Context: an optimization exercise on an open-source flow, tuned for small area, a short achievable clock period and few clock cycles. The choices shown serve that exercise and are no tape-out recipe.
At most, simulation tests tie the RTL to the original design; equivalence was not proved.
Not every run is shown, and edits may drop behaviour that the tests do not exercise.
No functional check of the RTL was part of runs 1 and 4 to 9.

## design/flow/design.v

```verilog
module matmul
#(
    parameter DIM_BITS = 16,
    parameter MEM_AW = 16,
    parameter MEM_DW = 32,
    parameter PREC = 16)
(
    input [MEM_AW-1:0] aBASE,
    input [DIM_BITS-1:0] aCOLS,
    input [DIM_BITS-1:0] aROWS,
    input [DIM_BITS-1:0] aSTRIDE,
    input [MEM_AW-1:0] bBASE,
    input [DIM_BITS-1:0] bCOLS,
    input [DIM_BITS-1:0] bSTRIDE,
    input [MEM_AW-1:0] cBASE,
    input [DIM_BITS-1:0] cSTRIDE,
    input clk,
    input go,
    input [MEM_DW-1:0] mem_rdata,
    input rst_n,
    output reg [MEM_AW-1:0] mem_addr,
    output reg mem_req,
    output [MEM_DW-1:0] mem_wdata,
    output reg mem_write,
    output reg ret
);
localparam S_IDLE = 3'd0;
localparam S_RD   = 3'd1;
localparam S_GAP  = 3'd2;
localparam S_WR   = 3'd3;
localparam S_INIT = 3'd4;
localparam K_A0 = 2'd0;
localparam K_B0 = 2'd1;
localparam K_B1 = 2'd2;
localparam K_A1 = 2'd3;
reg [2:0] st;
reg [1:0] ph;           
reg       gcnt;         
reg       kfirst;       
reg       wpend;        
reg       zero;         
reg       shortk;       
reg       w_r1, w_c1;   
reg       w_nrow;       
reg       w_done;       
reg [15:0] krem, jrem, irem;
reg [15:0] a_row, a_ptr, b_col, b_ptr, c_row, c_ptr;
reg [15:0] a_s, b_s, c_s;   
reg        klast, jlast, ilast, r1, c1;   
reg       q_v, d1_v, d2_v;
reg       q_f, d1_f, d2_f;
reg [1:0] q_k, d1_k, d2_k;
wire arr_a0 = d2_v & (d2_k == K_A0);
wire arr_b0 = d2_v & (d2_k == K_B0);
wire arr_b1 = d2_v & (d2_k == K_B1);
wire arr_a1 = d2_v & (d2_k == K_A1);
reg [15:0] ha0, hb0, hb1;
reg [15:0] xr;
reg [8:0] y_one, y_two, y_neg;    
wire [15:0] ysrc = arr_a1 ? hb0 : pend ? hb1 : mem_rdata[15:0];
wire [8:0] ysrc_one, ysrc_two, ysrc_neg;
matmul_booth_enc u_enc (.y(ysrc), .one(ysrc_one), .two(ysrc_two), .neg(ysrc_neg));
reg m_v, m_f, pend;
reg [31:0] ps, pc;       
wire [31:0] ms, mc;
matmul_csmul u_mul (.x(xr), .yone(y_one), .ytwo(y_two), .yneg(y_neg), .s(ms), .c(mc));
wire [31:0] acc_a = p_f ? 32'd0 : acc0;
wire [31:0] acc_s = acc_a ^ ps ^ pc;
wire [31:0] acc_c = ((acc_a & ps) | (acc_a & pc) | (ps & pc));
reg p_f;
reg [31:0] acc0, acc1, acc2, acc3;
assign mem_wdata = acc3;
wire [15:0] a_step2 = {a_s[14:0], 1'b0};
wire [15:0] c_step2 = {c_s[14:0], 1'b0};
reg [2:0]  st_n;
reg [1:0]  ph_n, q_k_n;
reg        mem_req_n, ret_n, q_v_n, q_f_n, mem_write_n;
reg        gcnt_n, kfirst_n, wpend_n, zero_n, shortk_n;
reg        w_r1_n, w_c1_n, w_nrow_n, w_done_n;
reg [15:0] mem_addr_n, krem_n, jrem_n, irem_n;
reg [15:0] a_row_n, a_ptr_n, b_col_n, b_ptr_n, c_row_n, c_ptr_n;
always @* begin
    st_n = st;
    ph_n = ph;
    gcnt_n = gcnt;
    kfirst_n = kfirst;
    wpend_n = wpend;
    zero_n = zero;
    shortk_n = shortk;
    w_r1_n = w_r1;
    w_c1_n = w_c1;
    w_nrow_n = w_nrow;
    w_done_n = w_done;
    krem_n = krem;
    jrem_n = jrem;
    irem_n = irem;
    a_row_n = a_row;
    a_ptr_n = a_ptr;
    b_col_n = b_col;
    b_ptr_n = b_ptr;
    c_row_n = c_row;
    c_ptr_n = c_ptr;
    mem_addr_n = mem_addr;
    mem_write_n = mem_write;
    mem_req_n = 1'b0;
    ret_n = 1'b0;
    q_v_n = 1'b0;
    q_f_n = kfirst;
    q_k_n = ph;
    case (st)
        S_IDLE: begin
            if (go)
                st_n = S_INIT;
        end
        S_INIT: begin
            krem_n = aCOLS;
            jrem_n = bCOLS;
            irem_n = aROWS;
            a_row_n = aBASE;
            a_ptr_n = aBASE;
            b_col_n = bBASE;
            b_ptr_n = bBASE;
            c_row_n = cBASE;
            c_ptr_n = cBASE;
            kfirst_n = 1'b1;
            wpend_n = 1'b0;
            zero_n = (aCOLS == 16'd0);
            shortk_n = (aCOLS[15:1] == 15'd0);
            if (aROWS == 16'd0 || bCOLS == 16'd0) begin
                st_n = S_WR;
                ph_n = 2'd3;
                w_r1_n = 1'b1;
                w_c1_n = 1'b1;
                w_done_n = 1'b1;
            end
            else begin
                st_n = S_RD;
                ph_n = 2'd1;
                mem_addr_n = aBASE;
                mem_req_n = 1'b1;
                mem_write_n = 1'b0;
                q_v_n = 1'b1;
                q_f_n = 1'b1;
                q_k_n = K_A0;
            end
        end
        S_RD: begin
            mem_req_n = 1'b1;
            mem_write_n = 1'b0;
            q_v_n = 1'b1;
            case (ph)
                2'd0: begin
                    mem_addr_n = a_ptr;
                    ph_n = 2'd1;
                end
                2'd1: begin
                    mem_addr_n = b_ptr;
                    ph_n = 2'd2;
                    if (wpend) begin
                        st_n = S_WR;
                        ph_n = 2'd0;
                        wpend_n = 1'b0;
                    end
                end
                2'd2: begin
                    mem_addr_n = b_ptr + 16'd1;
                    ph_n = 2'd3;
                end
                2'd3: begin
                    mem_addr_n = a_ptr + a_s;
                    ph_n = 2'd0;
                    if (!klast) begin
                        krem_n = krem - 16'd1;
                        kfirst_n = 1'b0;
                        a_ptr_n = a_ptr + 16'd1;
                        b_ptr_n = b_ptr + b_s;
                    end
                    else begin
                        kfirst_n = 1'b1;
                        krem_n = aCOLS;
                        w_r1_n = r1;
                        w_c1_n = c1;
                        w_nrow_n = jlast;
                        w_done_n = jlast & ilast;
                        if (!jlast) begin
                            a_ptr_n = a_row;
                            b_col_n = b_col + 16'd2;
                            b_ptr_n = b_col + 16'd2;
                            jrem_n = jrem - 16'd2;
                        end
                        else begin
                            a_row_n = a_row + a_step2;
                            a_ptr_n = a_row + a_step2;
                            b_col_n = bBASE;
                            b_ptr_n = bBASE;
                            jrem_n = bCOLS;
                            irem_n = irem - 16'd2;
                        end
                        if ((jlast & ilast) | shortk) begin
                            st_n = S_GAP;
                            gcnt_n = 1'b0;
                        end
                        else begin
                            wpend_n = 1'b1;
                        end
                    end
                end
            endcase
        end
        S_GAP: begin
            gcnt_n = 1'b1;
            if (gcnt) begin
                st_n = S_WR;
                ph_n = 2'd0;
            end
        end
        S_WR: begin
            mem_write_n = 1'b1;
            case (ph)
                2'd0: begin
                    mem_addr_n = c_ptr;
                    mem_req_n = 1'b1;
                    ph_n = 2'd1;
                end
                2'd1: begin
                    mem_addr_n = c_ptr + 16'd1;
                    mem_req_n = ~w_c1;
                    ph_n = 2'd2;
                end
                2'd2: begin
                    mem_addr_n = c_ptr + c_s;
                    mem_req_n = ~w_r1;
                    ph_n = 2'd3;
                end
                2'd3: begin
                    mem_addr_n = mem_addr + 16'd1;
                    mem_req_n = ~w_r1 & ~w_c1;
                    if (w_nrow) begin
                        c_row_n = c_row + c_step2;
                        c_ptr_n = c_row + c_step2;
                    end
                    else begin
                        c_ptr_n = c_ptr + 16'd2;
                    end
                    if (w_done) begin
                        st_n = S_IDLE;
                        ret_n = 1'b1;
                    end
                    else begin
                        st_n = S_RD;
                        ph_n = shortk ? 2'd0 : 2'd2;
                    end
                end
            endcase
        end
    endcase
end
always @(posedge clk or negedge rst_n) begin
    if (~rst_n) begin
        st <= S_IDLE;
        mem_req <= 1'b0;
        ret <= 1'b0;
        q_v <= 1'b0;
        d1_v <= 1'b0;
        d2_v <= 1'b0;
        m_v <= 1'b0;
        pend <= 1'b0;
    end
    else begin
        st <= st_n;
        mem_req <= mem_req_n;
        ret <= ret_n;
        q_v <= q_v_n;
        d1_v <= q_v;
        d2_v <= d1_v;
        m_v <= pend | (d2_v && d2_k != K_A0);
        pend <= ~pend & d2_v & (d2_k == K_A1);
    end
end
always @(posedge clk) begin
    if (st == S_INIT) begin
        a_s <= aSTRIDE;
        b_s <= bSTRIDE;
        c_s <= cSTRIDE;
    end
    klast <= (krem[15:1] == 15'd0);
    jlast <= (jrem[15:2] == 14'd0) && (jrem[1:0] != 2'd3);
    ilast <= (irem[15:2] == 14'd0) && (irem[1:0] != 2'd3);
    r1 <= (irem[15:1] == 15'd0);
    c1 <= (jrem[15:1] == 15'd0);
    ph <= ph_n;
    gcnt <= gcnt_n;
    kfirst <= kfirst_n;
    wpend <= wpend_n;
    zero <= zero_n;
    shortk <= shortk_n;
    w_r1 <= w_r1_n;
    w_c1 <= w_c1_n;
    w_nrow <= w_nrow_n;
    w_done <= w_done_n;
    krem <= krem_n;
    jrem <= jrem_n;
    irem <= irem_n;
    a_row <= a_row_n;
    a_ptr <= a_ptr_n;
    b_col <= b_col_n;
    b_ptr <= b_ptr_n;
    c_row <= c_row_n;
    c_ptr <= c_ptr_n;
    mem_addr <= mem_addr_n;
    mem_write <= mem_write_n;
    q_f <= q_f_n;
    q_k <= q_k_n;
    if (!pend)
        m_f <= d2_f;
end
always @(posedge clk) begin
    d1_f <= q_f;
    d1_k <= q_k;
    d2_f <= d1_f;
    d2_k <= d1_k;
    if (arr_a0) ha0 <= mem_rdata[15:0];
    if (arr_b0) hb0 <= mem_rdata[15:0];
    if (arr_b1) hb1 <= mem_rdata[15:0];
    if (zero)
        xr <= 16'd0;
    else if (arr_b0 | arr_b1)
        xr <= ha0;
    else if (arr_a1)
        xr <= mem_rdata[15:0];
    else if (!pend)
        xr <= 16'd0;
    y_one <= ysrc_one;
    y_two <= ysrc_two;
    y_neg <= ysrc_neg;
    p_f <= m_v & m_f;
    ps <= ms;
    pc <= mc;
    acc3 <= acc_s + {acc_c[30:0], 1'b0};
    acc2 <= acc3;
    acc1 <= acc2;
    acc0 <= acc1;
end
endmodule
module matmul_booth_enc (
    input [15:0] y,
    output [8:0] one,
    output [8:0] two,
    output [8:0] neg
);
assign one[0] = y[0] ^ 1'b0;
assign two[0] = (y[1] & ~y[0] & ~1'b0) | (~y[1] & y[0] & 1'b0);
assign neg[0] = y[1];
assign one[1] = y[2] ^ y[1];
assign two[1] = (y[3] & ~y[2] & ~y[1]) | (~y[3] & y[2] & y[1]);
assign neg[1] = y[3];
assign one[2] = y[4] ^ y[3];
assign two[2] = (y[5] & ~y[4] & ~y[3]) | (~y[5] & y[4] & y[3]);
assign neg[2] = y[5];
assign one[3] = y[6] ^ y[5];
assign two[3] = (y[7] & ~y[6] & ~y[5]) | (~y[7] & y[6] & y[5]);
assign neg[3] = y[7];
assign one[4] = y[8] ^ y[7];
assign two[4] = (y[9] & ~y[8] & ~y[7]) | (~y[9] & y[8] & y[7]);
assign neg[4] = y[9];
assign one[5] = y[10] ^ y[9];
assign two[5] = (y[11] & ~y[10] & ~y[9]) | (~y[11] & y[10] & y[9]);
assign neg[5] = y[11];
assign one[6] = y[12] ^ y[11];
assign two[6] = (y[13] & ~y[12] & ~y[11]) | (~y[13] & y[12] & y[11]);
assign neg[6] = y[13];
assign one[7] = y[14] ^ y[13];
assign two[7] = (y[15] & ~y[14] & ~y[13]) | (~y[15] & y[14] & y[13]);
assign neg[7] = y[15];
assign one[8] = 1'b0 ^ y[15];
assign two[8] = (1'b0 & ~1'b0 & ~y[15]) | (~1'b0 & 1'b0 & y[15]);
assign neg[8] = 1'b0;
endmodule
module matmul_csmul (
    input [15:0] x,
    input [8:0] yone,
    input [8:0] ytwo,
    input [8:0] yneg,
    output [31:0] s,
    output [31:0] c
);
wire one0 = yone[0];
wire two0 = ytwo[0];
wire neg0 = yneg[0];
wire pp0_0 = ((one0 & x[0]) | (two0 & 1'b0)) ^ neg0;
wire pp0_1 = ((one0 & x[1]) | (two0 & x[0])) ^ neg0;
wire pp0_2 = ((one0 & x[2]) | (two0 & x[1])) ^ neg0;
wire pp0_3 = ((one0 & x[3]) | (two0 & x[2])) ^ neg0;
wire pp0_4 = ((one0 & x[4]) | (two0 & x[3])) ^ neg0;
wire pp0_5 = ((one0 & x[5]) | (two0 & x[4])) ^ neg0;
wire pp0_6 = ((one0 & x[6]) | (two0 & x[5])) ^ neg0;
wire pp0_7 = ((one0 & x[7]) | (two0 & x[6])) ^ neg0;
wire pp0_8 = ((one0 & x[8]) | (two0 & x[7])) ^ neg0;
wire pp0_9 = ((one0 & x[9]) | (two0 & x[8])) ^ neg0;
wire pp0_10 = ((one0 & x[10]) | (two0 & x[9])) ^ neg0;
wire pp0_11 = ((one0 & x[11]) | (two0 & x[10])) ^ neg0;
wire pp0_12 = ((one0 & x[12]) | (two0 & x[11])) ^ neg0;
wire pp0_13 = ((one0 & x[13]) | (two0 & x[12])) ^ neg0;
wire pp0_14 = ((one0 & x[14]) | (two0 & x[13])) ^ neg0;
wire pp0_15 = ((one0 & x[15]) | (two0 & x[14])) ^ neg0;
wire pp0_16 = ((one0 & 1'b0) | (two0 & x[15])) ^ neg0;
wire nn0 = ~neg0;
wire one1 = yone[1];
wire two1 = ytwo[1];
wire neg1 = yneg[1];
wire pp1_0 = ((one1 & x[0]) | (two1 & 1'b0)) ^ neg1;
wire pp1_1 = ((one1 & x[1]) | (two1 & x[0])) ^ neg1;
wire pp1_2 = ((one1 & x[2]) | (two1 & x[1])) ^ neg1;
wire pp1_3 = ((one1 & x[3]) | (two1 & x[2])) ^ neg1;
wire pp1_4 = ((one1 & x[4]) | (two1 & x[3])) ^ neg1;
wire pp1_5 = ((one1 & x[5]) | (two1 & x[4])) ^ neg1;
wire pp1_6 = ((one1 & x[6]) | (two1 & x[5])) ^ neg1;
wire pp1_7 = ((one1 & x[7]) | (two1 & x[6])) ^ neg1;
wire pp1_8 = ((one1 & x[8]) | (two1 & x[7])) ^ neg1;
wire pp1_9 = ((one1 & x[9]) | (two1 & x[8])) ^ neg1;
wire pp1_10 = ((one1 & x[10]) | (two1 & x[9])) ^ neg1;
wire pp1_11 = ((one1 & x[11]) | (two1 & x[10])) ^ neg1;
wire pp1_12 = ((one1 & x[12]) | (two1 & x[11])) ^ neg1;
wire pp1_13 = ((one1 & x[13]) | (two1 & x[12])) ^ neg1;
wire pp1_14 = ((one1 & x[14]) | (two1 & x[13])) ^ neg1;
wire pp1_15 = ((one1 & x[15]) | (two1 & x[14])) ^ neg1;
wire pp1_16 = ((one1 & 1'b0) | (two1 & x[15])) ^ neg1;
wire nn1 = ~neg1;
wire one2 = yone[2];
wire two2 = ytwo[2];
wire neg2 = yneg[2];
wire pp2_0 = ((one2 & x[0]) | (two2 & 1'b0)) ^ neg2;
wire pp2_1 = ((one2 & x[1]) | (two2 & x[0])) ^ neg2;
wire pp2_2 = ((one2 & x[2]) | (two2 & x[1])) ^ neg2;
wire pp2_3 = ((one2 & x[3]) | (two2 & x[2])) ^ neg2;
wire pp2_4 = ((one2 & x[4]) | (two2 & x[3])) ^ neg2;
wire pp2_5 = ((one2 & x[5]) | (two2 & x[4])) ^ neg2;
wire pp2_6 = ((one2 & x[6]) | (two2 & x[5])) ^ neg2;
wire pp2_7 = ((one2 & x[7]) | (two2 & x[6])) ^ neg2;
wire pp2_8 = ((one2 & x[8]) | (two2 & x[7])) ^ neg2;
wire pp2_9 = ((one2 & x[9]) | (two2 & x[8])) ^ neg2;
wire pp2_10 = ((one2 & x[10]) | (two2 & x[9])) ^ neg2;
wire pp2_11 = ((one2 & x[11]) | (two2 & x[10])) ^ neg2;
wire pp2_12 = ((one2 & x[12]) | (two2 & x[11])) ^ neg2;
wire pp2_13 = ((one2 & x[13]) | (two2 & x[12])) ^ neg2;
wire pp2_14 = ((one2 & x[14]) | (two2 & x[13])) ^ neg2;
wire pp2_15 = ((one2 & x[15]) | (two2 & x[14])) ^ neg2;
wire pp2_16 = ((one2 & 1'b0) | (two2 & x[15])) ^ neg2;
wire nn2 = ~neg2;
wire one3 = yone[3];
wire two3 = ytwo[3];
wire neg3 = yneg[3];
wire pp3_0 = ((one3 & x[0]) | (two3 & 1'b0)) ^ neg3;
wire pp3_1 = ((one3 & x[1]) | (two3 & x[0])) ^ neg3;
wire pp3_2 = ((one3 & x[2]) | (two3 & x[1])) ^ neg3;
wire pp3_3 = ((one3 & x[3]) | (two3 & x[2])) ^ neg3;
wire pp3_4 = ((one3 & x[4]) | (two3 & x[3])) ^ neg3;
wire pp3_5 = ((one3 & x[5]) | (two3 & x[4])) ^ neg3;
wire pp3_6 = ((one3 & x[6]) | (two3 & x[5])) ^ neg3;
wire pp3_7 = ((one3 & x[7]) | (two3 & x[6])) ^ neg3;
wire pp3_8 = ((one3 & x[8]) | (two3 & x[7])) ^ neg3;
wire pp3_9 = ((one3 & x[9]) | (two3 & x[8])) ^ neg3;
wire pp3_10 = ((one3 & x[10]) | (two3 & x[9])) ^ neg3;
wire pp3_11 = ((one3 & x[11]) | (two3 & x[10])) ^ neg3;
wire pp3_12 = ((one3 & x[12]) | (two3 & x[11])) ^ neg3;
wire pp3_13 = ((one3 & x[13]) | (two3 & x[12])) ^ neg3;
wire pp3_14 = ((one3 & x[14]) | (two3 & x[13])) ^ neg3;
wire pp3_15 = ((one3 & x[15]) | (two3 & x[14])) ^ neg3;
wire pp3_16 = ((one3 & 1'b0) | (two3 & x[15])) ^ neg3;
wire nn3 = ~neg3;
wire one4 = yone[4];
wire two4 = ytwo[4];
wire neg4 = yneg[4];
wire pp4_0 = ((one4 & x[0]) | (two4 & 1'b0)) ^ neg4;
wire pp4_1 = ((one4 & x[1]) | (two4 & x[0])) ^ neg4;
wire pp4_2 = ((one4 & x[2]) | (two4 & x[1])) ^ neg4;
wire pp4_3 = ((one4 & x[3]) | (two4 & x[2])) ^ neg4;
wire pp4_4 = ((one4 & x[4]) | (two4 & x[3])) ^ neg4;
wire pp4_5 = ((one4 & x[5]) | (two4 & x[4])) ^ neg4;
wire pp4_6 = ((one4 & x[6]) | (two4 & x[5])) ^ neg4;
wire pp4_7 = ((one4 & x[7]) | (two4 & x[6])) ^ neg4;
wire pp4_8 = ((one4 & x[8]) | (two4 & x[7])) ^ neg4;
wire pp4_9 = ((one4 & x[9]) | (two4 & x[8])) ^ neg4;
wire pp4_10 = ((one4 & x[10]) | (two4 & x[9])) ^ neg4;
wire pp4_11 = ((one4 & x[11]) | (two4 & x[10])) ^ neg4;
wire pp4_12 = ((one4 & x[12]) | (two4 & x[11])) ^ neg4;
wire pp4_13 = ((one4 & x[13]) | (two4 & x[12])) ^ neg4;
wire pp4_14 = ((one4 & x[14]) | (two4 & x[13])) ^ neg4;
wire pp4_15 = ((one4 & x[15]) | (two4 & x[14])) ^ neg4;
wire pp4_16 = ((one4 & 1'b0) | (two4 & x[15])) ^ neg4;
wire nn4 = ~neg4;
wire one5 = yone[5];
wire two5 = ytwo[5];
wire neg5 = yneg[5];
wire pp5_0 = ((one5 & x[0]) | (two5 & 1'b0)) ^ neg5;
wire pp5_1 = ((one5 & x[1]) | (two5 & x[0])) ^ neg5;
wire pp5_2 = ((one5 & x[2]) | (two5 & x[1])) ^ neg5;
wire pp5_3 = ((one5 & x[3]) | (two5 & x[2])) ^ neg5;
wire pp5_4 = ((one5 & x[4]) | (two5 & x[3])) ^ neg5;
wire pp5_5 = ((one5 & x[5]) | (two5 & x[4])) ^ neg5;
wire pp5_6 = ((one5 & x[6]) | (two5 & x[5])) ^ neg5;
wire pp5_7 = ((one5 & x[7]) | (two5 & x[6])) ^ neg5;
wire pp5_8 = ((one5 & x[8]) | (two5 & x[7])) ^ neg5;
wire pp5_9 = ((one5 & x[9]) | (two5 & x[8])) ^ neg5;
wire pp5_10 = ((one5 & x[10]) | (two5 & x[9])) ^ neg5;
wire pp5_11 = ((one5 & x[11]) | (two5 & x[10])) ^ neg5;
wire pp5_12 = ((one5 & x[12]) | (two5 & x[11])) ^ neg5;
wire pp5_13 = ((one5 & x[13]) | (two5 & x[12])) ^ neg5;
wire pp5_14 = ((one5 & x[14]) | (two5 & x[13])) ^ neg5;
wire pp5_15 = ((one5 & x[15]) | (two5 & x[14])) ^ neg5;
wire pp5_16 = ((one5 & 1'b0) | (two5 & x[15])) ^ neg5;
wire nn5 = ~neg5;
wire one6 = yone[6];
wire two6 = ytwo[6];
wire neg6 = yneg[6];
wire pp6_0 = ((one6 & x[0]) | (two6 & 1'b0)) ^ neg6;
wire pp6_1 = ((one6 & x[1]) | (two6 & x[0])) ^ neg6;
wire pp6_2 = ((one6 & x[2]) | (two6 & x[1])) ^ neg6;
wire pp6_3 = ((one6 & x[3]) | (two6 & x[2])) ^ neg6;
wire pp6_4 = ((one6 & x[4]) | (two6 & x[3])) ^ neg6;
wire pp6_5 = ((one6 & x[5]) | (two6 & x[4])) ^ neg6;
wire pp6_6 = ((one6 & x[6]) | (two6 & x[5])) ^ neg6;
wire pp6_7 = ((one6 & x[7]) | (two6 & x[6])) ^ neg6;
wire pp6_8 = ((one6 & x[8]) | (two6 & x[7])) ^ neg6;
wire pp6_9 = ((one6 & x[9]) | (two6 & x[8])) ^ neg6;
wire pp6_10 = ((one6 & x[10]) | (two6 & x[9])) ^ neg6;
wire pp6_11 = ((one6 & x[11]) | (two6 & x[10])) ^ neg6;
wire pp6_12 = ((one6 & x[12]) | (two6 & x[11])) ^ neg6;
wire pp6_13 = ((one6 & x[13]) | (two6 & x[12])) ^ neg6;
wire pp6_14 = ((one6 & x[14]) | (two6 & x[13])) ^ neg6;
wire pp6_15 = ((one6 & x[15]) | (two6 & x[14])) ^ neg6;
wire pp6_16 = ((one6 & 1'b0) | (two6 & x[15])) ^ neg6;
wire nn6 = ~neg6;
wire one7 = yone[7];
wire two7 = ytwo[7];
wire neg7 = yneg[7];
wire pp7_0 = ((one7 & x[0]) | (two7 & 1'b0)) ^ neg7;
wire pp7_1 = ((one7 & x[1]) | (two7 & x[0])) ^ neg7;
wire pp7_2 = ((one7 & x[2]) | (two7 & x[1])) ^ neg7;
wire pp7_3 = ((one7 & x[3]) | (two7 & x[2])) ^ neg7;
wire pp7_4 = ((one7 & x[4]) | (two7 & x[3])) ^ neg7;
wire pp7_5 = ((one7 & x[5]) | (two7 & x[4])) ^ neg7;
wire pp7_6 = ((one7 & x[6]) | (two7 & x[5])) ^ neg7;
wire pp7_7 = ((one7 & x[7]) | (two7 & x[6])) ^ neg7;
wire pp7_8 = ((one7 & x[8]) | (two7 & x[7])) ^ neg7;
wire pp7_9 = ((one7 & x[9]) | (two7 & x[8])) ^ neg7;
wire pp7_10 = ((one7 & x[10]) | (two7 & x[9])) ^ neg7;
wire pp7_11 = ((one7 & x[11]) | (two7 & x[10])) ^ neg7;
wire pp7_12 = ((one7 & x[12]) | (two7 & x[11])) ^ neg7;
wire pp7_13 = ((one7 & x[13]) | (two7 & x[12])) ^ neg7;
wire pp7_14 = ((one7 & x[14]) | (two7 & x[13])) ^ neg7;
wire pp7_15 = ((one7 & x[15]) | (two7 & x[14])) ^ neg7;
wire pp7_16 = ((one7 & 1'b0) | (two7 & x[15])) ^ neg7;
wire nn7 = ~neg7;
wire one8 = yone[8];
wire two8 = ytwo[8];
wire neg8 = yneg[8];
wire pp8_0 = ((one8 & x[0]) | (two8 & 1'b0)) ^ neg8;
wire pp8_1 = ((one8 & x[1]) | (two8 & x[0])) ^ neg8;
wire pp8_2 = ((one8 & x[2]) | (two8 & x[1])) ^ neg8;
wire pp8_3 = ((one8 & x[3]) | (two8 & x[2])) ^ neg8;
wire pp8_4 = ((one8 & x[4]) | (two8 & x[3])) ^ neg8;
wire pp8_5 = ((one8 & x[5]) | (two8 & x[4])) ^ neg8;
wire pp8_6 = ((one8 & x[6]) | (two8 & x[5])) ^ neg8;
wire pp8_7 = ((one8 & x[7]) | (two8 & x[6])) ^ neg8;
wire pp8_8 = ((one8 & x[8]) | (two8 & x[7])) ^ neg8;
wire pp8_9 = ((one8 & x[9]) | (two8 & x[8])) ^ neg8;
wire pp8_10 = ((one8 & x[10]) | (two8 & x[9])) ^ neg8;
wire pp8_11 = ((one8 & x[11]) | (two8 & x[10])) ^ neg8;
wire pp8_12 = ((one8 & x[12]) | (two8 & x[11])) ^ neg8;
wire pp8_13 = ((one8 & x[13]) | (two8 & x[12])) ^ neg8;
wire pp8_14 = ((one8 & x[14]) | (two8 & x[13])) ^ neg8;
wire pp8_15 = ((one8 & x[15]) | (two8 & x[14])) ^ neg8;
wire s1 = pp0_10 ^ pp1_8;
wire c2 = pp0_10 & pp1_8;
wire s3 = pp0_11 ^ pp1_9;
wire c4 = pp0_11 & pp1_9;
wire s5 = pp0_12 ^ pp1_10 ^ pp2_8;
wire c6 = (pp0_12 & pp1_10) | (pp0_12 & pp2_8) | (pp1_10 & pp2_8);
wire s7 = pp3_6 ^ pp4_4;
wire c8 = pp3_6 & pp4_4;
wire s9 = pp0_13 ^ pp1_11 ^ pp2_9;
wire c10 = (pp0_13 & pp1_11) | (pp0_13 & pp2_9) | (pp1_11 & pp2_9);
wire s11 = pp3_7 ^ pp4_5;
wire c12 = pp3_7 & pp4_5;
wire s13 = pp0_14 ^ pp1_12 ^ pp2_10;
wire c14 = (pp0_14 & pp1_12) | (pp0_14 & pp2_10) | (pp1_12 & pp2_10);
wire s15 = pp3_8 ^ pp4_6 ^ pp5_4;
wire c16 = (pp3_8 & pp4_6) | (pp3_8 & pp5_4) | (pp4_6 & pp5_4);
wire s17 = pp6_2 ^ pp7_0;
wire c18 = pp6_2 & pp7_0;
wire s19 = pp0_15 ^ pp1_13 ^ pp2_11;
wire c20 = (pp0_15 & pp1_13) | (pp0_15 & pp2_11) | (pp1_13 & pp2_11);
wire s21 = pp3_9 ^ pp4_7 ^ pp5_5;
wire c22 = (pp3_9 & pp4_7) | (pp3_9 & pp5_5) | (pp4_7 & pp5_5);
wire s23 = pp6_3 ^ pp7_1;
wire c24 = pp6_3 & pp7_1;
wire s25 = pp0_16 ^ pp1_14 ^ pp2_12;
wire c26 = (pp0_16 & pp1_14) | (pp0_16 & pp2_12) | (pp1_14 & pp2_12);
wire s27 = pp3_10 ^ pp4_8 ^ pp5_6;
wire c28 = (pp3_10 & pp4_8) | (pp3_10 & pp5_6) | (pp4_8 & pp5_6);
wire s29 = pp6_4 ^ pp7_2 ^ pp8_0;
wire c30 = (pp6_4 & pp7_2) | (pp6_4 & pp8_0) | (pp7_2 & pp8_0);
wire s31 = neg0 ^ pp1_15 ^ pp2_13;
wire c32 = (neg0 & pp1_15) | (neg0 & pp2_13) | (pp1_15 & pp2_13);
wire s33 = pp3_11 ^ pp4_9 ^ pp5_7;
wire c34 = (pp3_11 & pp4_9) | (pp3_11 & pp5_7) | (pp4_9 & pp5_7);
wire s35 = pp6_5 ^ pp7_3 ^ pp8_1;
wire c36 = (pp6_5 & pp7_3) | (pp6_5 & pp8_1) | (pp7_3 & pp8_1);
wire s37 = neg0 ^ pp1_16 ^ pp2_14;
wire c38 = (neg0 & pp1_16) | (neg0 & pp2_14) | (pp1_16 & pp2_14);
wire s39 = pp3_12 ^ pp4_10 ^ pp5_8;
wire c40 = (pp3_12 & pp4_10) | (pp3_12 & pp5_8) | (pp4_10 & pp5_8);
wire s41 = pp6_6 ^ pp7_4 ^ pp8_2;
wire c42 = (pp6_6 & pp7_4) | (pp6_6 & pp8_2) | (pp7_4 & pp8_2);
wire s43 = nn0 ^ nn1 ^ pp2_15;
wire c44 = (nn0 & nn1) | (nn0 & pp2_15) | (nn1 & pp2_15);
wire s45 = pp3_13 ^ pp4_11 ^ pp5_9;
wire c46 = (pp3_13 & pp4_11) | (pp3_13 & pp5_9) | (pp4_11 & pp5_9);
wire s47 = pp6_7 ^ pp7_5 ^ pp8_3;
wire c48 = (pp6_7 & pp7_5) | (pp6_7 & pp8_3) | (pp7_5 & pp8_3);
wire s49 = pp2_16 ^ pp3_14 ^ pp4_12;
wire c50 = (pp2_16 & pp3_14) | (pp2_16 & pp4_12) | (pp3_14 & pp4_12);
wire s51 = pp5_10 ^ pp6_8 ^ pp7_6;
wire c52 = (pp5_10 & pp6_8) | (pp5_10 & pp7_6) | (pp6_8 & pp7_6);
wire s53 = pp8_4 ^ 1'b1;
wire c54 = pp8_4 & 1'b1;
wire s55 = nn2 ^ pp3_15 ^ pp4_13;
wire c56 = (nn2 & pp3_15) | (nn2 & pp4_13) | (pp3_15 & pp4_13);
wire s57 = pp5_11 ^ pp6_9 ^ pp7_7;
wire c58 = (pp5_11 & pp6_9) | (pp5_11 & pp7_7) | (pp6_9 & pp7_7);
wire s59 = pp3_16 ^ pp4_14 ^ pp5_12;
wire c60 = (pp3_16 & pp4_14) | (pp3_16 & pp5_12) | (pp4_14 & pp5_12);
wire s61 = pp6_10 ^ pp7_8;
wire c62 = pp6_10 & pp7_8;
wire s63 = nn3 ^ pp4_15 ^ pp5_13;
wire c64 = (nn3 & pp4_15) | (nn3 & pp5_13) | (pp4_15 & pp5_13);
wire s65 = pp4_16 ^ pp5_14;
wire c66 = pp4_16 & pp5_14;
wire s67 = pp0_6 ^ pp1_4;
wire c68 = pp0_6 & pp1_4;
wire s69 = pp0_7 ^ pp1_5;
wire c70 = pp0_7 & pp1_5;
wire s71 = pp0_8 ^ pp1_6 ^ pp2_4;
wire c72 = (pp0_8 & pp1_6) | (pp0_8 & pp2_4) | (pp1_6 & pp2_4);
wire s73 = pp3_2 ^ pp4_0;
wire c74 = pp3_2 & pp4_0;
wire s75 = pp0_9 ^ pp1_7 ^ pp2_5;
wire c76 = (pp0_9 & pp1_7) | (pp0_9 & pp2_5) | (pp1_7 & pp2_5);
wire s77 = pp3_3 ^ pp4_1;
wire c78 = pp3_3 & pp4_1;
wire s79 = pp2_6 ^ pp3_4 ^ pp4_2;
wire c80 = (pp2_6 & pp3_4) | (pp2_6 & pp4_2) | (pp3_4 & pp4_2);
wire s81 = pp5_0 ^ neg5 ^ s1;
wire c82 = (pp5_0 & neg5) | (pp5_0 & s1) | (neg5 & s1);
wire s83 = pp2_7 ^ pp3_5 ^ pp4_3;
wire c84 = (pp2_7 & pp3_5) | (pp2_7 & pp4_3) | (pp3_5 & pp4_3);
wire s85 = pp5_1 ^ s3 ^ c2;
wire c86 = (pp5_1 & s3) | (pp5_1 & c2) | (s3 & c2);
wire s87 = pp5_2 ^ pp6_0 ^ neg6;
wire c88 = (pp5_2 & pp6_0) | (pp5_2 & neg6) | (pp6_0 & neg6);
wire s89 = s5 ^ s7 ^ c4;
wire c90 = (s5 & s7) | (s5 & c4) | (s7 & c4);
wire s91 = pp5_3 ^ pp6_1 ^ s9;
wire c92 = (pp5_3 & pp6_1) | (pp5_3 & s9) | (pp6_1 & s9);
wire s93 = s11 ^ c6 ^ c8;
wire c94 = (s11 & c6) | (s11 & c8) | (c6 & c8);
wire s95 = neg7 ^ s13 ^ s15;
wire c96 = (neg7 & s13) | (neg7 & s15) | (s13 & s15);
wire s97 = s17 ^ c10 ^ c12;
wire c98 = (s17 & c10) | (s17 & c12) | (c10 & c12);
wire s99 = s19 ^ s21 ^ s23;
wire c100 = (s19 & s21) | (s19 & s23) | (s21 & s23);
wire s101 = c14 ^ c16 ^ c18;
wire c102 = (c14 & c16) | (c14 & c18) | (c16 & c18);
wire s103 = s25 ^ s27 ^ s29;
wire c104 = (s25 & s27) | (s25 & s29) | (s27 & s29);
wire s105 = c20 ^ c22 ^ c24;
wire c106 = (c20 & c22) | (c20 & c24) | (c22 & c24);
wire s107 = s31 ^ s33 ^ s35;
wire c108 = (s31 & s33) | (s31 & s35) | (s33 & s35);
wire s109 = c26 ^ c28 ^ c30;
wire c110 = (c26 & c28) | (c26 & c30) | (c28 & c30);
wire s111 = s37 ^ s39 ^ s41;
wire c112 = (s37 & s39) | (s37 & s41) | (s39 & s41);
wire s113 = c32 ^ c34 ^ c36;
wire c114 = (c32 & c34) | (c32 & c36) | (c34 & c36);
wire s115 = s43 ^ s45 ^ s47;
wire c116 = (s43 & s45) | (s43 & s47) | (s45 & s47);
wire s117 = c38 ^ c40 ^ c42;
wire c118 = (c38 & c40) | (c38 & c42) | (c40 & c42);
wire s119 = s49 ^ s51 ^ s53;
wire c120 = (s49 & s51) | (s49 & s53) | (s51 & s53);
wire s121 = c44 ^ c46 ^ c48;
wire c122 = (c44 & c46) | (c44 & c48) | (c46 & c48);
wire s123 = pp8_5 ^ s55 ^ s57;
wire c124 = (pp8_5 & s55) | (pp8_5 & s57) | (s55 & s57);
wire s125 = c50 ^ c52 ^ c54;
wire c126 = (c50 & c52) | (c50 & c54) | (c52 & c54);
wire s127 = pp8_6 ^ 1'b1 ^ s59;
wire c128 = (pp8_6 & 1'b1) | (pp8_6 & s59) | (1'b1 & s59);
wire s129 = s61 ^ c56 ^ c58;
wire c130 = (s61 & c56) | (s61 & c58) | (c56 & c58);
wire s131 = pp6_11 ^ pp7_9 ^ pp8_7;
wire c132 = (pp6_11 & pp7_9) | (pp6_11 & pp8_7) | (pp7_9 & pp8_7);
wire s133 = s63 ^ c60 ^ c62;
wire c134 = (s63 & c60) | (s63 & c62) | (c60 & c62);
wire s135 = pp6_12 ^ pp7_10 ^ pp8_8;
wire c136 = (pp6_12 & pp7_10) | (pp6_12 & pp8_8) | (pp7_10 & pp8_8);
wire s137 = 1'b1 ^ s65 ^ c64;
wire c138 = (1'b1 & s65) | (1'b1 & c64) | (s65 & c64);
wire s139 = nn4 ^ pp5_15 ^ pp6_13;
wire c140 = (nn4 & pp5_15) | (nn4 & pp6_13) | (pp5_15 & pp6_13);
wire s141 = pp7_11 ^ pp8_9 ^ c66;
wire c142 = (pp7_11 & pp8_9) | (pp7_11 & c66) | (pp8_9 & c66);
wire s143 = pp5_16 ^ pp6_14 ^ pp7_12;
wire c144 = (pp5_16 & pp6_14) | (pp5_16 & pp7_12) | (pp6_14 & pp7_12);
wire s145 = pp8_10 ^ 1'b1;
wire c146 = pp8_10 & 1'b1;
wire s147 = nn5 ^ pp6_15 ^ pp7_13;
wire c148 = (nn5 & pp6_15) | (nn5 & pp7_13) | (pp6_15 & pp7_13);
wire s149 = pp6_16 ^ pp7_14;
wire c150 = pp6_16 & pp7_14;
wire s151 = pp0_4 ^ pp1_2;
wire c152 = pp0_4 & pp1_2;
wire s153 = pp0_5 ^ pp1_3;
wire c154 = pp0_5 & pp1_3;
wire s155 = pp2_2 ^ pp3_0 ^ neg3;
wire c156 = (pp2_2 & pp3_0) | (pp2_2 & neg3) | (pp3_0 & neg3);
wire s157 = pp2_3 ^ pp3_1 ^ s69;
wire c158 = (pp2_3 & pp3_1) | (pp2_3 & s69) | (pp3_1 & s69);
wire s159 = neg4 ^ s71 ^ s73;
wire c160 = (neg4 & s71) | (neg4 & s73) | (s71 & s73);
wire s161 = s75 ^ s77 ^ c72;
wire c162 = (s75 & s77) | (s75 & c72) | (s77 & c72);
wire s163 = s79 ^ s81 ^ c76;
wire c164 = (s79 & s81) | (s79 & c76) | (s81 & c76);
wire s165 = s83 ^ s85 ^ c80;
wire c166 = (s83 & s85) | (s83 & c80) | (s85 & c80);
wire s167 = s87 ^ s89 ^ c84;
wire c168 = (s87 & s89) | (s87 & c84) | (s89 & c84);
wire s169 = s91 ^ s93 ^ c88;
wire c170 = (s91 & s93) | (s91 & c88) | (s93 & c88);
wire s171 = s95 ^ s97 ^ c92;
wire c172 = (s95 & s97) | (s95 & c92) | (s97 & c92);
wire s173 = s99 ^ s101 ^ c96;
wire c174 = (s99 & s101) | (s99 & c96) | (s101 & c96);
wire s175 = s103 ^ s105 ^ c100;
wire c176 = (s103 & s105) | (s103 & c100) | (s105 & c100);
wire s177 = s107 ^ s109 ^ c104;
wire c178 = (s107 & s109) | (s107 & c104) | (s109 & c104);
wire s179 = s111 ^ s113 ^ c108;
wire c180 = (s111 & s113) | (s111 & c108) | (s113 & c108);
wire s181 = s115 ^ s117 ^ c112;
wire c182 = (s115 & s117) | (s115 & c112) | (s117 & c112);
wire s183 = s119 ^ s121 ^ c116;
wire c184 = (s119 & s121) | (s119 & c116) | (s121 & c116);
wire s185 = s123 ^ s125 ^ c120;
wire c186 = (s123 & s125) | (s123 & c120) | (s125 & c120);
wire s187 = s127 ^ s129 ^ c124;
wire c188 = (s127 & s129) | (s127 & c124) | (s129 & c124);
wire s189 = s131 ^ s133 ^ c128;
wire c190 = (s131 & s133) | (s131 & c128) | (s133 & c128);
wire s191 = s135 ^ s137 ^ c132;
wire c192 = (s135 & s137) | (s135 & c132) | (s137 & c132);
wire s193 = s139 ^ s141 ^ c136;
wire c194 = (s139 & s141) | (s139 & c136) | (s141 & c136);
wire s195 = s143 ^ s145 ^ c140;
wire c196 = (s143 & s145) | (s143 & c140) | (s145 & c140);
wire s197 = pp8_11 ^ s147 ^ c144;
wire c198 = (pp8_11 & s147) | (pp8_11 & c144) | (s147 & c144);
wire s199 = pp8_12 ^ 1'b1 ^ s149;
wire c200 = (pp8_12 & 1'b1) | (pp8_12 & s149) | (1'b1 & s149);
wire s201 = nn6 ^ pp7_15 ^ pp8_13;
wire c202 = (nn6 & pp7_15) | (nn6 & pp8_13) | (pp7_15 & pp8_13);
wire s203 = pp7_16 ^ pp8_14;
wire c204 = pp7_16 & pp8_14;
wire s205 = pp0_2 ^ pp1_0;
wire c206 = pp0_2 & pp1_0;
wire s207 = pp0_3 ^ pp1_1;
wire c208 = pp0_3 & pp1_1;
wire s209 = pp2_0 ^ neg2 ^ s151;
wire c210 = (pp2_0 & neg2) | (pp2_0 & s151) | (neg2 & s151);
wire s211 = pp2_1 ^ s153 ^ c152;
wire c212 = (pp2_1 & s153) | (pp2_1 & c152) | (s153 & c152);
wire s213 = s67 ^ s155 ^ c154;
wire c214 = (s67 & s155) | (s67 & c154) | (s155 & c154);
wire s215 = c68 ^ s157 ^ c156;
wire c216 = (c68 & s157) | (c68 & c156) | (s157 & c156);
wire s217 = c70 ^ s159 ^ c158;
wire c218 = (c70 & s159) | (c70 & c158) | (s159 & c158);
wire s219 = c74 ^ s161 ^ c160;
wire c220 = (c74 & s161) | (c74 & c160) | (s161 & c160);
wire s221 = c78 ^ s163 ^ c162;
wire c222 = (c78 & s163) | (c78 & c162) | (s163 & c162);
wire s223 = c82 ^ s165 ^ c164;
wire c224 = (c82 & s165) | (c82 & c164) | (s165 & c164);
wire s225 = c86 ^ s167 ^ c166;
wire c226 = (c86 & s167) | (c86 & c166) | (s167 & c166);
wire s227 = c90 ^ s169 ^ c168;
wire c228 = (c90 & s169) | (c90 & c168) | (s169 & c168);
wire s229 = c94 ^ s171 ^ c170;
wire c230 = (c94 & s171) | (c94 & c170) | (s171 & c170);
wire s231 = c98 ^ s173 ^ c172;
wire c232 = (c98 & s173) | (c98 & c172) | (s173 & c172);
wire s233 = c102 ^ s175 ^ c174;
wire c234 = (c102 & s175) | (c102 & c174) | (s175 & c174);
wire s235 = c106 ^ s177 ^ c176;
wire c236 = (c106 & s177) | (c106 & c176) | (s177 & c176);
wire s237 = c110 ^ s179 ^ c178;
wire c238 = (c110 & s179) | (c110 & c178) | (s179 & c178);
wire s239 = c114 ^ s181 ^ c180;
wire c240 = (c114 & s181) | (c114 & c180) | (s181 & c180);
wire s241 = c118 ^ s183 ^ c182;
wire c242 = (c118 & s183) | (c118 & c182) | (s183 & c182);
wire s243 = c122 ^ s185 ^ c184;
wire c244 = (c122 & s185) | (c122 & c184) | (s185 & c184);
wire s245 = c126 ^ s187 ^ c186;
wire c246 = (c126 & s187) | (c126 & c186) | (s187 & c186);
wire s247 = c130 ^ s189 ^ c188;
wire c248 = (c130 & s189) | (c130 & c188) | (s189 & c188);
wire s249 = c134 ^ s191 ^ c190;
wire c250 = (c134 & s191) | (c134 & c190) | (s191 & c190);
wire s251 = c138 ^ s193 ^ c192;
wire c252 = (c138 & s193) | (c138 & c192) | (s193 & c192);
wire s253 = c142 ^ s195 ^ c194;
wire c254 = (c142 & s195) | (c142 & c194) | (s195 & c194);
wire s255 = c146 ^ s197 ^ c196;
wire c256 = (c146 & s197) | (c146 & c196) | (s197 & c196);
wire s257 = c148 ^ s199 ^ c198;
wire c258 = (c148 & s199) | (c148 & c198) | (s199 & c198);
wire s259 = c150 ^ s201 ^ c200;
wire c260 = (c150 & s201) | (c150 & c200) | (s201 & c200);
wire s261 = 1'b1 ^ s203 ^ c202;
wire c262 = (1'b1 & s203) | (1'b1 & c202) | (s203 & c202);
wire s263 = nn7 ^ pp8_15 ^ c204;
wire c264 = (nn7 & pp8_15) | (nn7 & c204) | (pp8_15 & c204);
assign s[0] = pp0_0;
assign c[0] = neg0;
assign s[1] = pp0_1;
assign c[1] = 1'b0;
assign s[2] = neg1;
assign c[2] = s205;
assign s[3] = s207;
assign c[3] = c206;
assign s[4] = s209;
assign c[4] = c208;
assign s[5] = s211;
assign c[5] = c210;
assign s[6] = s213;
assign c[6] = c212;
assign s[7] = s215;
assign c[7] = c214;
assign s[8] = s217;
assign c[8] = c216;
assign s[9] = s219;
assign c[9] = c218;
assign s[10] = s221;
assign c[10] = c220;
assign s[11] = s223;
assign c[11] = c222;
assign s[12] = s225;
assign c[12] = c224;
assign s[13] = s227;
assign c[13] = c226;
assign s[14] = s229;
assign c[14] = c228;
assign s[15] = s231;
assign c[15] = c230;
assign s[16] = s233;
assign c[16] = c232;
assign s[17] = s235;
assign c[17] = c234;
assign s[18] = s237;
assign c[18] = c236;
assign s[19] = s239;
assign c[19] = c238;
assign s[20] = s241;
assign c[20] = c240;
assign s[21] = s243;
assign c[21] = c242;
assign s[22] = s245;
assign c[22] = c244;
assign s[23] = s247;
assign c[23] = c246;
assign s[24] = s249;
assign c[24] = c248;
assign s[25] = s251;
assign c[25] = c250;
assign s[26] = s253;
assign c[26] = c252;
assign s[27] = s255;
assign c[27] = c254;
assign s[28] = s257;
assign c[28] = c256;
assign s[29] = s259;
assign c[29] = c258;
assign s[30] = s261;
assign c[30] = c260;
assign s[31] = s263;
assign c[31] = c262;
endmodule
```

## design/flow/flow/run.sh

```bash
#!/bin/bash
# The standard layout, with two changes to how it is made (the SDC and its
# 10 ns clock are unchanged): port buffers use the small buf_1 cell instead of
# the default delay buffer, and repair_timing aims for a larger setup margin.
set -euo pipefail
bash standard.sh 'BUFFER_PORTS_ARGS=-buffer_cell sky130_fd_sc_hd__buf_1' SETUP_SLACK_MARGIN=6 finish > standard_make.log 2>&1
```

## design/flow/standard.sh

```bash
#!/bin/bash
# synth_recipe.tcl (not shown) runs the flow's synth.tcl, then flattens the netlist and writes it again
# the make line also repeats each setting of config.mk as NAME=value (left out here)
make -C /OpenROAD-flow-scripts/flow DESIGN_CONFIG=/design/flow/config.mk WORK_HOME=/design/flow/orfs CLKGATE_MAP_FILE= SYNTH_SCRIPT=/design/flow/synth_recipe.tcl "${@:-finish}"
```

## design/flow/config.mk

```make
export PLATFORM = sky130hd
export DESIGN_NAME = matmul
export DESIGN_NICKNAME = matmul
export VERILOG_FILES = /design/flow/design.v
export SDC_FILE = /design/flow/constraint.sdc
export NUM_CORES = 4
export LEC_CHECK = 0
export ABC_CLOCK_PERIOD_IN_PS = 3000
export CAP_MARGIN = 20
export CORE_MARGIN = 2
export CORE_UTILIZATION = 40
export PLACE_DENSITY = 0.6
export SLEW_MARGIN = 20
```

## design/flow/constraint.sdc

```tcl
create_clock -name core_clock -period 10.0 [get_ports {clk}]
set_input_delay 2.0000 -clock core_clock [delete_from_list [all_inputs] [get_ports {clk}]]
set_output_delay 2.0000 -clock core_clock [all_outputs]
set_load 0.01 [all_outputs]
```

==> run notes, run 1 <==
Outcome:
- The flow ran to the end and the layout has no timing, DRC or antenna violations.

Logic synthesis:
- The top-area cell type share of the netlist area is 25.9%.
- The most instantiated library cell after synthesis is sky130_fd_sc_hd__inv_1.
- The synthesized netlist occupies a cell area of 0.0312 mm².
- The synthesized area per cell is 10.0 µm².
- The synthesized design spends more area on one cell type than any other, namely sky130_fd_sc_hd__edfxtp_1.
- In the synthesized netlist the dominant register cell turns out to be sky130_fd_sc_hd__edfxtp_1.
- The number of synthesized flops with an enable pin is 269.
- Counting instances in the post-synthesis netlist gives the leading cell types as sky130_fd_sc_hd__inv_1, sky130_fd_sc_hd__edfxtp_1, sky130_fd_sc_hd__nand2_1.
- The proportion of synthesized chip area in sequential cells is 42.4%.
- The number of register bits inferred by synthesis is 525.
- The total nets after synthesis is 3,563.
- By area the synthesized netlist is led by sky130_fd_sc_hd__edfxtp_1, sky130_fd_sc_hd__dfxtp_1, sky130_fd_sc_hd__fa_1, sky130_fd_sc_hd__xnor2_1, sky130_fd_sc_hd__ha_1.
- Yosys mapped the design onto 91 distinct sky130hd cell types.
- Synthesis handed over a netlist of 3,111 instances.
- The share of flip-flops with an asynchronous set or reset is 1.90%.
- For this run, the number of Yosys warnings is 1.

Global routing:
- Summed over all layers, the global routing overflow is 0.
- For this run, global-route usage on met3 was measured as 3.01%.
- For this run, global-route usage on met1 was measured as 24.8%.
- The initial antenna violation count is 7.
- The pin count of the biggest net entering global routing is 82.
- The number of global-route vias before repair is 22,785.
- The fraction of met2 tracks used by global routing is 33.6%.
- The most heavily used metal layer in global routing is met2.
- The first-pass GRT wire length is 125,000 µm.

Layout:
- Summing all multi-input logic gate instances after layout gives 0.0163 mm².
- The filler cell count is 7,587.
- In the final layout, the share of cells above drive strength 1 is 5.54%.
- The sequential cell area in the final layout is 0.0133 mm².
- Relative to the synthesized area, the layout overhead comes to 11.9%.
- Summing all non-filler instances in the final layout gives an area of 0.0350 mm².
- For this run, the post-layout net count is 3,687.
- Once layout is complete, the utilization of the core stands at 45.2%.

CTS:
- The clock net sink count is 525.
- Buffers inserted during clock tree synthesis total 58.
- The library cell used as clock root buffer is sky130_fd_sc_hd__clkbuf_16.
- TritonCTS built the clock tree.
- Gates resized during post-CTS repair numbered 3.
- The later pin in the worst-skew pair is clocked with a latency of 620 ps.
- The clock transition at the registers of the reported paths is 60 ps.
- In this run the deepest clock path goes through 3 buffers.
- The clock tree synthesis step divided the H-tree into 2 levels.
- In this run, post-CTS hold repair placed 0 buffers.
- The number of setup buffers added after CTS is 0.

Route:
- The detailed-route via count is 23,105.
- The topmost layer with routed signal wires is met5.
- The length of routed met3 wiring is 4450 µm.
- The met2 layer wire length in the routed design is 38,400 µm.
- The detailed-route vias per instance is 5.34.
- In the final routed layout, each cell accounts on average for 18.3 µm.
- The length of routed wiring on met1 is 34,000 µm.
- The number of DRC markers after the initial detailed-route iteration is 1,368.
- The count of nets left with antenna violations after detail routing is 0.
- The total DRC errors in the routed layout is 0.
- The detailed-routing iteration count for the pre-antenna-repair pass is 5.

Worst setup path:
- The worst endpoint required time is 10,330 ps.
- STA classifies the critical path startpoint as a flop.
- The critical path in this run is classified as flop to flop.
- The beginning of the worst register-to-register path is ph[1]$_DFFE_PP_.
- The worst setup path is captured at a flop.
- The endpoint arrival time on the critical path is 4110 ps.
- Along the worst path, the maximum fanout reaches 69.

Flow run:
- The reported max-cap violation count is 0.

Place:
- Detailed placement ended at an HPWL of 57,000 µm.
- The placer congestion estimate is 0.893.
- After detailed placement, the total cell area comes to 0.0329 mm².
- The number of buffers inserted by port buffering is 213.

STA:
- The final count of hold timing violations is 0.
- The clock skew after layout is 13.0 ps.
- The final-report setup violation count is 0.
- The highest achievable clock rate is 0.265 GHz.
- Setup repair after global routing left no endpoint under its margin.
- The final cycle utilization of the critical path is 37.8%.
- The number of max-slew violations in the final report was 0.
- The worst pin sits at a relative slew slack of 26.5%.
- The routed design could run at a clock period as short as 3780 ps.
- For the final routed database, the setup TNS stands at 0 ps.
- For the pin with the worst max-slew slack, the measured transition is 1100 ps.

Die:
- The starting utilization of the core area is 40.4%.
- The number of rows created at floorplan is 102.
- The overall die area is 0.0803 mm².
- The floorplan step set the die height to 283 µm.
- The standard cell core area is 0.0773 mm².
- In this run the horizontal extent of the chip is 283 µm.
- The number of top-level pins is 230.

Worst hold path:
- The worst hold-check path type is flop to flop.
- The beginning of the worst hold path is d1_f$_DFF_P_.
-- run 1: cells by family after synthesis --
kind of cell,count (synthesis),share of synthesized area (%)
and+or+nand+nor,793,12.2
DFF,525,42.4
muxes,63,2.30
AOI/OAI and AO/OA,684,14.4
xor gates and xnor gates,316,8.86
adders and majority gates,273,14.3
buffers and inverters,457,5.59
-- run 1: path summary, 6_finish.rpt --
kind	to	slack, ps	cells after the start
min in group asynchronous	ret$_DFF_PN0_	1420	1
worst min-delay path	d2_f$_DFF_P_	320	0
worst max register to register	mem_addr[9]$_DFFE_PP_	6220	9
worst max-delay path	mem_addr[9]$_DFFE_PP_	6220	9
max in group asynchronous	st[1]$_DFFE_PN0P_	8090	1
worst min register to register	d2_f$_DFF_P_	320	0
-- run 1: layout make-up --
type	count	area share (%)
Sequential cell	525	37.9
Inverter	280	3.02
Antenna cell	1	0.00716
Multi-Input combinational cell	2129	46.6
Clock inverter	38	1.24
Timing Repair Buffer	241	2.91
Clock buffer	72	4.58
Tap cell	1040	3.72
-- run 1: cell usage in the layout (no fill, tap or decap), drive strengths merged, types with 134 or more instances in the layout --
cell    count
a21oi     152
buf       241
ha        134
xnor2     232
inv       285
nand2     251
fa        139
edfxtp    269
nor2      180
dfxtp     246
o21ai     169
-- run 1: critical path, cell delays in order, from the launching register on --
cell and delay (ps):
sky130_fd_sc_hd__edfxtp_1 320, sky130_fd_sc_hd__buf_4 580, sky130_fd_sc_hd__nand2_1 670, sky130_fd_sc_hd__and3_4 420, sky130_fd_sc_hd__o21a_1 310, sky130_fd_sc_hd__and2_4 230, sky130_fd_sc_hd__xor2_1 130, sky130_fd_sc_hd__mux4_2 470
sky130_fd_sc_hd__o311ai_1 140, sky130_fd_sc_hd__o211ai_1 170
-- run 1: metrics by stage --
step	hold WS, ps	std cells	worst slack (ps)
2_1_floorplan	310	3111	6070
3_3_place_gp	310	4215	5700
3_5_place_dp	312	4215	5700
4_1_cts	320	4325	5910
5_1_grt	322	4326	6010
6_report	320	4326	6220
-- run 1: registers in the layout (all words and copies together) (netlist names), 31 cells and up --
name	cells
pc	31
acc1	32
ps	32
acc0	32
acc3	32
acc2	32
### PDN straps and rails, run 1

Pins as bars on the die edge.
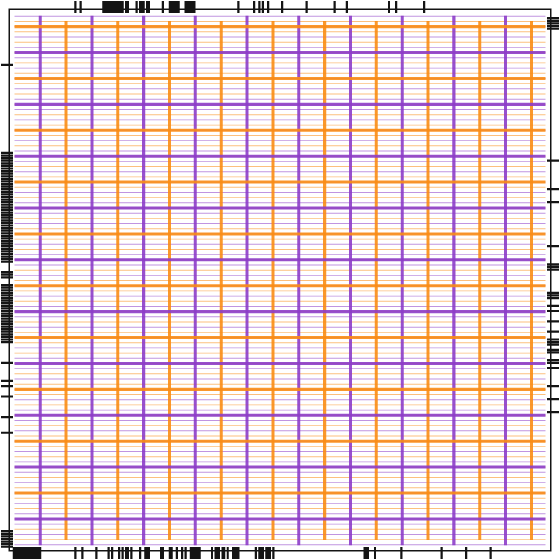
- purple: VSS
- orange: VDD
- met1 rails: 103
- rows: 102
- met5 straps: 20
- met4 straps: 20

### Placed cells, one colour a class, run 1

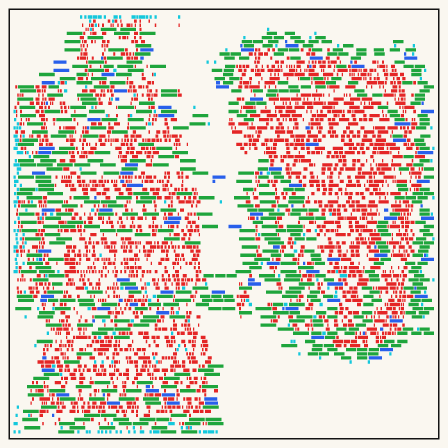
- green: flops (cells 525)
- cyan: other buffers and delay cells (cells 241)
- red: all other logic (cells 2,409)
- blue: clock drivers and dummy loads (cells 110)

### Routed clock nets over the placement, run 1

Scale bar: 100 µm.
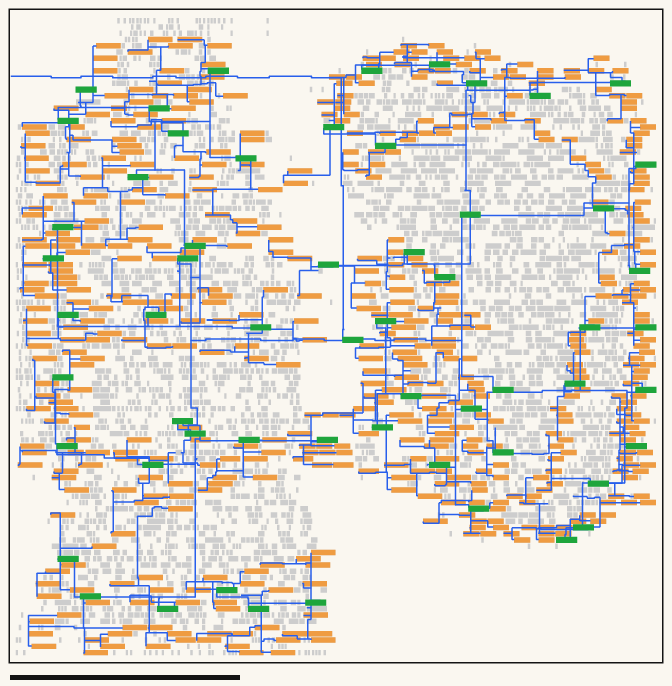
- orange: flip-flops (count 525)
- green: cells driving clock nets (count 58)
- blue: clock wires (length 7,080 µm)
- routed clock nets: 59

### Metal layers overlaid, run 1

Scale bar: 100 µm.
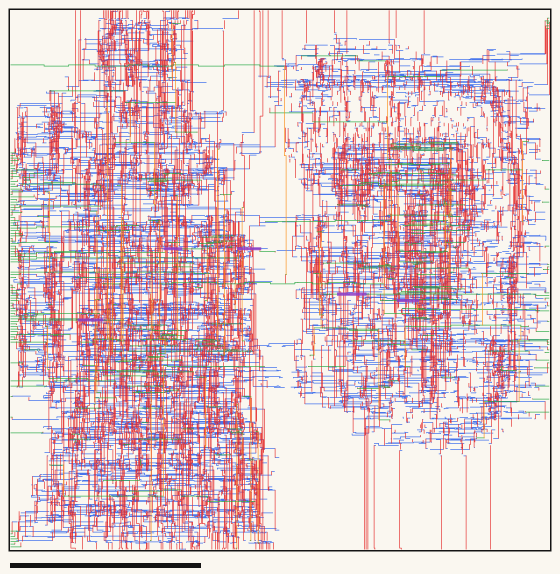
- orange: met4 (wire length 2,290 µm)
- purple: met5 (wire length 55.2 µm)
- blue: met1 (wire length 34.0 mm)
- green: met3 (wire length 4,450 µm)
- red: met2 (wire length 38.4 mm)
Final Routed Wirelength: 79,200 µm
overall fraction of global-route tracks in use: 19.4%

### Clock wiring as the flow saved it, run 1

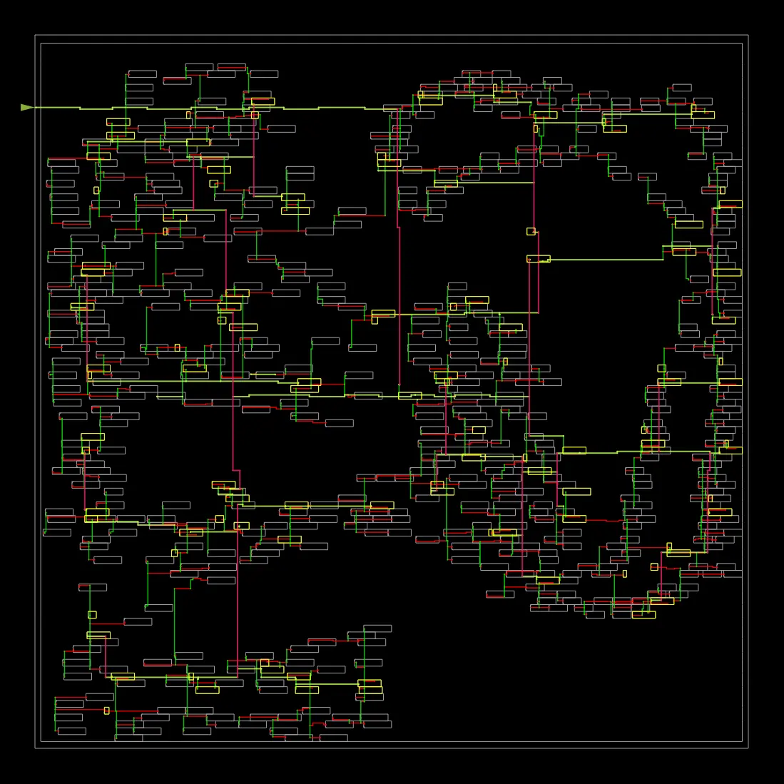

==> run 2: changes to the inputs <==
--- a/design/flow/design.v
+++ b/design/flow/design.v
@@ -64,10 +64,8 @@
 reg [31:0] ps, pc;       
 wire [31:0] ms, mc;
 matmul_csmul u_mul (.x(xr), .yone(y_one), .ytwo(y_two), .yneg(y_neg), .s(ms), .c(mc));
-wire [31:0] acc_a = p_f ? 32'd0 : acc0;
-wire [31:0] acc_s = acc_a ^ ps ^ pc;
-wire [31:0] acc_c = ((acc_a & ps) | (acc_a & pc) | (ps & pc));
-reg p_f;
+wire [31:0] acc_s = acc0 ^ ps ^ pc;
+wire [31:0] acc_c = ((acc0 & ps) | (acc0 & pc) | (ps & pc));
 reg [31:0] acc0, acc1, acc2, acc3;
 assign mem_wdata = acc3;
 wire [15:0] a_step2 = {a_s[14:0], 1'b0};
@@ -100,8 +98,8 @@
     b_ptr_n = b_ptr;
     c_row_n = c_row;
     c_ptr_n = c_ptr;
-    mem_addr_n = mem_addr;
-    mem_write_n = mem_write;
+    mem_addr_n = a_ptr;
+    mem_write_n = 1'b1;
     mem_req_n = 1'b0;
     ret_n = 1'b0;
     q_v_n = 1'b0;
@@ -333,13 +331,12 @@
     y_one <= ysrc_one;
     y_two <= ysrc_two;
     y_neg <= ysrc_neg;
-    p_f <= m_v & m_f;
     ps <= ms;
     pc <= mc;
     acc3 <= acc_s + {acc_c[30:0], 1'b0};
     acc2 <= acc3;
     acc1 <= acc2;
-    acc0 <= acc1;
+    acc0 <= (m_v & m_f) ? 32'd0 : acc1;
 end
 endmodule
 module matmul_booth_enc (
==> design/flow/flow/run.sh (replaced) <==
#!/bin/bash
# The standard layout, with two changes to how it is made (the SDC and its
# 10 ns clock are unchanged): port buffers use the small buf_1 cell instead of
# the default delay buffer, and repair_timing aims for a larger setup margin.
set -euo pipefail
bash standard.sh 'BUFFER_PORTS_ARGS=-buffer_cell sky130_fd_sc_hd__buf_1' SETUP_SLACK_MARGIN=6.5 finish > standard_make.log 2>&1
### Clock wiring as the flow saved it, run 2

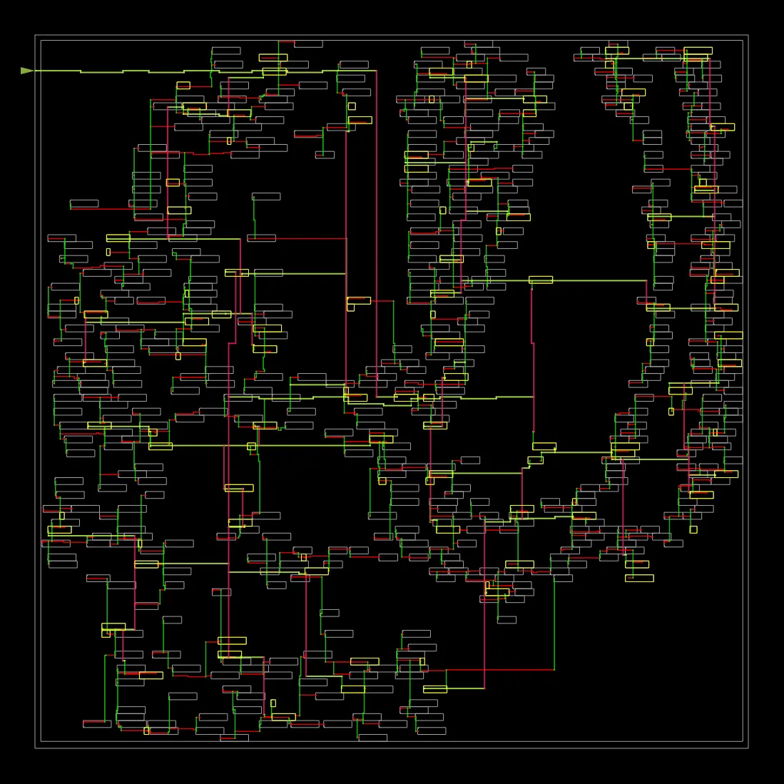
sequential cell count: 524
clock latency on the worst-skew pair: 660 ps
final setup skew: 28.6 ps
clock buffers: 71

### Routed clock nets over the placement, run 2

Scale bar: 100 µm.
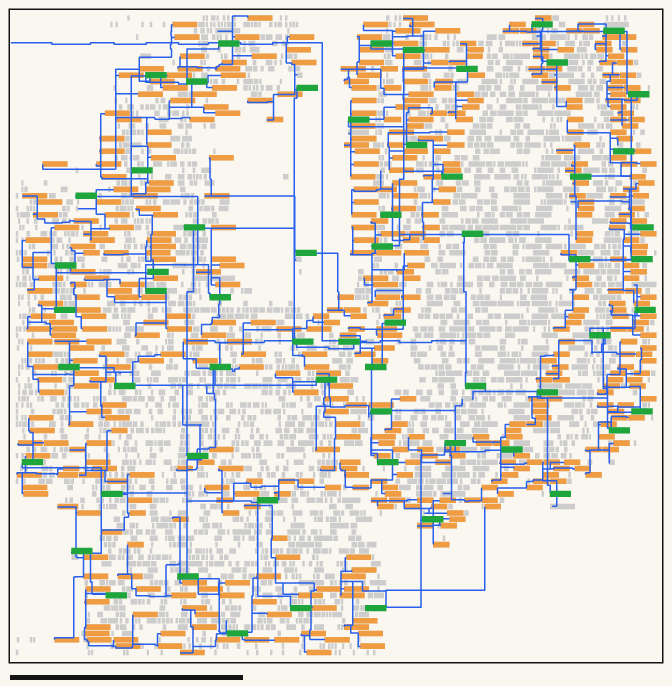
- orange: flip-flops (count 524)
- blue: clock wires (length 7,450 µm)
- green: cells driving clock nets (count 61)
- flops lie: all over the die
- routed clock nets: 62

==> run 2 against run 1 <==
Via count is 4.5% lower. Hold slack got worse by 1.9 ps. Still clean. Critical endpoint is now acc3[19]$_DFF_P_.
==> run notes, run 2 <==
Worst setup path:
- The nature of the critical path endpoint is a flop.
- The most critical setup path has its endpoint at acc3[19]$_DFF_P_.
- The critical path class is flop to flop.
- Data on the critical path is required at its endpoint by 10,570 ps.
- In this design, the largest share of critical-path delay is due to buffers and inverters.
- The dominant cell type by count on the critical path is sky130_fd_sc_hd__buf_4.
- The slowest cell on the critical path is sky130_fd_sc_hd__fa_1.
- The critical path runs through a total of 17 cells.
- Along the worst path, the maximum fanout reaches 5.
- The combined buffer and inverter count along the critical path is 9.
- The startpoint identified for the worst register-to-register timing path is ps[4]$_DFF_P_.

Logic synthesis:
- By count the netlist is led by sky130_fd_sc_hd__dfxtp_1, sky130_fd_sc_hd__nand2_1, sky130_fd_sc_hd__edfxtp_1.
- After synthesis, the share of cell area in mux cells is 2.37%.
- The xor and xnor fraction of the mapped netlist area is 9.37%.
- In this run, synthesis produced a sequential element count of 524.
- The top-area cell type share of the netlist area is 24.9%.
- sky130_fd_sc_hd__edfxtp_1 takes more of the synthesized area than any other cell.
- Counting every net in the synthesized netlist gives 3,410.
- Counting distinct cell types in the post-synthesis netlist gives 91.
- In this run the cell area of the synthesized design comes to 0.0304 mm².
- In the synthesized netlist the async set-or-reset flop fraction comes to 1.91%.
- The share of the Yosys chip area taken by registers is 43.0%.
- The post-synthesis cell count is 2,958.
- The synthesized netlist devotes 12.0% of its cell area to simple gates.
- The number of synthesized flops with an enable pin is 252.
- The primary flip-flop cell chosen by synthesis mapping is sky130_fd_sc_hd__dfxtp_1.
- The synthesized area per cell is 10.3 µm².
- The dominant combinational cell family by area after synthesis is adder cells.

Route:
- For this run, design rule violations remaining after detail routing come to 0.
- Using the TritonRoute via totals, the vias-per-cell ratio works out to 5.33.
- The detailed-route via count is 22,068.
- After detailed routing, the average wire length per cell comes to 18.5 µm.
- The detailed-routing iteration count for the pre-antenna-repair pass is 7.
- The detailed router finished its first iteration with 1,518 violations.
- After detailed routing, the total wire length is 76,500 µm.

Layout:
- The filler cells instantiated in the layout total 7,190.
- The count of cells in the finished layout, fillers not included, comes to 4,141.
- The final layout contains 3,556 nets.
- Compared with the post-synthesis result, the final layout area differs by 13.4%.
- In the final layout, the share of cells above drive strength 1 is 8.14%.

STA:
- Setup repair after global routing could not meet its margin everywhere.
- In this run the tightest slew margin relative to its limit is 29.6%.
- For the final routed database, the setup TNS stands at 0 ps.
- The clock period could shrink to 3530 ps.
- The number of max-slew violations in the final report is 0.
- The final count of hold timing violations is 0.
- The final-report setup violation count is 0.

CTS:
- The number of clock buffers added by TritonCTS is 61.
- Clock tree synthesis selected as its root buffer the cell sky130_fd_sc_hd__clkbuf_16.
- The tree built by TritonCTS fans out to 524 sinks.
- TritonCTS built the clock tree.
- The clock transition at the registers of the reported paths is 70 ps.

Place:
- Once detailed placement completed, the half-perimeter wirelength came to 55,300 µm.
- The post-placement cell area is 0.0319 mm².
- Port buffering added 213 buffers.
- The placer congestion estimate is 0.862.

Global routing:
- The overflow left after global routing is 0.
- Entering global routing, the biggest net connects 84 pins.
- Global routing used 19.3% of the available tracks across all layers.

Die:
- The floorplan step set the die height to 280 µm.
- Measured along the x axis, the die boundary spans 280 µm.

Worst hold path:
- The worst hold-check path type is flop to flop.
- The endpoint of the worst hold-timing path is acc1[5]$_DFF_P_.
- The worst hold path begins at acc2[5]$_DFF_P_.

Flow run:
- The reported max-cap violation count is 0.

Outcome:
- The run finished with no timing, DRC or antenna violations.
Testbench counts for the RTL of run 2, summed over its fixed seeds: cycles 52,372.
### Placed cells, one colour a class, run 2

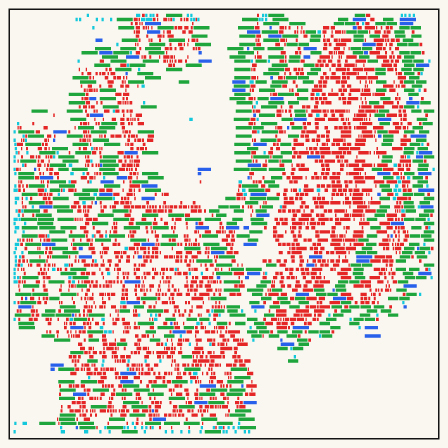
final core utilization: 45.6%
proportion of cell area occupied by registers: 38.1%
post-route design area: 0.0344 mm²
core area: 0.0756 mm²

### Metal layers overlaid, run 2

Scale bar: 100 µm.
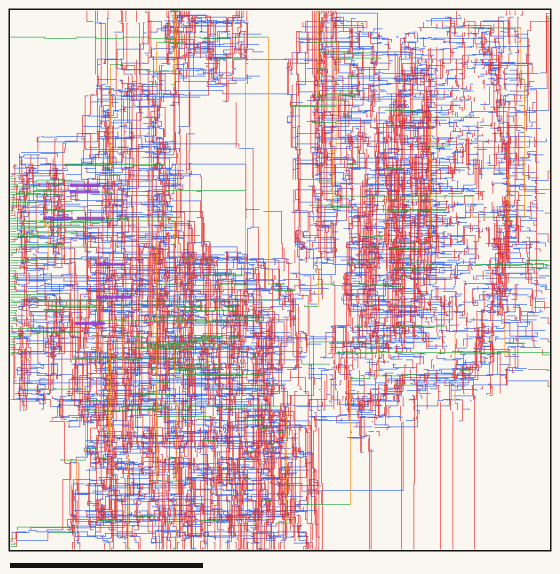
- orange: met4 (wire length 2,260 µm)
- green: met3 (wire length 4,260 µm)
- blue: met1 (wire length 32.6 mm)
- purple: met5 (wire length 97.5 µm)
- red: met2 (wire length 37.3 mm)

## run 2: cell types whose count changed in the layout (fill, tap and decap cells not counted), moves of 16 or more
cell,change
sky130_fd_sc_hd__o21ai_0,+26
sky130_fd_sc_hd__dfxtp_2,+31
sky130_fd_sc_hd__o21ai_1,-23
sky130_fd_sc_hd__and2_1,+24
sky130_fd_sc_hd__a21o_1,-18
sky130_fd_sc_hd__inv_1,-105
sky130_fd_sc_hd__edfxtp_1,-17
sky130_fd_sc_hd__nor2_1,+18
sky130_fd_sc_hd__nand3_1,-16
sky130_fd_sc_hd__nand2b_1,-29
## run 2: kinds of logic after synthesis
logic type	after synthesis
xor gates and xnor gates	325
buffers and inverters	342
AOI/OAI and AO/OA	663
DFF	524
muxes	63
and+or+nand+nor	768
adders and majority gates	273
## run 2: cell type report
| type | instances | area, µm² | share of cell area [%] |
|---|---|---|---|
| antenna | 6 | 15.0 | 0.0436 |
| clock buffer | 71 | 1630 | 4.72 |
| clock inverter | 45 | 597 | 1.73 |
| inverter | 174 | 663 | 1.93 |
| multi-input combinational | 2093 | 16100 | 46.8 |
| sequential | 524 | 13100 | 38.1 |
| tap | 978 | 1220 | 3.55 |
| timing repair buffer | 250 | 1080 | 3.14 |
## run 2: routing by layer
layer | vias up | GRT usage, % | share of wire (%)
li1 | 10715 | - | -
met1 | 10611 | 24.5 | 43
met2 | 592 | 33.2 | 49
met3 | 136 | 3.30 | 5.6
met4 | 14 | 6.27 | 3.0
met5 | - | 0 | 0.13
## run 2: repair_timing
action,in CTS,in global routing
hold buffers,0,0
setup endpoints to repair,38,34
gates cloned,0,1
buffers inserted,13,1
pin swaps,3,6
resized for setup,23,31
## run 2: per-stage QoR
step	setup slack [ps]
floorplan	6510
global placement	5900
detailed placement	5880
CTS	6470
global route	6340
finish	6470
### PDN straps and rails, run 2

Pins as bars on the die edge.
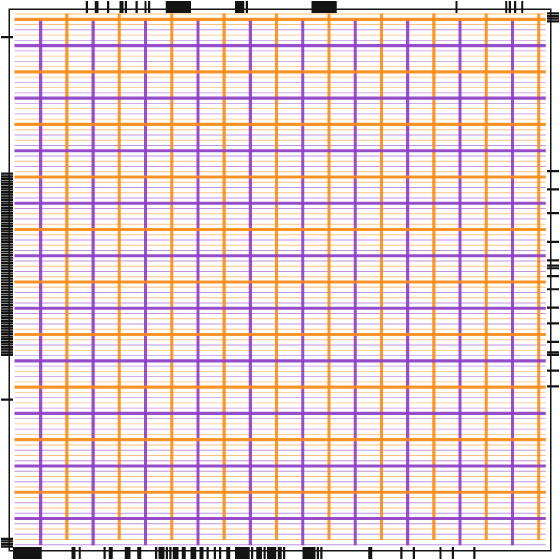

==> run 3: changes to the inputs <==
==> design/flow/flow/run.sh (replaced) <==
#!/bin/bash
# The standard layout, with two changes to how it is made (the SDC and its
# 10 ns clock are unchanged): port buffers use the small buf_1 cell instead of
# the default delay buffer, and repair_timing aims for a larger setup margin.
set -euo pipefail
bash standard.sh 'BUFFER_PORTS_ARGS=-buffer_cell sky130_fd_sc_hd__buf_1' SETUP_SLACK_MARGIN=7 finish > standard_make.log 2>&1
### PDN straps and rails, run 3

Pins as bars on the die edge.
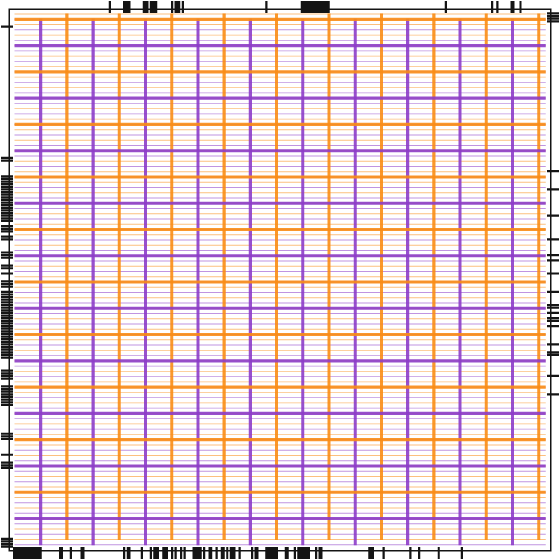
- orange: VDD
- purple: VSS
- signal pins: 230
- rows: 101
- met4 straps: 20
- met5 straps: 20
- met1 rails: 102
chip width: 280 µm
chip height: 280 µm

### Clock wiring as the flow saved it, run 3

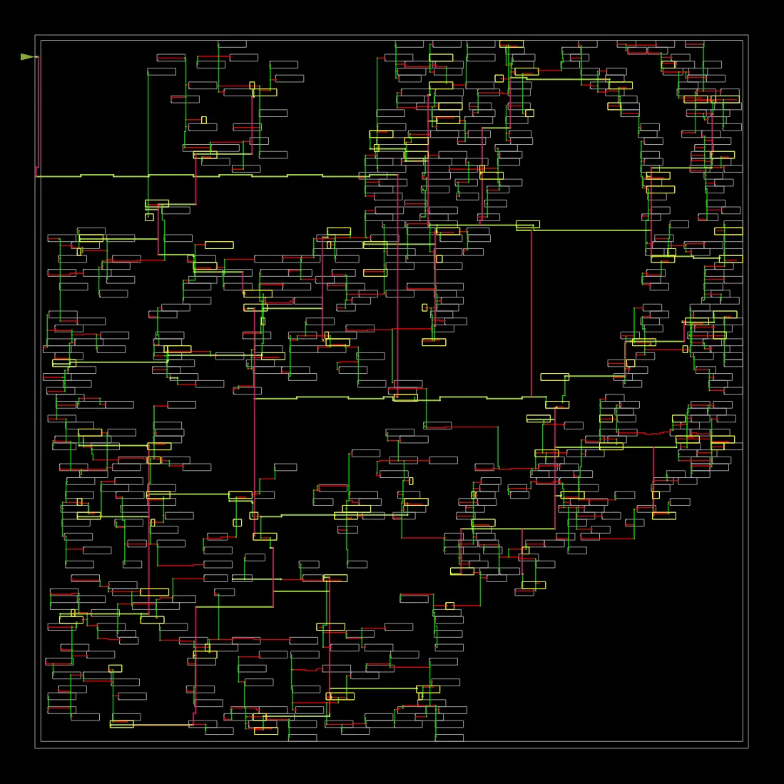
clock buffers: 78

### Routed clock nets over the placement, run 3

Scale bar: 100 µm.
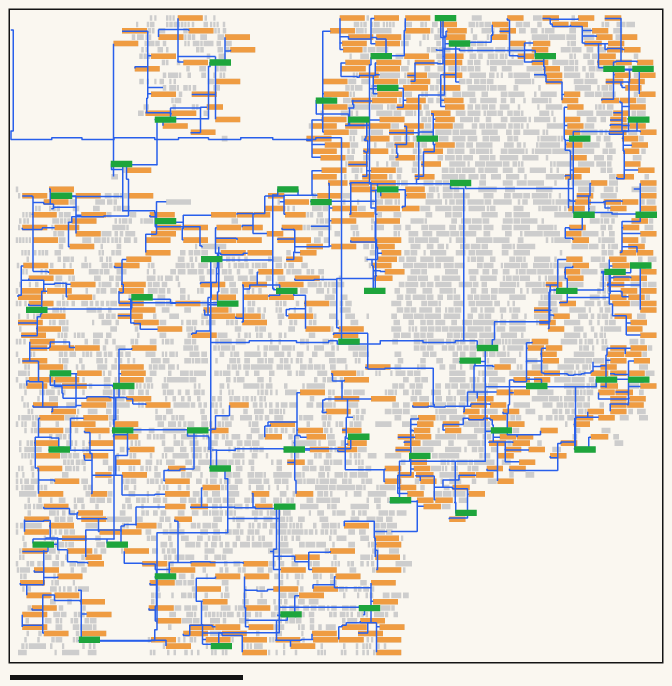
- green: cells driving clock nets (count 59)
- orange: flip-flops (count 524)
- blue: clock wires (length 7,280 µm)
- flops lie: all over the die

### Placed cells, one colour a class, run 3

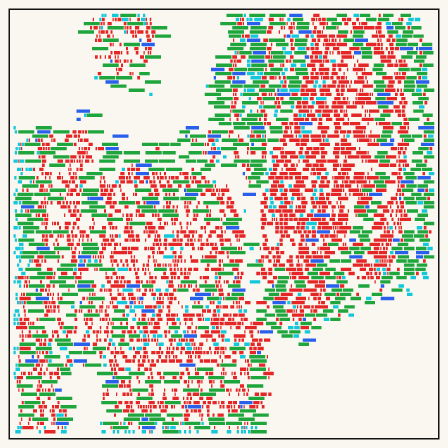
- blue: clock drivers and dummy loads (cells 112)
- cyan: other buffers and delay cells (cells 363)
- green: flops (cells 524)
- red: all other logic (cells 2,268)
Rows: 101
post-route design area: 0.0371 mm²
proportion of cell area occupied by registers: 35.9%

==> run 3 against run 2 <==
Final cell count rose by 2.6%. Synthesized cell count did not move. Highest routed layer unchanged. First-iteration DRC count increased by 15%. Flip-flop and latch count did not move. Clock skew is 32 ps higher. Clock-buffer cell count increased by 7. Largest cell class unchanged. Register-to-register slack better by 450 ps. Critical endpoint is now ret. Synthesized area unchanged. Non-clock buffer count up 113. Die area did not move.
==> run notes, run 3 <==
Logic synthesis:
- Synthesis inferred 524 register bits.
- By count the netlist is led by sky130_fd_sc_hd__dfxtp_1, sky130_fd_sc_hd__nand2_1, sky130_fd_sc_hd__edfxtp_1.
- Synthesis handed over a netlist of 2,958 instances.
- The most area-hungry cell type in the Yosys netlist is sky130_fd_sc_hd__edfxtp_1.
- The primary flip-flop cell chosen by synthesis mapping is sky130_fd_sc_hd__dfxtp_1.
- Synthesis produced a netlist with a net count of 3,410.
- The top-area cell type share of the netlist area is 24.9%.
- Ranked by total cell area, the synthesized netlist is headed by sky130_fd_sc_hd__edfxtp_1, sky130_fd_sc_hd__dfxtp_1, sky130_fd_sc_hd__fa_1, sky130_fd_sc_hd__xnor2_1, sky130_fd_sc_hd__ha_1.
- The synthesized area per cell is 10.3 µm².
- The number of synthesized flops with an enable pin is 252.
- The distinct cell type count of the synthesized netlist is 91.
- After synthesis, the share of flip-flops with an asynchronous set or reset is 1.91%.
- After synthesis the cells add up to 0.0304 mm².
- The most instantiated library cell after synthesis is sky130_fd_sc_hd__dfxtp_1.
- The number of warning messages in the yosys log is 1.

Worst setup path:
- The slowest stage of the critical path is the sky130_fd_sc_hd__dfrtp_1 cell.
- The startpoint identified for the worst register-to-register timing path is xr[11]$_SDFFE_PP0P_.
- The endpoint arrival time on the critical path is 1220 ps.
- The launching element type of the critical path is a flop.
- The largest fanout on the critical path is 1.
- Walking the worst path, the cells encountered are clkbuf_2.
- On the worst path, the slowest cell contributes a delay of 410 ps.
- The number of cells on the worst reg-to-reg path is 10.
- On the critical path the largest part of the delay comes from flip-flops.
- For the worst setup path, the data required time is 8000 ps.

Route:
- The detailed router put a total of 34,800 µm of wire on met1.
- The detailed-route vias per instance is 5.32.
- For this block, the via count after detailed routing is 22,617.
- In this run, the number of DRC markers left after iteration 0 of detailed routing was 1,746.
- In this run the remaining antenna-violating nets after routing total 0.
- The length of routed met3 wiring is 4340 µm.
- The topmost layer with routed signal wires is met5.
- The wire length per cell is 18.7 µm.
- The total DRC errors in the routed layout is 0.
- The first TritonRoute pass finished after 10 iterations.

CTS:
- The library cell used as clock root buffer is sky130_fd_sc_hd__clkbuf_16.
- The clock net sink count is 524.
- The clock reaches the later pin of the worst-skew pair after 670 ps.
- The clock transition at the registers of the reported paths is 60 ps.
- The number of H-tree levels is 2.
- TritonCTS built the clock tree.
- The total clock buffers created by CTS is 59.
- Counting along the longest clock path gives a buffer depth of 3.

STA:
- In the post-route analysis, the smallest setup slack over all paths is 6780 ps.
- The number of max-slew violations in the final report is 0.
- The worst slew margin relative to its limit is 27.8%.
- The final cycle utilization of the critical path is 32.2%.
- The final-report setup violation count is 0.
- The clock skew after layout is 60.9 ps.
- The final count of hold timing violations came to 0.
- The setup TNS after final layout is 0 ps.
- Setup repair after global routing could not meet its margin everywhere.

Die:
- Once the floorplan was initialized, standard cells occupied 40.2% of the core.
- The total area inside the core boundary comes to 0.0756 mm².
- The number of top-level pins is 230.

Layout:
- The library cells used most frequently in the layout, excluding fill and tap cells, are sky130_fd_sc_hd__edfxtp_1, sky130_fd_sc_hd__nand2_1, sky130_fd_sc_hd__xnor2_1.
- The area growth from synthesis to layout is 22.0%.
- The layout cell share with drive strength beyond 1 is 20.1%.
- Leaving out fill and tap cells, the most frequent cell in the layout is sky130_fd_sc_hd__edfxtp_1.

Global routing:
- The number of global-route vias before repair was 22,214.
- For this run the aggregate overflow at the end of global routing stands at 0.
- The first-pass GRT wire length is 124,000 µm.
- The initial antenna violation count is 9.

Place:
- The number of buffers inserted by port buffering is 213.
- The congestion estimate from routability-driven global placement came to 0.845.

Worst hold path:
- The path class of the tightest hold or removal check is flop to flop.

Flow run:
- Max-cap violations in this run came to 0.

Outcome:
- The run finished with no timing, DRC or antenna violations.
run 3: cell counts after synthesis:
Identical to the previous run, type by type.
run 3: metal layers:
metal  vias up  track usage (%)
met5         -                0
met4         4             6.09
met3       126             2.89
met2       611             33.6
met1     10926             26.5
li1      10950                -
run 3: area by class of cell:
cell class | count | area (µm²)
diodes | 5 | 12.5
clock buffers | 78 | 1740
clock inverters | 34 | 400
fillers | 6936 | 38500
inverters | 174 | 684
multi-input cells | 2093 | 17100
flip-flops and latches | 524 | 13300
well taps | 978 | 1220
repair buffers | 363 | 2560
repair inverters | 1 | 5.00
run 3: repair_timing:
| action | 4_1_cts | 5_1_grt |
|---|---|---|
| setup buffers | 83 | 43 |
| pin swaps | 51 | 98 |
| cloned | 1 | 1 |
| endpoints found under the setup margin | 158 | 140 |
| gates resized for setup | 341 | 136 |
run 3: kinds of logic after synthesis:
kind of cell,count (synthesis),share of synthesized area [%]
AO/OA/AOI/OAI,663,14.3
XOR/XNOR,325,9.37
adder cells (fa/ha/maj),273,14.7
buffers and inverters,342,4.29
flip-flops,524,43.0
multiplexers,63,2.37
AND/OR/NAND/NOR,768,12.0
run 3: stage by stage:
step	instances	hold WS (ps)	area, µm²
after detailed placement	4005	312	32300
after global routing	4249	298	37100
after CTS	4201	282	36200
after global placement	4005	310	32300
final	4250	285	37100
after floorplan	2958	310	31300
run 3: worst min path at each step:
stage	from	end	slack, ps	cells past startpoint
after detailed placement	acc2[28]$_DFF_P_	acc1[28]$_DFF_P_	310	0
after global routing	q_k[1]$_DFF_P_	d1_k[1]$_DFF_P_	300	0
after floorplan	acc2[0]$_DFF_P_	acc1[0]$_DFF_P_	310	0
final	q_k[1]$_DFF_P_	d1_k[1]$_DFF_P_	290	0
after CTS	q_k[1]$_DFF_P_	d1_k[1]$_DFF_P_	280	0
after global placement	acc2[28]$_DFF_P_	acc1[28]$_DFF_P_	310	0
### Metal layers overlaid, run 3

Scale bar: 100 µm.
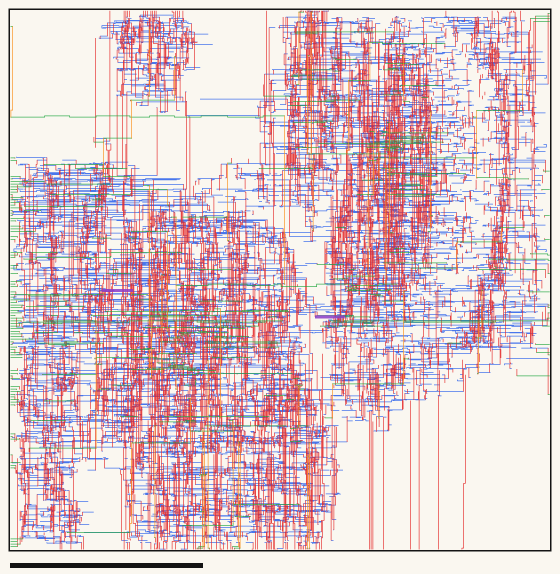

==> run 4: changes to the inputs <==
--- a/design/flow/design.v
+++ b/design/flow/design.v
@@ -47,6 +47,7 @@
 reg [15:0] a_row, a_ptr, b_col, b_ptr, c_row, c_ptr;
 reg [15:0] a_s, b_s, c_s;   
 reg        klast, jlast, ilast, r1, c1;   
+reg        bend;         
 reg       q_v, d1_v, d2_v;
 reg       q_f, d1_f, d2_f;
 reg [1:0] q_k, d1_k, d2_k;
@@ -167,7 +168,7 @@
                 2'd3: begin
                     mem_addr_n = a_ptr + a_s;
                     ph_n = 2'd0;
-                    if (!klast) begin
+                    if (!bend) begin
                         krem_n = krem - 16'd1;
                         kfirst_n = 1'b0;
                         a_ptr_n = a_ptr + 16'd1;
@@ -282,6 +283,7 @@
         c_s <= cSTRIDE;
     end
     klast <= (krem[15:1] == 15'd0);
+    bend <= (st == S_RD) && (ph == 2'd2) && klast;
     jlast <= (jrem[15:2] == 14'd0) && (jrem[1:0] != 2'd3);
     ilast <= (irem[15:2] == 14'd0) && (irem[1:0] != 2'd3);
     r1 <= (irem[15:1] == 15'd0);
### Metal layers overlaid, run 4

Scale bar: 100 µm.
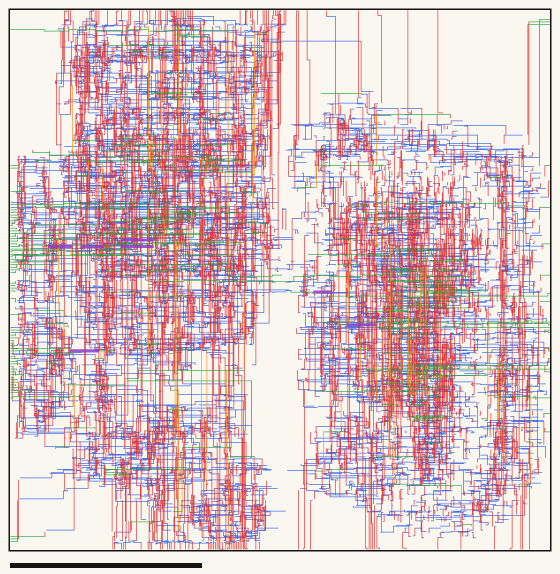
WL/cell: 19.7 µm
Final Routed Wirelength: 85,700 µm
via count: 23,712

### Routed clock nets over the placement, run 4

Scale bar: 100 µm.
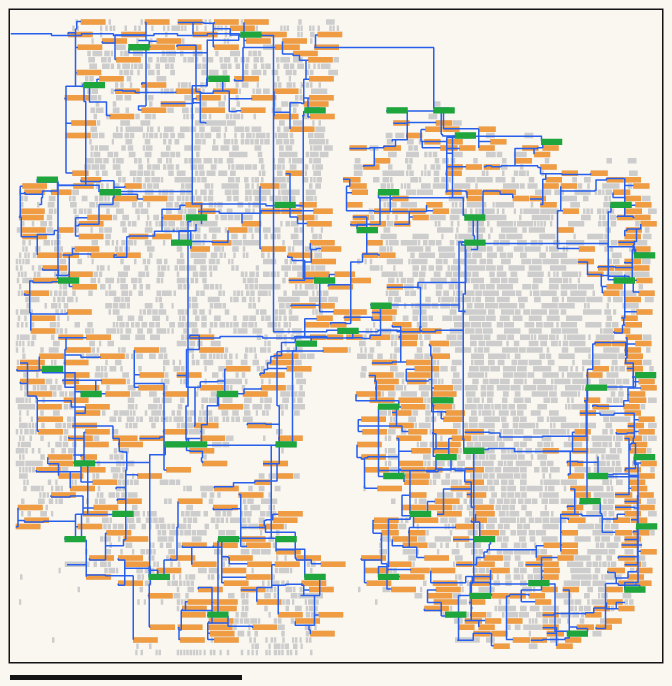
final setup skew: 46.3 ps

### PDN straps and rails, run 4

Pins as bars on the die edge.
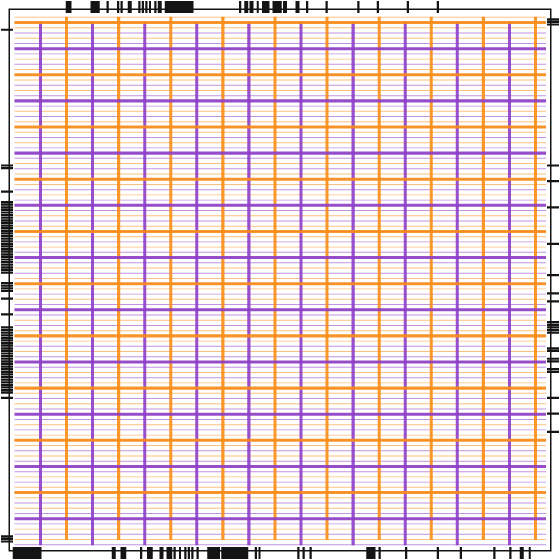
- purple: VSS
- orange: VDD
- signal pins: 230
- met1 rails: 102
- met5 straps: 20
- rows: 101

### Placed cells, one colour a class, run 4

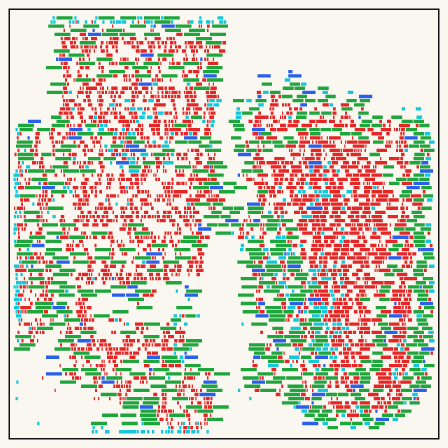
- blue: clock drivers and dummy loads (cells 112)
- green: flops (cells 525)
- red: all other logic (cells 2,311)
- cyan: other buffers and delay cells (cells 380)
core area: 0.0761 mm²
post-route design area: 0.0375 mm²
final core utilization: 49.2%
proportion of cell area occupied by registers: 35.5%

==> run 4 against run 3 <==
Still clean on timing, DRC and antenna. Sequential share of layout area is 0.37 points lower. Die area is 1.2% higher. Flip-flop and latch count is 1 higher. Wire length is 7.9% higher. Via count is 4.8% higher. Global-route usage is 1.4 points higher. Worst setup slack worse by 150 ps. Non-clock buffer count is 17 higher. Largest cell class unchanged. Highest routed layer unchanged.
==> run notes, run 4 <==
Outcome:
- The flow ran to the end and the layout has no timing, DRC or antenna violations.

STA:
- Setup repair after global routing could not meet its margin everywhere.
- The final cycle utilization of the critical path is 33.6%.
- The worst-case hold slack is 317 ps.
- The number of max-slew violations in the final report is 0.
- Headroom to the max-slew limit came out at 27.1%.
- In the final timing run, aggregate negative setup slack is 0 ps.
- For the pin with the worst max-slew slack, the measured transition is 1090 ps.
- The final count of hold timing violations is 0.
- The minimum clock period after layout is 3360 ps.

CTS:
- The deepest clock path buffer count is 3.
- The total clock buffers created by CTS is 59.
- In this run the clock root is driven by a sky130_fd_sc_hd__clkbuf_16.
- After clock tree synthesis, the clock-pin slew on the worst setup and hold paths is 60 ps.
- TritonCTS built the clock tree.
- The count of hold-fix buffers inserted at cts is 0.
- After clock tree synthesis, the repair step resized 369 gates.

Route:
- The total DRC errors in the routed layout is 0.
- The length of routed wiring on met1 is 34,400 µm.
- The first detailed-routing pass took 6 iterations.
- In this run the remaining antenna-violating nets after routing total 0.
- The first routing iteration left 1,670 violations.
- The topmost layer with routed signal wires is met5.

Logic synthesis:
- The synthesized-area fraction occupied by and/or/nand/nor cells is 12.7%.
- The share of flip-flops with an asynchronous set or reset is 1.90%.
- By area, the combinational part of the netlist is dominated by compound AO/OA/AOI/OAI gates.
- Each instance of the synthesized netlist takes up on average 10.2 µm².
- By count the netlist is led by sky130_fd_sc_hd__dfxtp_1, sky130_fd_sc_hd__edfxtp_1, sky130_fd_sc_hd__nand2_1.
- In the post-synthesis netlist, the biggest area contributors are sky130_fd_sc_hd__edfxtp_1, sky130_fd_sc_hd__dfxtp_1, sky130_fd_sc_hd__fa_1, sky130_fd_sc_hd__xnor2_1, sky130_fd_sc_hd__ha_1.
- In this run the biggest area consumer among cell types represents 24.6% of the synthesized area.
- The most instantiated library cell after synthesis is sky130_fd_sc_hd__dfxtp_1.
- For this run, the number of Yosys warnings is 1.
- The post-synthesis cell count is 3,010.
- The number of register bits inferred by synthesis is 525.
- The primary flip-flop cell chosen by synthesis mapping is sky130_fd_sc_hd__dfxtp_1.
- Of the total synthesized cell area, the portion taken by full adders, half adders and majority gates is 14.5%.
- The most area-hungry cell type in the Yosys netlist is sky130_fd_sc_hd__edfxtp_1.
- Counting every net in the synthesized netlist gives 3,462.
- The proportion of synthesized chip area in sequential cells is 42.5%.
- The cell area that synthesis handed to floorplanning was 0.0307 mm².
- The synthesized netlist devotes 14.8% of its cell area to compound gates.

Worst hold path:
- The worst hold-check path type is flop to flop.

Place:
- Counting tap cells, the placed design contains a total of 4,107 instances.
- The post-placement cell area is 0.0327 mm².
- The HPWL after detailed placement is 57,600 µm.
- Input and output buffers added on the ports amount to 213.
- The placer congestion estimate is 0.914.
- Timing analysis after detailed placement gives a worst setup slack of 5700 ps.

Worst setup path:
- The critical path in this run is classified as input port to flop.
- For the worst setup path, the data required time is 10,490 ps.
- Of all nets on the critical path, the largest fanout is 4.
- The nature of the critical path endpoint is a flop.
- Data on the critical path arrives at its endpoint at 3850 ps.
- The launching element type of the critical path is an input port.

Die:
- The overall die area is 0.0791 mm².
- In this run the vertical extent of the chip is 281 µm.
- Row generation in the floorplan step produced 101 rows.

Layout:
- Counting the fill cells in the layout gives 6,958.
- The post-route netlist has 19.2% of its cells at a drive strength greater than 1.
- The top cell types in the final layout, fill and taps aside, are sky130_fd_sc_hd__edfxtp_1, sky130_fd_sc_hd__nand2_1, sky130_fd_sc_hd__xnor2_1.
- The multi-input logic area is 0.0174 mm².
- Leaving out fill and tap cells, the most frequent cell in the layout is sky130_fd_sc_hd__edfxtp_1.
- The final layout contains 3,729 nets.

Global routing:
- Entering global routing, the biggest net connects 78 pins.
- The initial antenna violation count came to 11.
- Global routing finished with a remaining overflow of 0.
- Global routing used 21.4% of the available tracks.

Flow run:
- Across the run, the number of max-cap violations was 0.
[run 4: changes by cell type after synthesis, moves of 12 or more]
cell                      delta
sky130_fd_sc_hd__nand4_1    +12
sky130_fd_sc_hd__a21oi_1    -29
sky130_fd_sc_hd__a31oi_1    +14
sky130_fd_sc_hd__xnor2_1    -13
sky130_fd_sc_hd__nor2_1     -20
sky130_fd_sc_hd__a21o_1     +18
sky130_fd_sc_hd__o21ai_1    +14
[run 4: per-layer routing]
layer / up-vias / GRT usage (%)
met3: 219 / 3.70
met2: 703 / 37.8
met4: 14 / 8.73
met5: - / 0
met1: 11520 / 25.6
li1: 11256 / -
[run 4: path summary, 6_finish.rpt]
kind                            depth (start not counted)         startpoint  slack [ps]              endpoint
worst max-delay path                                    9           bCOLS[6]        6640  mem_addr[15]$_DFF_P_
worst min-delay path                                    0   acc2[16]$_DFF_P_         320      acc1[16]$_DFF_P_
worst max register to register                         10  st[1]$_DFFE_PN0P_        6820  mem_addr[15]$_DFF_P_
worst min register to register                          0   acc2[16]$_DFF_P_         320      acc1[16]$_DFF_P_
max in group asynchronous                               1              rst_n        8060         m_v$_DFF_PN0_
min in group asynchronous                               1              rst_n        1420         ret$_DFF_PN0_
[run 4: worst max-delay path, cell delays in order]
cell and delay (ps):
sky130_fd_sc_hd__buf_6 100, sky130_fd_sc_hd__nor4_4 260, sky130_fd_sc_hd__nand4_1 240, sky130_fd_sc_hd__nand2_4 200
sky130_fd_sc_hd__nor2_4 70, sky130_fd_sc_hd__a32o_2 270, sky130_fd_sc_hd__or4_1 470, sky130_fd_sc_hd__o21ai_1 140
sky130_fd_sc_hd__o22ai_1 100
[run 4: final cells by class]
type	instances	share of cell area, %
Sequential cell	525	35.5
Antenna cell	4	0.0267
Clock inverter	30	1.02
Timing Repair inverter	1	0.0134
Tap cell	1030	3.44
Timing Repair Buffer	380	7.26
Clock buffer	82	4.42
Multi-Input combinational cell	2136	46.5
Inverter	174	1.83
### Clock wiring as the flow saved it, run 4

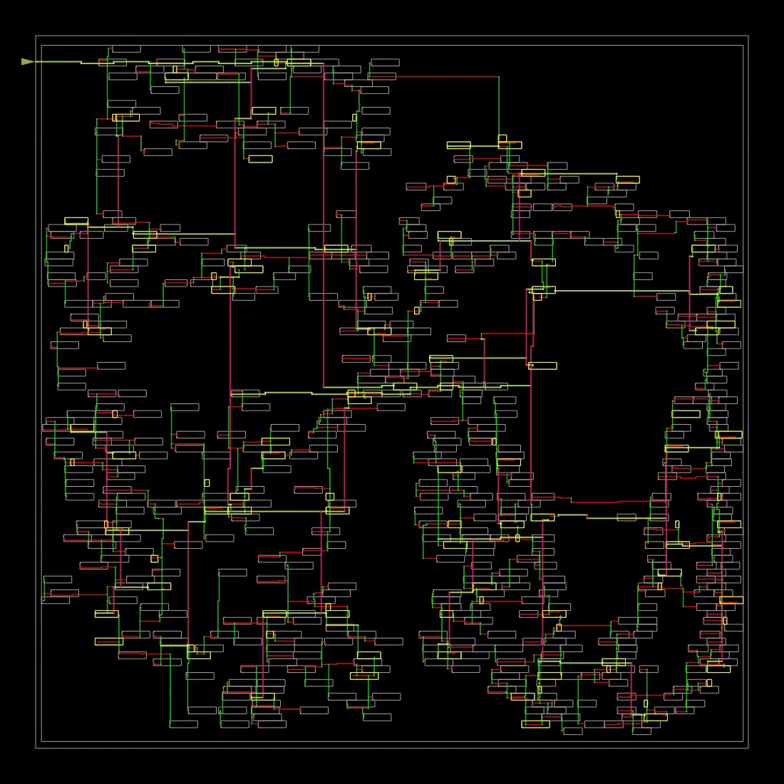

==> run 5: changes to the inputs <==
--- a/design/flow/design.v
+++ b/design/flow/design.v
@@ -45,7 +45,6 @@
 reg       w_done;       
 reg [15:0] krem, jrem, irem;
 reg [15:0] a_row, a_ptr, b_col, b_ptr, c_row, c_ptr;
-reg [15:0] a_s, b_s, c_s;   
 reg        klast, jlast, ilast, r1, c1;   
 reg        bend;         
 reg       q_v, d1_v, d2_v;
@@ -69,8 +68,8 @@
 wire [31:0] acc_c = ((acc0 & ps) | (acc0 & pc) | (ps & pc));
 reg [31:0] acc0, acc1, acc2, acc3;
 assign mem_wdata = acc3;
-wire [15:0] a_step2 = {a_s[14:0], 1'b0};
-wire [15:0] c_step2 = {c_s[14:0], 1'b0};
+wire [15:0] a_step2 = {aSTRIDE[14:0], 1'b0};
+wire [15:0] c_step2 = {cSTRIDE[14:0], 1'b0};
 reg [2:0]  st_n;
 reg [1:0]  ph_n, q_k_n;
 reg        mem_req_n, ret_n, q_v_n, q_f_n, mem_write_n;
@@ -166,13 +165,13 @@
                     ph_n = 2'd3;
                 end
                 2'd3: begin
-                    mem_addr_n = a_ptr + a_s;
+                    mem_addr_n = a_ptr + aSTRIDE;
                     ph_n = 2'd0;
                     if (!bend) begin
                         krem_n = krem - 16'd1;
                         kfirst_n = 1'b0;
                         a_ptr_n = a_ptr + 16'd1;
-                        b_ptr_n = b_ptr + b_s;
+                        b_ptr_n = b_ptr + bSTRIDE;
                     end
                     else begin
                         kfirst_n = 1'b1;
@@ -227,7 +226,7 @@
                     ph_n = 2'd2;
                 end
                 2'd2: begin
-                    mem_addr_n = c_ptr + c_s;
+                    mem_addr_n = c_ptr + cSTRIDE;
                     mem_req_n = ~w_r1;
                     ph_n = 2'd3;
                 end
@@ -277,11 +276,6 @@
     end
 end
 always @(posedge clk) begin
-    if (st == S_INIT) begin
-        a_s <= aSTRIDE;
-        b_s <= bSTRIDE;
-        c_s <= cSTRIDE;
-    end
     klast <= (krem[15:1] == 15'd0);
     bend <= (st == S_RD) && (ph == 2'd2) && klast;
     jlast <= (jrem[15:2] == 14'd0) && (jrem[1:0] != 2'd3);
### Clock wiring as the flow saved it, run 5

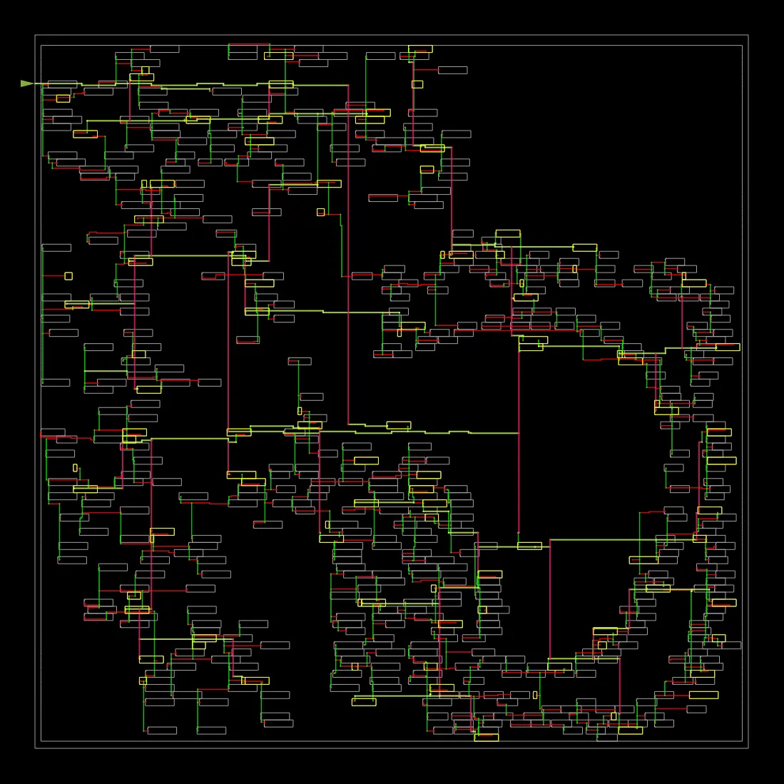
sinks on the clock net: 477
clock buffers: 77
final setup skew: 73.4 ps
number of CTS-inserted buffers: 55

### PDN straps and rails, run 5

Pins as bars on the die edge.
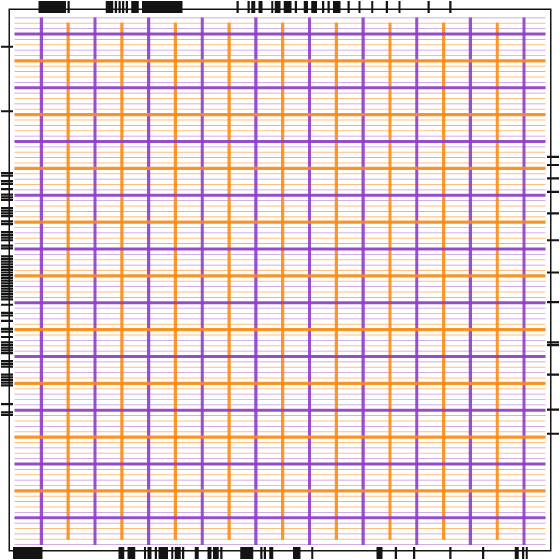
- purple: VSS
- orange: VDD
- met1 rails: 99
- met4 straps: 19
- rows: 98
- signal pins: 230
- met5 straps: 19

### Placed cells, one colour a class, run 5

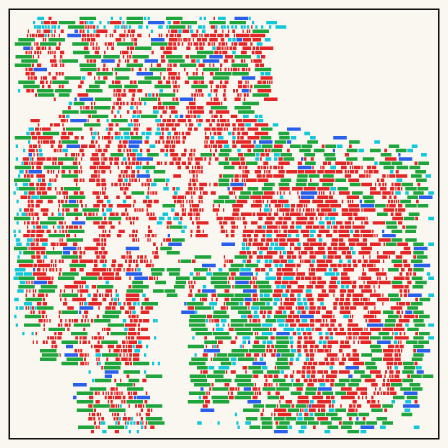
- green: flops (cells 477)
- blue: clock drivers and dummy loads (cells 104)
- cyan: other buffers and delay cells (cells 457)
- red: all other logic (cells 2,308)

### Metal layers overlaid, run 5

Scale bar: 100 µm.
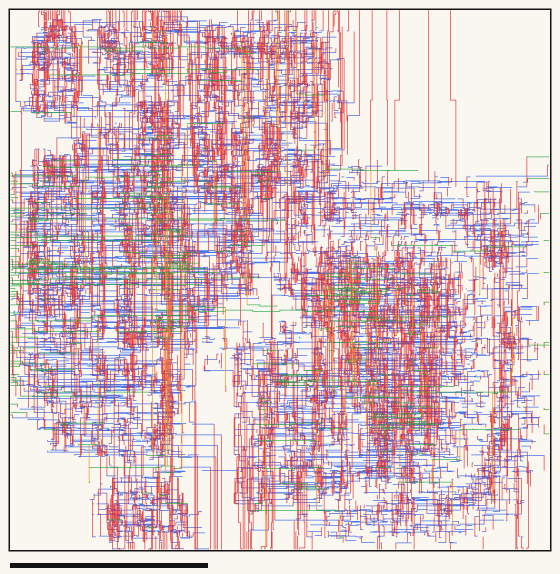
- green: met3 (wire length 4,810 µm)
- blue: met1 (wire length 35.3 mm)
- orange: met4 (wire length 2,760 µm)
- red: met2 (wire length 41.7 mm)

==> run 5 against run 4 <==
Critical path depth grew 1. Fmax is 11% lower. Die area down 5.6%. Still clean.
==> run notes, run 5 <==
STA:
- Setup repair after global routing could not meet its margin everywhere.
- The setup TNS after final layout is 0 ps.
- The number of max-slew violations in the final report came to 0.
- The final-report setup violation count is 0.
- The minimum clock period after layout is 3780 ps.
- Headroom to the max-slew limit came out at 30.2%.
- The final count of hold timing violations is 0.
- Of the available clock period, the critical path in the final layout requires 37.8%.
- The pin slew with the least headroom to its limit is 1050 ps.

CTS:
- TritonCTS built the clock tree.
- The deepest clock path buffer count is 3.
- Post-CTS repair changed the size of 481 cells.
- The number of setup buffers added after CTS is 167.
- CTS built an H-tree with a depth of 2.
- The clock transition at the registers of the reported paths is 60 ps.
- The number of hold buffers added after CTS was 0.
- The worst-skew pair later-pin latency is 660 ps.
- The library cell used as clock root buffer is sky130_fd_sc_hd__clkbuf_16.

Worst setup path:
- The largest fanout on the critical path is 5.
- On the critical path, the stage with the largest delay is an instance of sky130_fd_sc_hd__or3_1.
- The number of buffers and inverters on the critical path is 1.
- The worst reg2reg path depth is 11.
- The endpoint identified for the worst register-to-register timing path is acc3[29]$_DFF_P_.
- The nature of the critical path endpoint is a flop.
- The worst setup path is of the input port to flop kind.
- The launching element type of the critical path is an input port.
- The cell family contributing the most delay on the critical path is compound AO/OA/AOI/OAI gates.
- The beginning of the worst register-to-register path is ps[3]$_DFF_P_.
- The endpoint arrival time on the critical path is 4160 ps.

Logic synthesis:
- The number of register bits inferred by synthesis is 477.
- The number of synthesized flops with an enable pin is 204.
- A synthesized cell averages 9.82 µm².
- The top-area cell type share of the netlist area is 21.1%.
- Yosys attributes the largest share of cell area to sky130_fd_sc_hd__edfxtp_1, sky130_fd_sc_hd__dfxtp_1, sky130_fd_sc_hd__fa_1, sky130_fd_sc_hd__xnor2_1, sky130_fd_sc_hd__ha_1.
- The share of flip-flops with an asynchronous set or reset is 2.10%.
- The biggest area contributor in the post-synthesis netlist is sky130_fd_sc_hd__edfxtp_1.
- Summing the sequential cell areas from Yosys gives 40.1% of the chip area.
- Among all cell types in the netlist, the one instantiated most often is sky130_fd_sc_hd__nand2_1.
- The post-synthesis cell count is 2,953.
- The commonest cells after synthesis are sky130_fd_sc_hd__nand2_1, sky130_fd_sc_hd__dfxtp_1, sky130_fd_sc_hd__xnor2_1.
- Counting every net in the synthesized netlist gives 3,405.
- The primary flip-flop cell chosen by synthesis mapping is sky130_fd_sc_hd__dfxtp_1.

Route:
- After detailed routing, the average wire length per cell comes to 19.7 µm.
- For this run, design rule violations remaining after detail routing come to 0.
- Detailed routing placed a total of 41,700 µm of wire on met2.
- The detailed-route vias per instance is 5.46.
- The highest metal layer carrying signal wires in the routed design is met4.
- The length of routed wiring on met1 is 35,300 µm.

Layout:
- The layout cell share with drive strength beyond 1 is 25.8%.
- The filler cell count is 6,338.
- The most common cell after layout, fill and taps aside is sky130_fd_sc_hd__nand2_1.
- Leaving out filler cells and counting taps, the final layout contains 4,299.
- The layout-stage area growth over the synthesis result is 28.4%.

Die:
- The starting utilization of the core area is 40.5%.
- The horizontal extent of the die is 273 µm.
- The number of rows created at floorplan is 98.

Global routing:
- For this run the aggregate overflow at the end of global routing stands at 0.
- The fraction of met2 tracks used by global routing is 38.3%.
- The initial antenna violation count was 4.
- In the global route stage, met1 resource usage came out at 27.4%.
- The met3 usage in global routing is 3.67%.
- met2 is the most crowded layer.
- Global routing used 22.0% of the available tracks.
- Entering global routing, the biggest net connects 63 pins.

Place:
- After detailed placement, the design holds a cell count of 3,975.
- The number of buffers inserted by port buffering is 213.
- Routability-driven placement finished with a final weighted congestion of 0.902.

Worst hold path:
- The endpoint of the worst hold-timing path is acc1[31]$_DFF_P_.
- The beginning of the worst hold path is acc2[31]$_DFF_P_.
- In this run the worst hold path is classified as flop to flop.
- The number of cells on the worst hold path is 0.

Outcome:
- The run finished with no timing, DRC or antenna violations.

Flow run:
- Max-cap violations in this run came to 0.
## run 5: cell count changes after synthesis, moves of 8 or more
cell                       before  now
sky130_fd_sc_hd__nor3_1        48   57
sky130_fd_sc_hd__o21ai_1       25    8
sky130_fd_sc_hd__nand3_1       67   59
sky130_fd_sc_hd__nand2_1      248  294
sky130_fd_sc_hd__o21ai_0      153  208
sky130_fd_sc_hd__a31oi_1       29   15
sky130_fd_sc_hd__edfxtp_1     252  204
sky130_fd_sc_hd__nand4_1       27   13
sky130_fd_sc_hd__a21o_1        40   29
sky130_fd_sc_hd__nor2b_1       25   15
sky130_fd_sc_hd__a21oi_1      128  117
sky130_fd_sc_hd__or2_2         13    4
sky130_fd_sc_hd__nor2_1       177  190
sky130_fd_sc_hd__xnor2_1      215  230
## run 5: worst max-delay path by stage
| stage | startpoint | endpoint | slack [ps] | depth (start not counted) |
|---|---|---|---|---|
| 2_1_floorplan | aSTRIDE[1] | a_ptr[12]$_DFFE_PP_ | 5840 | 10 |
| 3_3_place_gp | aSTRIDE[1] | a_ptr[12]$_DFFE_PP_ | 5240 | 11 |
| 4_1_cts | cSTRIDE[0] | mem_addr[10]$_DFF_P_ | 6180 | 12 |
| 5_1_grt | aSTRIDE[0] | a_ptr[15]$_DFFE_PP_ | 6170 | 13 |
| 3_5_place_dp | aSTRIDE[1] | a_ptr[14]$_DFFE_PP_ | 5120 | 10 |
| 6_report | aSTRIDE[5] | a_ptr[15]$_DFFE_PP_ | 6220 | 10 |
## run 5: area by class of cell
class	instances	area, µm²	share of cell area (%)
antenna	3	7.51	0.0202
clock buffer	77	1600	4.30
clock inverter	27	427	1.15
inverter	170	662	1.78
multi-input combinational	2138	18100	48.5
sequential	477	11800	31.8
tap	950	1190	3.19
timing repair buffer	457	3460	9.29
## run 5: cells by family after synthesis
group / after synthesis / share of synthesized area [%]
AND/OR/NAND/NOR: 799 / 12.7
AO/OA/AOI/OAI: 689 / 15.6
flip-flops: 477 / 40.1
buffers and inverters: 338 / 4.38
XOR/XNOR: 322 / 9.72
adder cells (fa/ha/maj): 273 / 15.4
multiplexers: 55 / 2.06
## run 5: through the flow
stage          hold slack (ps)  utilization [%]  setup WS (ps)
2_1_floorplan              310                -           5840
3_3_place_gp               312             43.9           5240
3_5_place_dp               312             43.9           5120
4_1_cts                    288             50.7           6180
5_1_grt                    288             52.0           6170
6_report                   286             52.0           6220
### Routed clock nets over the placement, run 5

Scale bar: 100 µm.
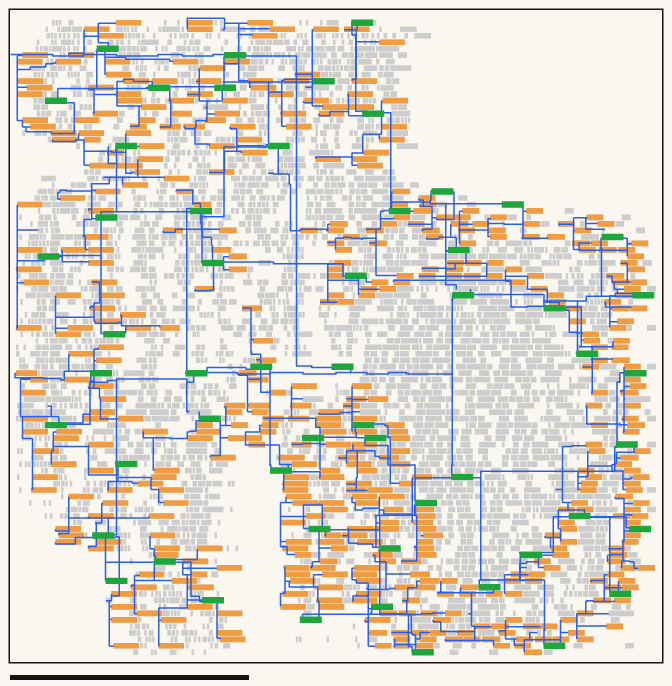

==> run 6: changes to the inputs <==
--- a/design/flow/design.v
+++ b/design/flow/design.v
@@ -39,6 +39,7 @@
 reg       kfirst;       
 reg       wpend;        
 reg       zero;         
+reg       empty;        
 reg       shortk;       
 reg       w_r1, w_c1;   
 reg       w_nrow;       
@@ -73,9 +74,11 @@
 reg [2:0]  st_n;
 reg [1:0]  ph_n, q_k_n;
 reg        mem_req_n, ret_n, q_v_n, q_f_n, mem_write_n;
-reg        gcnt_n, kfirst_n, wpend_n, zero_n, shortk_n;
+reg        gcnt_n, kfirst_n, wpend_n, zero_n, shortk_n, empty_n;
 reg        w_r1_n, w_c1_n, w_nrow_n, w_done_n;
 reg [15:0] mem_addr_n, krem_n, jrem_n, irem_n;
+reg [15:0] abase, aoff;
+reg        acin, ajunk;
 reg [15:0] a_row_n, a_ptr_n, b_col_n, b_ptr_n, c_row_n, c_ptr_n;
 always @* begin
     st_n = st;
@@ -85,6 +88,7 @@
     wpend_n = wpend;
     zero_n = zero;
     shortk_n = shortk;
+    empty_n = empty;
     w_r1_n = w_r1;
     w_c1_n = w_c1;
     w_nrow_n = w_nrow;
@@ -98,7 +102,9 @@
     b_ptr_n = b_ptr;
     c_row_n = c_row;
     c_ptr_n = c_ptr;
-    mem_addr_n = a_ptr;
+    abase = a_ptr;
+    aoff = 16'd0;
+    acin = 1'b0;
     mem_write_n = 1'b1;
     mem_req_n = 1'b0;
     ret_n = 1'b0;
@@ -107,6 +113,9 @@
     q_k_n = ph;
     case (st)
         S_IDLE: begin
+            zero_n = (aCOLS == 16'd0);
+            shortk_n = (aCOLS[15:1] == 15'd0);
+            empty_n = (aROWS == 16'd0) || (bCOLS == 16'd0);
             if (go)
                 st_n = S_INIT;
         end
@@ -122,9 +131,11 @@
             c_ptr_n = cBASE;
             kfirst_n = 1'b1;
             wpend_n = 1'b0;
-            zero_n = (aCOLS == 16'd0);
-            shortk_n = (aCOLS[15:1] == 15'd0);
-            if (aROWS == 16'd0 || bCOLS == 16'd0) begin
+            abase = aBASE;
+            mem_write_n = 1'b0;
+            q_f_n = 1'b1;
+            q_k_n = K_A0;
+            if (empty) begin
                 st_n = S_WR;
                 ph_n = 2'd3;
                 w_r1_n = 1'b1;
@@ -134,12 +145,8 @@
             else begin
                 st_n = S_RD;
                 ph_n = 2'd1;
-                mem_addr_n = aBASE;
                 mem_req_n = 1'b1;
-                mem_write_n = 1'b0;
                 q_v_n = 1'b1;
-                q_f_n = 1'b1;
-                q_k_n = K_A0;
             end
         end
         S_RD: begin
@@ -148,11 +155,11 @@
             q_v_n = 1'b1;
             case (ph)
                 2'd0: begin
-                    mem_addr_n = a_ptr;
+                    abase = a_ptr;
                     ph_n = 2'd1;
                 end
                 2'd1: begin
-                    mem_addr_n = b_ptr;
+                    abase = b_ptr;
                     ph_n = 2'd2;
                     if (wpend) begin
                         st_n = S_WR;
@@ -161,11 +168,13 @@
                     end
                 end
                 2'd2: begin
-                    mem_addr_n = b_ptr + 16'd1;
+                    abase = b_ptr;
+                    acin = 1'b1;
                     ph_n = 2'd3;
                 end
                 2'd3: begin
-                    mem_addr_n = a_ptr + aSTRIDE;
+                    abase = a_ptr;
+                    aoff = aSTRIDE;
                     ph_n = 2'd0;
                     if (!bend) begin
                         krem_n = krem - 16'd1;
@@ -216,22 +225,25 @@
             mem_write_n = 1'b1;
             case (ph)
                 2'd0: begin
-                    mem_addr_n = c_ptr;
+                    abase = c_ptr;
                     mem_req_n = 1'b1;
                     ph_n = 2'd1;
                 end
                 2'd1: begin
-                    mem_addr_n = c_ptr + 16'd1;
+                    abase = c_ptr;
+                    acin = 1'b1;
                     mem_req_n = ~w_c1;
                     ph_n = 2'd2;
                 end
                 2'd2: begin
-                    mem_addr_n = c_ptr + cSTRIDE;
+                    abase = c_ptr;
+                    aoff = cSTRIDE;
                     mem_req_n = ~w_r1;
                     ph_n = 2'd3;
                 end
                 2'd3: begin
-                    mem_addr_n = mem_addr + 16'd1;
+                    abase = mem_addr;
+                    acin = 1'b1;
                     mem_req_n = ~w_r1 & ~w_c1;
                     if (w_nrow) begin
                         c_row_n = c_row + c_step2;
@@ -252,6 +264,7 @@
             endcase
         end
     endcase
+    {mem_addr_n, ajunk} = {abase, 1'b1} + {aoff, acin};
 end
 always @(posedge clk or negedge rst_n) begin
     if (~rst_n) begin
@@ -288,6 +301,7 @@
     wpend <= wpend_n;
     zero <= zero_n;
     shortk <= shortk_n;
+    empty <= empty_n;
     w_r1 <= w_r1_n;
     w_c1 <= w_c1_n;
     w_nrow <= w_nrow_n;
### Routed clock nets over the placement, run 6

Scale bar: 100 µm.
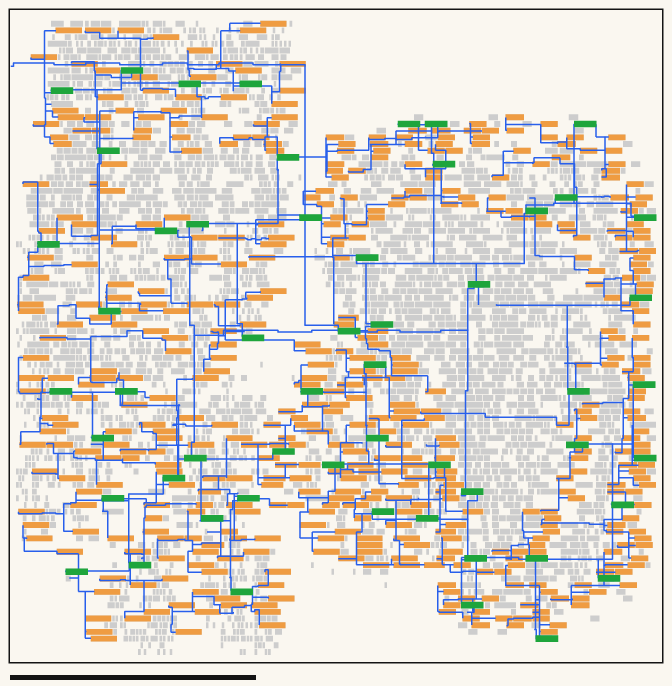
clock latency on the worst-skew pair: 630 ps
final setup skew: 22.1 ps

### Clock wiring as the flow saved it, run 6

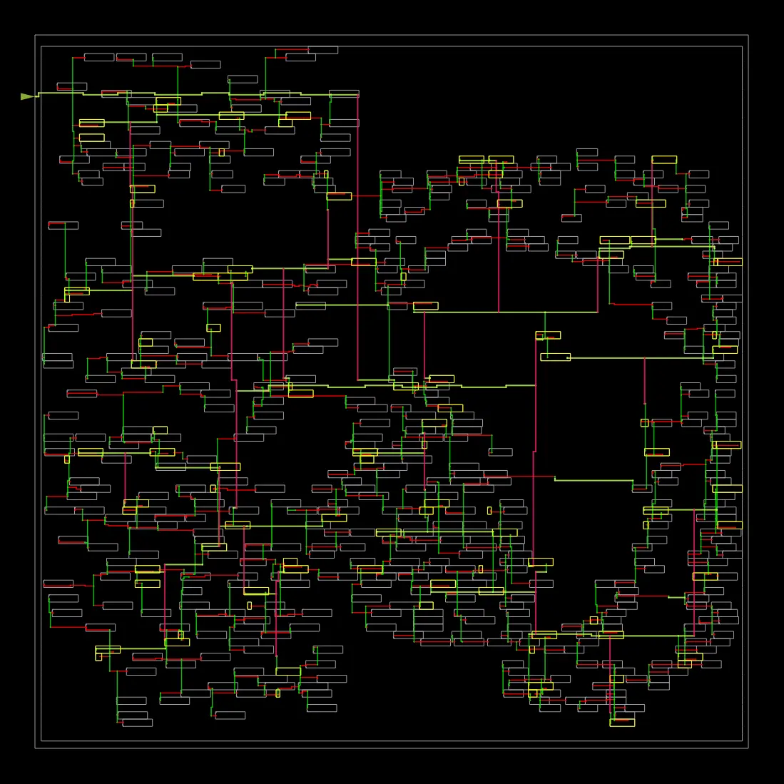
sinks on the clock net: 478

### PDN straps and rails, run 6

Pins as bars on the die edge.
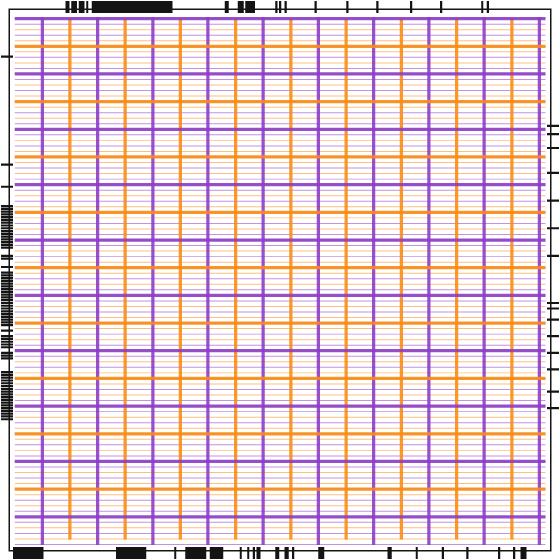
- orange: VDD
- purple: VSS
- rows: 95
- met1 rails: 96
- met4 straps: 19
- signal pins: 230
- met5 straps: 19

### Placed cells, one colour a class, run 6

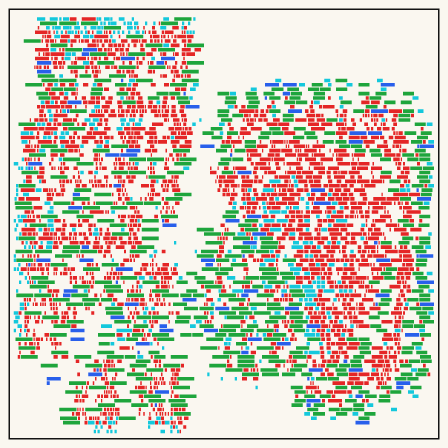
- cyan: other buffers and delay cells (cells 447)
- red: all other logic (cells 2,015)
- green: flops (cells 478)
- blue: clock drivers and dummy loads (cells 101)

==> run 6 against run 5 <==
Highest routed layer is now met5. Global-route usage decreased by 0.74 points. Fmax down 3.1%.
==> run notes, run 6 <==
Outcome:
- The run finished with no timing, DRC or antenna violations.

Layout:
- The layout-stage area growth over the synthesis result is 28.4%.
- The net count of the finished layout is 3,437.
- Summing all multi-input logic gate instances after layout gives 0.0161 mm².
- After routing the design area is 0.0351 mm².

STA:
- In the final timing run, aggregate negative setup slack is 0 ps.
- The final count of hold timing violations was 0.
- On the final layout, the worst hold slack is 313 ps.
- Setup violations remaining at the end of the flow were counted as 0.
- The highest achievable clock rate is 0.257 GHz.
- The post-route worst setup slack is 6100 ps.
- The minimum clock period after layout is 3900 ps.
- At the pin with the least slew margin, the transition time is 1090 ps.
- Setup repair after global routing could not meet its margin everywhere.
- Headroom to the max-slew limit came out at 27.2%.

Global routing:
- The pin count of the biggest net entering global routing is 55.
- The number of global-route vias before repair is 21,929.
- Global routing finished with a remaining overflow of 0.
- The first-pass GRT wire length is 119,000 µm.

Die:
- The number of rows created at floorplan is 95.
- The number of top-level pins is 230.
- The region available for standard cell placement spans 0.0674 mm².
- The die covers 0.0704 mm².
- The initial utilization of the core area, before any placement, comes to 40.5%.

Worst setup path:
- The endpoint arrival time on the critical path is 4450 ps.
- The delay of the slowest critical-path stage is 380 ps.
- The nature of the critical path endpoint is a flop.
- The critical path class is input port to flop.
- The endpoint of the most critical register-to-register path is mem_addr[15]$_DFF_P_.
- Among the stages of the critical path, the cell type that occurs most often is sky130_fd_sc_hd__a21oi_2.

CTS:
- The longest clock path from root to sink contains 3 buffers.
- The clock transition at the registers of the reported paths is 60 ps.
- The total clock buffers created by CTS is 54.
- The number of setup buffers added after CTS is 153.
- The CTS tree is yes.
- CTS placed an instance of sky130_fd_sc_hd__clkbuf_16 at the clock tree root.

Logic synthesis:
- After synthesis, the cell types taking the most area are sky130_fd_sc_hd__edfxtp_1, sky130_fd_sc_hd__dfxtp_1, sky130_fd_sc_hd__fa_1, sky130_fd_sc_hd__xnor2_1, sky130_fd_sc_hd__ha_1.
- The synthesized area per cell is 10.3 µm².
- The primary flip-flop cell chosen by synthesis mapping is sky130_fd_sc_hd__dfxtp_1.
- The post-synthesis cell count is 2,647.
- The share of flip-flops with an asynchronous set or reset is 2.09%.
- The largest total area in the synthesized netlist belongs to sky130_fd_sc_hd__edfxtp_1.
- The netlist area before placement is 0.0273 mm².
- Counting distinct cell types in the post-synthesis netlist gives 85.

Route:
- The detailed-route vias per instance is 5.42.
- Wire segments on met2 add up to 38,600 µm in the final route.
- For this block, the via count after detailed routing is 21,225.
- The detailed-routing iteration count for the pre-antenna-repair pass is 5.
- The number of DRC markers after the initial detailed-route iteration is 1,580.
- The length of routed met3 wiring is 4480 µm.

Place:
- The half-perimeter wire length after placement is 51,000 µm.
- After detailed placement, the design holds a cell count of 3,601.
- Timing analysis after detailed placement gives a worst setup slack of 5240 ps.

Worst hold path:
- The worst hold-check path type is flop to flop.

Flow run:
- Max-cap violations in this run came to 0.
==> run 6: changes by cell type after synthesis, moves of 10 or more <==
cell and delta:
sky130_fd_sc_hd__nand2_1 -60, sky130_fd_sc_hd__o21ai_1 +16, sky130_fd_sc_hd__nor2_1 -31, sky130_fd_sc_hd__a21oi_1 -12
sky130_fd_sc_hd__clkbuf_1 -21, sky130_fd_sc_hd__o21ai_0 -63, sky130_fd_sc_hd__inv_1 -12, sky130_fd_sc_hd__a22o_1 +12
sky130_fd_sc_hd__nand3_1 -19, sky130_fd_sc_hd__xor2_1 -15, sky130_fd_sc_hd__o31ai_1 -14, sky130_fd_sc_hd__a211oi_1 -16
sky130_fd_sc_hd__nor3_1 -18, sky130_fd_sc_hd__ha_1 -10
==> run 6: cell families (layout without fill, tap and decap cells) <==
family	after synthesis	count (layout)	synth area share (%)
flip-flops	478	478	42.7
other	0	2	0
AO/OA/AOI/OAI	591	591	14.4
XOR/XNOR	298	298	9.55
buffers and inverters	310	703	4.37
multiplexers	51	51	1.92
AND/OR/NAND/NOR	657	658	11.2
adder cells (fa/ha/maj)	262	262	15.8
==> run 6: layout make-up <==
class | instances | share of cell area [%]
diodes | 2 | 0.0143
clock inverters | 20 | 0.742
clock buffers | 81 | 4.76
well taps | 873 | 3.11
inverters | 155 | 1.75
repair buffers | 447 | 9.94
flip-flops and latches | 478 | 33.8
multi-input cells | 1860 | 45.9
==> run 6: worst max path at each step <==
| stage | slack, ps | start | end | depth (start not counted) |
|---|---|---|---|---|
| after floorplan | 5680 | aBASE[0] | mem_addr[15]$_DFF_P_ | 13 |
| after global placement | 5250 | aSTRIDE[2] | a_ptr[15]$_DFFE_PP_ | 11 |
| after detailed placement | 5240 | aSTRIDE[0] | a_ptr[15]$_DFFE_PP_ | 13 |
| after CTS | 6120 | aBASE[0] | mem_addr[15]$_DFF_P_ | 14 |
| after global routing | 6000 | aBASE[0] | mem_addr[15]$_DFF_P_ | 14 |
| final | 6100 | aBASE[0] | mem_addr[15]$_DFF_P_ | 14 |
==> run 6: routing by layer <==
metal	up-vias	global-route usage (%)
met5	-	0
met4	14	10.2
met3	200	3.75
met2	674	37.5
met1	10395	25.1
li1	9942	-
### Metal layers overlaid, run 6

Scale bar: 100 µm.
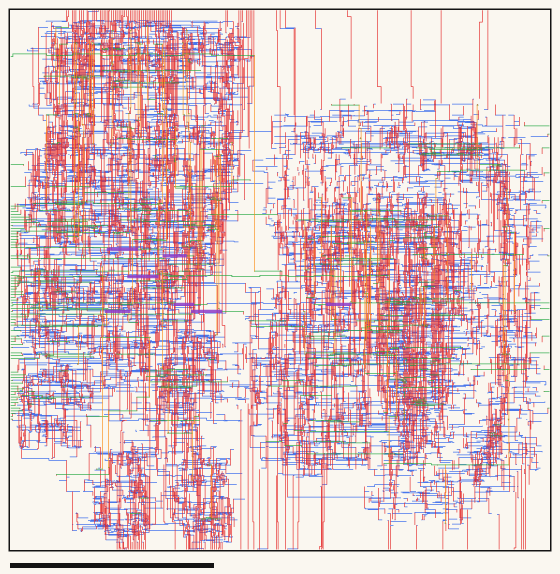

==> run 7: changes to the inputs <==
--- a/design/flow/design.v
+++ b/design/flow/design.v
@@ -46,6 +46,7 @@
 reg       w_done;       
 reg [15:0] krem, jrem, irem;
 reg [15:0] a_row, a_ptr, b_col, b_ptr, c_row, c_ptr;
+reg [15:0] a_s, b_s, c_s;   
 reg        klast, jlast, ilast, r1, c1;   
 reg        bend;         
 reg       q_v, d1_v, d2_v;
@@ -69,8 +70,8 @@
 wire [31:0] acc_c = ((acc0 & ps) | (acc0 & pc) | (ps & pc));
 reg [31:0] acc0, acc1, acc2, acc3;
 assign mem_wdata = acc3;
-wire [15:0] a_step2 = {aSTRIDE[14:0], 1'b0};
-wire [15:0] c_step2 = {cSTRIDE[14:0], 1'b0};
+wire [15:0] a_step2 = {a_s[14:0], 1'b0};
+wire [15:0] c_step2 = {c_s[14:0], 1'b0};
 reg [2:0]  st_n;
 reg [1:0]  ph_n, q_k_n;
 reg        mem_req_n, ret_n, q_v_n, q_f_n, mem_write_n;
@@ -174,13 +175,13 @@
                 end
                 2'd3: begin
                     abase = a_ptr;
-                    aoff = aSTRIDE;
+                    aoff = a_s;
                     ph_n = 2'd0;
                     if (!bend) begin
                         krem_n = krem - 16'd1;
                         kfirst_n = 1'b0;
                         a_ptr_n = a_ptr + 16'd1;
-                        b_ptr_n = b_ptr + bSTRIDE;
+                        b_ptr_n = b_ptr + b_s;
                     end
                     else begin
                         kfirst_n = 1'b1;
@@ -237,7 +238,7 @@
                 end
                 2'd2: begin
                     abase = c_ptr;
-                    aoff = cSTRIDE;
+                    aoff = c_s;
                     mem_req_n = ~w_r1;
                     ph_n = 2'd3;
                 end
@@ -289,6 +290,11 @@
     end
 end
 always @(posedge clk) begin
+    if (st == S_INIT) begin
+        a_s <= aSTRIDE;
+        b_s <= bSTRIDE;
+        c_s <= cSTRIDE;
+    end
     klast <= (krem[15:1] == 15'd0);
     bend <= (st == S_RD) && (ph == 2'd2) && klast;
     jlast <= (jrem[15:2] == 14'd0) && (jrem[1:0] != 2'd3);
### Metal layers overlaid, run 7

Scale bar: 100 µm.
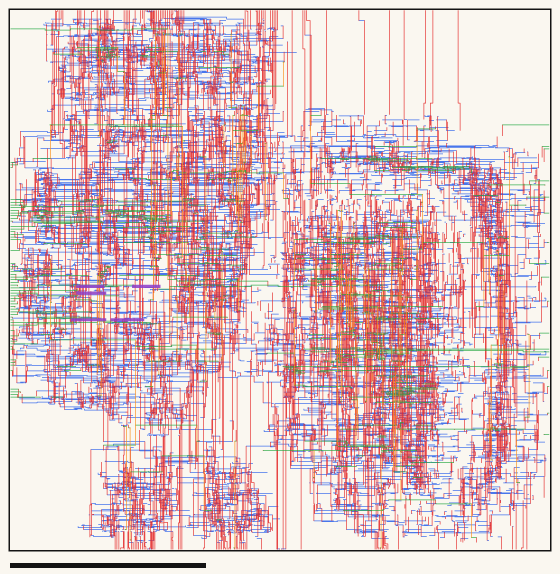
- orange: met4 (wire length 3,830 µm)
- purple: met5 (wire length 71.8 µm)
- green: met3 (wire length 5,050 µm)
- blue: met1 (wire length 32.9 mm)
- red: met2 (wire length 42.8 mm)

### Clock wiring as the flow saved it, run 7

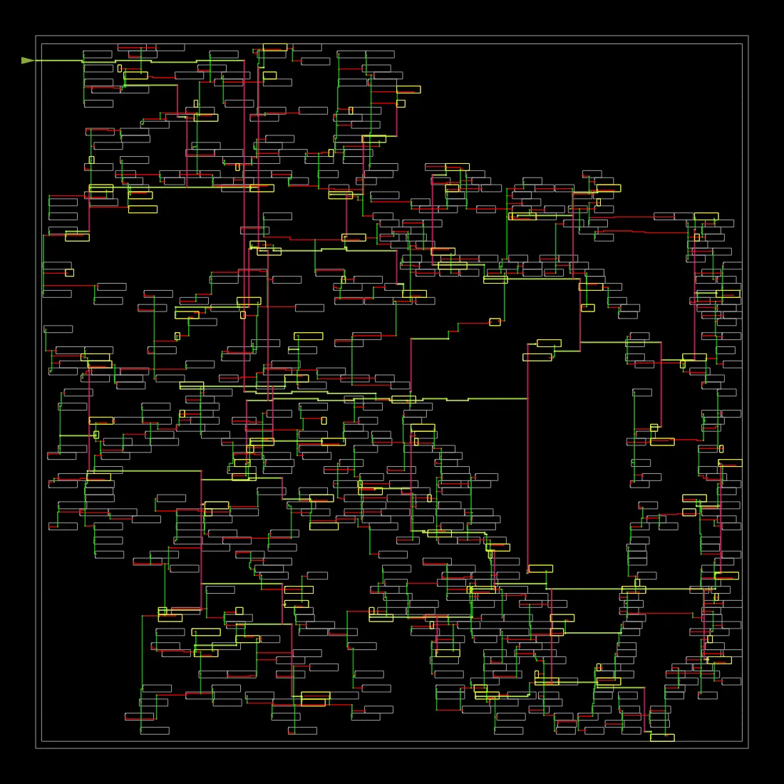
final setup skew: 45.1 ps
number of CTS-inserted buffers: 60

### Routed clock nets over the placement, run 7

Scale bar: 100 µm.
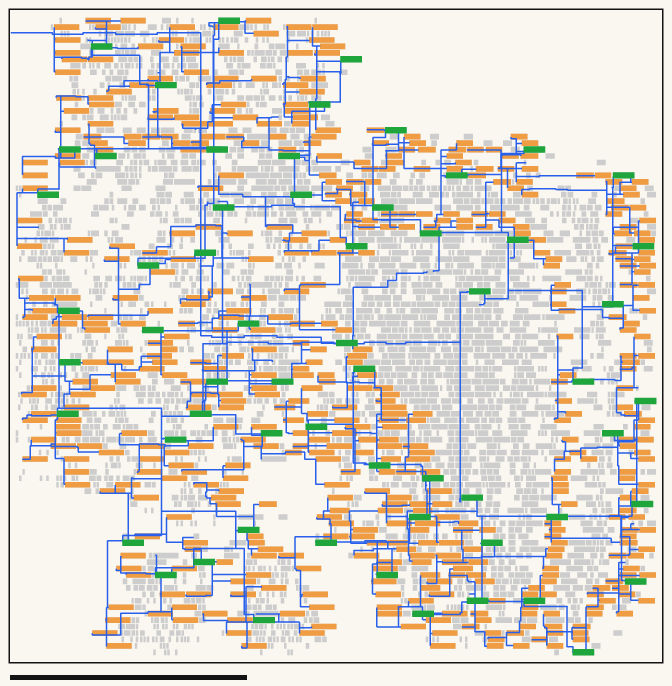
- orange: flip-flops (count 526)
- blue: clock wires (length 7,550 µm)
- green: cells driving clock nets (count 60)
- routed clock nets: 61
- flops lie: all over the die

### PDN straps and rails, run 7

Pins as bars on the die edge.
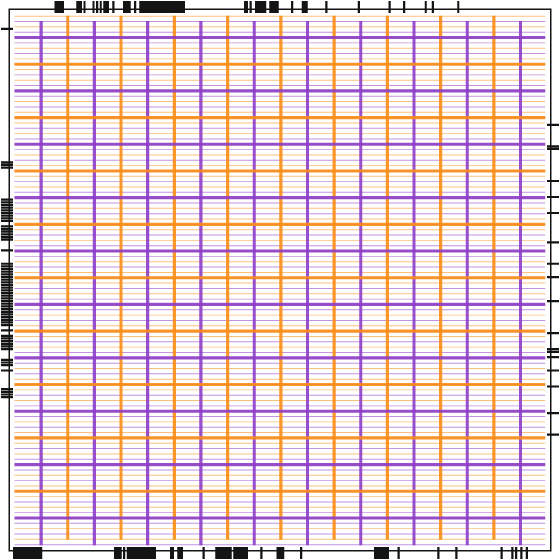
chip width: 275 µm
chip height: 275 µm
core area: 0.0728 mm²

==> run 7 against run 6 <==
Die area grew 7.5%. Wire length grew 11%. Register-to-register slack better by 390 ps. Clock-buffer cell count rose by 2. Global-route usage up 0.63 points. Worst setup slack improved by 400 ps. Critical endpoint is now mem_addr[11]$_DFF_P_. Largest cell class unchanged. Highest routed layer unchanged.
==> run notes, run 7 <==
STA:
- The final count of hold timing violations is 0.
- For the pin with the worst max-slew slack, the measured transition is 1090 ps.
- Setup total negative slack on the finished layout was measured at 0 ps.
- The final cycle utilization of the critical path is 34.9%.
- The final-report setup violation count is 0.
- Measured against its own limit, the worst slew margin works out to 27.0%.
- The worst path meets setup with 6510 ps of slack.
- On the final layout, the worst hold slack is 284 ps.
- Setup repair after global routing could not meet its margin everywhere.
- The smallest clock period supported by the final layout is computed as 3490 ps.

Route:
- After detailed routing, the average wire length per cell comes to 20.6 µm.
- The count of nets left with antenna violations after detail routing is 0.
- The first detailed-routing pass took 10 iterations.
- The final wirelength is 84,700 µm.
- After detailed routing, the number of remaining DRC violations is 0.
- Using the TritonRoute via totals, the vias-per-cell ratio works out to 5.49.
- The detailed router finished its first iteration with 2,082 violations.
- The final route contains 22,596 vias.

Worst setup path:
- STA classifies the critical path startpoint as an input port.
- STA classifies the critical path endpoint as a flop.
- The critical path class is input port to flop.
- The cell type group with the largest total delay on the critical path is compound AO/OA/AOI/OAI gates.
- Traced cell by cell, the critical path runs through buf_8 -> a222oi_1 -> nand2_2 -> fa_2 -> a21o_1 -> a21oi_4 -> o21ai_4 -> nand3_2 -> o21a_1 -> o21bai_1 -> xor2_1.
- The worst endpoint required time is 10,530 ps.
- The combined buffer and inverter count along the critical path is 1.
- The endpoint arrival time on the critical path is 4030 ps.
- The delay of the slowest critical-path stage is 390 ps.
- Among all stages on the critical path, the largest delay is contributed by sky130_fd_sc_hd__fa_2.
- The largest fanout on the critical path is 3.

Place:
- Summed over all nets, the half-perimeter wirelength after detailed placement is 57,300 µm.
- In this run, placement finished with an instance count of 3,835.
- The placer congestion estimate is 0.908.
- The number of buffers inserted by port buffering is 213.
- The worst setup timing slack at the placement stage is 5490 ps.
- The post-placement cell area is 0.0313 mm².

Logic synthesis:
- After synthesis the cells add up to 0.0294 mm².
- The most area-hungry cell type in the Yosys netlist is sky130_fd_sc_hd__edfxtp_1.
- By count the netlist is led by sky130_fd_sc_hd__nand2_1, sky130_fd_sc_hd__dfxtp_1, sky130_fd_sc_hd__edfxtp_1.
- The netlist uses 81 different library cells.
- The most instantiated library cell after synthesis is sky130_fd_sc_hd__nand2_1.
- The number of register bits inferred by synthesis is 526.
- The share of the Yosys chip area taken by registers is 44.6%.
- Synthesis handed over a netlist of 2,807 instances.
- For this run, the number of Yosys warnings is 1.
- The total nets after synthesis is 3,248.
- In the post-synthesis netlist, the biggest area contributors are sky130_fd_sc_hd__edfxtp_1, sky130_fd_sc_hd__dfxtp_1, sky130_fd_sc_hd__fa_1, sky130_fd_sc_hd__xnor2_1, sky130_fd_sc_hd__ha_1.
- The average instance in the mapped netlist occupies 10.5 µm².
- The share of flip-flops with an asynchronous set or reset is 1.90%.
- The number of synthesized flops with an enable pin is 253.
- The top cell type by area accounts for 25.8% of the synthesized area.

Layout:
- The share of the core filled with cells is 50.0%.
- Cells with a size suffix above 1 make up 21.9% of the layout.
- The most common cell after layout, fill and taps aside is sky130_fd_sc_hd__nand2_1.
- In the final design database the tool counted 3,543 nets.
- The filler cell count is 6,498.
- The post-route cell area is 0.0364 mm².
- From synthesis to final layout, the design area changed by 23.8%.
- Excluding fillers, the count of instances in the completed layout stands at 4,116.

Outcome:
- The flow ran to the end and the layout has no timing, DRC or antenna violations.

CTS:
- The clock net sink count is 526.
- The tree is rooted in a sky130_fd_sc_hd__clkbuf_16.
- At the later pin of the worst-skew pair, clock insertion delay measures 650 ps.
- The clock transition at the registers of the reported paths is 70 ps.
- The CTS tree is yes.
- The number of H-tree levels is 2.
- The deepest clock path buffer count is 3.

Global routing:
- The number of global-route vias before repair is 22,903.
- The initial antenna violation count is 7.
- The pin count of the biggest net entering global routing is 71.
- In the global route stage, overall resource usage came out at 21.9%.
- The first-pass GRT wire length is 129,000 µm.
- The overflow left after global routing is 0.

Die:
- The number of rows created at floorplan is 99.
- The starting utilization of the core area is 40.4%.
- Pin placement for this block handled 230 I/O pins.

Flow run:
- The reported max-cap violation count is 0.

Worst hold path:
- The tightest min-delay check is of the flop to flop type.
## run 7: final cells by class
type                       instances  area [µm²]  area share (%)
multi-input combinational       1950       16100            44.3
sequential                       526       13300            36.6
timing repair buffer             399        3030            8.32
clock buffer                      83        1650            4.52
tap                              959        1200            3.29
inverter                         164         648            1.78
clock inverter                    31         430            1.18
antenna                            3        7.51          0.0206
timing repair inverter             1        5.00          0.0137
## run 7: worst register-to-register path, delay by kind of cell (launching register included)
family / cells / cell delay [ps]
adder cells (fa/ha/maj): 1 / 390
XOR/XNOR: 1 / 140
AO/OA/AOI/OAI: 6 / 1140
buffers and inverters: 1 / 330
flip-flops: 1 / 640
AND/OR/NAND/NOR: 4 / 670
## run 7: worst paths after layout
check                                       start                   end  slack, ps  cells past startpoint
min in group asynchronous                   rst_n        d1_v$_DFF_PN0_       1340                      1
worst max register to register  st[2]$_DFFE_PN0P_  mem_addr[11]$_DFF_P_       6600                     13
worst min-delay path             acc2[31]$_DFF_P_      acc1[31]$_DFF_P_        280                      0
worst max-delay path                     aBASE[0]  mem_addr[11]$_DFF_P_       6510                     11
max in group asynchronous                   rst_n     st[1]$_DFFE_PN0P_       8190                      1
worst min register to register   acc2[31]$_DFF_P_      acc1[31]$_DFF_P_        280                      0
## run 7: cell families after synthesis
family	Yosys count	share of synthesized area, %
xor+xnor	295	8.83
simple gates	711	11.4
buf+inv	331	4.29
compound gates	631	14.3
fa+ha+maj	262	14.7
flops	526	44.6
mux	51	1.84
## run 7: routing by layer
metal | GRT usage [%] | vias to the layer above | wire length (µm)
met1 | 25.9 | 11075 | 32900
met3 | 3.57 | 237 | 5050
met4 | 9.97 | 10 | 3830
met5 | 0 | - | 71
li1 | - | 10467 | -
met2 | 39.0 | 807 | 42800
## run 7: repair_timing
| item | CTS | global route |
|---|---|---|
| pin swaps | 106 | 105 |
| hold buffers | 0 | 0 |
| buffers inserted | 128 | 35 |
| setup endpoints to repair | 213 | 152 |
| resized for setup | 369 | 115 |
| cloned | 1 | 0 |
### Placed cells, one colour a class, run 7

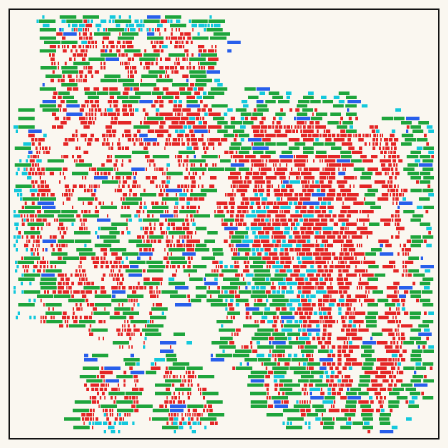

==> run 8: changes to the inputs <==
--- a/design/flow/design.v
+++ b/design/flow/design.v
@@ -24,22 +24,20 @@
     output reg mem_write,
     output reg ret
 );
-localparam S_IDLE = 3'd0;
-localparam S_RD   = 3'd1;
-localparam S_GAP  = 3'd2;
-localparam S_WR   = 3'd3;
-localparam S_INIT = 3'd4;
+localparam S_IDLE = 2'd0;
+localparam S_RD   = 2'd1;
+localparam S_GAP  = 2'd2;
+localparam S_WR   = 2'd3;
 localparam K_A0 = 2'd0;
 localparam K_B0 = 2'd1;
 localparam K_B1 = 2'd2;
 localparam K_A1 = 2'd3;
-reg [2:0] st;
+reg [1:0] st;
 reg [1:0] ph;           
 reg       gcnt;         
 reg       kfirst;       
 reg       wpend;        
 reg       zero;         
-reg       empty;        
 reg       shortk;       
 reg       w_r1, w_c1;   
 reg       w_nrow;       
@@ -72,10 +70,10 @@
 assign mem_wdata = acc3;
 wire [15:0] a_step2 = {a_s[14:0], 1'b0};
 wire [15:0] c_step2 = {c_s[14:0], 1'b0};
-reg [2:0]  st_n;
+reg [1:0]  st_n;
 reg [1:0]  ph_n, q_k_n;
 reg        mem_req_n, ret_n, q_v_n, q_f_n, mem_write_n;
-reg        gcnt_n, kfirst_n, wpend_n, zero_n, shortk_n, empty_n;
+reg        gcnt_n, kfirst_n, wpend_n, zero_n, shortk_n;
 reg        w_r1_n, w_c1_n, w_nrow_n, w_done_n;
 reg [15:0] mem_addr_n, krem_n, jrem_n, irem_n;
 reg [15:0] abase, aoff;
@@ -89,7 +87,6 @@
     wpend_n = wpend;
     zero_n = zero;
     shortk_n = shortk;
-    empty_n = empty;
     w_r1_n = w_r1;
     w_c1_n = w_c1;
     w_nrow_n = w_nrow;
@@ -116,11 +113,6 @@
         S_IDLE: begin
             zero_n = (aCOLS == 16'd0);
             shortk_n = (aCOLS[15:1] == 15'd0);
-            empty_n = (aROWS == 16'd0) || (bCOLS == 16'd0);
-            if (go)
-                st_n = S_INIT;
-        end
-        S_INIT: begin
             krem_n = aCOLS;
             jrem_n = bCOLS;
             irem_n = aROWS;
@@ -132,22 +124,18 @@
             c_ptr_n = cBASE;
             kfirst_n = 1'b1;
             wpend_n = 1'b0;
-            abase = aBASE;
-            mem_write_n = 1'b0;
-            q_f_n = 1'b1;
-            q_k_n = K_A0;
-            if (empty) begin
-                st_n = S_WR;
-                ph_n = 2'd3;
-                w_r1_n = 1'b1;
-                w_c1_n = 1'b1;
-                w_done_n = 1'b1;
-            end
-            else begin
-                st_n = S_RD;
-                ph_n = 2'd1;
-                mem_req_n = 1'b1;
-                q_v_n = 1'b1;
+            w_r1_n = 1'b1;
+            w_c1_n = 1'b1;
+            w_done_n = 1'b1;
+            if (go) begin
+                if ((aROWS == 16'd0) || (bCOLS == 16'd0)) begin
+                    st_n = S_WR;
+                    ph_n = 2'd3;
+                end
+                else begin
+                    st_n = S_RD;
+                    ph_n = 2'd0;
+                end
             end
         end
         S_RD: begin
@@ -290,7 +278,7 @@
     end
 end
 always @(posedge clk) begin
-    if (st == S_INIT) begin
+    if (st == S_IDLE) begin
         a_s <= aSTRIDE;
         b_s <= bSTRIDE;
         c_s <= cSTRIDE;
@@ -307,7 +295,6 @@
     wpend <= wpend_n;
     zero <= zero_n;
     shortk <= shortk_n;
-    empty <= empty_n;
     w_r1 <= w_r1_n;
     w_c1 <= w_c1_n;
     w_nrow <= w_nrow_n;
### Placed cells, one colour a class, run 8

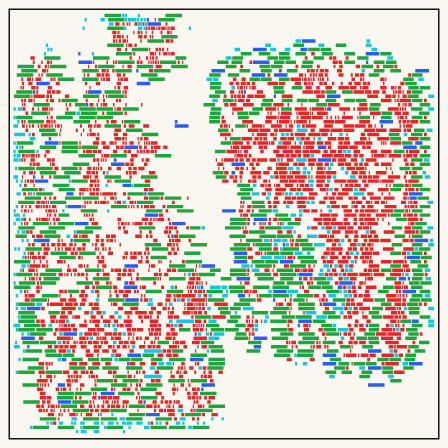
- cyan: other buffers and delay cells (cells 387)
- green: flops (cells 524)
- blue: clock drivers and dummy loads (cells 110)
- red: all other logic (cells 2,051)

### Clock wiring as the flow saved it, run 8

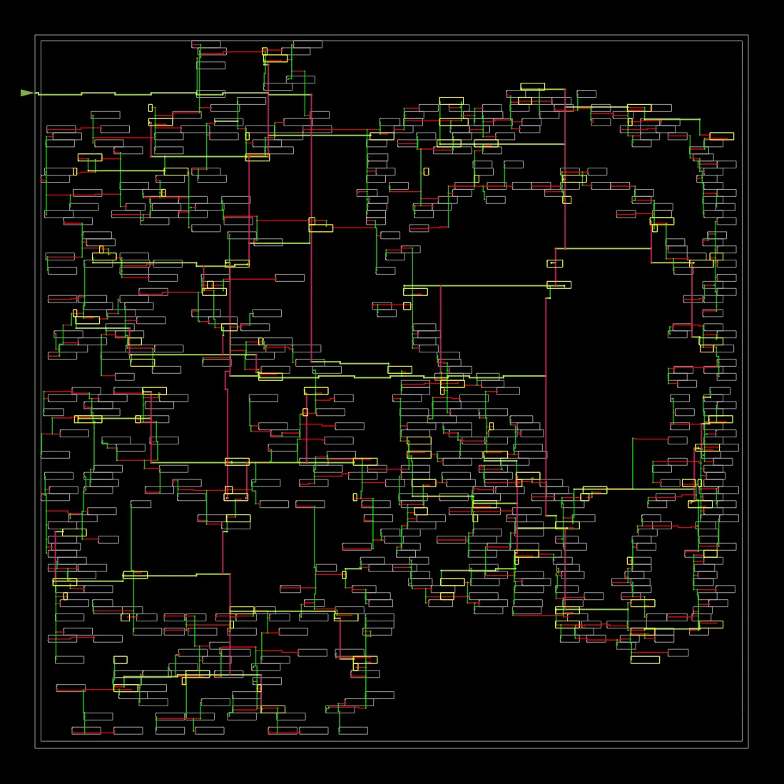
final setup skew: 36.9 ps
clock latency on the worst-skew pair: 650 ps
sinks on the clock net: 524

### Metal layers overlaid, run 8

Scale bar: 100 µm.
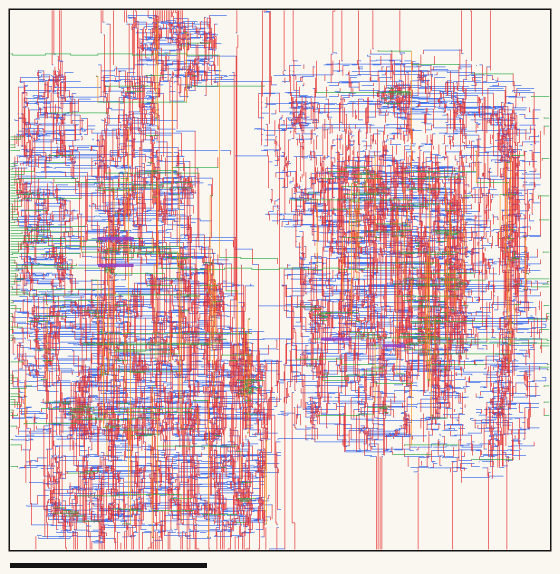
- red: met2 (wire length 40.8 mm)
- blue: met1 (wire length 32.6 mm)
- purple: met5 (wire length 57.0 µm)
- green: met3 (wire length 4,770 µm)
- orange: met4 (wire length 3,270 µm)
Final Routed Wirelength: 81,500 µm
WL/cell: 20.2 µm
overall fraction of global-route tracks in use: 21.2%
via count: 22,132

### PDN straps and rails, run 8

Pins as bars on the die edge.
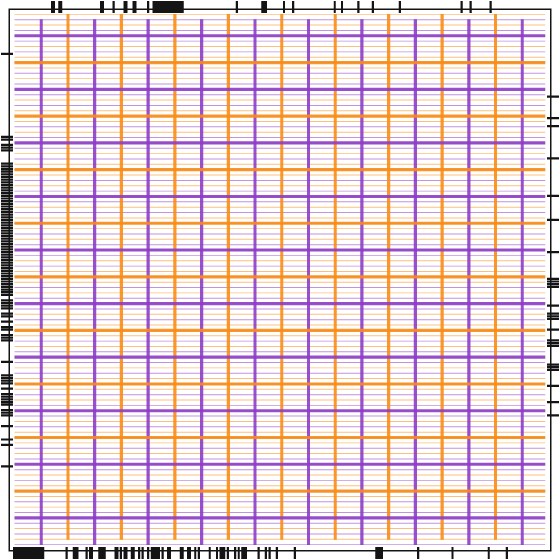
chip width: 274 µm
chip height: 274 µm

==> run 8 against run 7 <==
Synthesized cell count decreased by 2.6%. Flip-flop and latch count down 2. Design area shrank 1.2%. Fmax grew 9.7%. Via count down 2.1%. Still clean on timing, DRC and antenna. Global-route usage decreased by 0.75 points.
==> run notes, run 8 <==
Logic synthesis:
- Synthesis instantiated 78 different standard cells from the library.
- After synthesis, the most frequently instantiated cells are sky130_fd_sc_hd__dfxtp_1, sky130_fd_sc_hd__edfxtp_1, sky130_fd_sc_hd__xnor2_1.
- Each instance of the synthesized netlist takes up on average 10.7 µm².
- The largest total area in the synthesized netlist belongs to sky130_fd_sc_hd__edfxtp_1.
- The top-area cell type share of the netlist area is 25.9%.
- The most instantiated library cell after synthesis is sky130_fd_sc_hd__dfxtp_1.
- The primary flip-flop cell chosen by synthesis mapping is sky130_fd_sc_hd__dfxtp_1.
- In the synthesized netlist, the number of instances is 2,735.
- The number of synthesized flops with an enable pin is 252.
- The proportion of synthesized chip area in sequential cells is 44.7%.
- The total nets after synthesis is 3,181.
- Counting flops and latches in the post-synthesis netlist gives 524.
- The number of warning messages in the yosys log is 1.
- After synthesis, the cell types taking the most area are sky130_fd_sc_hd__edfxtp_1, sky130_fd_sc_hd__dfxtp_1, sky130_fd_sc_hd__fa_1, sky130_fd_sc_hd__xnor2_1, sky130_fd_sc_hd__ha_1.
- Of all flip-flops after synthesis, the portion carrying an async set or reset was 1.72%.
- The netlist area before placement is 0.0292 mm².

STA:
- The pin slew with the least headroom to its limit is 1160 ps.
- The worst path uses 31.9% of the clock period.
- The highest achievable clock rate is 0.314 GHz.
- Headroom to the max-slew limit came out at 22.1%.
- The final-report setup violation count is 0.
- The final count of hold timing violations is 0.
- The smallest clock period supported by the final layout is computed as 3190 ps.
- The number of max-slew violations in the final report is 0.
- Setup repair after global routing could not meet its margin everywhere.
- The setup TNS after final layout is 0 ps.

Die:
- After floorplanning, the core was sized to cover 0.0726 mm².
- 230 I/O pins were placed.
- The die covers 0.0752 mm².
- The starting utilization of the core area is 40.2%.
- In this run the core area contains 99 standard-cell rows.

CTS:
- In this run the number of H-tree levels came out at 2.
- Clock tree synthesis inserted a total of 58 buffers.
- The deepest clock path buffer count is 3.
- The CTS tree is yes.
- The clock transition at the registers of the reported paths is 70 ps.
- The library cell used as clock root buffer is sky130_fd_sc_hd__clkbuf_16.

Layout:
- The share of the core filled with cells is 49.5%.
- The most common cell after layout, fill and taps aside is sky130_fd_sc_hd__edfxtp_1.
- Relative to the synthesized area, the layout overhead comes to 23.1%.
- At the end of the flow, the number of nets in the layout was 3,468.
- The finished layout holds 4,033 standard cells, fillers aside.
- Of the cells placed in the final design, the portion with a size suffix greater than 1 is 21.6%.
- The library cells used most frequently in the layout, excluding fill and tap cells, are sky130_fd_sc_hd__edfxtp_1, sky130_fd_sc_hd__xnor2_1, sky130_fd_sc_hd__nand2_1.

Worst setup path:
- The critical path in this run is classified as flop to output port.
- The slowest cell on the critical path is sky130_fd_sc_hd__dfrtp_1.
- In this run the register-to-register setup slack is 6910 ps.
- STA puts the critical path data required time at 8000 ps.
- In this design, the stage delay of the slowest critical-path cell is 400 ps.
- The launching element type of the critical path is a flop.
- In this run the critical register-to-register path is launched from y_two[5]$_DFF_P_.
- The worst reg2reg path depth is 9.
- The combined buffer and inverter count along the critical path is 1.
- The endpoint arrival time on the critical path is 1190 ps.
- Traced cell by cell, the critical path runs through clkbuf_2.
- The worst register-to-register path ends at ps[14]$_DFF_P_.
- STA classifies the critical path endpoint as an output port.
- The cell type group with the largest total delay on the critical path is flip-flops.
- The largest fanout on the critical path is 1.

Global routing:
- The fraction of met2 tracks used by global routing is 37.4%.
- The pin count of the biggest net entering global routing is 78.
- The global routing met1 resource utilization is 25.6%.
- The number of global-route vias before repair is 22,555.
- The overflow left after global routing is 0.
- The first-pass GRT wire length is 125,000 µm.
- The initial antenna violation count was 7.
- The met3 usage in global routing is 3.33%.
- The most heavily used metal layer in global routing is met2.

Place:
- Including well taps, the total number of placed cells is 3,771.
- Buffers placed on the I/O ports in this run total 213.
- The placer congestion estimate is 0.896.
- The half-perimeter wire length after placement is 55,100 µm.

Flow run:
- The reported max-cap violation count is 0.

Worst hold path:
- The worst hold path passes through 0 cells.
- For hold timing, the worst endpoint is d1_f$_DFF_P_.
- The path class of the tightest hold or removal check is flop to flop.
- The beginning of the worst hold path is q_f$_DFF_P_.

Outcome:
- The run finished with no timing, DRC or antenna violations.

Route:
- The count of nets left with antenna violations once routing finished came out at 0.
- The topmost layer with routed signal wires is met5.
- The total DRC errors in the routed layout is 0.
- The detailed-routing iteration count for the pre-antenna-repair pass is 6.
- The number of DRC markers after the initial detailed-route iteration is 1,513.
- The length of routed met3 wiring is 4770 µm.
- The routed design uses 40,800 µm of met2 wire.
- The detailed-route vias per instance is 5.49.
- The length of routed wiring on met1 is 32,600 µm.
## run 8: changes by cell type in the layout (fill, tap and decap cells not counted), sizes merged, moves of 15 or more
| cell | change |
|---|---|
| buf | -15 |
| nand2 | -87 |
| a21oi | +35 |
| a222oi | -15 |
| mux2i | +16 |
| a221oi | +18 |
| xnor2 | +20 |
| o21ai | -53 |
| xor2 | -19 |
## run 8: logic make-up after synthesis
family          Yosys count  share of synthesized area (%)
compound gates          629                           14.3
xor+xnor                295                           8.85
fa+ha+maj               267                           15.0
flops                   524                           44.7
buf+inv                 317                           4.08
mux                      72                           2.60
simple gates            631                           10.5
## run 8: worst max path at each step
stage | slack [ps] | depth (start not counted) | startpoint | endpoint
floorplan | 6930 | 11 | y_neg[5]$_DFF_P_ | ps[21]$_DFF_P_
global placement | 6150 | 6 | st[0]$_DFFE_PN0P_ | b_col[10]$_DFFE_PP_
detailed placement | 6100 | 7 | y_neg[1]$_DFF_P_ | ps[13]$_DFF_P_
CTS | 6770 | 1 | mem_req$_DFF_PN0_ | mem_req
global route | 6780 | 1 | mem_req$_DFF_PN0_ | mem_req
finish | 6810 | 1 | mem_req$_DFF_PN0_ | mem_req
## run 8: timing repair
action	CTS	global route
endpoints found under the setup margin	239	129
hold endpoints to repair	0	0
hold buffers	0	0
cloned	3	0
buffers inserted	115	32
pin swaps	92	116
resized for setup	369	127
## run 8: final cells by class
| class | instances | area [µm²] |
|---|---|---|
| Clock inverter | 25 | 213 |
| Tap cell | 959 | 1200 |
| Sequential cell | 524 | 13300 |
| Clock buffer | 85 | 1710 |
| Inverter | 157 | 619 |
| Timing Repair Buffer | 387 | 2870 |
| Fill cell | 6509 | 36600 |
| Antenna cell | 2 | 5.00 |
| Multi-Input combinational cell | 1894 | 16100 |
## run 8: stage by stage
step	hold WS, ps	area, µm²	worst slack [ps]
floorplan	310	29900	6930
global placement	311	31000	6150
detailed placement	312	31000	6100
CTS	304	35100	6770
global route	319	36000	6780
finish	299	36000	6810
### Routed clock nets over the placement, run 8

Scale bar: 100 µm.
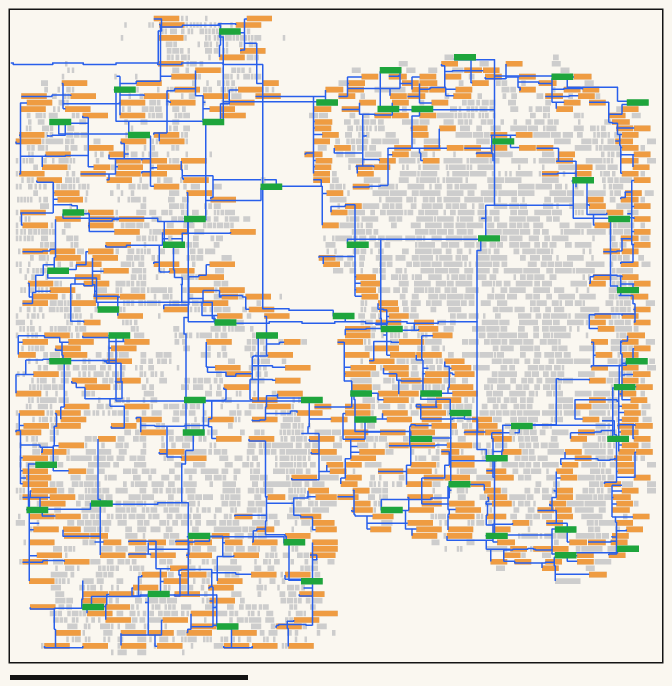

==> run 9: changes to the inputs <==
--- a/design/flow/config.mk
+++ b/design/flow/config.mk
@@ -8,6 +8,6 @@
 export ABC_CLOCK_PERIOD_IN_PS = 3000
 export CAP_MARGIN = 20
 export CORE_MARGIN = 2
-export CORE_UTILIZATION = 40
-export PLACE_DENSITY = 0.6
+export CORE_UTILIZATION = 55
+export PLACE_DENSITY = 0.7
 export SLEW_MARGIN = 20
### Routed clock nets over the placement, run 9

Scale bar: 50 µm.
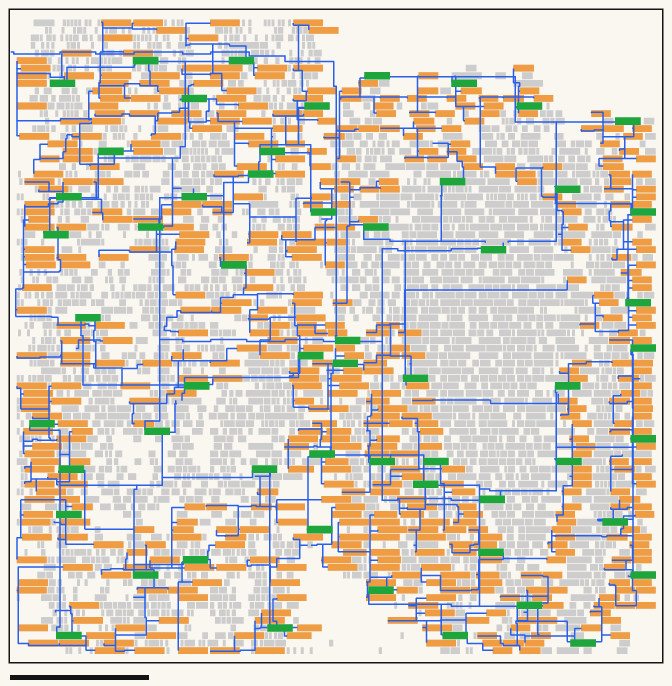
- blue: clock wires (length 6,640 µm)
- green: cells driving clock nets (count 56)
- orange: flip-flops (count 524)
- routed clock nets: 57
- flops lie: all over the die
final setup skew: 39.2 ps

### Metal layers overlaid, run 9

Scale bar: 50 µm.
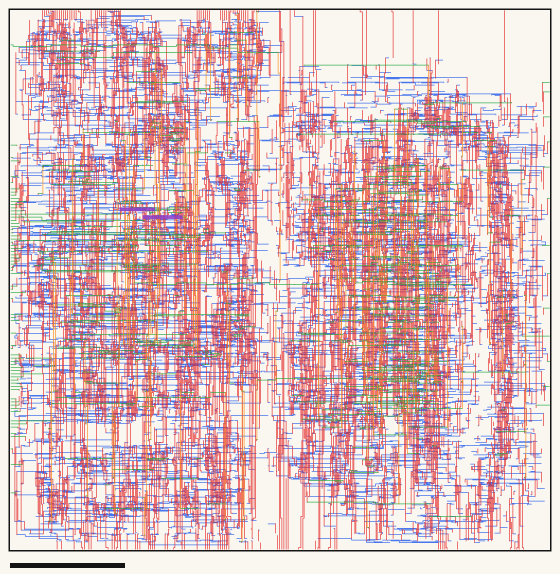
- purple: met5 (wire length 29.4 µm)
- red: met2 (wire length 40.8 mm)
- blue: met1 (wire length 29.7 mm)
- orange: met4 (wire length 4,990 µm)
- green: met3 (wire length 5,260 µm)

==> run 9 against run 8 <==
Via count rose by 2.3%. Fmax rose by 0.78%. Non-clock buffer count rose by 27. Clock skew rose by 2.3 ps. Still clean on timing, DRC and antenna. Die area fell by 27%. Wire length fell by 0.95%. First-iteration DRC count rose by 27%. Highest routed layer unchanged. Core utilization rose by 18 points. Design area fell by 0.58%. Sequential share of layout area rose by 0.23 points.
==> run notes, run 9 <==
Outcome:
- The flow ran to the end and the layout has no timing, DRC or antenna violations.

Logic synthesis:
- The netlist area before placement is 0.0292 mm².
- The number of register bits inferred by synthesis is 524.
- The synthesized-area fraction occupied by and/or/nand/nor cells is 10.5%.
- In the synthesized netlist, the number of instances is 2,735.
- Among all flip-flop cells after synthesis, the most frequent one is sky130_fd_sc_hd__dfxtp_1.
- The distinct cell type count of the synthesized netlist is 78.
- The most area-hungry cell type in the Yosys netlist is sky130_fd_sc_hd__edfxtp_1.
- The xor and xnor fraction of the mapped netlist area is 8.85%.
- The number of synthesized flops with an enable pin is 252.
- The top-area cell type share of the netlist area is 25.9%.
- By area, the combinational part of the netlist is dominated by adder cells.
- Measured against the total synthesized area, the mux share comes to 2.60%.
- Ranked by instance count, the synthesized netlist is headed by sky130_fd_sc_hd__dfxtp_1, sky130_fd_sc_hd__edfxtp_1, sky130_fd_sc_hd__xnor2_1.
- The synthesized area per cell is 10.7 µm².
- Summing the areas of all compound-gate instances in the mapped netlist gives 14.3% of the synthesized area.
- Synthesis produced a netlist with a net count of 3,181.
- The adder-cell share of the synthesized area is 15.0%.
- The proportion of synthesized chip area in sequential cells is 44.7%.
- In the post-synthesis netlist, the biggest area contributors are sky130_fd_sc_hd__edfxtp_1, sky130_fd_sc_hd__dfxtp_1, sky130_fd_sc_hd__fa_1, sky130_fd_sc_hd__xnor2_1, sky130_fd_sc_hd__ha_1.

Worst setup path:
- Data on the critical path arrives at its endpoint at 3730 ps.
- The launching element type of the critical path is a flop.
- The worst setup path is captured at a flop.
- The worst reg2reg path depth is 8.
- The critical path class is flop to flop.
- The worst endpoint required time is 10,570 ps.

Route:
- After the first detailed-routing iteration, the DRC count stood at 1,919.
- The final wirelength is 80,700 µm.
- The final route contains 22,632 vias.
- For this run, design rule violations remaining after detail routing come to 0.
- The detailed-route vias per instance is 5.97.

CTS:
- The number of H-tree levels is 2.
- The total clock buffers created by CTS is 56.
- Clock tree synthesis found a total of 524 sinks.
- The deepest clock path buffer count is 3.
- The library cell used as clock root buffer is sky130_fd_sc_hd__clkbuf_16.
- TritonCTS built the clock tree.
- The number of hold buffers added after CTS was 0.
- Clock latency on the worst-skew pair, taken at its later pin, is 660 ps.

Worst hold path:
- The worst hold-check path type is flop to flop.
- The number of cells on the worst hold path is 0.

STA:
- Headroom to the max-slew limit came out at 28.3%.
- Setup repair after global routing could not meet its margin everywhere.
- Timing would allow up to 0.316 GHz.
- The final count of hold timing violations is 0.
- The worst-case hold slack is 324 ps.
- After routing, the total negative slack on setup checks comes to 0 ps.
- The worst path uses 31.6% of the clock period.
- The routed design could run at a clock period as short as 3160 ps.
- The number of max-slew violations in the final report is 0.
- The final-report setup violation count is 0.
- The pin slew with the least headroom to its limit is 1080 ps.

Global routing:
- Global routing used 28.7% of the available tracks.
- Entering global routing, the biggest net connects 60 pins.
- The overflow left after global routing is 0.
- The first-pass GRT wire length is 122,000 µm.
- The initial antenna violation count was 5.
- The number of global-route vias before repair is 22,994.

Place:
- The half-perimeter wire length after placement is 52,300 µm.
- The number of cells after detailed placement is 3,499.
- The congestion estimate from routability-driven global placement came to 0.942.
- In this run the cell area measured after placement is 0.0306 mm².
- The count of buffers added on input and output ports is 213.

Layout:
- Leaving out fill and tap cells, the most frequent cells in the layout are sky130_fd_sc_hd__edfxtp_1, sky130_fd_sc_hd__xnor2_1, sky130_fd_sc_hd__nand2_1.
- In the final layout, the share of cells above drive strength 1 is 21.8%.
- The most common cell after layout, fill and taps aside is sky130_fd_sc_hd__edfxtp_1.
- After the last flow step, the layout net total stands at 3,494.

Die:
- The horizontal extent of the die is 234 µm.
- The floorplan die height is 234 µm.
- The die covers 0.0550 mm².
- The number of top-level pins is 230.
- The initial utilization of the core area, before any placement, comes to 55.6%.
### Placed cells, one colour a class, run 9

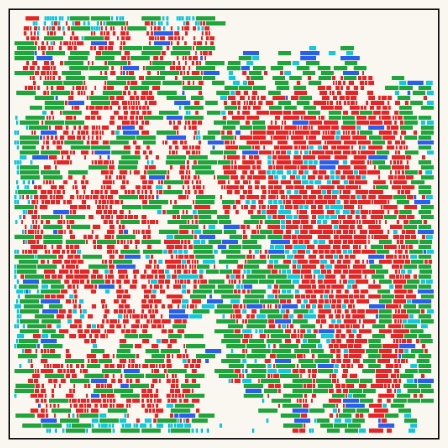
- cyan: other buffers and delay cells (cells 414)
- green: flops (cells 524)
- blue: clock drivers and dummy loads (cells 106)
- red: all other logic (cells 2,052)
final core utilization: 68.0%
Rows: 84

### PDN straps and rails, run 9

Pins as bars on the die edge.
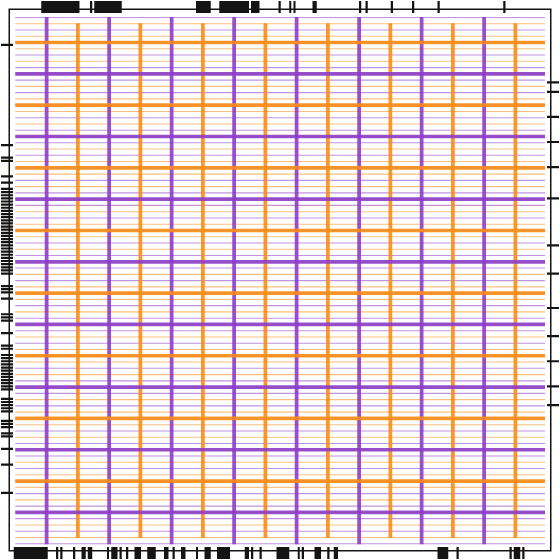
- purple: VSS
- orange: VDD
- met1 rails: 85
- rows: 84
- met5 straps: 16
- met4 straps: 16
- signal pins: 230

[run 9: cell counts after synthesis]
Identical to the previous run, type by type.
[run 9: per-layer routing]
layer | vias up | track usage, % | routed length (µm) | part of all wire [%]
met1 | 11023 | 33.2 | 29700 | 37
li1 | 10347 | - | - | -
met5 | - | 0 | 29 | 0.036
met3 | 309 | 4.69 | 5260 | 6.5
met2 | 949 | 50.2 | 40800 | 50
met4 | 4 | 16.6 | 4990 | 6.2
[run 9: repair_timing]
action	in CTS	in global routing
pin swaps	96	99
gates cloned	2	0
gates resized for setup	340	131
setup endpoints to repair	211	149
hold endpoints to repair	0	0
setup buffers	144	33
[run 9: area by class of cell]
cell class	instances	area, µm²
fill	3831	16800
inverter	157	623
tap	688	861
timing repair buffer	414	2980
multi-input combinational	1895	16000
sequential	524	13300
clock buffer	70	1550
antenna	4	10.0
clock inverter	36	505
[run 9: path summary, 6_finish.rpt]
check	from	end	slack, ps
max	xr[7]$_SDFFE_PP0P_	ps[19]$_DFF_P_	6840
min	acc2[31]$_DFF_P_	acc1[31]$_DFF_P_	320
max reg2reg	xr[7]$_SDFFE_PP0P_	ps[19]$_DFF_P_	6840
min reg2reg	acc2[31]$_DFF_P_	acc1[31]$_DFF_P_	320
max in group asynchronous	rst_n	st[0]$_DFFE_PN0P_	8280
min in group asynchronous	rst_n	pend$_DFF_PN0_	1310
[run 9: critical path: stages (launching register included)]
cell and delay [ps]:
sky130_fd_sc_hd__dfxtp_4 410, sky130_fd_sc_hd__buf_4 160, sky130_fd_sc_hd__a22oi_2 220, sky130_fd_sc_hd__xnor2_1 160
sky130_fd_sc_hd__fa_1 610, sky130_fd_sc_hd__fa_2 460, sky130_fd_sc_hd__fa_1 510, sky130_fd_sc_hd__inv_2 40
sky130_fd_sc_hd__fa_2 500
[run 9: stage by stage]
| stage | worst slack [ps] | utilization, % |
|---|---|---|
| 2_1_floorplan | 6930 | - |
| 6_report | 6840 | 68.0 |
| 3_3_place_gp | 6070 | 58.3 |
| 3_5_place_dp | 6050 | 58.3 |
| 5_1_grt | 6770 | 68.0 |
| 4_1_cts | 6860 | 66.5 |
### Clock wiring as the flow saved it, run 9

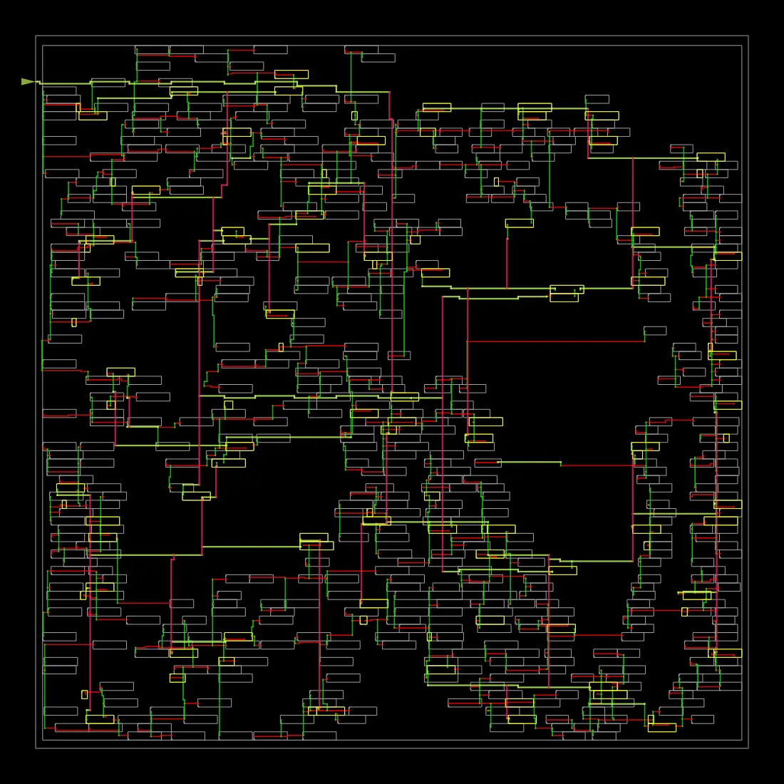

==> run 10: changes to the inputs <==
--- a/design/flow/design.v
+++ b/design/flow/design.v
@@ -54,10 +54,14 @@
 wire arr_b0 = d2_v & (d2_k == K_B0);
 wire arr_b1 = d2_v & (d2_k == K_B1);
 wire arr_a1 = d2_v & (d2_k == K_A1);
-reg [15:0] ha0, hb0, hb1;
+reg [15:0] rd1;           
+reg [15:0] hb0;
 reg [15:0] xr;
 reg [8:0] y_one, y_two, y_neg;    
-wire [15:0] ysrc = arr_a1 ? hb0 : pend ? hb1 : mem_rdata[15:0];
+wire [15:0] ysrc = zero ? 16'd0 :
+                   (arr_b0 | arr_b1) ? mem_rdata[15:0] :
+                   arr_a1 ? rd1 :
+                   pend ? hb0 : 16'd0;
 wire [8:0] ysrc_one, ysrc_two, ysrc_neg;
 matmul_booth_enc u_enc (.y(ysrc), .one(ysrc_one), .two(ysrc_two), .neg(ysrc_neg));
 reg m_v, m_f, pend;
@@ -227,13 +231,14 @@
                 2'd2: begin
                     abase = c_ptr;
                     aoff = c_s;
-                    mem_req_n = ~w_r1;
+                    acin = 1'b1;
+                    mem_req_n = ~w_r1 & ~w_c1;
                     ph_n = 2'd3;
                 end
                 2'd3: begin
-                    abase = mem_addr;
-                    acin = 1'b1;
-                    mem_req_n = ~w_r1 & ~w_c1;
+                    abase = c_ptr;
+                    aoff = c_s;
+                    mem_req_n = ~w_r1;
                     if (w_nrow) begin
                         c_row_n = c_row + c_step2;
                         c_ptr_n = c_row + c_step2;
@@ -320,17 +325,12 @@
     d1_k <= q_k;
     d2_f <= d1_f;
     d2_k <= d1_k;
-    if (arr_a0) ha0 <= mem_rdata[15:0];
+    rd1 <= mem_rdata[15:0];
     if (arr_b0) hb0 <= mem_rdata[15:0];
-    if (arr_b1) hb1 <= mem_rdata[15:0];
-    if (zero)
-        xr <= 16'd0;
-    else if (arr_b0 | arr_b1)
-        xr <= ha0;
+    if (arr_b0)
+        xr <= rd1;
     else if (arr_a1)
         xr <= mem_rdata[15:0];
-    else if (!pend)
-        xr <= 16'd0;
     y_one <= ysrc_one;
     y_two <= ysrc_two;
     y_neg <= ysrc_neg;
--- a/design/flow/config.mk
+++ b/design/flow/config.mk
@@ -8,6 +8,8 @@
 export ABC_CLOCK_PERIOD_IN_PS = 3000
 export CAP_MARGIN = 20
 export CORE_MARGIN = 2
-export CORE_UTILIZATION = 55
-export PLACE_DENSITY = 0.7
+export CORE_UTILIZATION = 40
+export CTS_CLUSTER_DIAMETER = 60
+export CTS_CLUSTER_SIZE = 25
+export PLACE_DENSITY = 0.6
 export SLEW_MARGIN = 20
### Clock wiring as the flow saved it, run 10

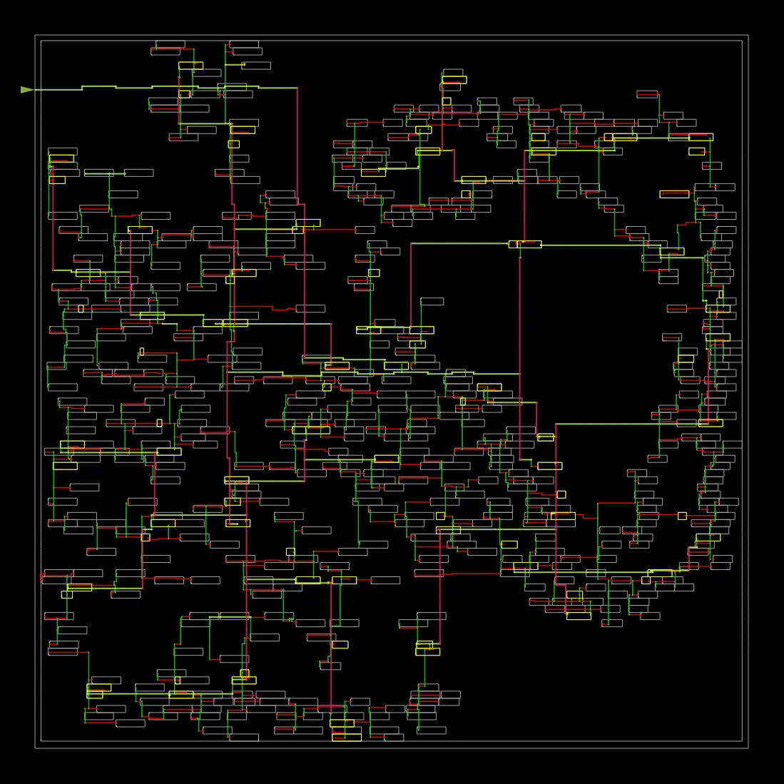
sinks on the clock net: 508
sequential cell count: 508
clock buffers: 53

### Metal layers overlaid, run 10

Scale bar: 100 µm.
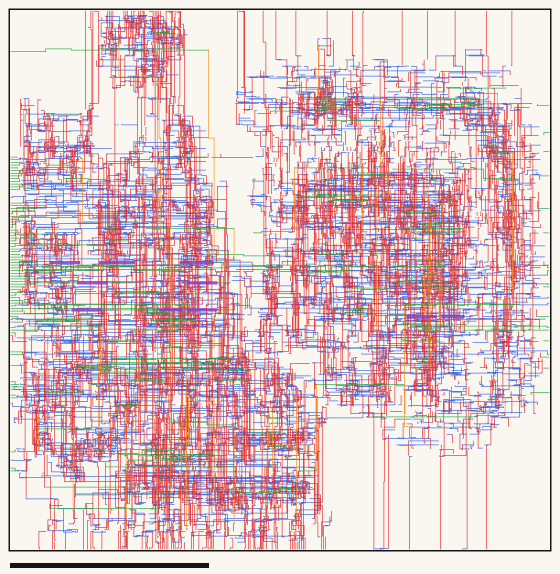
- green: met3 (wire length 5,030 µm)
- red: met2 (wire length 38.5 mm)
- blue: met1 (wire length 32.7 mm)
- purple: met5 (wire length 135 µm)
- orange: met4 (wire length 2,750 µm)
WL/cell: 19.8 µm
overall fraction of global-route tracks in use: 21.0%
via count: 21,613
Final Routed Wirelength: 79,100 µm

==> run 10 against run 9 <==
Final cell count up 5.3%. Die area up 34%. Via count down 4.5%. Register-to-register slack worse by 80 ps. Critical path depth up 3. Wire length down 2.0%. Hold slack better by 1.4 ps. Synthesized cell count down 0.11%. Worst setup slack worse by 75 ps. Clock-buffer cell count down 17. Highest routed layer unchanged.
==> run notes, run 10 <==
Outcome:
- The run finished with no timing, DRC or antenna violations.

Layout:
- Leaving out filler cells and counting taps, the final layout contains 3,989.
- In the layout the commonest cells are sky130_fd_sc_hd__nand2_1, sky130_fd_sc_hd__edfxtp_1, sky130_fd_sc_hd__dfxtp_1.
- Leaving out fill and tap cells, the most frequent cell in the layout is sky130_fd_sc_hd__nand2_1.
- After the last flow step, the layout net total stands at 3,441.

Global routing:
- The number of global-route vias before repair is 21,708.
- The total overflow left after global routing is 0.
- The pin count of the biggest net entering global routing is 77.

Die:
- For this configuration, the core starts out at a cell density of 40.2%.
- The die covers 0.0737 mm².

STA:
- Setup violations remaining at the end of the flow were counted as 0.
- The worst slew margin relative to its limit is 33.7%.
- The smallest clock period supported by the final layout is computed as 3240 ps.
- Setup repair after global routing could not meet its margin everywhere.
- The number of max-slew violations in the final report is 0.
- The pin slew with the least headroom to its limit is 993 ps.
- The final count of hold timing violations is 0.

Logic synthesis:
- The commonest cells after synthesis are sky130_fd_sc_hd__dfxtp_1, sky130_fd_sc_hd__nand2_1, sky130_fd_sc_hd__edfxtp_1.
- Of all flip-flops after synthesis, the portion carrying an async set or reset was 1.77%.
- The post-synthesis cell count is 2,732.
- The synthesized design contains 236 enable-type register cells.
- In the post-synthesis netlist, the cell with the most instances is sky130_fd_sc_hd__dfxtp_1.
- Of the synthesized area, sequential elements account for 44.0%.
- The netlist area before placement is 0.0286 mm².
- Summed over all instances, the cell type with the most area after synthesis is sky130_fd_sc_hd__edfxtp_1.
- The primary flip-flop cell chosen by synthesis mapping is sky130_fd_sc_hd__dfxtp_1.
- In this run the biggest area consumer among cell types represents 24.8% of the synthesized area.
- The synthesized area per cell is 10.5 µm².

Worst setup path:
- The worst reg2reg path depth is 11.
- The beginning of the worst register-to-register path is xr[13]$_DFFE_PP_.
- The critical path class is flop to flop.
- The nature of the critical path endpoint is a flop.
- The launching element type of the critical path is a flop.

CTS:
- In this run, CTS created clock tree buffers numbering 48.

Flow run:
- Across the run, the number of max-cap violations was 0.

Route:
- The total DRC errors in the routed layout is 0.
- The first routing iteration left 1,644 violations.
- In this run the remaining antenna-violating nets after routing total 0.

Place:
- The worst setup timing slack at the placement stage is 5760 ps.
- The HPWL after detailed placement is 55,300 µm.
- The number of cells after detailed placement is 3,748.
- The number of buffers inserted by port buffering is 213.

Worst hold path:
- The number of cells on the worst hold path is 0.
- The worst hold-check path type is flop to flop.
- The worst hold path terminates at acc1[2]$_DFF_P_.
Testbench counts for the RTL of run 10, summed over its fixed seeds: cycles 52,372.
### Placed cells, one colour a class, run 10

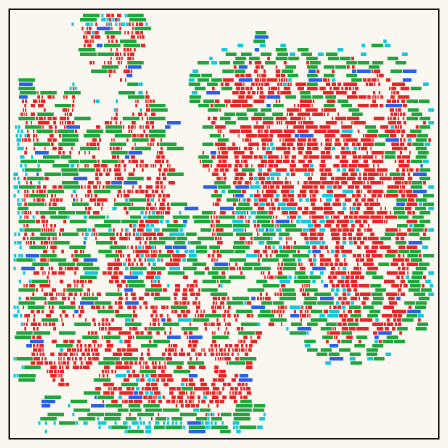
final core utilization: 48.9%
post-route design area: 0.0348 mm²
Rows: 98

### Routed clock nets over the placement, run 10

Scale bar: 100 µm.
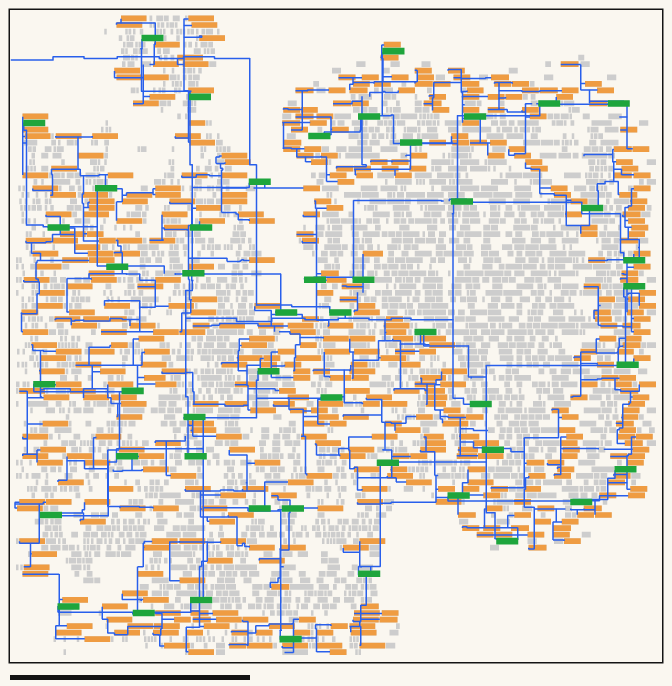
- green: cells driving clock nets (count 48)
- blue: clock wires (length 6,900 µm)
- orange: flip-flops (count 508)
- flops lie: all over the die
- routed clock nets: 49
clock latency on the worst-skew pair: 630 ps
final setup skew: 33.7 ps

## run 10: what timing repair did
item	CTS	global route
pin swaps	75	76
buffers inserted	104	39
resized for setup	279	101
gates cloned	2	2
endpoints found under the setup margin	314	127
## run 10: per-layer routing
layer | GRT usage [%] | routed length [µm]
met5 | 0 | 135
met4 | 8.23 | 2750
met3 | 3.80 | 5030
met2 | 35.4 | 38500
met1 | 26.6 | 32700
## run 10: layout make-up
type,count,area [µm²]
Fill cell,6480,36300
Multi-Input combinational cell,1908,15900
Sequential cell,508,12700
Timing Repair Buffer,374,2690
Clock buffer,53,1260
Tap cell,950,1190
Inverter,154,611
Clock inverter,37,465
Antenna cell,4,10.0
Timing Repair inverter,1,5.00
## run 10: cells by family after synthesis
logic type,Yosys count,synth area share (%)
flops,508,44.0
simple gates,674,11.0
xor+xnor,297,9.09
fa+ha+maj,267,15.3
compound gates,619,14.5
mux,51,1.88
buf+inv,316,4.23
## run 10: worst max path at each step
stage	startpoint	end	depth (start not counted)
after CTS	xr[13]$_DFFE_PP_	ps[21]$_DFF_P_	11
after global placement	st[1]$_DFFE_PN0P_	mem_addr[11]$_DFF_P_	13
after floorplan	st[1]$_DFFE_PN0P_	mem_addr[11]$_DFF_P_	14
after global routing	xr[12]$_DFFE_PP_	ps[23]$_DFF_P_	10
final	xr[13]$_DFFE_PP_	ps[21]$_DFF_P_	11
after detailed placement	st[1]$_DFFE_PN0P_	mem_addr[11]$_DFF_P_	13
## run 10: worst max-delay path, stage by stage (launching register included)
cell	delay (ps)
sky130_fd_sc_hd__edfxtp_1	420
sky130_fd_sc_hd__buf_12	160
sky130_fd_sc_hd__buf_8	130
sky130_fd_sc_hd__a22oi_2	190
sky130_fd_sc_hd__xnor2_2	100
sky130_fd_sc_hd__fa_2	530
sky130_fd_sc_hd__inv_2	50
sky130_fd_sc_hd__fa_1	490
sky130_fd_sc_hd__inv_2	40
sky130_fd_sc_hd__fa_2	520
sky130_fd_sc_hd__inv_2	40
sky130_fd_sc_hd__fa_2	500
### PDN straps and rails, run 10

Pins as bars on the die edge.
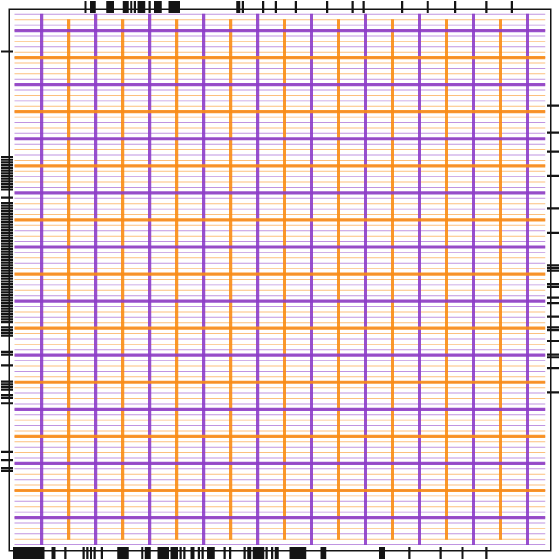

==> run 11: changes to the inputs <==
--- a/design/flow/config.mk
+++ b/design/flow/config.mk
@@ -13,3 +13,4 @@
 export CTS_CLUSTER_SIZE = 25
 export PLACE_DENSITY = 0.6
 export SLEW_MARGIN = 20
+export TNS_END_PERCENT = 0
### PDN straps and rails, run 11

Pins as bars on the die edge.
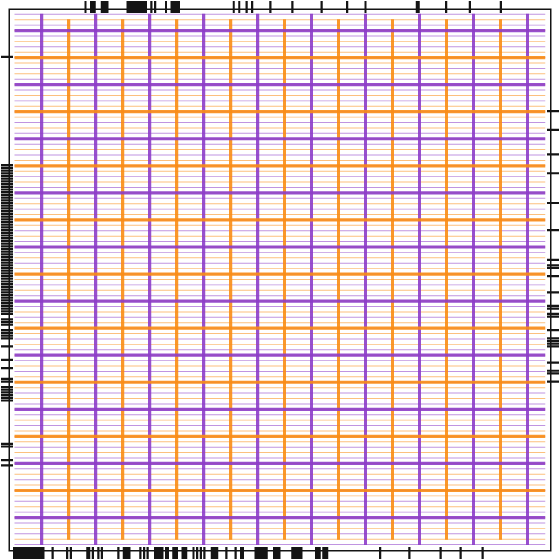
- purple: VSS
- orange: VDD
- met5 straps: 19
- met4 straps: 19
- met1 rails: 99
chip width: 271 µm
core area: 0.0711 mm²

### Placed cells, one colour a class, run 11

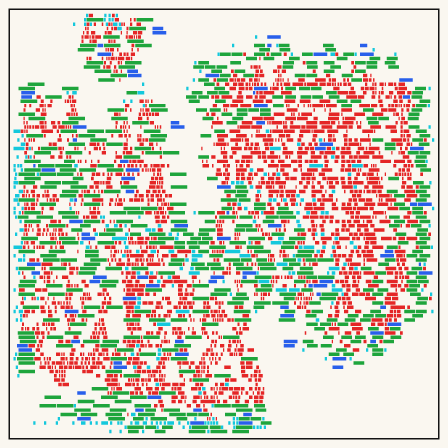
post-route design area: 0.0332 mm²
proportion of cell area occupied by registers: 38.0%
final core utilization: 46.7%

==> run 11 against run 10 <==
Still clean on timing, DRC and antenna. Clock-buffer cell count is 1 lower. Core utilization down 2.2 points. Register-to-register slack got worse by 100 ps. Non-clock buffer count shrank 54. Wire length shrank 2.6%. Clock skew rose by 10 ps. Flip-flop and latch count unchanged. Sequential share of layout area grew 1.5 points. Highest routed layer unchanged.
==> run notes, run 11 <==
Logic synthesis:
- For this run, the leading register cell type out of synthesis is sky130_fd_sc_hd__dfxtp_1.
- The top-area cell type share of the netlist area is 24.8%.
- The post-synthesis cell count is 2,732.
- The synthesized design contains 508 register bits.
- The netlist area before placement is 0.0286 mm².
- By area the synthesized netlist is led by sky130_fd_sc_hd__edfxtp_1, sky130_fd_sc_hd__dfxtp_1, sky130_fd_sc_hd__fa_1, sky130_fd_sc_hd__xnor2_1, sky130_fd_sc_hd__ha_1.
- In this run the mean area of a mapped cell was 10.5 µm².
- Ranked by instance count, the synthesized netlist is headed by sky130_fd_sc_hd__dfxtp_1, sky130_fd_sc_hd__nand2_1, sky130_fd_sc_hd__edfxtp_1.
- The number of warning messages in the yosys log is 1.
- Of all flip-flops after synthesis, the portion carrying an async set or reset was 1.77%.
- Synthesis instantiated 80 different standard cells from the library.
- The number of synthesized flops with an enable pin is 236.
- The most instantiated library cell after synthesis is sky130_fd_sc_hd__dfxtp_1.
- sky130_fd_sc_hd__edfxtp_1 takes more of the synthesized area than any other cell.
- The total nets after synthesis is 3,178.
- Sequential elements use 44.0% of the synthesized area.

Route:
- The number of DRC markers after the initial detailed-route iteration is 1,688.
- The detailed-route vias per instance is 5.48.
- In this run the remaining antenna-violating nets after routing total 0.
- Before antenna repair, the detailed router went through 6 iterations.
- In the routed design, unresolved DRC markers number 0.

Worst setup path:
- Measured in cells, the most critical reg-to-reg path has a length of 13.
- The slowest stage of the critical path belongs to the cell sky130_fd_sc_hd__edfxtp_1.
- The nature of the critical path endpoint is a flop.
- The endpoint arrival time on the critical path is 3820 ps.
- The largest single stage delay on the critical path is 500 ps.
- The critical path goes through buf_6 -> clkinvlp_4 -> ha_4 -> mux2i_2 -> a21oi_2 -> ha_1 -> a21oi_2 -> o21ai_2 -> a211oi_2 -> nor2_2 -> o41ai_4 -> o21ai_1 -> xor2_1.
- The dominant cell type by count on the critical path is sky130_fd_sc_hd__a21oi_2.
- The worst setup path is launched from a flop.
- Along the worst path, the maximum fanout reaches 6.
- For the worst setup path, the data required time is 10,490 ps.
- The critical path is of the flop to flop type.

Place:
- The placer congestion estimate is 0.901.
- In this run the tool buffered the top-level ports with 213 buffer cells.
- The half-perimeter wire length after placement is 55,300 µm.
- The post-placement cell area is 0.0301 mm².
- After detailed placement, the design holds a cell count of 3,748.

Worst hold path:
- The path class of the tightest hold or removal check is flop to flop.
- The number of cells on the worst hold path is 0.

Die:
- The number of rows created at floorplan is 98.
- Once the floorplan was initialized, standard cells occupied 40.2% of the core.
- The overall die area is 0.0737 mm².
- The number of top-level pins is 230.

STA:
- Setup violations remaining at the end of the flow were counted as 0.
- Setup repair after global routing could not meet its margin everywhere.
- The minimum clock period after layout is 3340 ps.
- The highest achievable clock rate is 0.300 GHz.
- The clock arrives with 43.9 ps of skew.
- The worst slew margin relative to its limit is 34.3%.
- The pin slew with the least headroom to its limit is 984 ps.
- The number of max-slew violations in the final report was 0.
- The worst-case hold slack is 320 ps.
- In the final timing run, aggregate negative setup slack is 0 ps.
- The final count of hold timing violations is 0.
- After layout, the worst path uses 33.4% of the clock period.

Outcome:
- The run finished with no timing, DRC or antenna violations.

CTS:
- Counting every sink on the clock net gives 508.
- Clock tree synthesis selected as its root buffer the cell sky130_fd_sc_hd__clkbuf_16.
- In this run the deepest clock path goes through 3 buffers.
- The number of H-tree levels is 2.
- Clock-pin slew was measured on the worst setup and hold paths at 90 ps.
- The CTS tree is yes.

Layout:
- In the layout the commonest cells are sky130_fd_sc_hd__dfxtp_1, sky130_fd_sc_hd__nand2_1, sky130_fd_sc_hd__edfxtp_1.
- The number of cells in the finished layout apart from fillers is 3,935.
- The most common cell after layout, fill and taps aside is sky130_fd_sc_hd__dfxtp_1.
- Across the whole layout, storage elements account for 0.0126 mm².
- The net count of the finished layout is 3,386.
- The filler cell count is 6,677.
- In the final layout, the multi-input gates occupy 0.0151 mm².
- Cells with a size suffix above 1 make up 10.8% of the layout.
- The layout-stage area growth over the synthesis result is 16.1%.

Flow run:
- The reported max-cap violation count is 0.

Global routing:
- The first-pass GRT wire length is 119,000 µm.
- The number of global-route vias before repair is 21,329.
- The overflow left after global routing is 0.
- The initial antenna violation count was 13.
- The pin count of the biggest net entering global routing is 61.
### Metal layers overlaid, run 11

Scale bar: 100 µm.
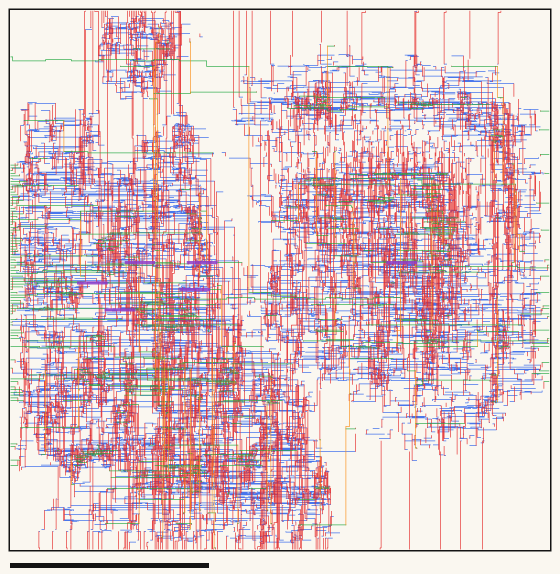
overall fraction of global-route tracks in use: 20.3%
WL/cell: 19.6 µm
Final Routed Wirelength: 77,000 µm
via count: 21,558

### Clock wiring as the flow saved it, run 11

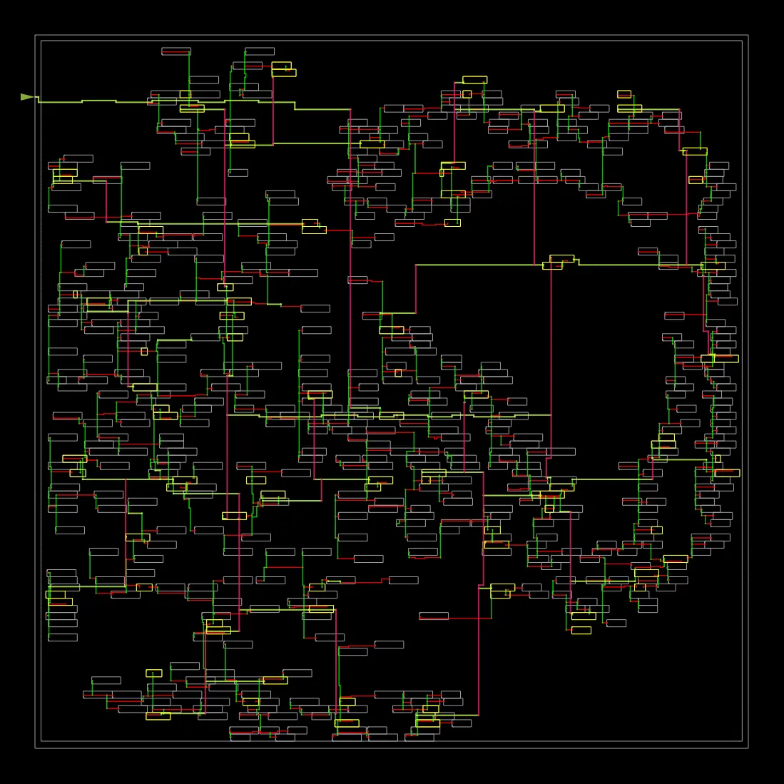
number of CTS-inserted buffers: 48
clock latency on the worst-skew pair: 640 ps

==> run 11: cell type report <==
cell class | instances | share of cell area [%]
clock inverters | 37 | 1.62
repair buffers | 320 | 5.66
diodes | 6 | 0.0452
inverters | 154 | 1.82
clock buffers | 52 | 3.75
multi-input cells | 1908 | 45.5
flip-flops and latches | 508 | 38.0
well taps | 950 | 3.58
==> run 11: timing repair <==
action | in CTS | in global routing
endpoints found under the hold margin | 0 | 0
gates resized for setup | 42 | 67
setup buffers | 50 | 38
endpoints found under the setup margin | 291 | 201
cloned | 0 | 3
hold buffers | 0 | 0
pin swaps | 6 | 46
==> run 11: worst paths after layout <==
path / to / slack [ps] / from
hold reg to reg: acc1[2]$_DFF_P_ / 320 / acc2[2]$_DFF_P_
min in group asynchronous: st[1]$_DFFE_PN0P_ / 1320 / rst_n
setup reg to reg: mem_addr[11]$_DFF_P_ / 6660 / ph[1]$_DFFE_PP_
hold / removal: acc1[2]$_DFF_P_ / 320 / acc2[2]$_DFF_P_
setup / recovery: mem_addr[11]$_DFF_P_ / 6660 / ph[1]$_DFFE_PP_
max in group asynchronous: pend$_DFF_PN0_ / 8290 / rst_n
==> run 11: routing by layer <==
metal / vias up / routed length [µm] / GRT usage [%]
li1: 10079 / - / -
met1: 10519 / 31600 / 25.8
met2: 803 / 37500 / 34.7
met3: 145 / 5310 / 3.37
met4: 12 / 2550 / 7.45
met5: - / 82 / 0
==> run 11: stage by stage <==
stage / worst slack [ps]
global placement: 5640
finish: 6660
CTS: 6560
global route: 6570
floorplan: 6470
detailed placement: 5490
==> run 11: cells by family after synthesis <==
kind of cell | Yosys count | synth area share (%)
buffers and inverters | 316 | 4.23
adder cells (fa/ha/maj) | 267 | 15.3
AND/OR/NAND/NOR | 674 | 11.0
multiplexers | 51 | 1.88
flip-flops | 508 | 44.0
XOR/XNOR | 297 | 9.09
AO/OA/AOI/OAI | 619 | 14.5
==> run 11: critical path, delay by kind of cell (launching register included) <==
kind,cells,cell delay (ps)
flops,1,500
fa+ha+maj,2,700
buf+inv,2,250
simple gates,1,110
compound gates,6,1220
xor+xnor,1,150
mux,1,250
### Routed clock nets over the placement, run 11

Scale bar: 100 µm.
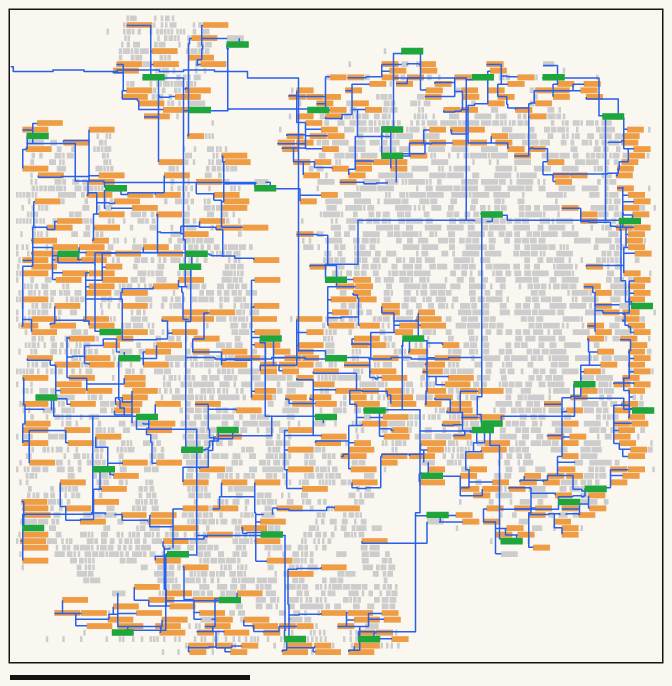

==> run 12: changes to the inputs <==
--- a/design/flow/config.mk
+++ b/design/flow/config.mk
@@ -9,8 +9,5 @@
 export CAP_MARGIN = 20
 export CORE_MARGIN = 2
 export CORE_UTILIZATION = 40
-export CTS_CLUSTER_DIAMETER = 60
-export CTS_CLUSTER_SIZE = 25
 export PLACE_DENSITY = 0.6
 export SLEW_MARGIN = 20
-export TNS_END_PERCENT = 0
### Routed clock nets over the placement, run 12

Scale bar: 100 µm.
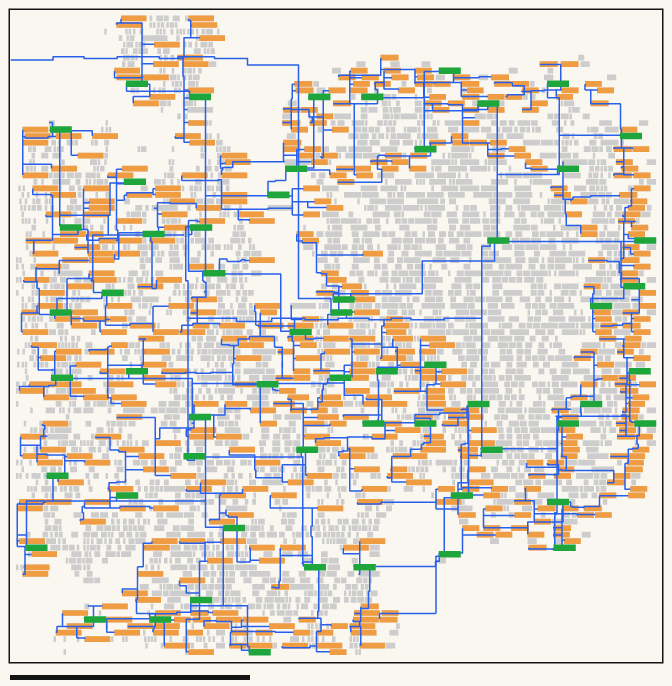
- orange: flip-flops (count 508)
- green: cells driving clock nets (count 58)
- blue: clock wires (length 7,240 µm)
- routed clock nets: 59
- flops lie: all over the die
clock latency on the worst-skew pair: 660 ps
final setup skew: 48.9 ps

### Clock wiring as the flow saved it, run 12

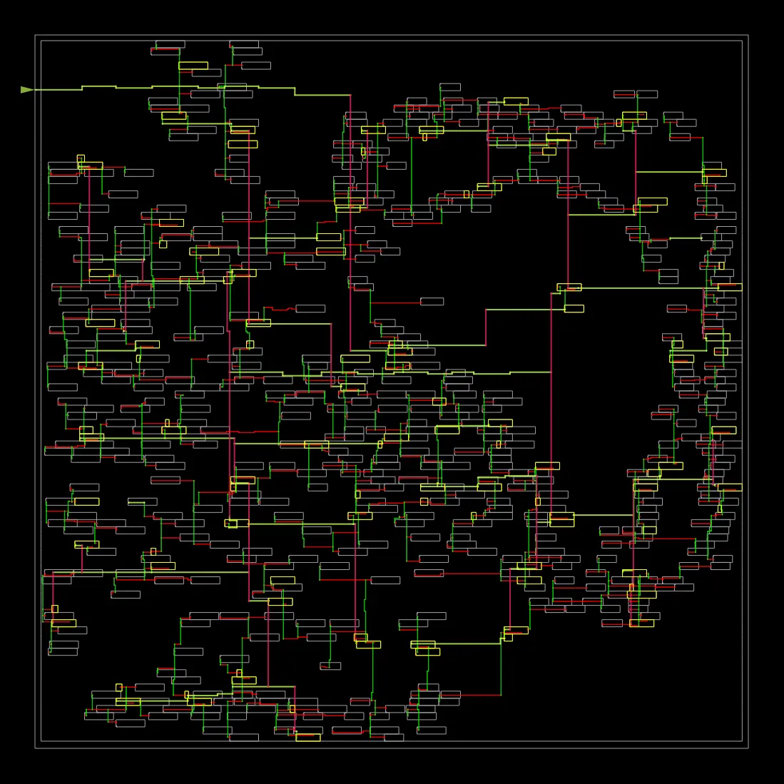
clock buffers: 80
number of CTS-inserted buffers: 58

==> run 12 against run 11 <==
Still clean on timing, DRC and antenna. Flip-flop and latch count is the same. Synthesized area is the same. Hold slack lost 2.4 ps. Wire length grew 3.0%. Non-clock buffer count grew 49. Clock skew grew 5.0 ps.
==> run notes, run 12 <==
Place:
- Before CTS, the worst setup slack after placement is 5760 ps.
- The number of buffers inserted by port buffering is 213.
- The post-placement cell area is 0.0304 mm².

STA:
- The worst pin sits at a relative slew slack of 33.8%.
- The final count of hold timing violations came to 0.
- Setup repair after global routing could not meet its margin everywhere.
- In the finished design, the share of the clock period the worst path needs comes to 32.3%.
- The highest achievable clock rate is 0.309 GHz.
- The post-route worst setup slack is 6770 ps.
- In the final timing run, aggregate negative setup slack is 0 ps.
- The number of max-slew violations in the final report was 0.

Route:
- In the routed design, unresolved DRC markers number 0.
- The final wirelength is 79,300 µm.
- The detailed-route vias per instance is 5.43.
- The detailed router finished its first iteration with 1,554 violations.

Worst hold path:
- The endpoint of the worst hold-timing path is acc1[27]$_DFF_P_.

Global routing:
- Global routing finished with a remaining overflow of 0.
- The initial antenna violation count is 14.

Logic synthesis:
- The mapped netlist covers 0.0286 mm².
- The number of register bits inferred by synthesis is 508.
- Among all flip-flop cells after synthesis, the most frequent one is sky130_fd_sc_hd__dfxtp_1.
- The most instantiated library cell after synthesis is sky130_fd_sc_hd__dfxtp_1.
- The cell count after synthesis came out at 2,732.
- The number of different library cells used by synthesis comes to 80.
- The synthesized netlist devotes 14.5% of its cell area to compound gates.
- The number of synthesized flops with an enable pin is 236.
- The synthesized netlist devotes 9.09% of its cell area to XOR and XNOR gates.
- The adder-cell share of the synthesized area is 15.3%.
- Ranked by total cell area, the synthesized netlist is headed by sky130_fd_sc_hd__edfxtp_1, sky130_fd_sc_hd__dfxtp_1, sky130_fd_sc_hd__fa_1, sky130_fd_sc_hd__xnor2_1, sky130_fd_sc_hd__ha_1.
- In the synthesized netlist, the cells that appear most often are sky130_fd_sc_hd__dfxtp_1, sky130_fd_sc_hd__nand2_1, sky130_fd_sc_hd__edfxtp_1.

Die:
- The die covers 0.0737 mm².
- The number of rows created at floorplan is 98.
- Once the floorplan was initialized, standard cells occupied 40.2% of the core.
- The floorplan die height is 271 µm.
- The standard cell core area is 0.0711 mm².

Layout:
- The most common cell after layout, fill and taps aside is sky130_fd_sc_hd__nand2_1.
- The layout cell share with drive strength beyond 1 is 20.5%.
- The filler cell count is 6,469.

Worst setup path:
- The critical path goes through buf_12 -> buf_8 -> a22oi_2 -> xnor2_2 -> fa_2 -> inv_2 -> fa_1 -> inv_2 -> fa_2 -> inv_2 -> fa_2.
- Among all stages on the critical path, the largest delay is contributed by sky130_fd_sc_hd__fa_2.
- The combined buffer and inverter count along the critical path is 5.
- The endpoint of the most critical register-to-register path is ps[21]$_DFF_P_.
- The launching element type of the critical path is a flop.
- STA classifies the critical path endpoint as a flop.
- The setup path with the least slack is of type flop to flop.
- The origin of the worst setup path is xr[13]$_DFFE_PP_.
- The delay of the slowest critical-path stage is 530 ps.
- Of all nets on the critical path, the largest fanout is 6.

CTS:
- No sink is reached through more buffers than the 3 on the longest clock path.
- The clock transition at the registers of the reported paths is 60 ps.
- The H-tree was split into 2 levels.
- The clock net sink count is 508.

Outcome:
- The flow ran to the end and the layout has no timing, DRC or antenna violations.
### Metal layers overlaid, run 12

Scale bar: 100 µm.
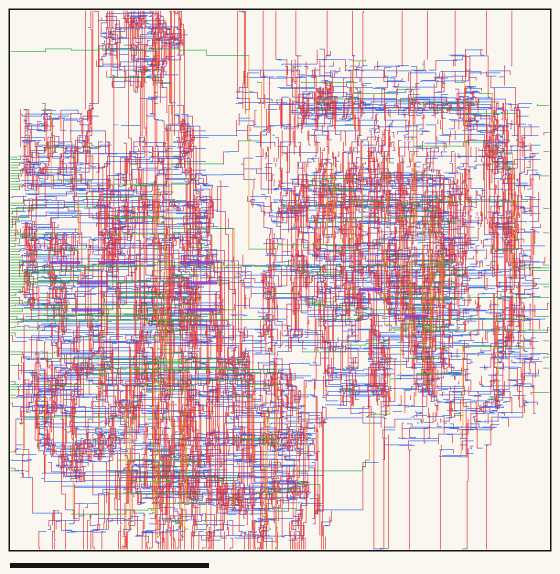
overall fraction of global-route tracks in use: 21.1%
WL/cell: 19.8 µm
via count: 21,739

### Placed cells, one colour a class, run 12

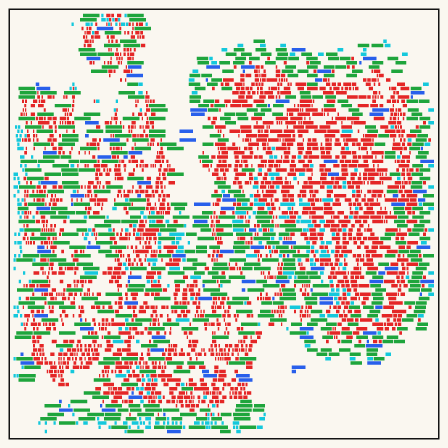
post-route design area: 0.0351 mm²
proportion of cell area occupied by registers: 36.1%
final core utilization: 49.4%

-- run 12: what timing repair did --
action	CTS	global route
hold buffers	0	0
setup buffers	98	40
endpoints found under the setup margin	313	109
gates cloned	2	2
pin swaps	73	61
resized for setup	267	111
-- run 12: layout make-up --
| cell class | count | area (µm²) | area share (%) |
|---|---|---|---|
| timing repair inverter | 1 | 5.00 | 0.0142 |
| sequential | 508 | 12700 | 36.1 |
| inverter | 154 | 609 | 1.73 |
| clock buffer | 80 | 1720 | 4.91 |
| clock inverter | 30 | 413 | 1.17 |
| timing repair buffer | 369 | 2650 | 7.54 |
| tap | 950 | 1190 | 3.38 |
| antenna | 5 | 12.5 | 0.0356 |
| multi-input combinational | 1908 | 15900 | 45.1 |
-- run 12: worst max path at each step --
stage                                      end  depth (start not counted)
after detailed placement  mem_addr[11]$_DFF_P_                         13
after floorplan           mem_addr[11]$_DFF_P_                         14
final                           ps[21]$_DFF_P_                         11
after global routing            ps[17]$_DFF_P_                          9
after CTS                       ps[23]$_DFF_P_                         10
after global placement    mem_addr[11]$_DFF_P_                         13
-- run 12: stage by stage --
step,cells,hold slack (ps)
2_1_floorplan,2732,310
3_3_place_gp,3748,312
3_5_place_dp,3748,312
4_1_cts,3958,320
5_1_grt,4004,330
6_report,4005,317
-- run 12: layer usage --
| layer | track usage [%] | part of all wire (%) |
|---|---|---|
| met1 | 26.4 | 41 |
| met2 | 35.7 | 49 |
| met3 | 4.18 | 6.4 |
| met4 | 8.44 | 3.6 |
| met5 | 0 | 0.15 |
-- run 12: logic make-up (layout without fill, tap and decap cells) --
logic type,count (synthesis),in the layout
simple gates,674,674
compound gates,619,619
flops,508,508
buf+inv,316,634
xor+xnor,297,297
fa+ha+maj,267,267
mux,51,51
other cells,0,5
==> run 13: changes to the inputs <==
==> design/flow/flow/run.sh (replaced) <==
#!/bin/bash
# The standard layout, with two changes to how it is made (the SDC and its
# 10 ns clock are unchanged): port buffers use the small buf_1 cell instead of
# the default delay buffer, and repair_timing aims for a larger setup margin.
set -euo pipefail
bash standard.sh 'BUFFER_PORTS_ARGS=-buffer_cell sky130_fd_sc_hd__buf_1' SETUP_SLACK_MARGIN=6.6 finish > standard_make.log 2>&1
--- a/design/flow/config.mk
+++ b/design/flow/config.mk
@@ -9,5 +9,7 @@
 export CAP_MARGIN = 20
 export CORE_MARGIN = 2
 export CORE_UTILIZATION = 40
+export CTS_CLUSTER_DIAMETER = 60
+export CTS_CLUSTER_SIZE = 25
 export PLACE_DENSITY = 0.6
 export SLEW_MARGIN = 20
### Routed clock nets over the placement, run 13

Scale bar: 100 µm.
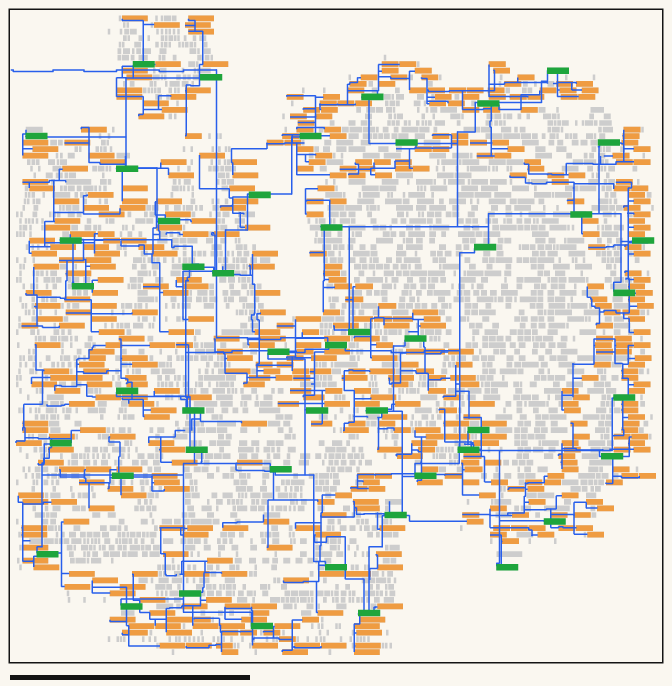
- orange: flip-flops (count 508)
- green: cells driving clock nets (count 47)
- blue: clock wires (length 6,720 µm)
- routed clock nets: 48
clock latency on the worst-skew pair: 620 ps
final setup skew: 45.1 ps

### Placed cells, one colour a class, run 13

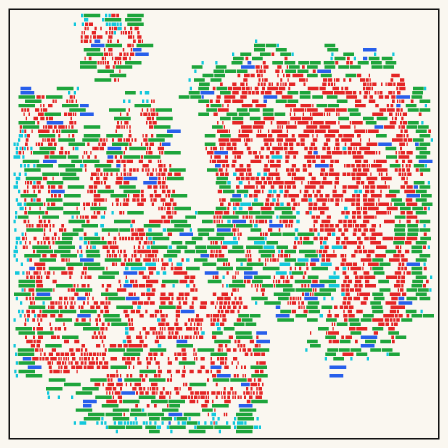
- red: all other logic (cells 2,062)
- blue: clock drivers and dummy loads (cells 88)
- green: flops (cells 508)
- cyan: other buffers and delay cells (cells 291)
proportion of cell area occupied by registers: 38.5%
final core utilization: 46.0%

### Metal layers overlaid, run 13

Scale bar: 100 µm.
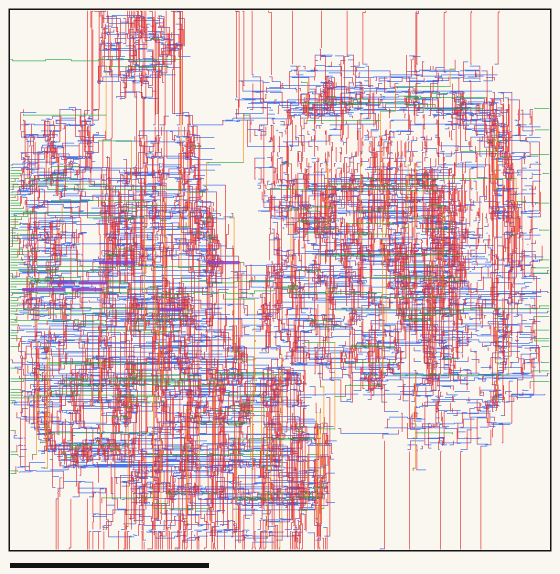
overall fraction of global-route tracks in use: 20.1%
WL/cell: 19.3 µm
Final Routed Wirelength: 75,200 µm
via count: 21,131

### Clock wiring as the flow saved it, run 13

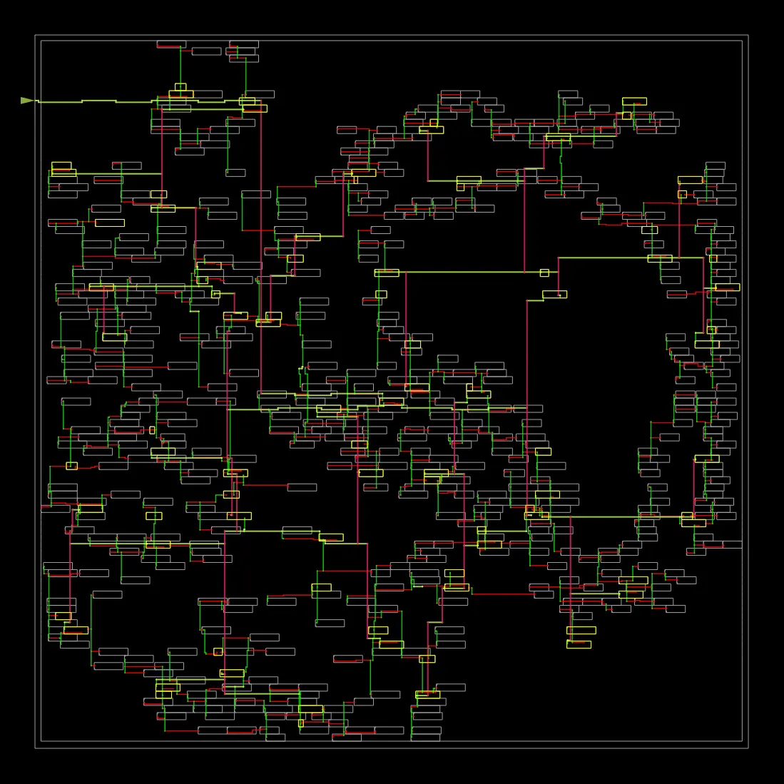
clock buffers: 48
number of CTS-inserted buffers: 47

==> run 13 against run 12 <==
Still clean on timing, DRC and antenna. Hold slack improved by 3.6 ps. Final cell count fell by 2.5%. Core utilization is 3.4 points lower. First-iteration DRC count grew 3.5%. Wire length decreased by 5.2%. Register-to-register slack worse by 40 ps. Via count down 2.8%. Clock-buffer cell count fell by 32. Critical path type unchanged. Highest routed layer unchanged.
==> run notes, run 13 <==
Outcome:
- The flow ran to the end and the layout has no timing, DRC or antenna violations.

Route:
- The length of routed met3 wiring is 4530 µm.
- In the routed layout, each cell is associated on average with a via count of 5.41.
- The number of DRC markers after the initial detailed-route iteration is 1,609.
- The routed design uses 36,600 µm of met2 wire.
- The length of routed wiring on met1 is 31,500 µm.
- The detailed-routing iteration count for the pre-antenna-repair pass is 6.
- The topmost layer with routed signal wires is met5.
- In the routed design, unresolved DRC markers number 0.
- The count of nets left with antenna violations after detail routing is 0.

Worst setup path:
- The critical path class is flop to flop.
- The dominant cell type by count on the critical path is sky130_fd_sc_hd__buf_4.
- The startpoint identified for the worst register-to-register timing path is ph[0]$_DFFE_PP_.
- STA puts the critical path data required time at 10,560 ps.
- The nature of the critical path endpoint is a flop.
- The launching element type of the critical path is a flop.
- The endpoint arrival time on the critical path is 3830 ps.
- The largest fanout on the critical path is 6.
- For this design, the slowest cell found on the critical path is sky130_fd_sc_hd__edfxtp_1.
- Traced cell by cell, the critical path runs through inv_2 -> ha_2 -> o21a_4 -> a22o_4 -> fa_2 -> a21oi_4 -> o21ai_1 -> a211oi_2 -> nor2_2 -> o41ai_2 -> buf_4 -> buf_4 -> xnor2_1.
- In this run the worst setup path begins at ph[0]$_DFFE_PP_.
- On the worst path, the slowest cell contributes a delay of 480 ps.

Layout:
- The library cell used most frequently in the layout, excluding fill and tap cells, is sky130_fd_sc_hd__nand2_1.
- The filler cell count is 6,692.
- The top cell types in the final layout, fill and taps aside, are sky130_fd_sc_hd__nand2_1, sky130_fd_sc_hd__dfxtp_1, sky130_fd_sc_hd__edfxtp_1.
- The layout-stage area growth over the synthesis result is 14.4%.
- In the final design database the tool counted 3,356 nets.
- The layout cell share with drive strength beyond 1 is 8.99%.

Die:
- The floorplan die height is 271 µm.
- The number of top-level pins is 230.
- The horizontal extent of the die is 271 µm.
- The overall die area is 0.0737 mm².
- The standard cell core area is 0.0711 mm².
- For this configuration, the core starts out at a cell density of 40.2%.
- The number of rows created at floorplan is 98.

Global routing:
- The total overflow left after global routing is 0.
- The initial antenna violation count is 11.
- Global routing used 3.48% of the available met3 tracks.
- The first global-routing pass estimated 118,000 µm of wire.
- After global routing, the most crowded layer is met2.
- The number of global-route vias before repair was 21,176.
- In the global route stage, met1 resource usage came out at 25.5%.
- Entering global routing, the biggest net connects 90 pins.
- The fraction of met2 tracks used by global routing is 34.6%.

Place:
- The half-perimeter wire length after placement is 55,300 µm.
- The placer congestion estimate is 0.897.
- Port buffering added 213 buffers.

Logic synthesis:
- The fraction of the mapped netlist area in compound gates is 14.5%.
- Yosys attributes the largest share of cell area to sky130_fd_sc_hd__edfxtp_1, sky130_fd_sc_hd__dfxtp_1, sky130_fd_sc_hd__fa_1, sky130_fd_sc_hd__xnor2_1, sky130_fd_sc_hd__ha_1.
- The share of flip-flops with an asynchronous set or reset is 1.77%.
- Summing the areas of all and, or, nand and nor instances in the mapped netlist gives 11.0% of the synthesized area.
- Counting flops with a built-in enable in the synthesized netlist gives 236.
- Of the synthesized area, sequential elements account for 44.0%.
- After synthesis the cells add up to 0.0286 mm².
- The most area-hungry cell type in the Yosys netlist is sky130_fd_sc_hd__edfxtp_1.
- The primary flip-flop cell chosen by synthesis mapping is sky130_fd_sc_hd__dfxtp_1.
- The adder-cell share of the synthesized area is 15.3%.
- Synthesis produced 2,732 cells.
- Of the post-synthesis cell area, the part taken by muxes is 1.88%.
- The synthesized area per cell is 10.5 µm².
- After synthesis, the largest family of logic cells by area is adder cells.
- By instance count, the leading cell after synthesis is sky130_fd_sc_hd__dfxtp_1.
- The number of register bits inferred by synthesis is 508.
- After Yosys synthesis, XOR and XNOR cells account for 9.09% of the synthesized area.
- The number of nets handed over by synthesis was 3,178.
- The distinct cell type count of the synthesized netlist is 80.
- In the synthesized netlist, the cells that appear most often are sky130_fd_sc_hd__dfxtp_1, sky130_fd_sc_hd__nand2_1, sky130_fd_sc_hd__edfxtp_1.
- The synthesized design devotes to its leading area cell type 24.8% of total area.
- For this run, the number of Yosys warnings is 1.

CTS:
- The library cell used as clock root buffer is sky130_fd_sc_hd__clkbuf_16.
- TritonCTS built the clock tree.
- Clock tree synthesis found a total of 508 sinks.
- The clock transition at the registers of the reported paths is 80 ps.
- The number of H-tree levels is 2.
- The clock passes through at most 3 buffers.

STA:
- Dividing the final minimum period by the clock period gives 32.7%.
- The minimum clock period after layout is 3270 ps.
- The number of max-slew violations in the final report was 0.
- For this run, the top clock speed supported by timing is 0.306 GHz.
- In the final timing run, aggregate negative setup slack is 0 ps.
- Setup repair after global routing could not meet its margin everywhere.
- Setup violations remaining at the end of the flow were counted as 0.
- The final count of hold timing violations is 0.
- The worst slew margin relative to its limit is 31.9%.
- At the pin with the least slew margin, the transition time is 1020 ps.

Flow run:
- Max-cap violations in this run came to 0.

Worst hold path:
- In this run the worst hold path is classified as flop to flop.
- The worst hold path begins at acc2[24]$_DFF_P_.
[run 13: layout make-up]
type / count / area [µm²] / area share (%)
sequential: 508 / 12600 / 38.5
timing repair buffer: 291 / 1580 / 4.82
inverter: 154 / 607 / 1.85
clock inverter: 40 / 563 / 1.72
tap: 950 / 1190 / 3.63
multi-input combinational: 1908 / 15000 / 45.8
antenna: 6 / 15.0 / 0.0459
clock buffer: 48 / 1180 / 3.60
[run 13: stage by stage]
step | worst slack, ps | cell area [µm²] | util [%] | hold WS, ps | cells
6_report | 6730 | 32700 | 46.0 | 321 | 3905
5_1_grt | 6530 | 32700 | 46.0 | 325 | 3903
4_1_cts | 6540 | 32400 | 45.5 | 325 | 3879
3_5_place_dp | 5890 | 30100 | 42.3 | 312 | 3747
3_3_place_gp | 5950 | 30100 | 42.3 | 311 | 3747
2_1_floorplan | 6610 | 28600 | - | 310 | 2732
[run 13: repair_timing]
item                       in CTS  in global routing
setup endpoints to repair     183                106
pin swaps                       3                 11
hold buffers                    0                  0
resized for setup              37                 32
buffers inserted               44                 19
[run 13: final timing paths]
path | endpoint | cells past startpoint
worst max register to register | mem_addr[9]$_DFF_P_ | 13
worst max-delay path | mem_addr[9]$_DFF_P_ | 13
max in group asynchronous | pend$_DFF_PN0_ | 1
worst min-delay path | acc1[24]$_DFF_P_ | 0
min in group asynchronous | st[1]$_DFFE_PN0P_ | 1
worst min register to register | acc1[24]$_DFF_P_ | 0
[run 13: worst max-delay path, delay by kind of cell (launching register included)]
kind	cells	cell delay [ps]
adder cells (fa/ha/maj)	2	680
AND/OR/NAND/NOR	1	80
flip-flops	1	480
XOR/XNOR	1	90
AO/OA/AOI/OAI	6	1490
buffers and inverters	3	380
[run 13: logic make-up (layout without fill, tap and decap cells)]
family,count (synthesis),in the layout
AOI/OAI and AO/OA,619,619
xor gates and xnor gates,297,297
adders and majority gates,267,267
buffers and inverters,316,533
DFF,508,508
muxes,51,51
other,0,6
and+or+nand+nor,674,674
### PDN straps and rails, run 13

Pins as bars on the die edge.
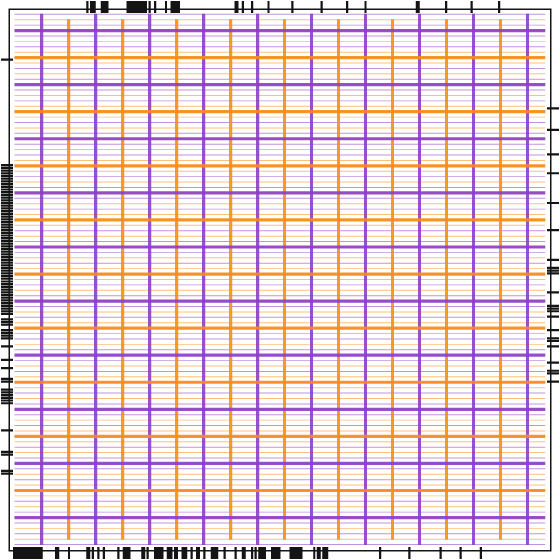

==> run 14: changes to the inputs <==
==> design/flow/flow/run.sh (replaced) <==
#!/bin/bash
# The standard layout, with two changes to how it is made (the SDC and its
# 10 ns clock are unchanged): port buffers use the small buf_1 cell instead of
# the default delay buffer, and repair_timing aims for a larger setup margin.
set -euo pipefail
bash standard.sh 'BUFFER_PORTS_ARGS=-buffer_cell sky130_fd_sc_hd__buf_1' SETUP_SLACK_MARGIN=6.8 finish > standard_make.log 2>&1
--- a/design/flow/config.mk
+++ b/design/flow/config.mk
@@ -9,6 +9,7 @@
 export CAP_MARGIN = 20
 export CORE_MARGIN = 2
 export CORE_UTILIZATION = 40
+export CTS_BUF_LIST = sky130_fd_sc_hd__clkbuf_4 sky130_fd_sc_hd__clkbuf_8 sky130_fd_sc_hd__clkbuf_16
 export CTS_CLUSTER_DIAMETER = 60
 export CTS_CLUSTER_SIZE = 25
 export PLACE_DENSITY = 0.6
### PDN straps and rails, run 14

Pins as bars on the die edge.
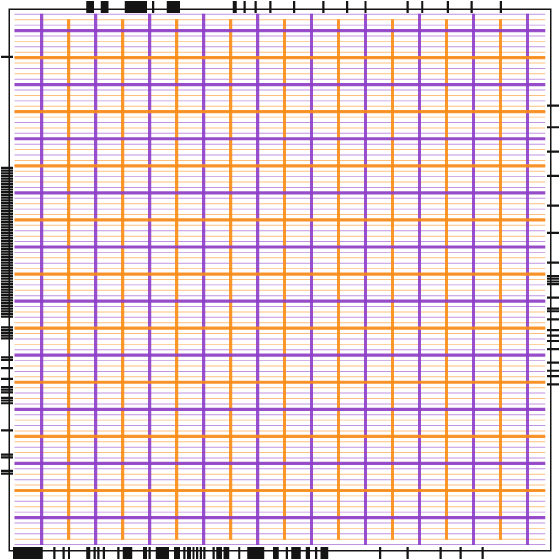
chip height: 271 µm

### Routed clock nets over the placement, run 14

Scale bar: 100 µm.
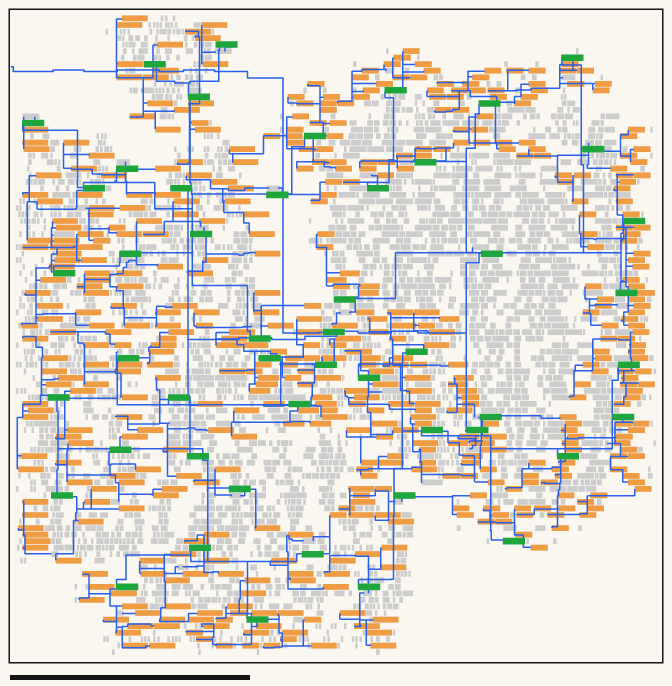
- green: cells driving clock nets (count 49)
- orange: flip-flops (count 508)
- blue: clock wires (length 6,760 µm)
- routed clock nets: 50
- flops lie: all over the die

### Clock wiring as the flow saved it, run 14

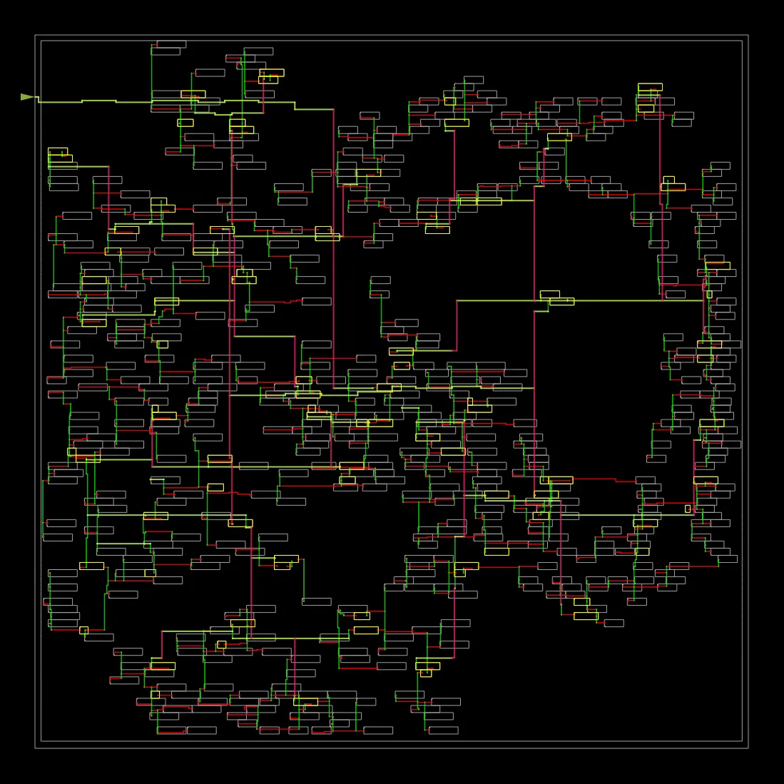
final setup skew: 43.1 ps
clock buffers: 55
number of CTS-inserted buffers: 49

### Metal layers overlaid, run 14

Scale bar: 100 µm.
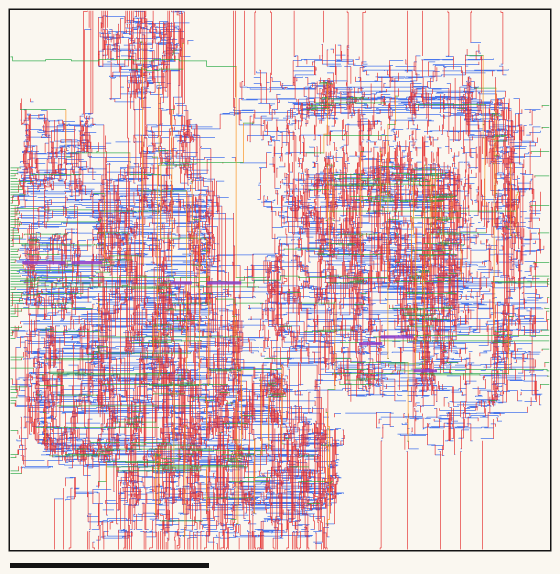
- green: met3 (wire length 4,990 µm)
- red: met2 (wire length 38.0 mm)
- purple: met5 (wire length 93.8 µm)
- orange: met4 (wire length 2,700 µm)
- blue: met1 (wire length 32.4 mm)

==> run 14 against run 13 <==
Design area up 2.4%. Synthesized area unchanged. Clock skew down 1.9 ps. Largest cell class unchanged. Critical path depth down 12. Critical endpoint is now mem_req. Wire length up 3.9%.
==> run notes, run 14 <==
Layout:
- After filler insertion, the fill cell instance count of the layout stands at 6,579.
- The net count of the finished layout is 3,392.
- The layout-stage area growth over the synthesis result is 17.2%.
- Leaving out fill and tap cells, the most frequent cell in the layout is sky130_fd_sc_hd__dfxtp_1.
- After routing the design area is 0.0335 mm².
- The share of the core filled with cells is 47.1%.
- The top cell types in the final layout, fill and taps aside, are sky130_fd_sc_hd__dfxtp_1, sky130_fd_sc_hd__nand2_1, sky130_fd_sc_hd__edfxtp_1.

Logic synthesis:
- The distinct cell type count of the synthesized netlist is 80.
- For this run, the number of Yosys warnings is 1.
- Synthesis produced a netlist with a net count of 3,178.
- The most area-hungry cell type in the Yosys netlist is sky130_fd_sc_hd__edfxtp_1.
- The number of register bits inferred by synthesis is 508.
- By area the synthesized netlist is led by sky130_fd_sc_hd__edfxtp_1, sky130_fd_sc_hd__dfxtp_1, sky130_fd_sc_hd__fa_1, sky130_fd_sc_hd__xnor2_1, sky130_fd_sc_hd__ha_1.
- The mapped netlist covers 0.0286 mm².
- By count the netlist is led by sky130_fd_sc_hd__dfxtp_1, sky130_fd_sc_hd__nand2_1, sky130_fd_sc_hd__edfxtp_1.
- The top-area cell type share of the netlist area is 24.8%.

STA:
- The setup TNS after final layout is 0 ps.
- Setup repair after global routing could not meet its margin everywhere.
- The highest achievable clock rate is 0.306 GHz.
- The pin slew with the least headroom to its limit is 1030 ps.
- The final cycle utilization of the critical path is 32.6%.

Worst setup path:
- Broken down by cell family, the worst path's largest delay share belongs to flip-flops.
- The launching element type of the critical path is a flop.
- The endpoint arrival time on the critical path is 1260 ps.
- The nature of the critical path endpoint is an output port.
- The slowest cell on the critical path is sky130_fd_sc_hd__dfrtp_1.
- Along the worst path, the maximum fanout reaches 1.
- The worst endpoint required time is 8000 ps.
- The setup path with the least slack is of type flop to output port.
- For this run, the slowest stage of the critical path takes 450 ps.

Flow run:
- The reported max-cap violation count is 0.

Place:
- The worst setup timing slack at the placement stage is 5200 ps.
- The count of buffers added on input and output ports is 213.
- The post-placement cell area is 0.0301 mm².
- The placer congestion estimate is 0.906.
- The half-perimeter wire length after placement is 56,100 µm.

Global routing:
- The overflow left after global routing is 0.
- The number of global-route vias before repair is 21,730.
- The initial antenna violation count came to 9.

Route:
- The detailed-route via count is 21,518.
- The detailed-routing iteration count for the pre-antenna-repair pass is 6.
- The final layout contains routed wiring with a total length of 78,200 µm.

CTS:
- The count of hold-fix buffers inserted at cts is 0.
- The number of H-tree levels is 2.
- TritonCTS built the clock tree.
- After clock tree synthesis, the clock-pin slew on the worst setup and hold paths is 80 ps.
- The clock passes through at most 3 buffers.

Die:
- The number of top-level pins is 230.
- The die is 271 µm wide.
- The starting utilization of the core area is 40.2%.
- The standard cell core area is 0.0711 mm².

Outcome:
- The flow ran to the end and the layout has no timing, DRC or antenna violations.
run 14: final timing paths:
path,from,end,slack (ps),cells after the start
max in group asynchronous,rst_n,st[0]$_DFFE_PN0P_,8360,1
hold / removal,acc2[5]$_DFF_P_,acc1[5]$_DFF_P_,330,0
hold reg to reg,acc2[5]$_DFF_P_,acc1[5]$_DFF_P_,330,0
min in group asynchronous,rst_n,ret$_DFF_PN0_,1290,1
setup reg to reg,xr[12]$_DFFE_PP_,ps[18]$_DFF_P_,6780,9
setup / recovery,mem_req$_DFF_PN0_,mem_req,6740,1
run 14: logic make-up after synthesis:
kind of cell / count (synthesis) / synth area share [%]
AO/OA/AOI/OAI: 619 / 14.5
XOR/XNOR: 297 / 9.09
adder cells (fa/ha/maj): 267 / 15.3
buffers and inverters: 316 / 4.23
flip-flops: 508 / 44.0
multiplexers: 51 / 1.88
AND/OR/NAND/NOR: 674 / 11.0
run 14: repair_timing:
item | 4_1_cts | 5_1_grt
buffers inserted | 79 | 14
gates cloned | 2 | 0
pin swaps | 22 | 37
endpoints found under the setup margin | 228 | 62
resized for setup | 86 | 90
run 14: area by class of cell:
| cell class | count | area (µm²) | area share, % |
|---|---|---|---|
| clock inverter | 37 | 500 | 1.49 |
| multi-input combinational | 1908 | 15300 | 45.6 |
| inverter | 154 | 606 | 1.81 |
| antenna | 2 | 5.00 | 0.0149 |
| tap | 950 | 1190 | 3.55 |
| timing repair buffer | 325 | 1930 | 5.75 |
| sequential | 508 | 12600 | 37.7 |
| clock buffer | 55 | 1350 | 4.02 |
run 14: layer usage:
metal / wire (µm) / global-route usage, %
met4: 2700 / 7.97
met5: 93 / 0
met2: 38000 / 35.3
met1: 32400 / 26.5
met3: 4990 / 3.56
run 14: per-stage QoR:
| step | cells | hold slack, ps |
|---|---|---|
| 2_1_floorplan | 2732 | 310 |
| 3_3_place_gp | 3749 | 312 |
| 3_5_place_dp | 3750 | 312 |
| 6_report | 3939 | 325 |
| 5_1_grt | 3938 | 335 |
| 4_1_cts | 3923 | 329 |
### Placed cells, one colour a class, run 14

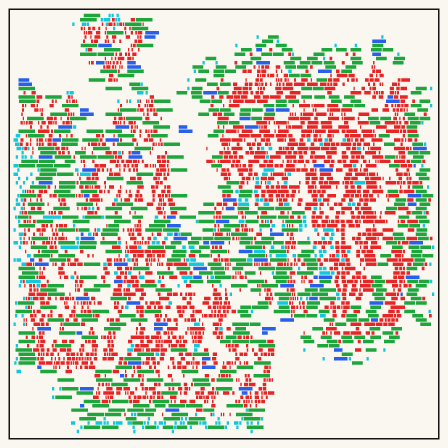

==> run 15: changes to the inputs <==
--- a/design/flow/config.mk
+++ b/design/flow/config.mk
@@ -9,7 +9,7 @@
 export CAP_MARGIN = 20
 export CORE_MARGIN = 2
 export CORE_UTILIZATION = 40
-export CTS_BUF_LIST = sky130_fd_sc_hd__clkbuf_4 sky130_fd_sc_hd__clkbuf_8 sky130_fd_sc_hd__clkbuf_16
+export CTS_BUF_LIST = sky130_fd_sc_hd__clkbuf_8
 export CTS_CLUSTER_DIAMETER = 60
 export CTS_CLUSTER_SIZE = 25
 export PLACE_DENSITY = 0.6
### Placed cells, one colour a class, run 15

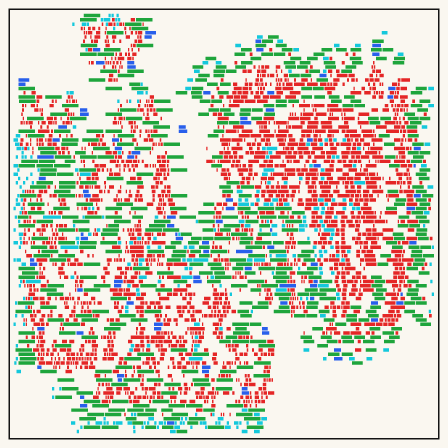
post-route design area: 0.0336 mm²
proportion of cell area occupied by registers: 37.8%
final core utilization: 47.3%

### Routed clock nets over the placement, run 15

Scale bar: 100 µm.
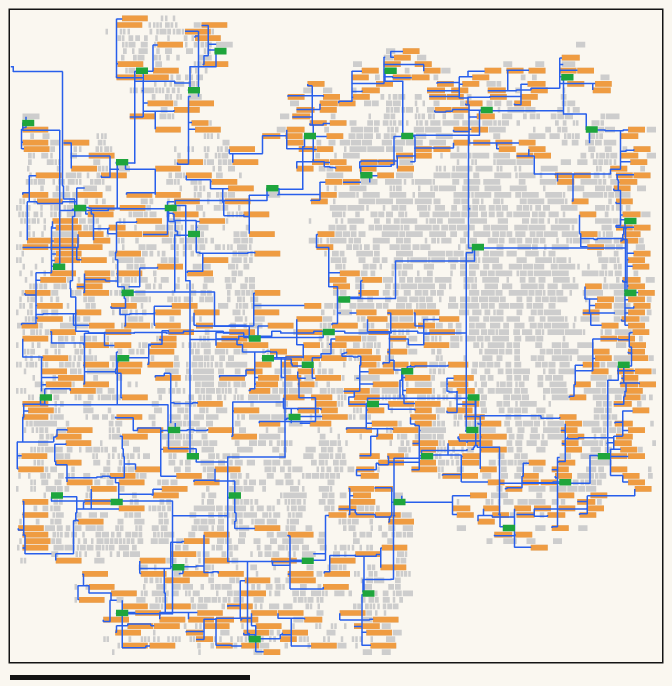
final setup skew: 45.8 ps

==> run 15 against run 14 <==
Wire length up 1.0%. Worst setup slack got worse by 96 ps. Synthesized cell count is the same. Die area unchanged. Global-route usage barely moved. Hold slack gained 4.6 ps. Final cell count rose by 0.43%. Flip-flop and latch count stayed put. Clock skew rose by 2.7 ps. Core utilization is 0.15 points higher. Critical path type unchanged. Largest cell class unchanged. Highest routed layer unchanged.
==> run notes, run 15 <==
Worst setup path:
- The delay of the slowest critical-path stage is 460 ps.
- The cell type group with the largest total delay on the critical path is flip-flops.
- The beginning of the worst register-to-register path is xr[12]$_DFFE_PP_.
- The endpoint arrival time on the critical path is 1360 ps.
- In this run the critical register-to-register path is captured at ps[15]$_DFF_P_.
- Walking the worst path, the cells encountered are buf_2.
- For the worst flop-to-flop path, the logic depth is 10.
- In this run the worst path has a maximum fanout of 1.
- The worst endpoint required time is 8000 ps.
- The nature of the critical path endpoint is an output port.
- The critical path class is flop to output port.
- Counting both buffers and inverters, the worst setup path holds a total of 1.
- The slowest cell on the critical path is sky130_fd_sc_hd__dfrtp_1.

Logic synthesis:
- The synthesized design contains 236 enable-type register cells.
- The distinct cell type count of the synthesized netlist is 80.
- The share of flip-flops with an asynchronous set or reset is 1.77%.
- The netlist area before placement is 0.0286 mm².
- Synthesis handed over a netlist of 2,732 instances.
- By instance count, the leading cell after synthesis is sky130_fd_sc_hd__dfxtp_1.
- The synthesized area per cell is 10.5 µm².
- The most area-hungry cell type in the Yosys netlist is sky130_fd_sc_hd__edfxtp_1.
- The number of register bits inferred by synthesis is 508.
- The top cell type by area accounts for 24.8% of the synthesized area.
- Ranked by total cell area, the synthesized netlist is headed by sky130_fd_sc_hd__edfxtp_1, sky130_fd_sc_hd__dfxtp_1, sky130_fd_sc_hd__fa_1, sky130_fd_sc_hd__xnor2_1, sky130_fd_sc_hd__ha_1.
- For this run, the number of Yosys warnings is 1.
- The proportion of synthesized chip area in sequential cells is 44.0%.
- Ranked by instance count, the synthesized netlist is headed by sky130_fd_sc_hd__dfxtp_1, sky130_fd_sc_hd__nand2_1, sky130_fd_sc_hd__edfxtp_1.
- The total nets after synthesis is 3,178.

Flow run:
- The reported max-cap violation count is 0.

Worst hold path:
- The endpoint of the worst hold-timing path is acc1[5]$_DFF_P_.
- The beginning of the worst hold path is acc2[5]$_DFF_P_.
- Along the worst hold path, the cell count comes to 0.

Layout:
- The post-route netlist has 16.4% of its cells at a drive strength greater than 1.
- From synthesis to final layout, the design area changed by 17.5%.
- In the layout the commonest cells are sky130_fd_sc_hd__nand2_1, sky130_fd_sc_hd__edfxtp_1, sky130_fd_sc_hd__xnor2_1, sky130_fd_sc_hd__dfxtp_1, sky130_fd_sc_hd__buf_1.
- Leaving out fill and tap cells, the most frequent cell in the layout is sky130_fd_sc_hd__nand2_1.

Global routing:
- The initial antenna violation count is 9.
- The first global-routing pass estimated 121,000 µm of wire.
- The number of global-route vias before repair is 21,816.
- Entering global routing, the biggest net connects 56 pins.
- For this run, global-route usage on met3 was measured as 3.65%.
- The most heavily used metal layer in global routing is met2.

STA:
- The post-route worst setup slack is 6640 ps.
- Dividing the final minimum period by the clock period gives 33.6%.
- Counting I/O delays and the setup requirement, the final critical path takes 3360 ps.
- Final hold analysis gives a worst-case slack of 330 ps.
- The worst slew margin relative to its limit is 30.9%.
- The pin slew with the least headroom to its limit is 1030 ps.
- Based on the critical path, the design can be clocked at up to 0.298 GHz.
- The number of max-slew violations in the final report is 0.

Place:
- In this run the tool buffered the top-level ports with 213 buffer cells.
- The worst setup timing slack at the placement stage is 5200 ps.
- The half-perimeter wire length after placement is 56,100 µm.
- The congestion estimate from routability-driven global placement came to 0.906.

CTS:
- The clock passes through at most 3 buffers.
- The CTS tree is yes.
- The clock net sink count is 508.
- The number of H-tree levels is 2.
- The library cell used as clock root buffer is sky130_fd_sc_hd__clkbuf_8.
- The clock transition at the registers of the reported paths is 110 ps.

Route:
- The final route contains 21,582 vias.
- The number of DRC markers after the initial detailed-route iteration is 1,715.
- After detailed routing, the average wire length per cell comes to 20.0 µm.
- The count of nets left with antenna violations after detail routing is 0.
- After detailed routing, the number of vias per cell comes to 5.46.

Die:
- The floorplan die height is 271 µm.
- The standard cell core area is 0.0711 mm².
- The die covers 0.0737 mm².
- The number of top-level pins is 230.

Outcome:
- The run finished with no timing, DRC or antenna violations.
### Clock wiring as the flow saved it, run 15

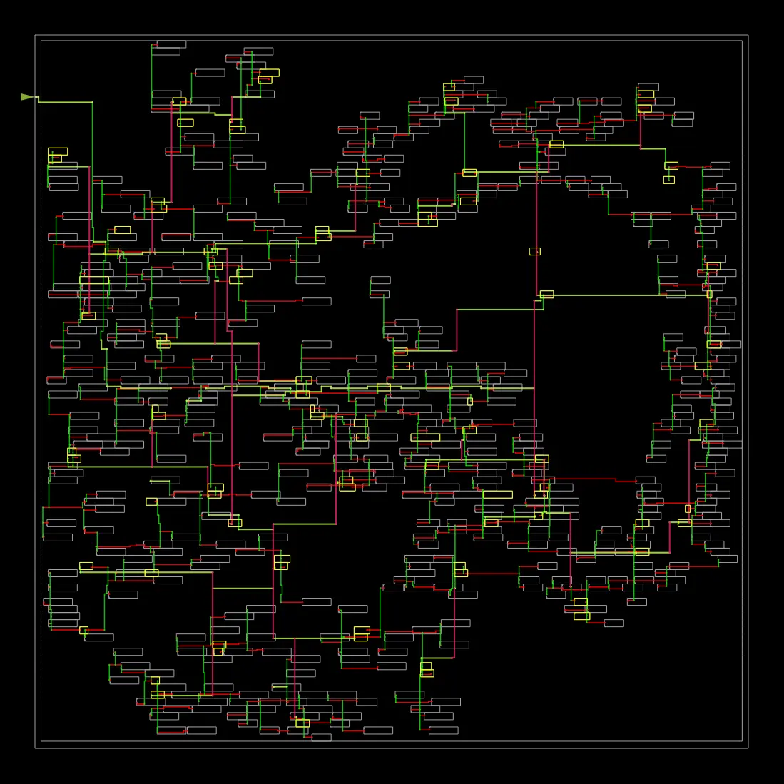
clock buffers: 51
clock latency on the worst-skew pair: 720 ps

### Metal layers overlaid, run 15

Scale bar: 100 µm.
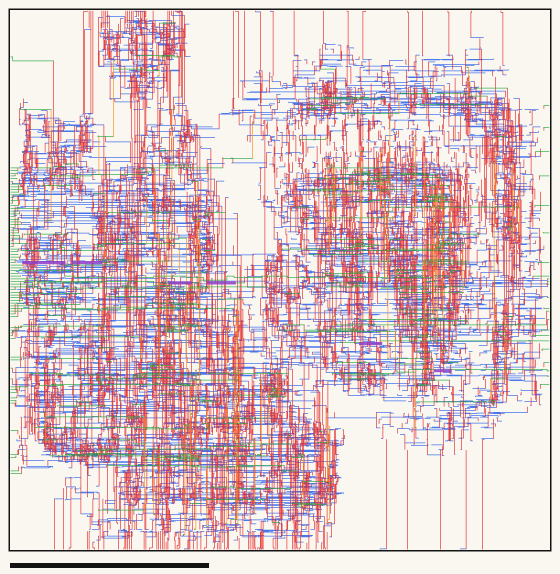
- green: met3 (wire length 5,360 µm)
- orange: met4 (wire length 2,780 µm)
- purple: met5 (wire length 74.5 µm)
- blue: met1 (wire length 32.2 mm)
- red: met2 (wire length 38.5 mm)
Final Routed Wirelength: 79,000 µm
overall fraction of global-route tracks in use: 20.8%

## run 15: cell counts after synthesis
Identical to the previous run, type by type.
## run 15: routing by layer
layer,vias to the layer above,wire (µm)
li1,10105,-
met1,10511,32200
met2,759,38500
met3,195,5360
met4,12,2780
met5,-,74
## run 15: what timing repair did
action	CTS	global route
hold buffers	0	0
gates cloned	3	1
pin swaps	42	76
endpoints found under the setup margin	269	89
setup buffers	80	27
gates resized for setup	228	109
## run 15: cell type report
cell class | count | area (µm²)
antenna | 3 | 7.51
sequential | 508 | 12700
tap | 950 | 1190
clock buffer | 51 | 702
inverter | 154 | 607
clock inverter | 41 | 578
multi-input combinational | 1908 | 15500
timing repair buffer | 341 | 2380
fill | 6542 | 37500
## run 15: how the worst max path moves through the flow
stage          slack (ps)                   end  depth (start not counted)               from
6_report             6640               mem_req                          1  mem_req$_DFF_PN0_
3_5_place_dp         5200  mem_addr[11]$_DFF_P_                         14  st[1]$_DFFE_PN0P_
3_3_place_gp         5230  mem_addr[11]$_DFF_P_                         14  st[1]$_DFFE_PN0P_
5_1_grt              6620               mem_req                          1  mem_req$_DFF_PN0_
4_1_cts              6600               mem_req                          1  mem_req$_DFF_PN0_
2_1_floorplan        6790  mem_addr[11]$_DFF_P_                         14  st[1]$_DFFE_PN0P_
## run 15: cells by family (layout without fill, tap and decap cells)
| family | after synthesis | count (layout) | synth area share (%) |
|---|---|---|---|
| AND/OR/NAND/NOR | 674 | 674 | 11.0 |
| AO/OA/AOI/OAI | 619 | 619 | 14.5 |
| flip-flops | 508 | 508 | 44.0 |
| buffers and inverters | 316 | 587 | 4.23 |
| XOR/XNOR | 297 | 297 | 9.09 |
| adder cells (fa/ha/maj) | 267 | 267 | 15.3 |
| multiplexers | 51 | 51 | 1.88 |
| other | 0 | 3 | 0 |
## run 15: metrics by stage
step / area, µm² / cells
floorplan: 28700 / 2732
global placement: 30100 / 3749
detailed placement: 30100 / 3750
CTS: 32900 / 3925
global route: 33600 / 3955
finish: 33600 / 3956

==> separate check: timing with driven ports <==
The results above use ideal ports. As a check the final layouts listed here were re-extracted and re-timed, cells and wires unchanged. Step 1 sets driving cells, clkbuf_16 on the clock port and buf_2 on the other inputs (assumed; they add their load-dependent delay and slew). Step 2 adds t to the input delays and takes it off the output delays; t is the mean of the earliest and latest rising clock arrival at the registers after step 1. Input paths then give back, and output paths get back, about the clock's delay inside the block. a / b / c = ideal ports / drivers / drivers and shift; a / b = the first two.
run | t, ns | setup slack, ns | worst hold slack (ns) | clock arrival spread, ns
run 1 | 0.675 | 6.224 / 6.224 / 5.886 | 0.320 / 0.320 / 0.320 | 0.015 / 0.015
run 2 | 0.704 | 6.470 / 6.470 / 5.992 | 0.318 / 0.318 / 0.318 | 0.036 / 0.036
run 3 | 0.700 | 6.784 / 6.722 / 6.295 | 0.285 / 0.285 / 0.285 | 0.063 / 0.063
run 4 | 0.708 | 6.635 / 6.673 / 5.966 | 0.317 / 0.317 / 0.317 | 0.046 / 0.047
run 5 | 0.690 | 6.224 / 6.254 / 5.564 | 0.286 / 0.286 / 0.286 | 0.073 / 0.073
run 6 | 0.682 | 6.102 / 6.123 / 5.441 | 0.313 / 0.313 / 0.313 | 0.022 / 0.022
run 7 | 0.697 | 6.507 / 6.533 / 5.837 | 0.284 / 0.284 / 0.284 | 0.049 / 0.049
run 8 | 0.686 | 6.815 / 6.758 / 6.487 | 0.299 / 0.299 / 0.299 | 0.039 / 0.040
run 9 | 0.701 | 6.839 / 6.813 / 6.619 | 0.324 / 0.324 / 0.324 | 0.039 / 0.039
run 10 | 0.676 | 6.764 / 6.751 / 6.451 | 0.326 / 0.326 / 0.326 | 0.034 / 0.034
run 11 | 0.679 | 6.661 / 6.661 / 6.452 | 0.320 / 0.320 / 0.320 | 0.047 / 0.047
run 12 | 0.692 | 6.766 / 6.724 / 6.505 | 0.317 / 0.317 / 0.317 | 0.049 / 0.049
run 13 | 0.666 | 6.729 / 6.729 / 6.458 | 0.321 / 0.321 / 0.321 | 0.045 / 0.045
run 14 | 0.675 | 6.737 / 6.678 / 6.494 | 0.325 / 0.325 / 0.325 | 0.050 / 0.051
run 15 | 0.752 | 6.640 / 6.587 / 6.480 | 0.330 / 0.330 / 0.330 | 0.058 / 0.058
After both steps every run listed still meets setup and hold. The setup slack of run 7, which loses most, moves by +0.026 ns with the drivers and by -0.670 ns with both steps.
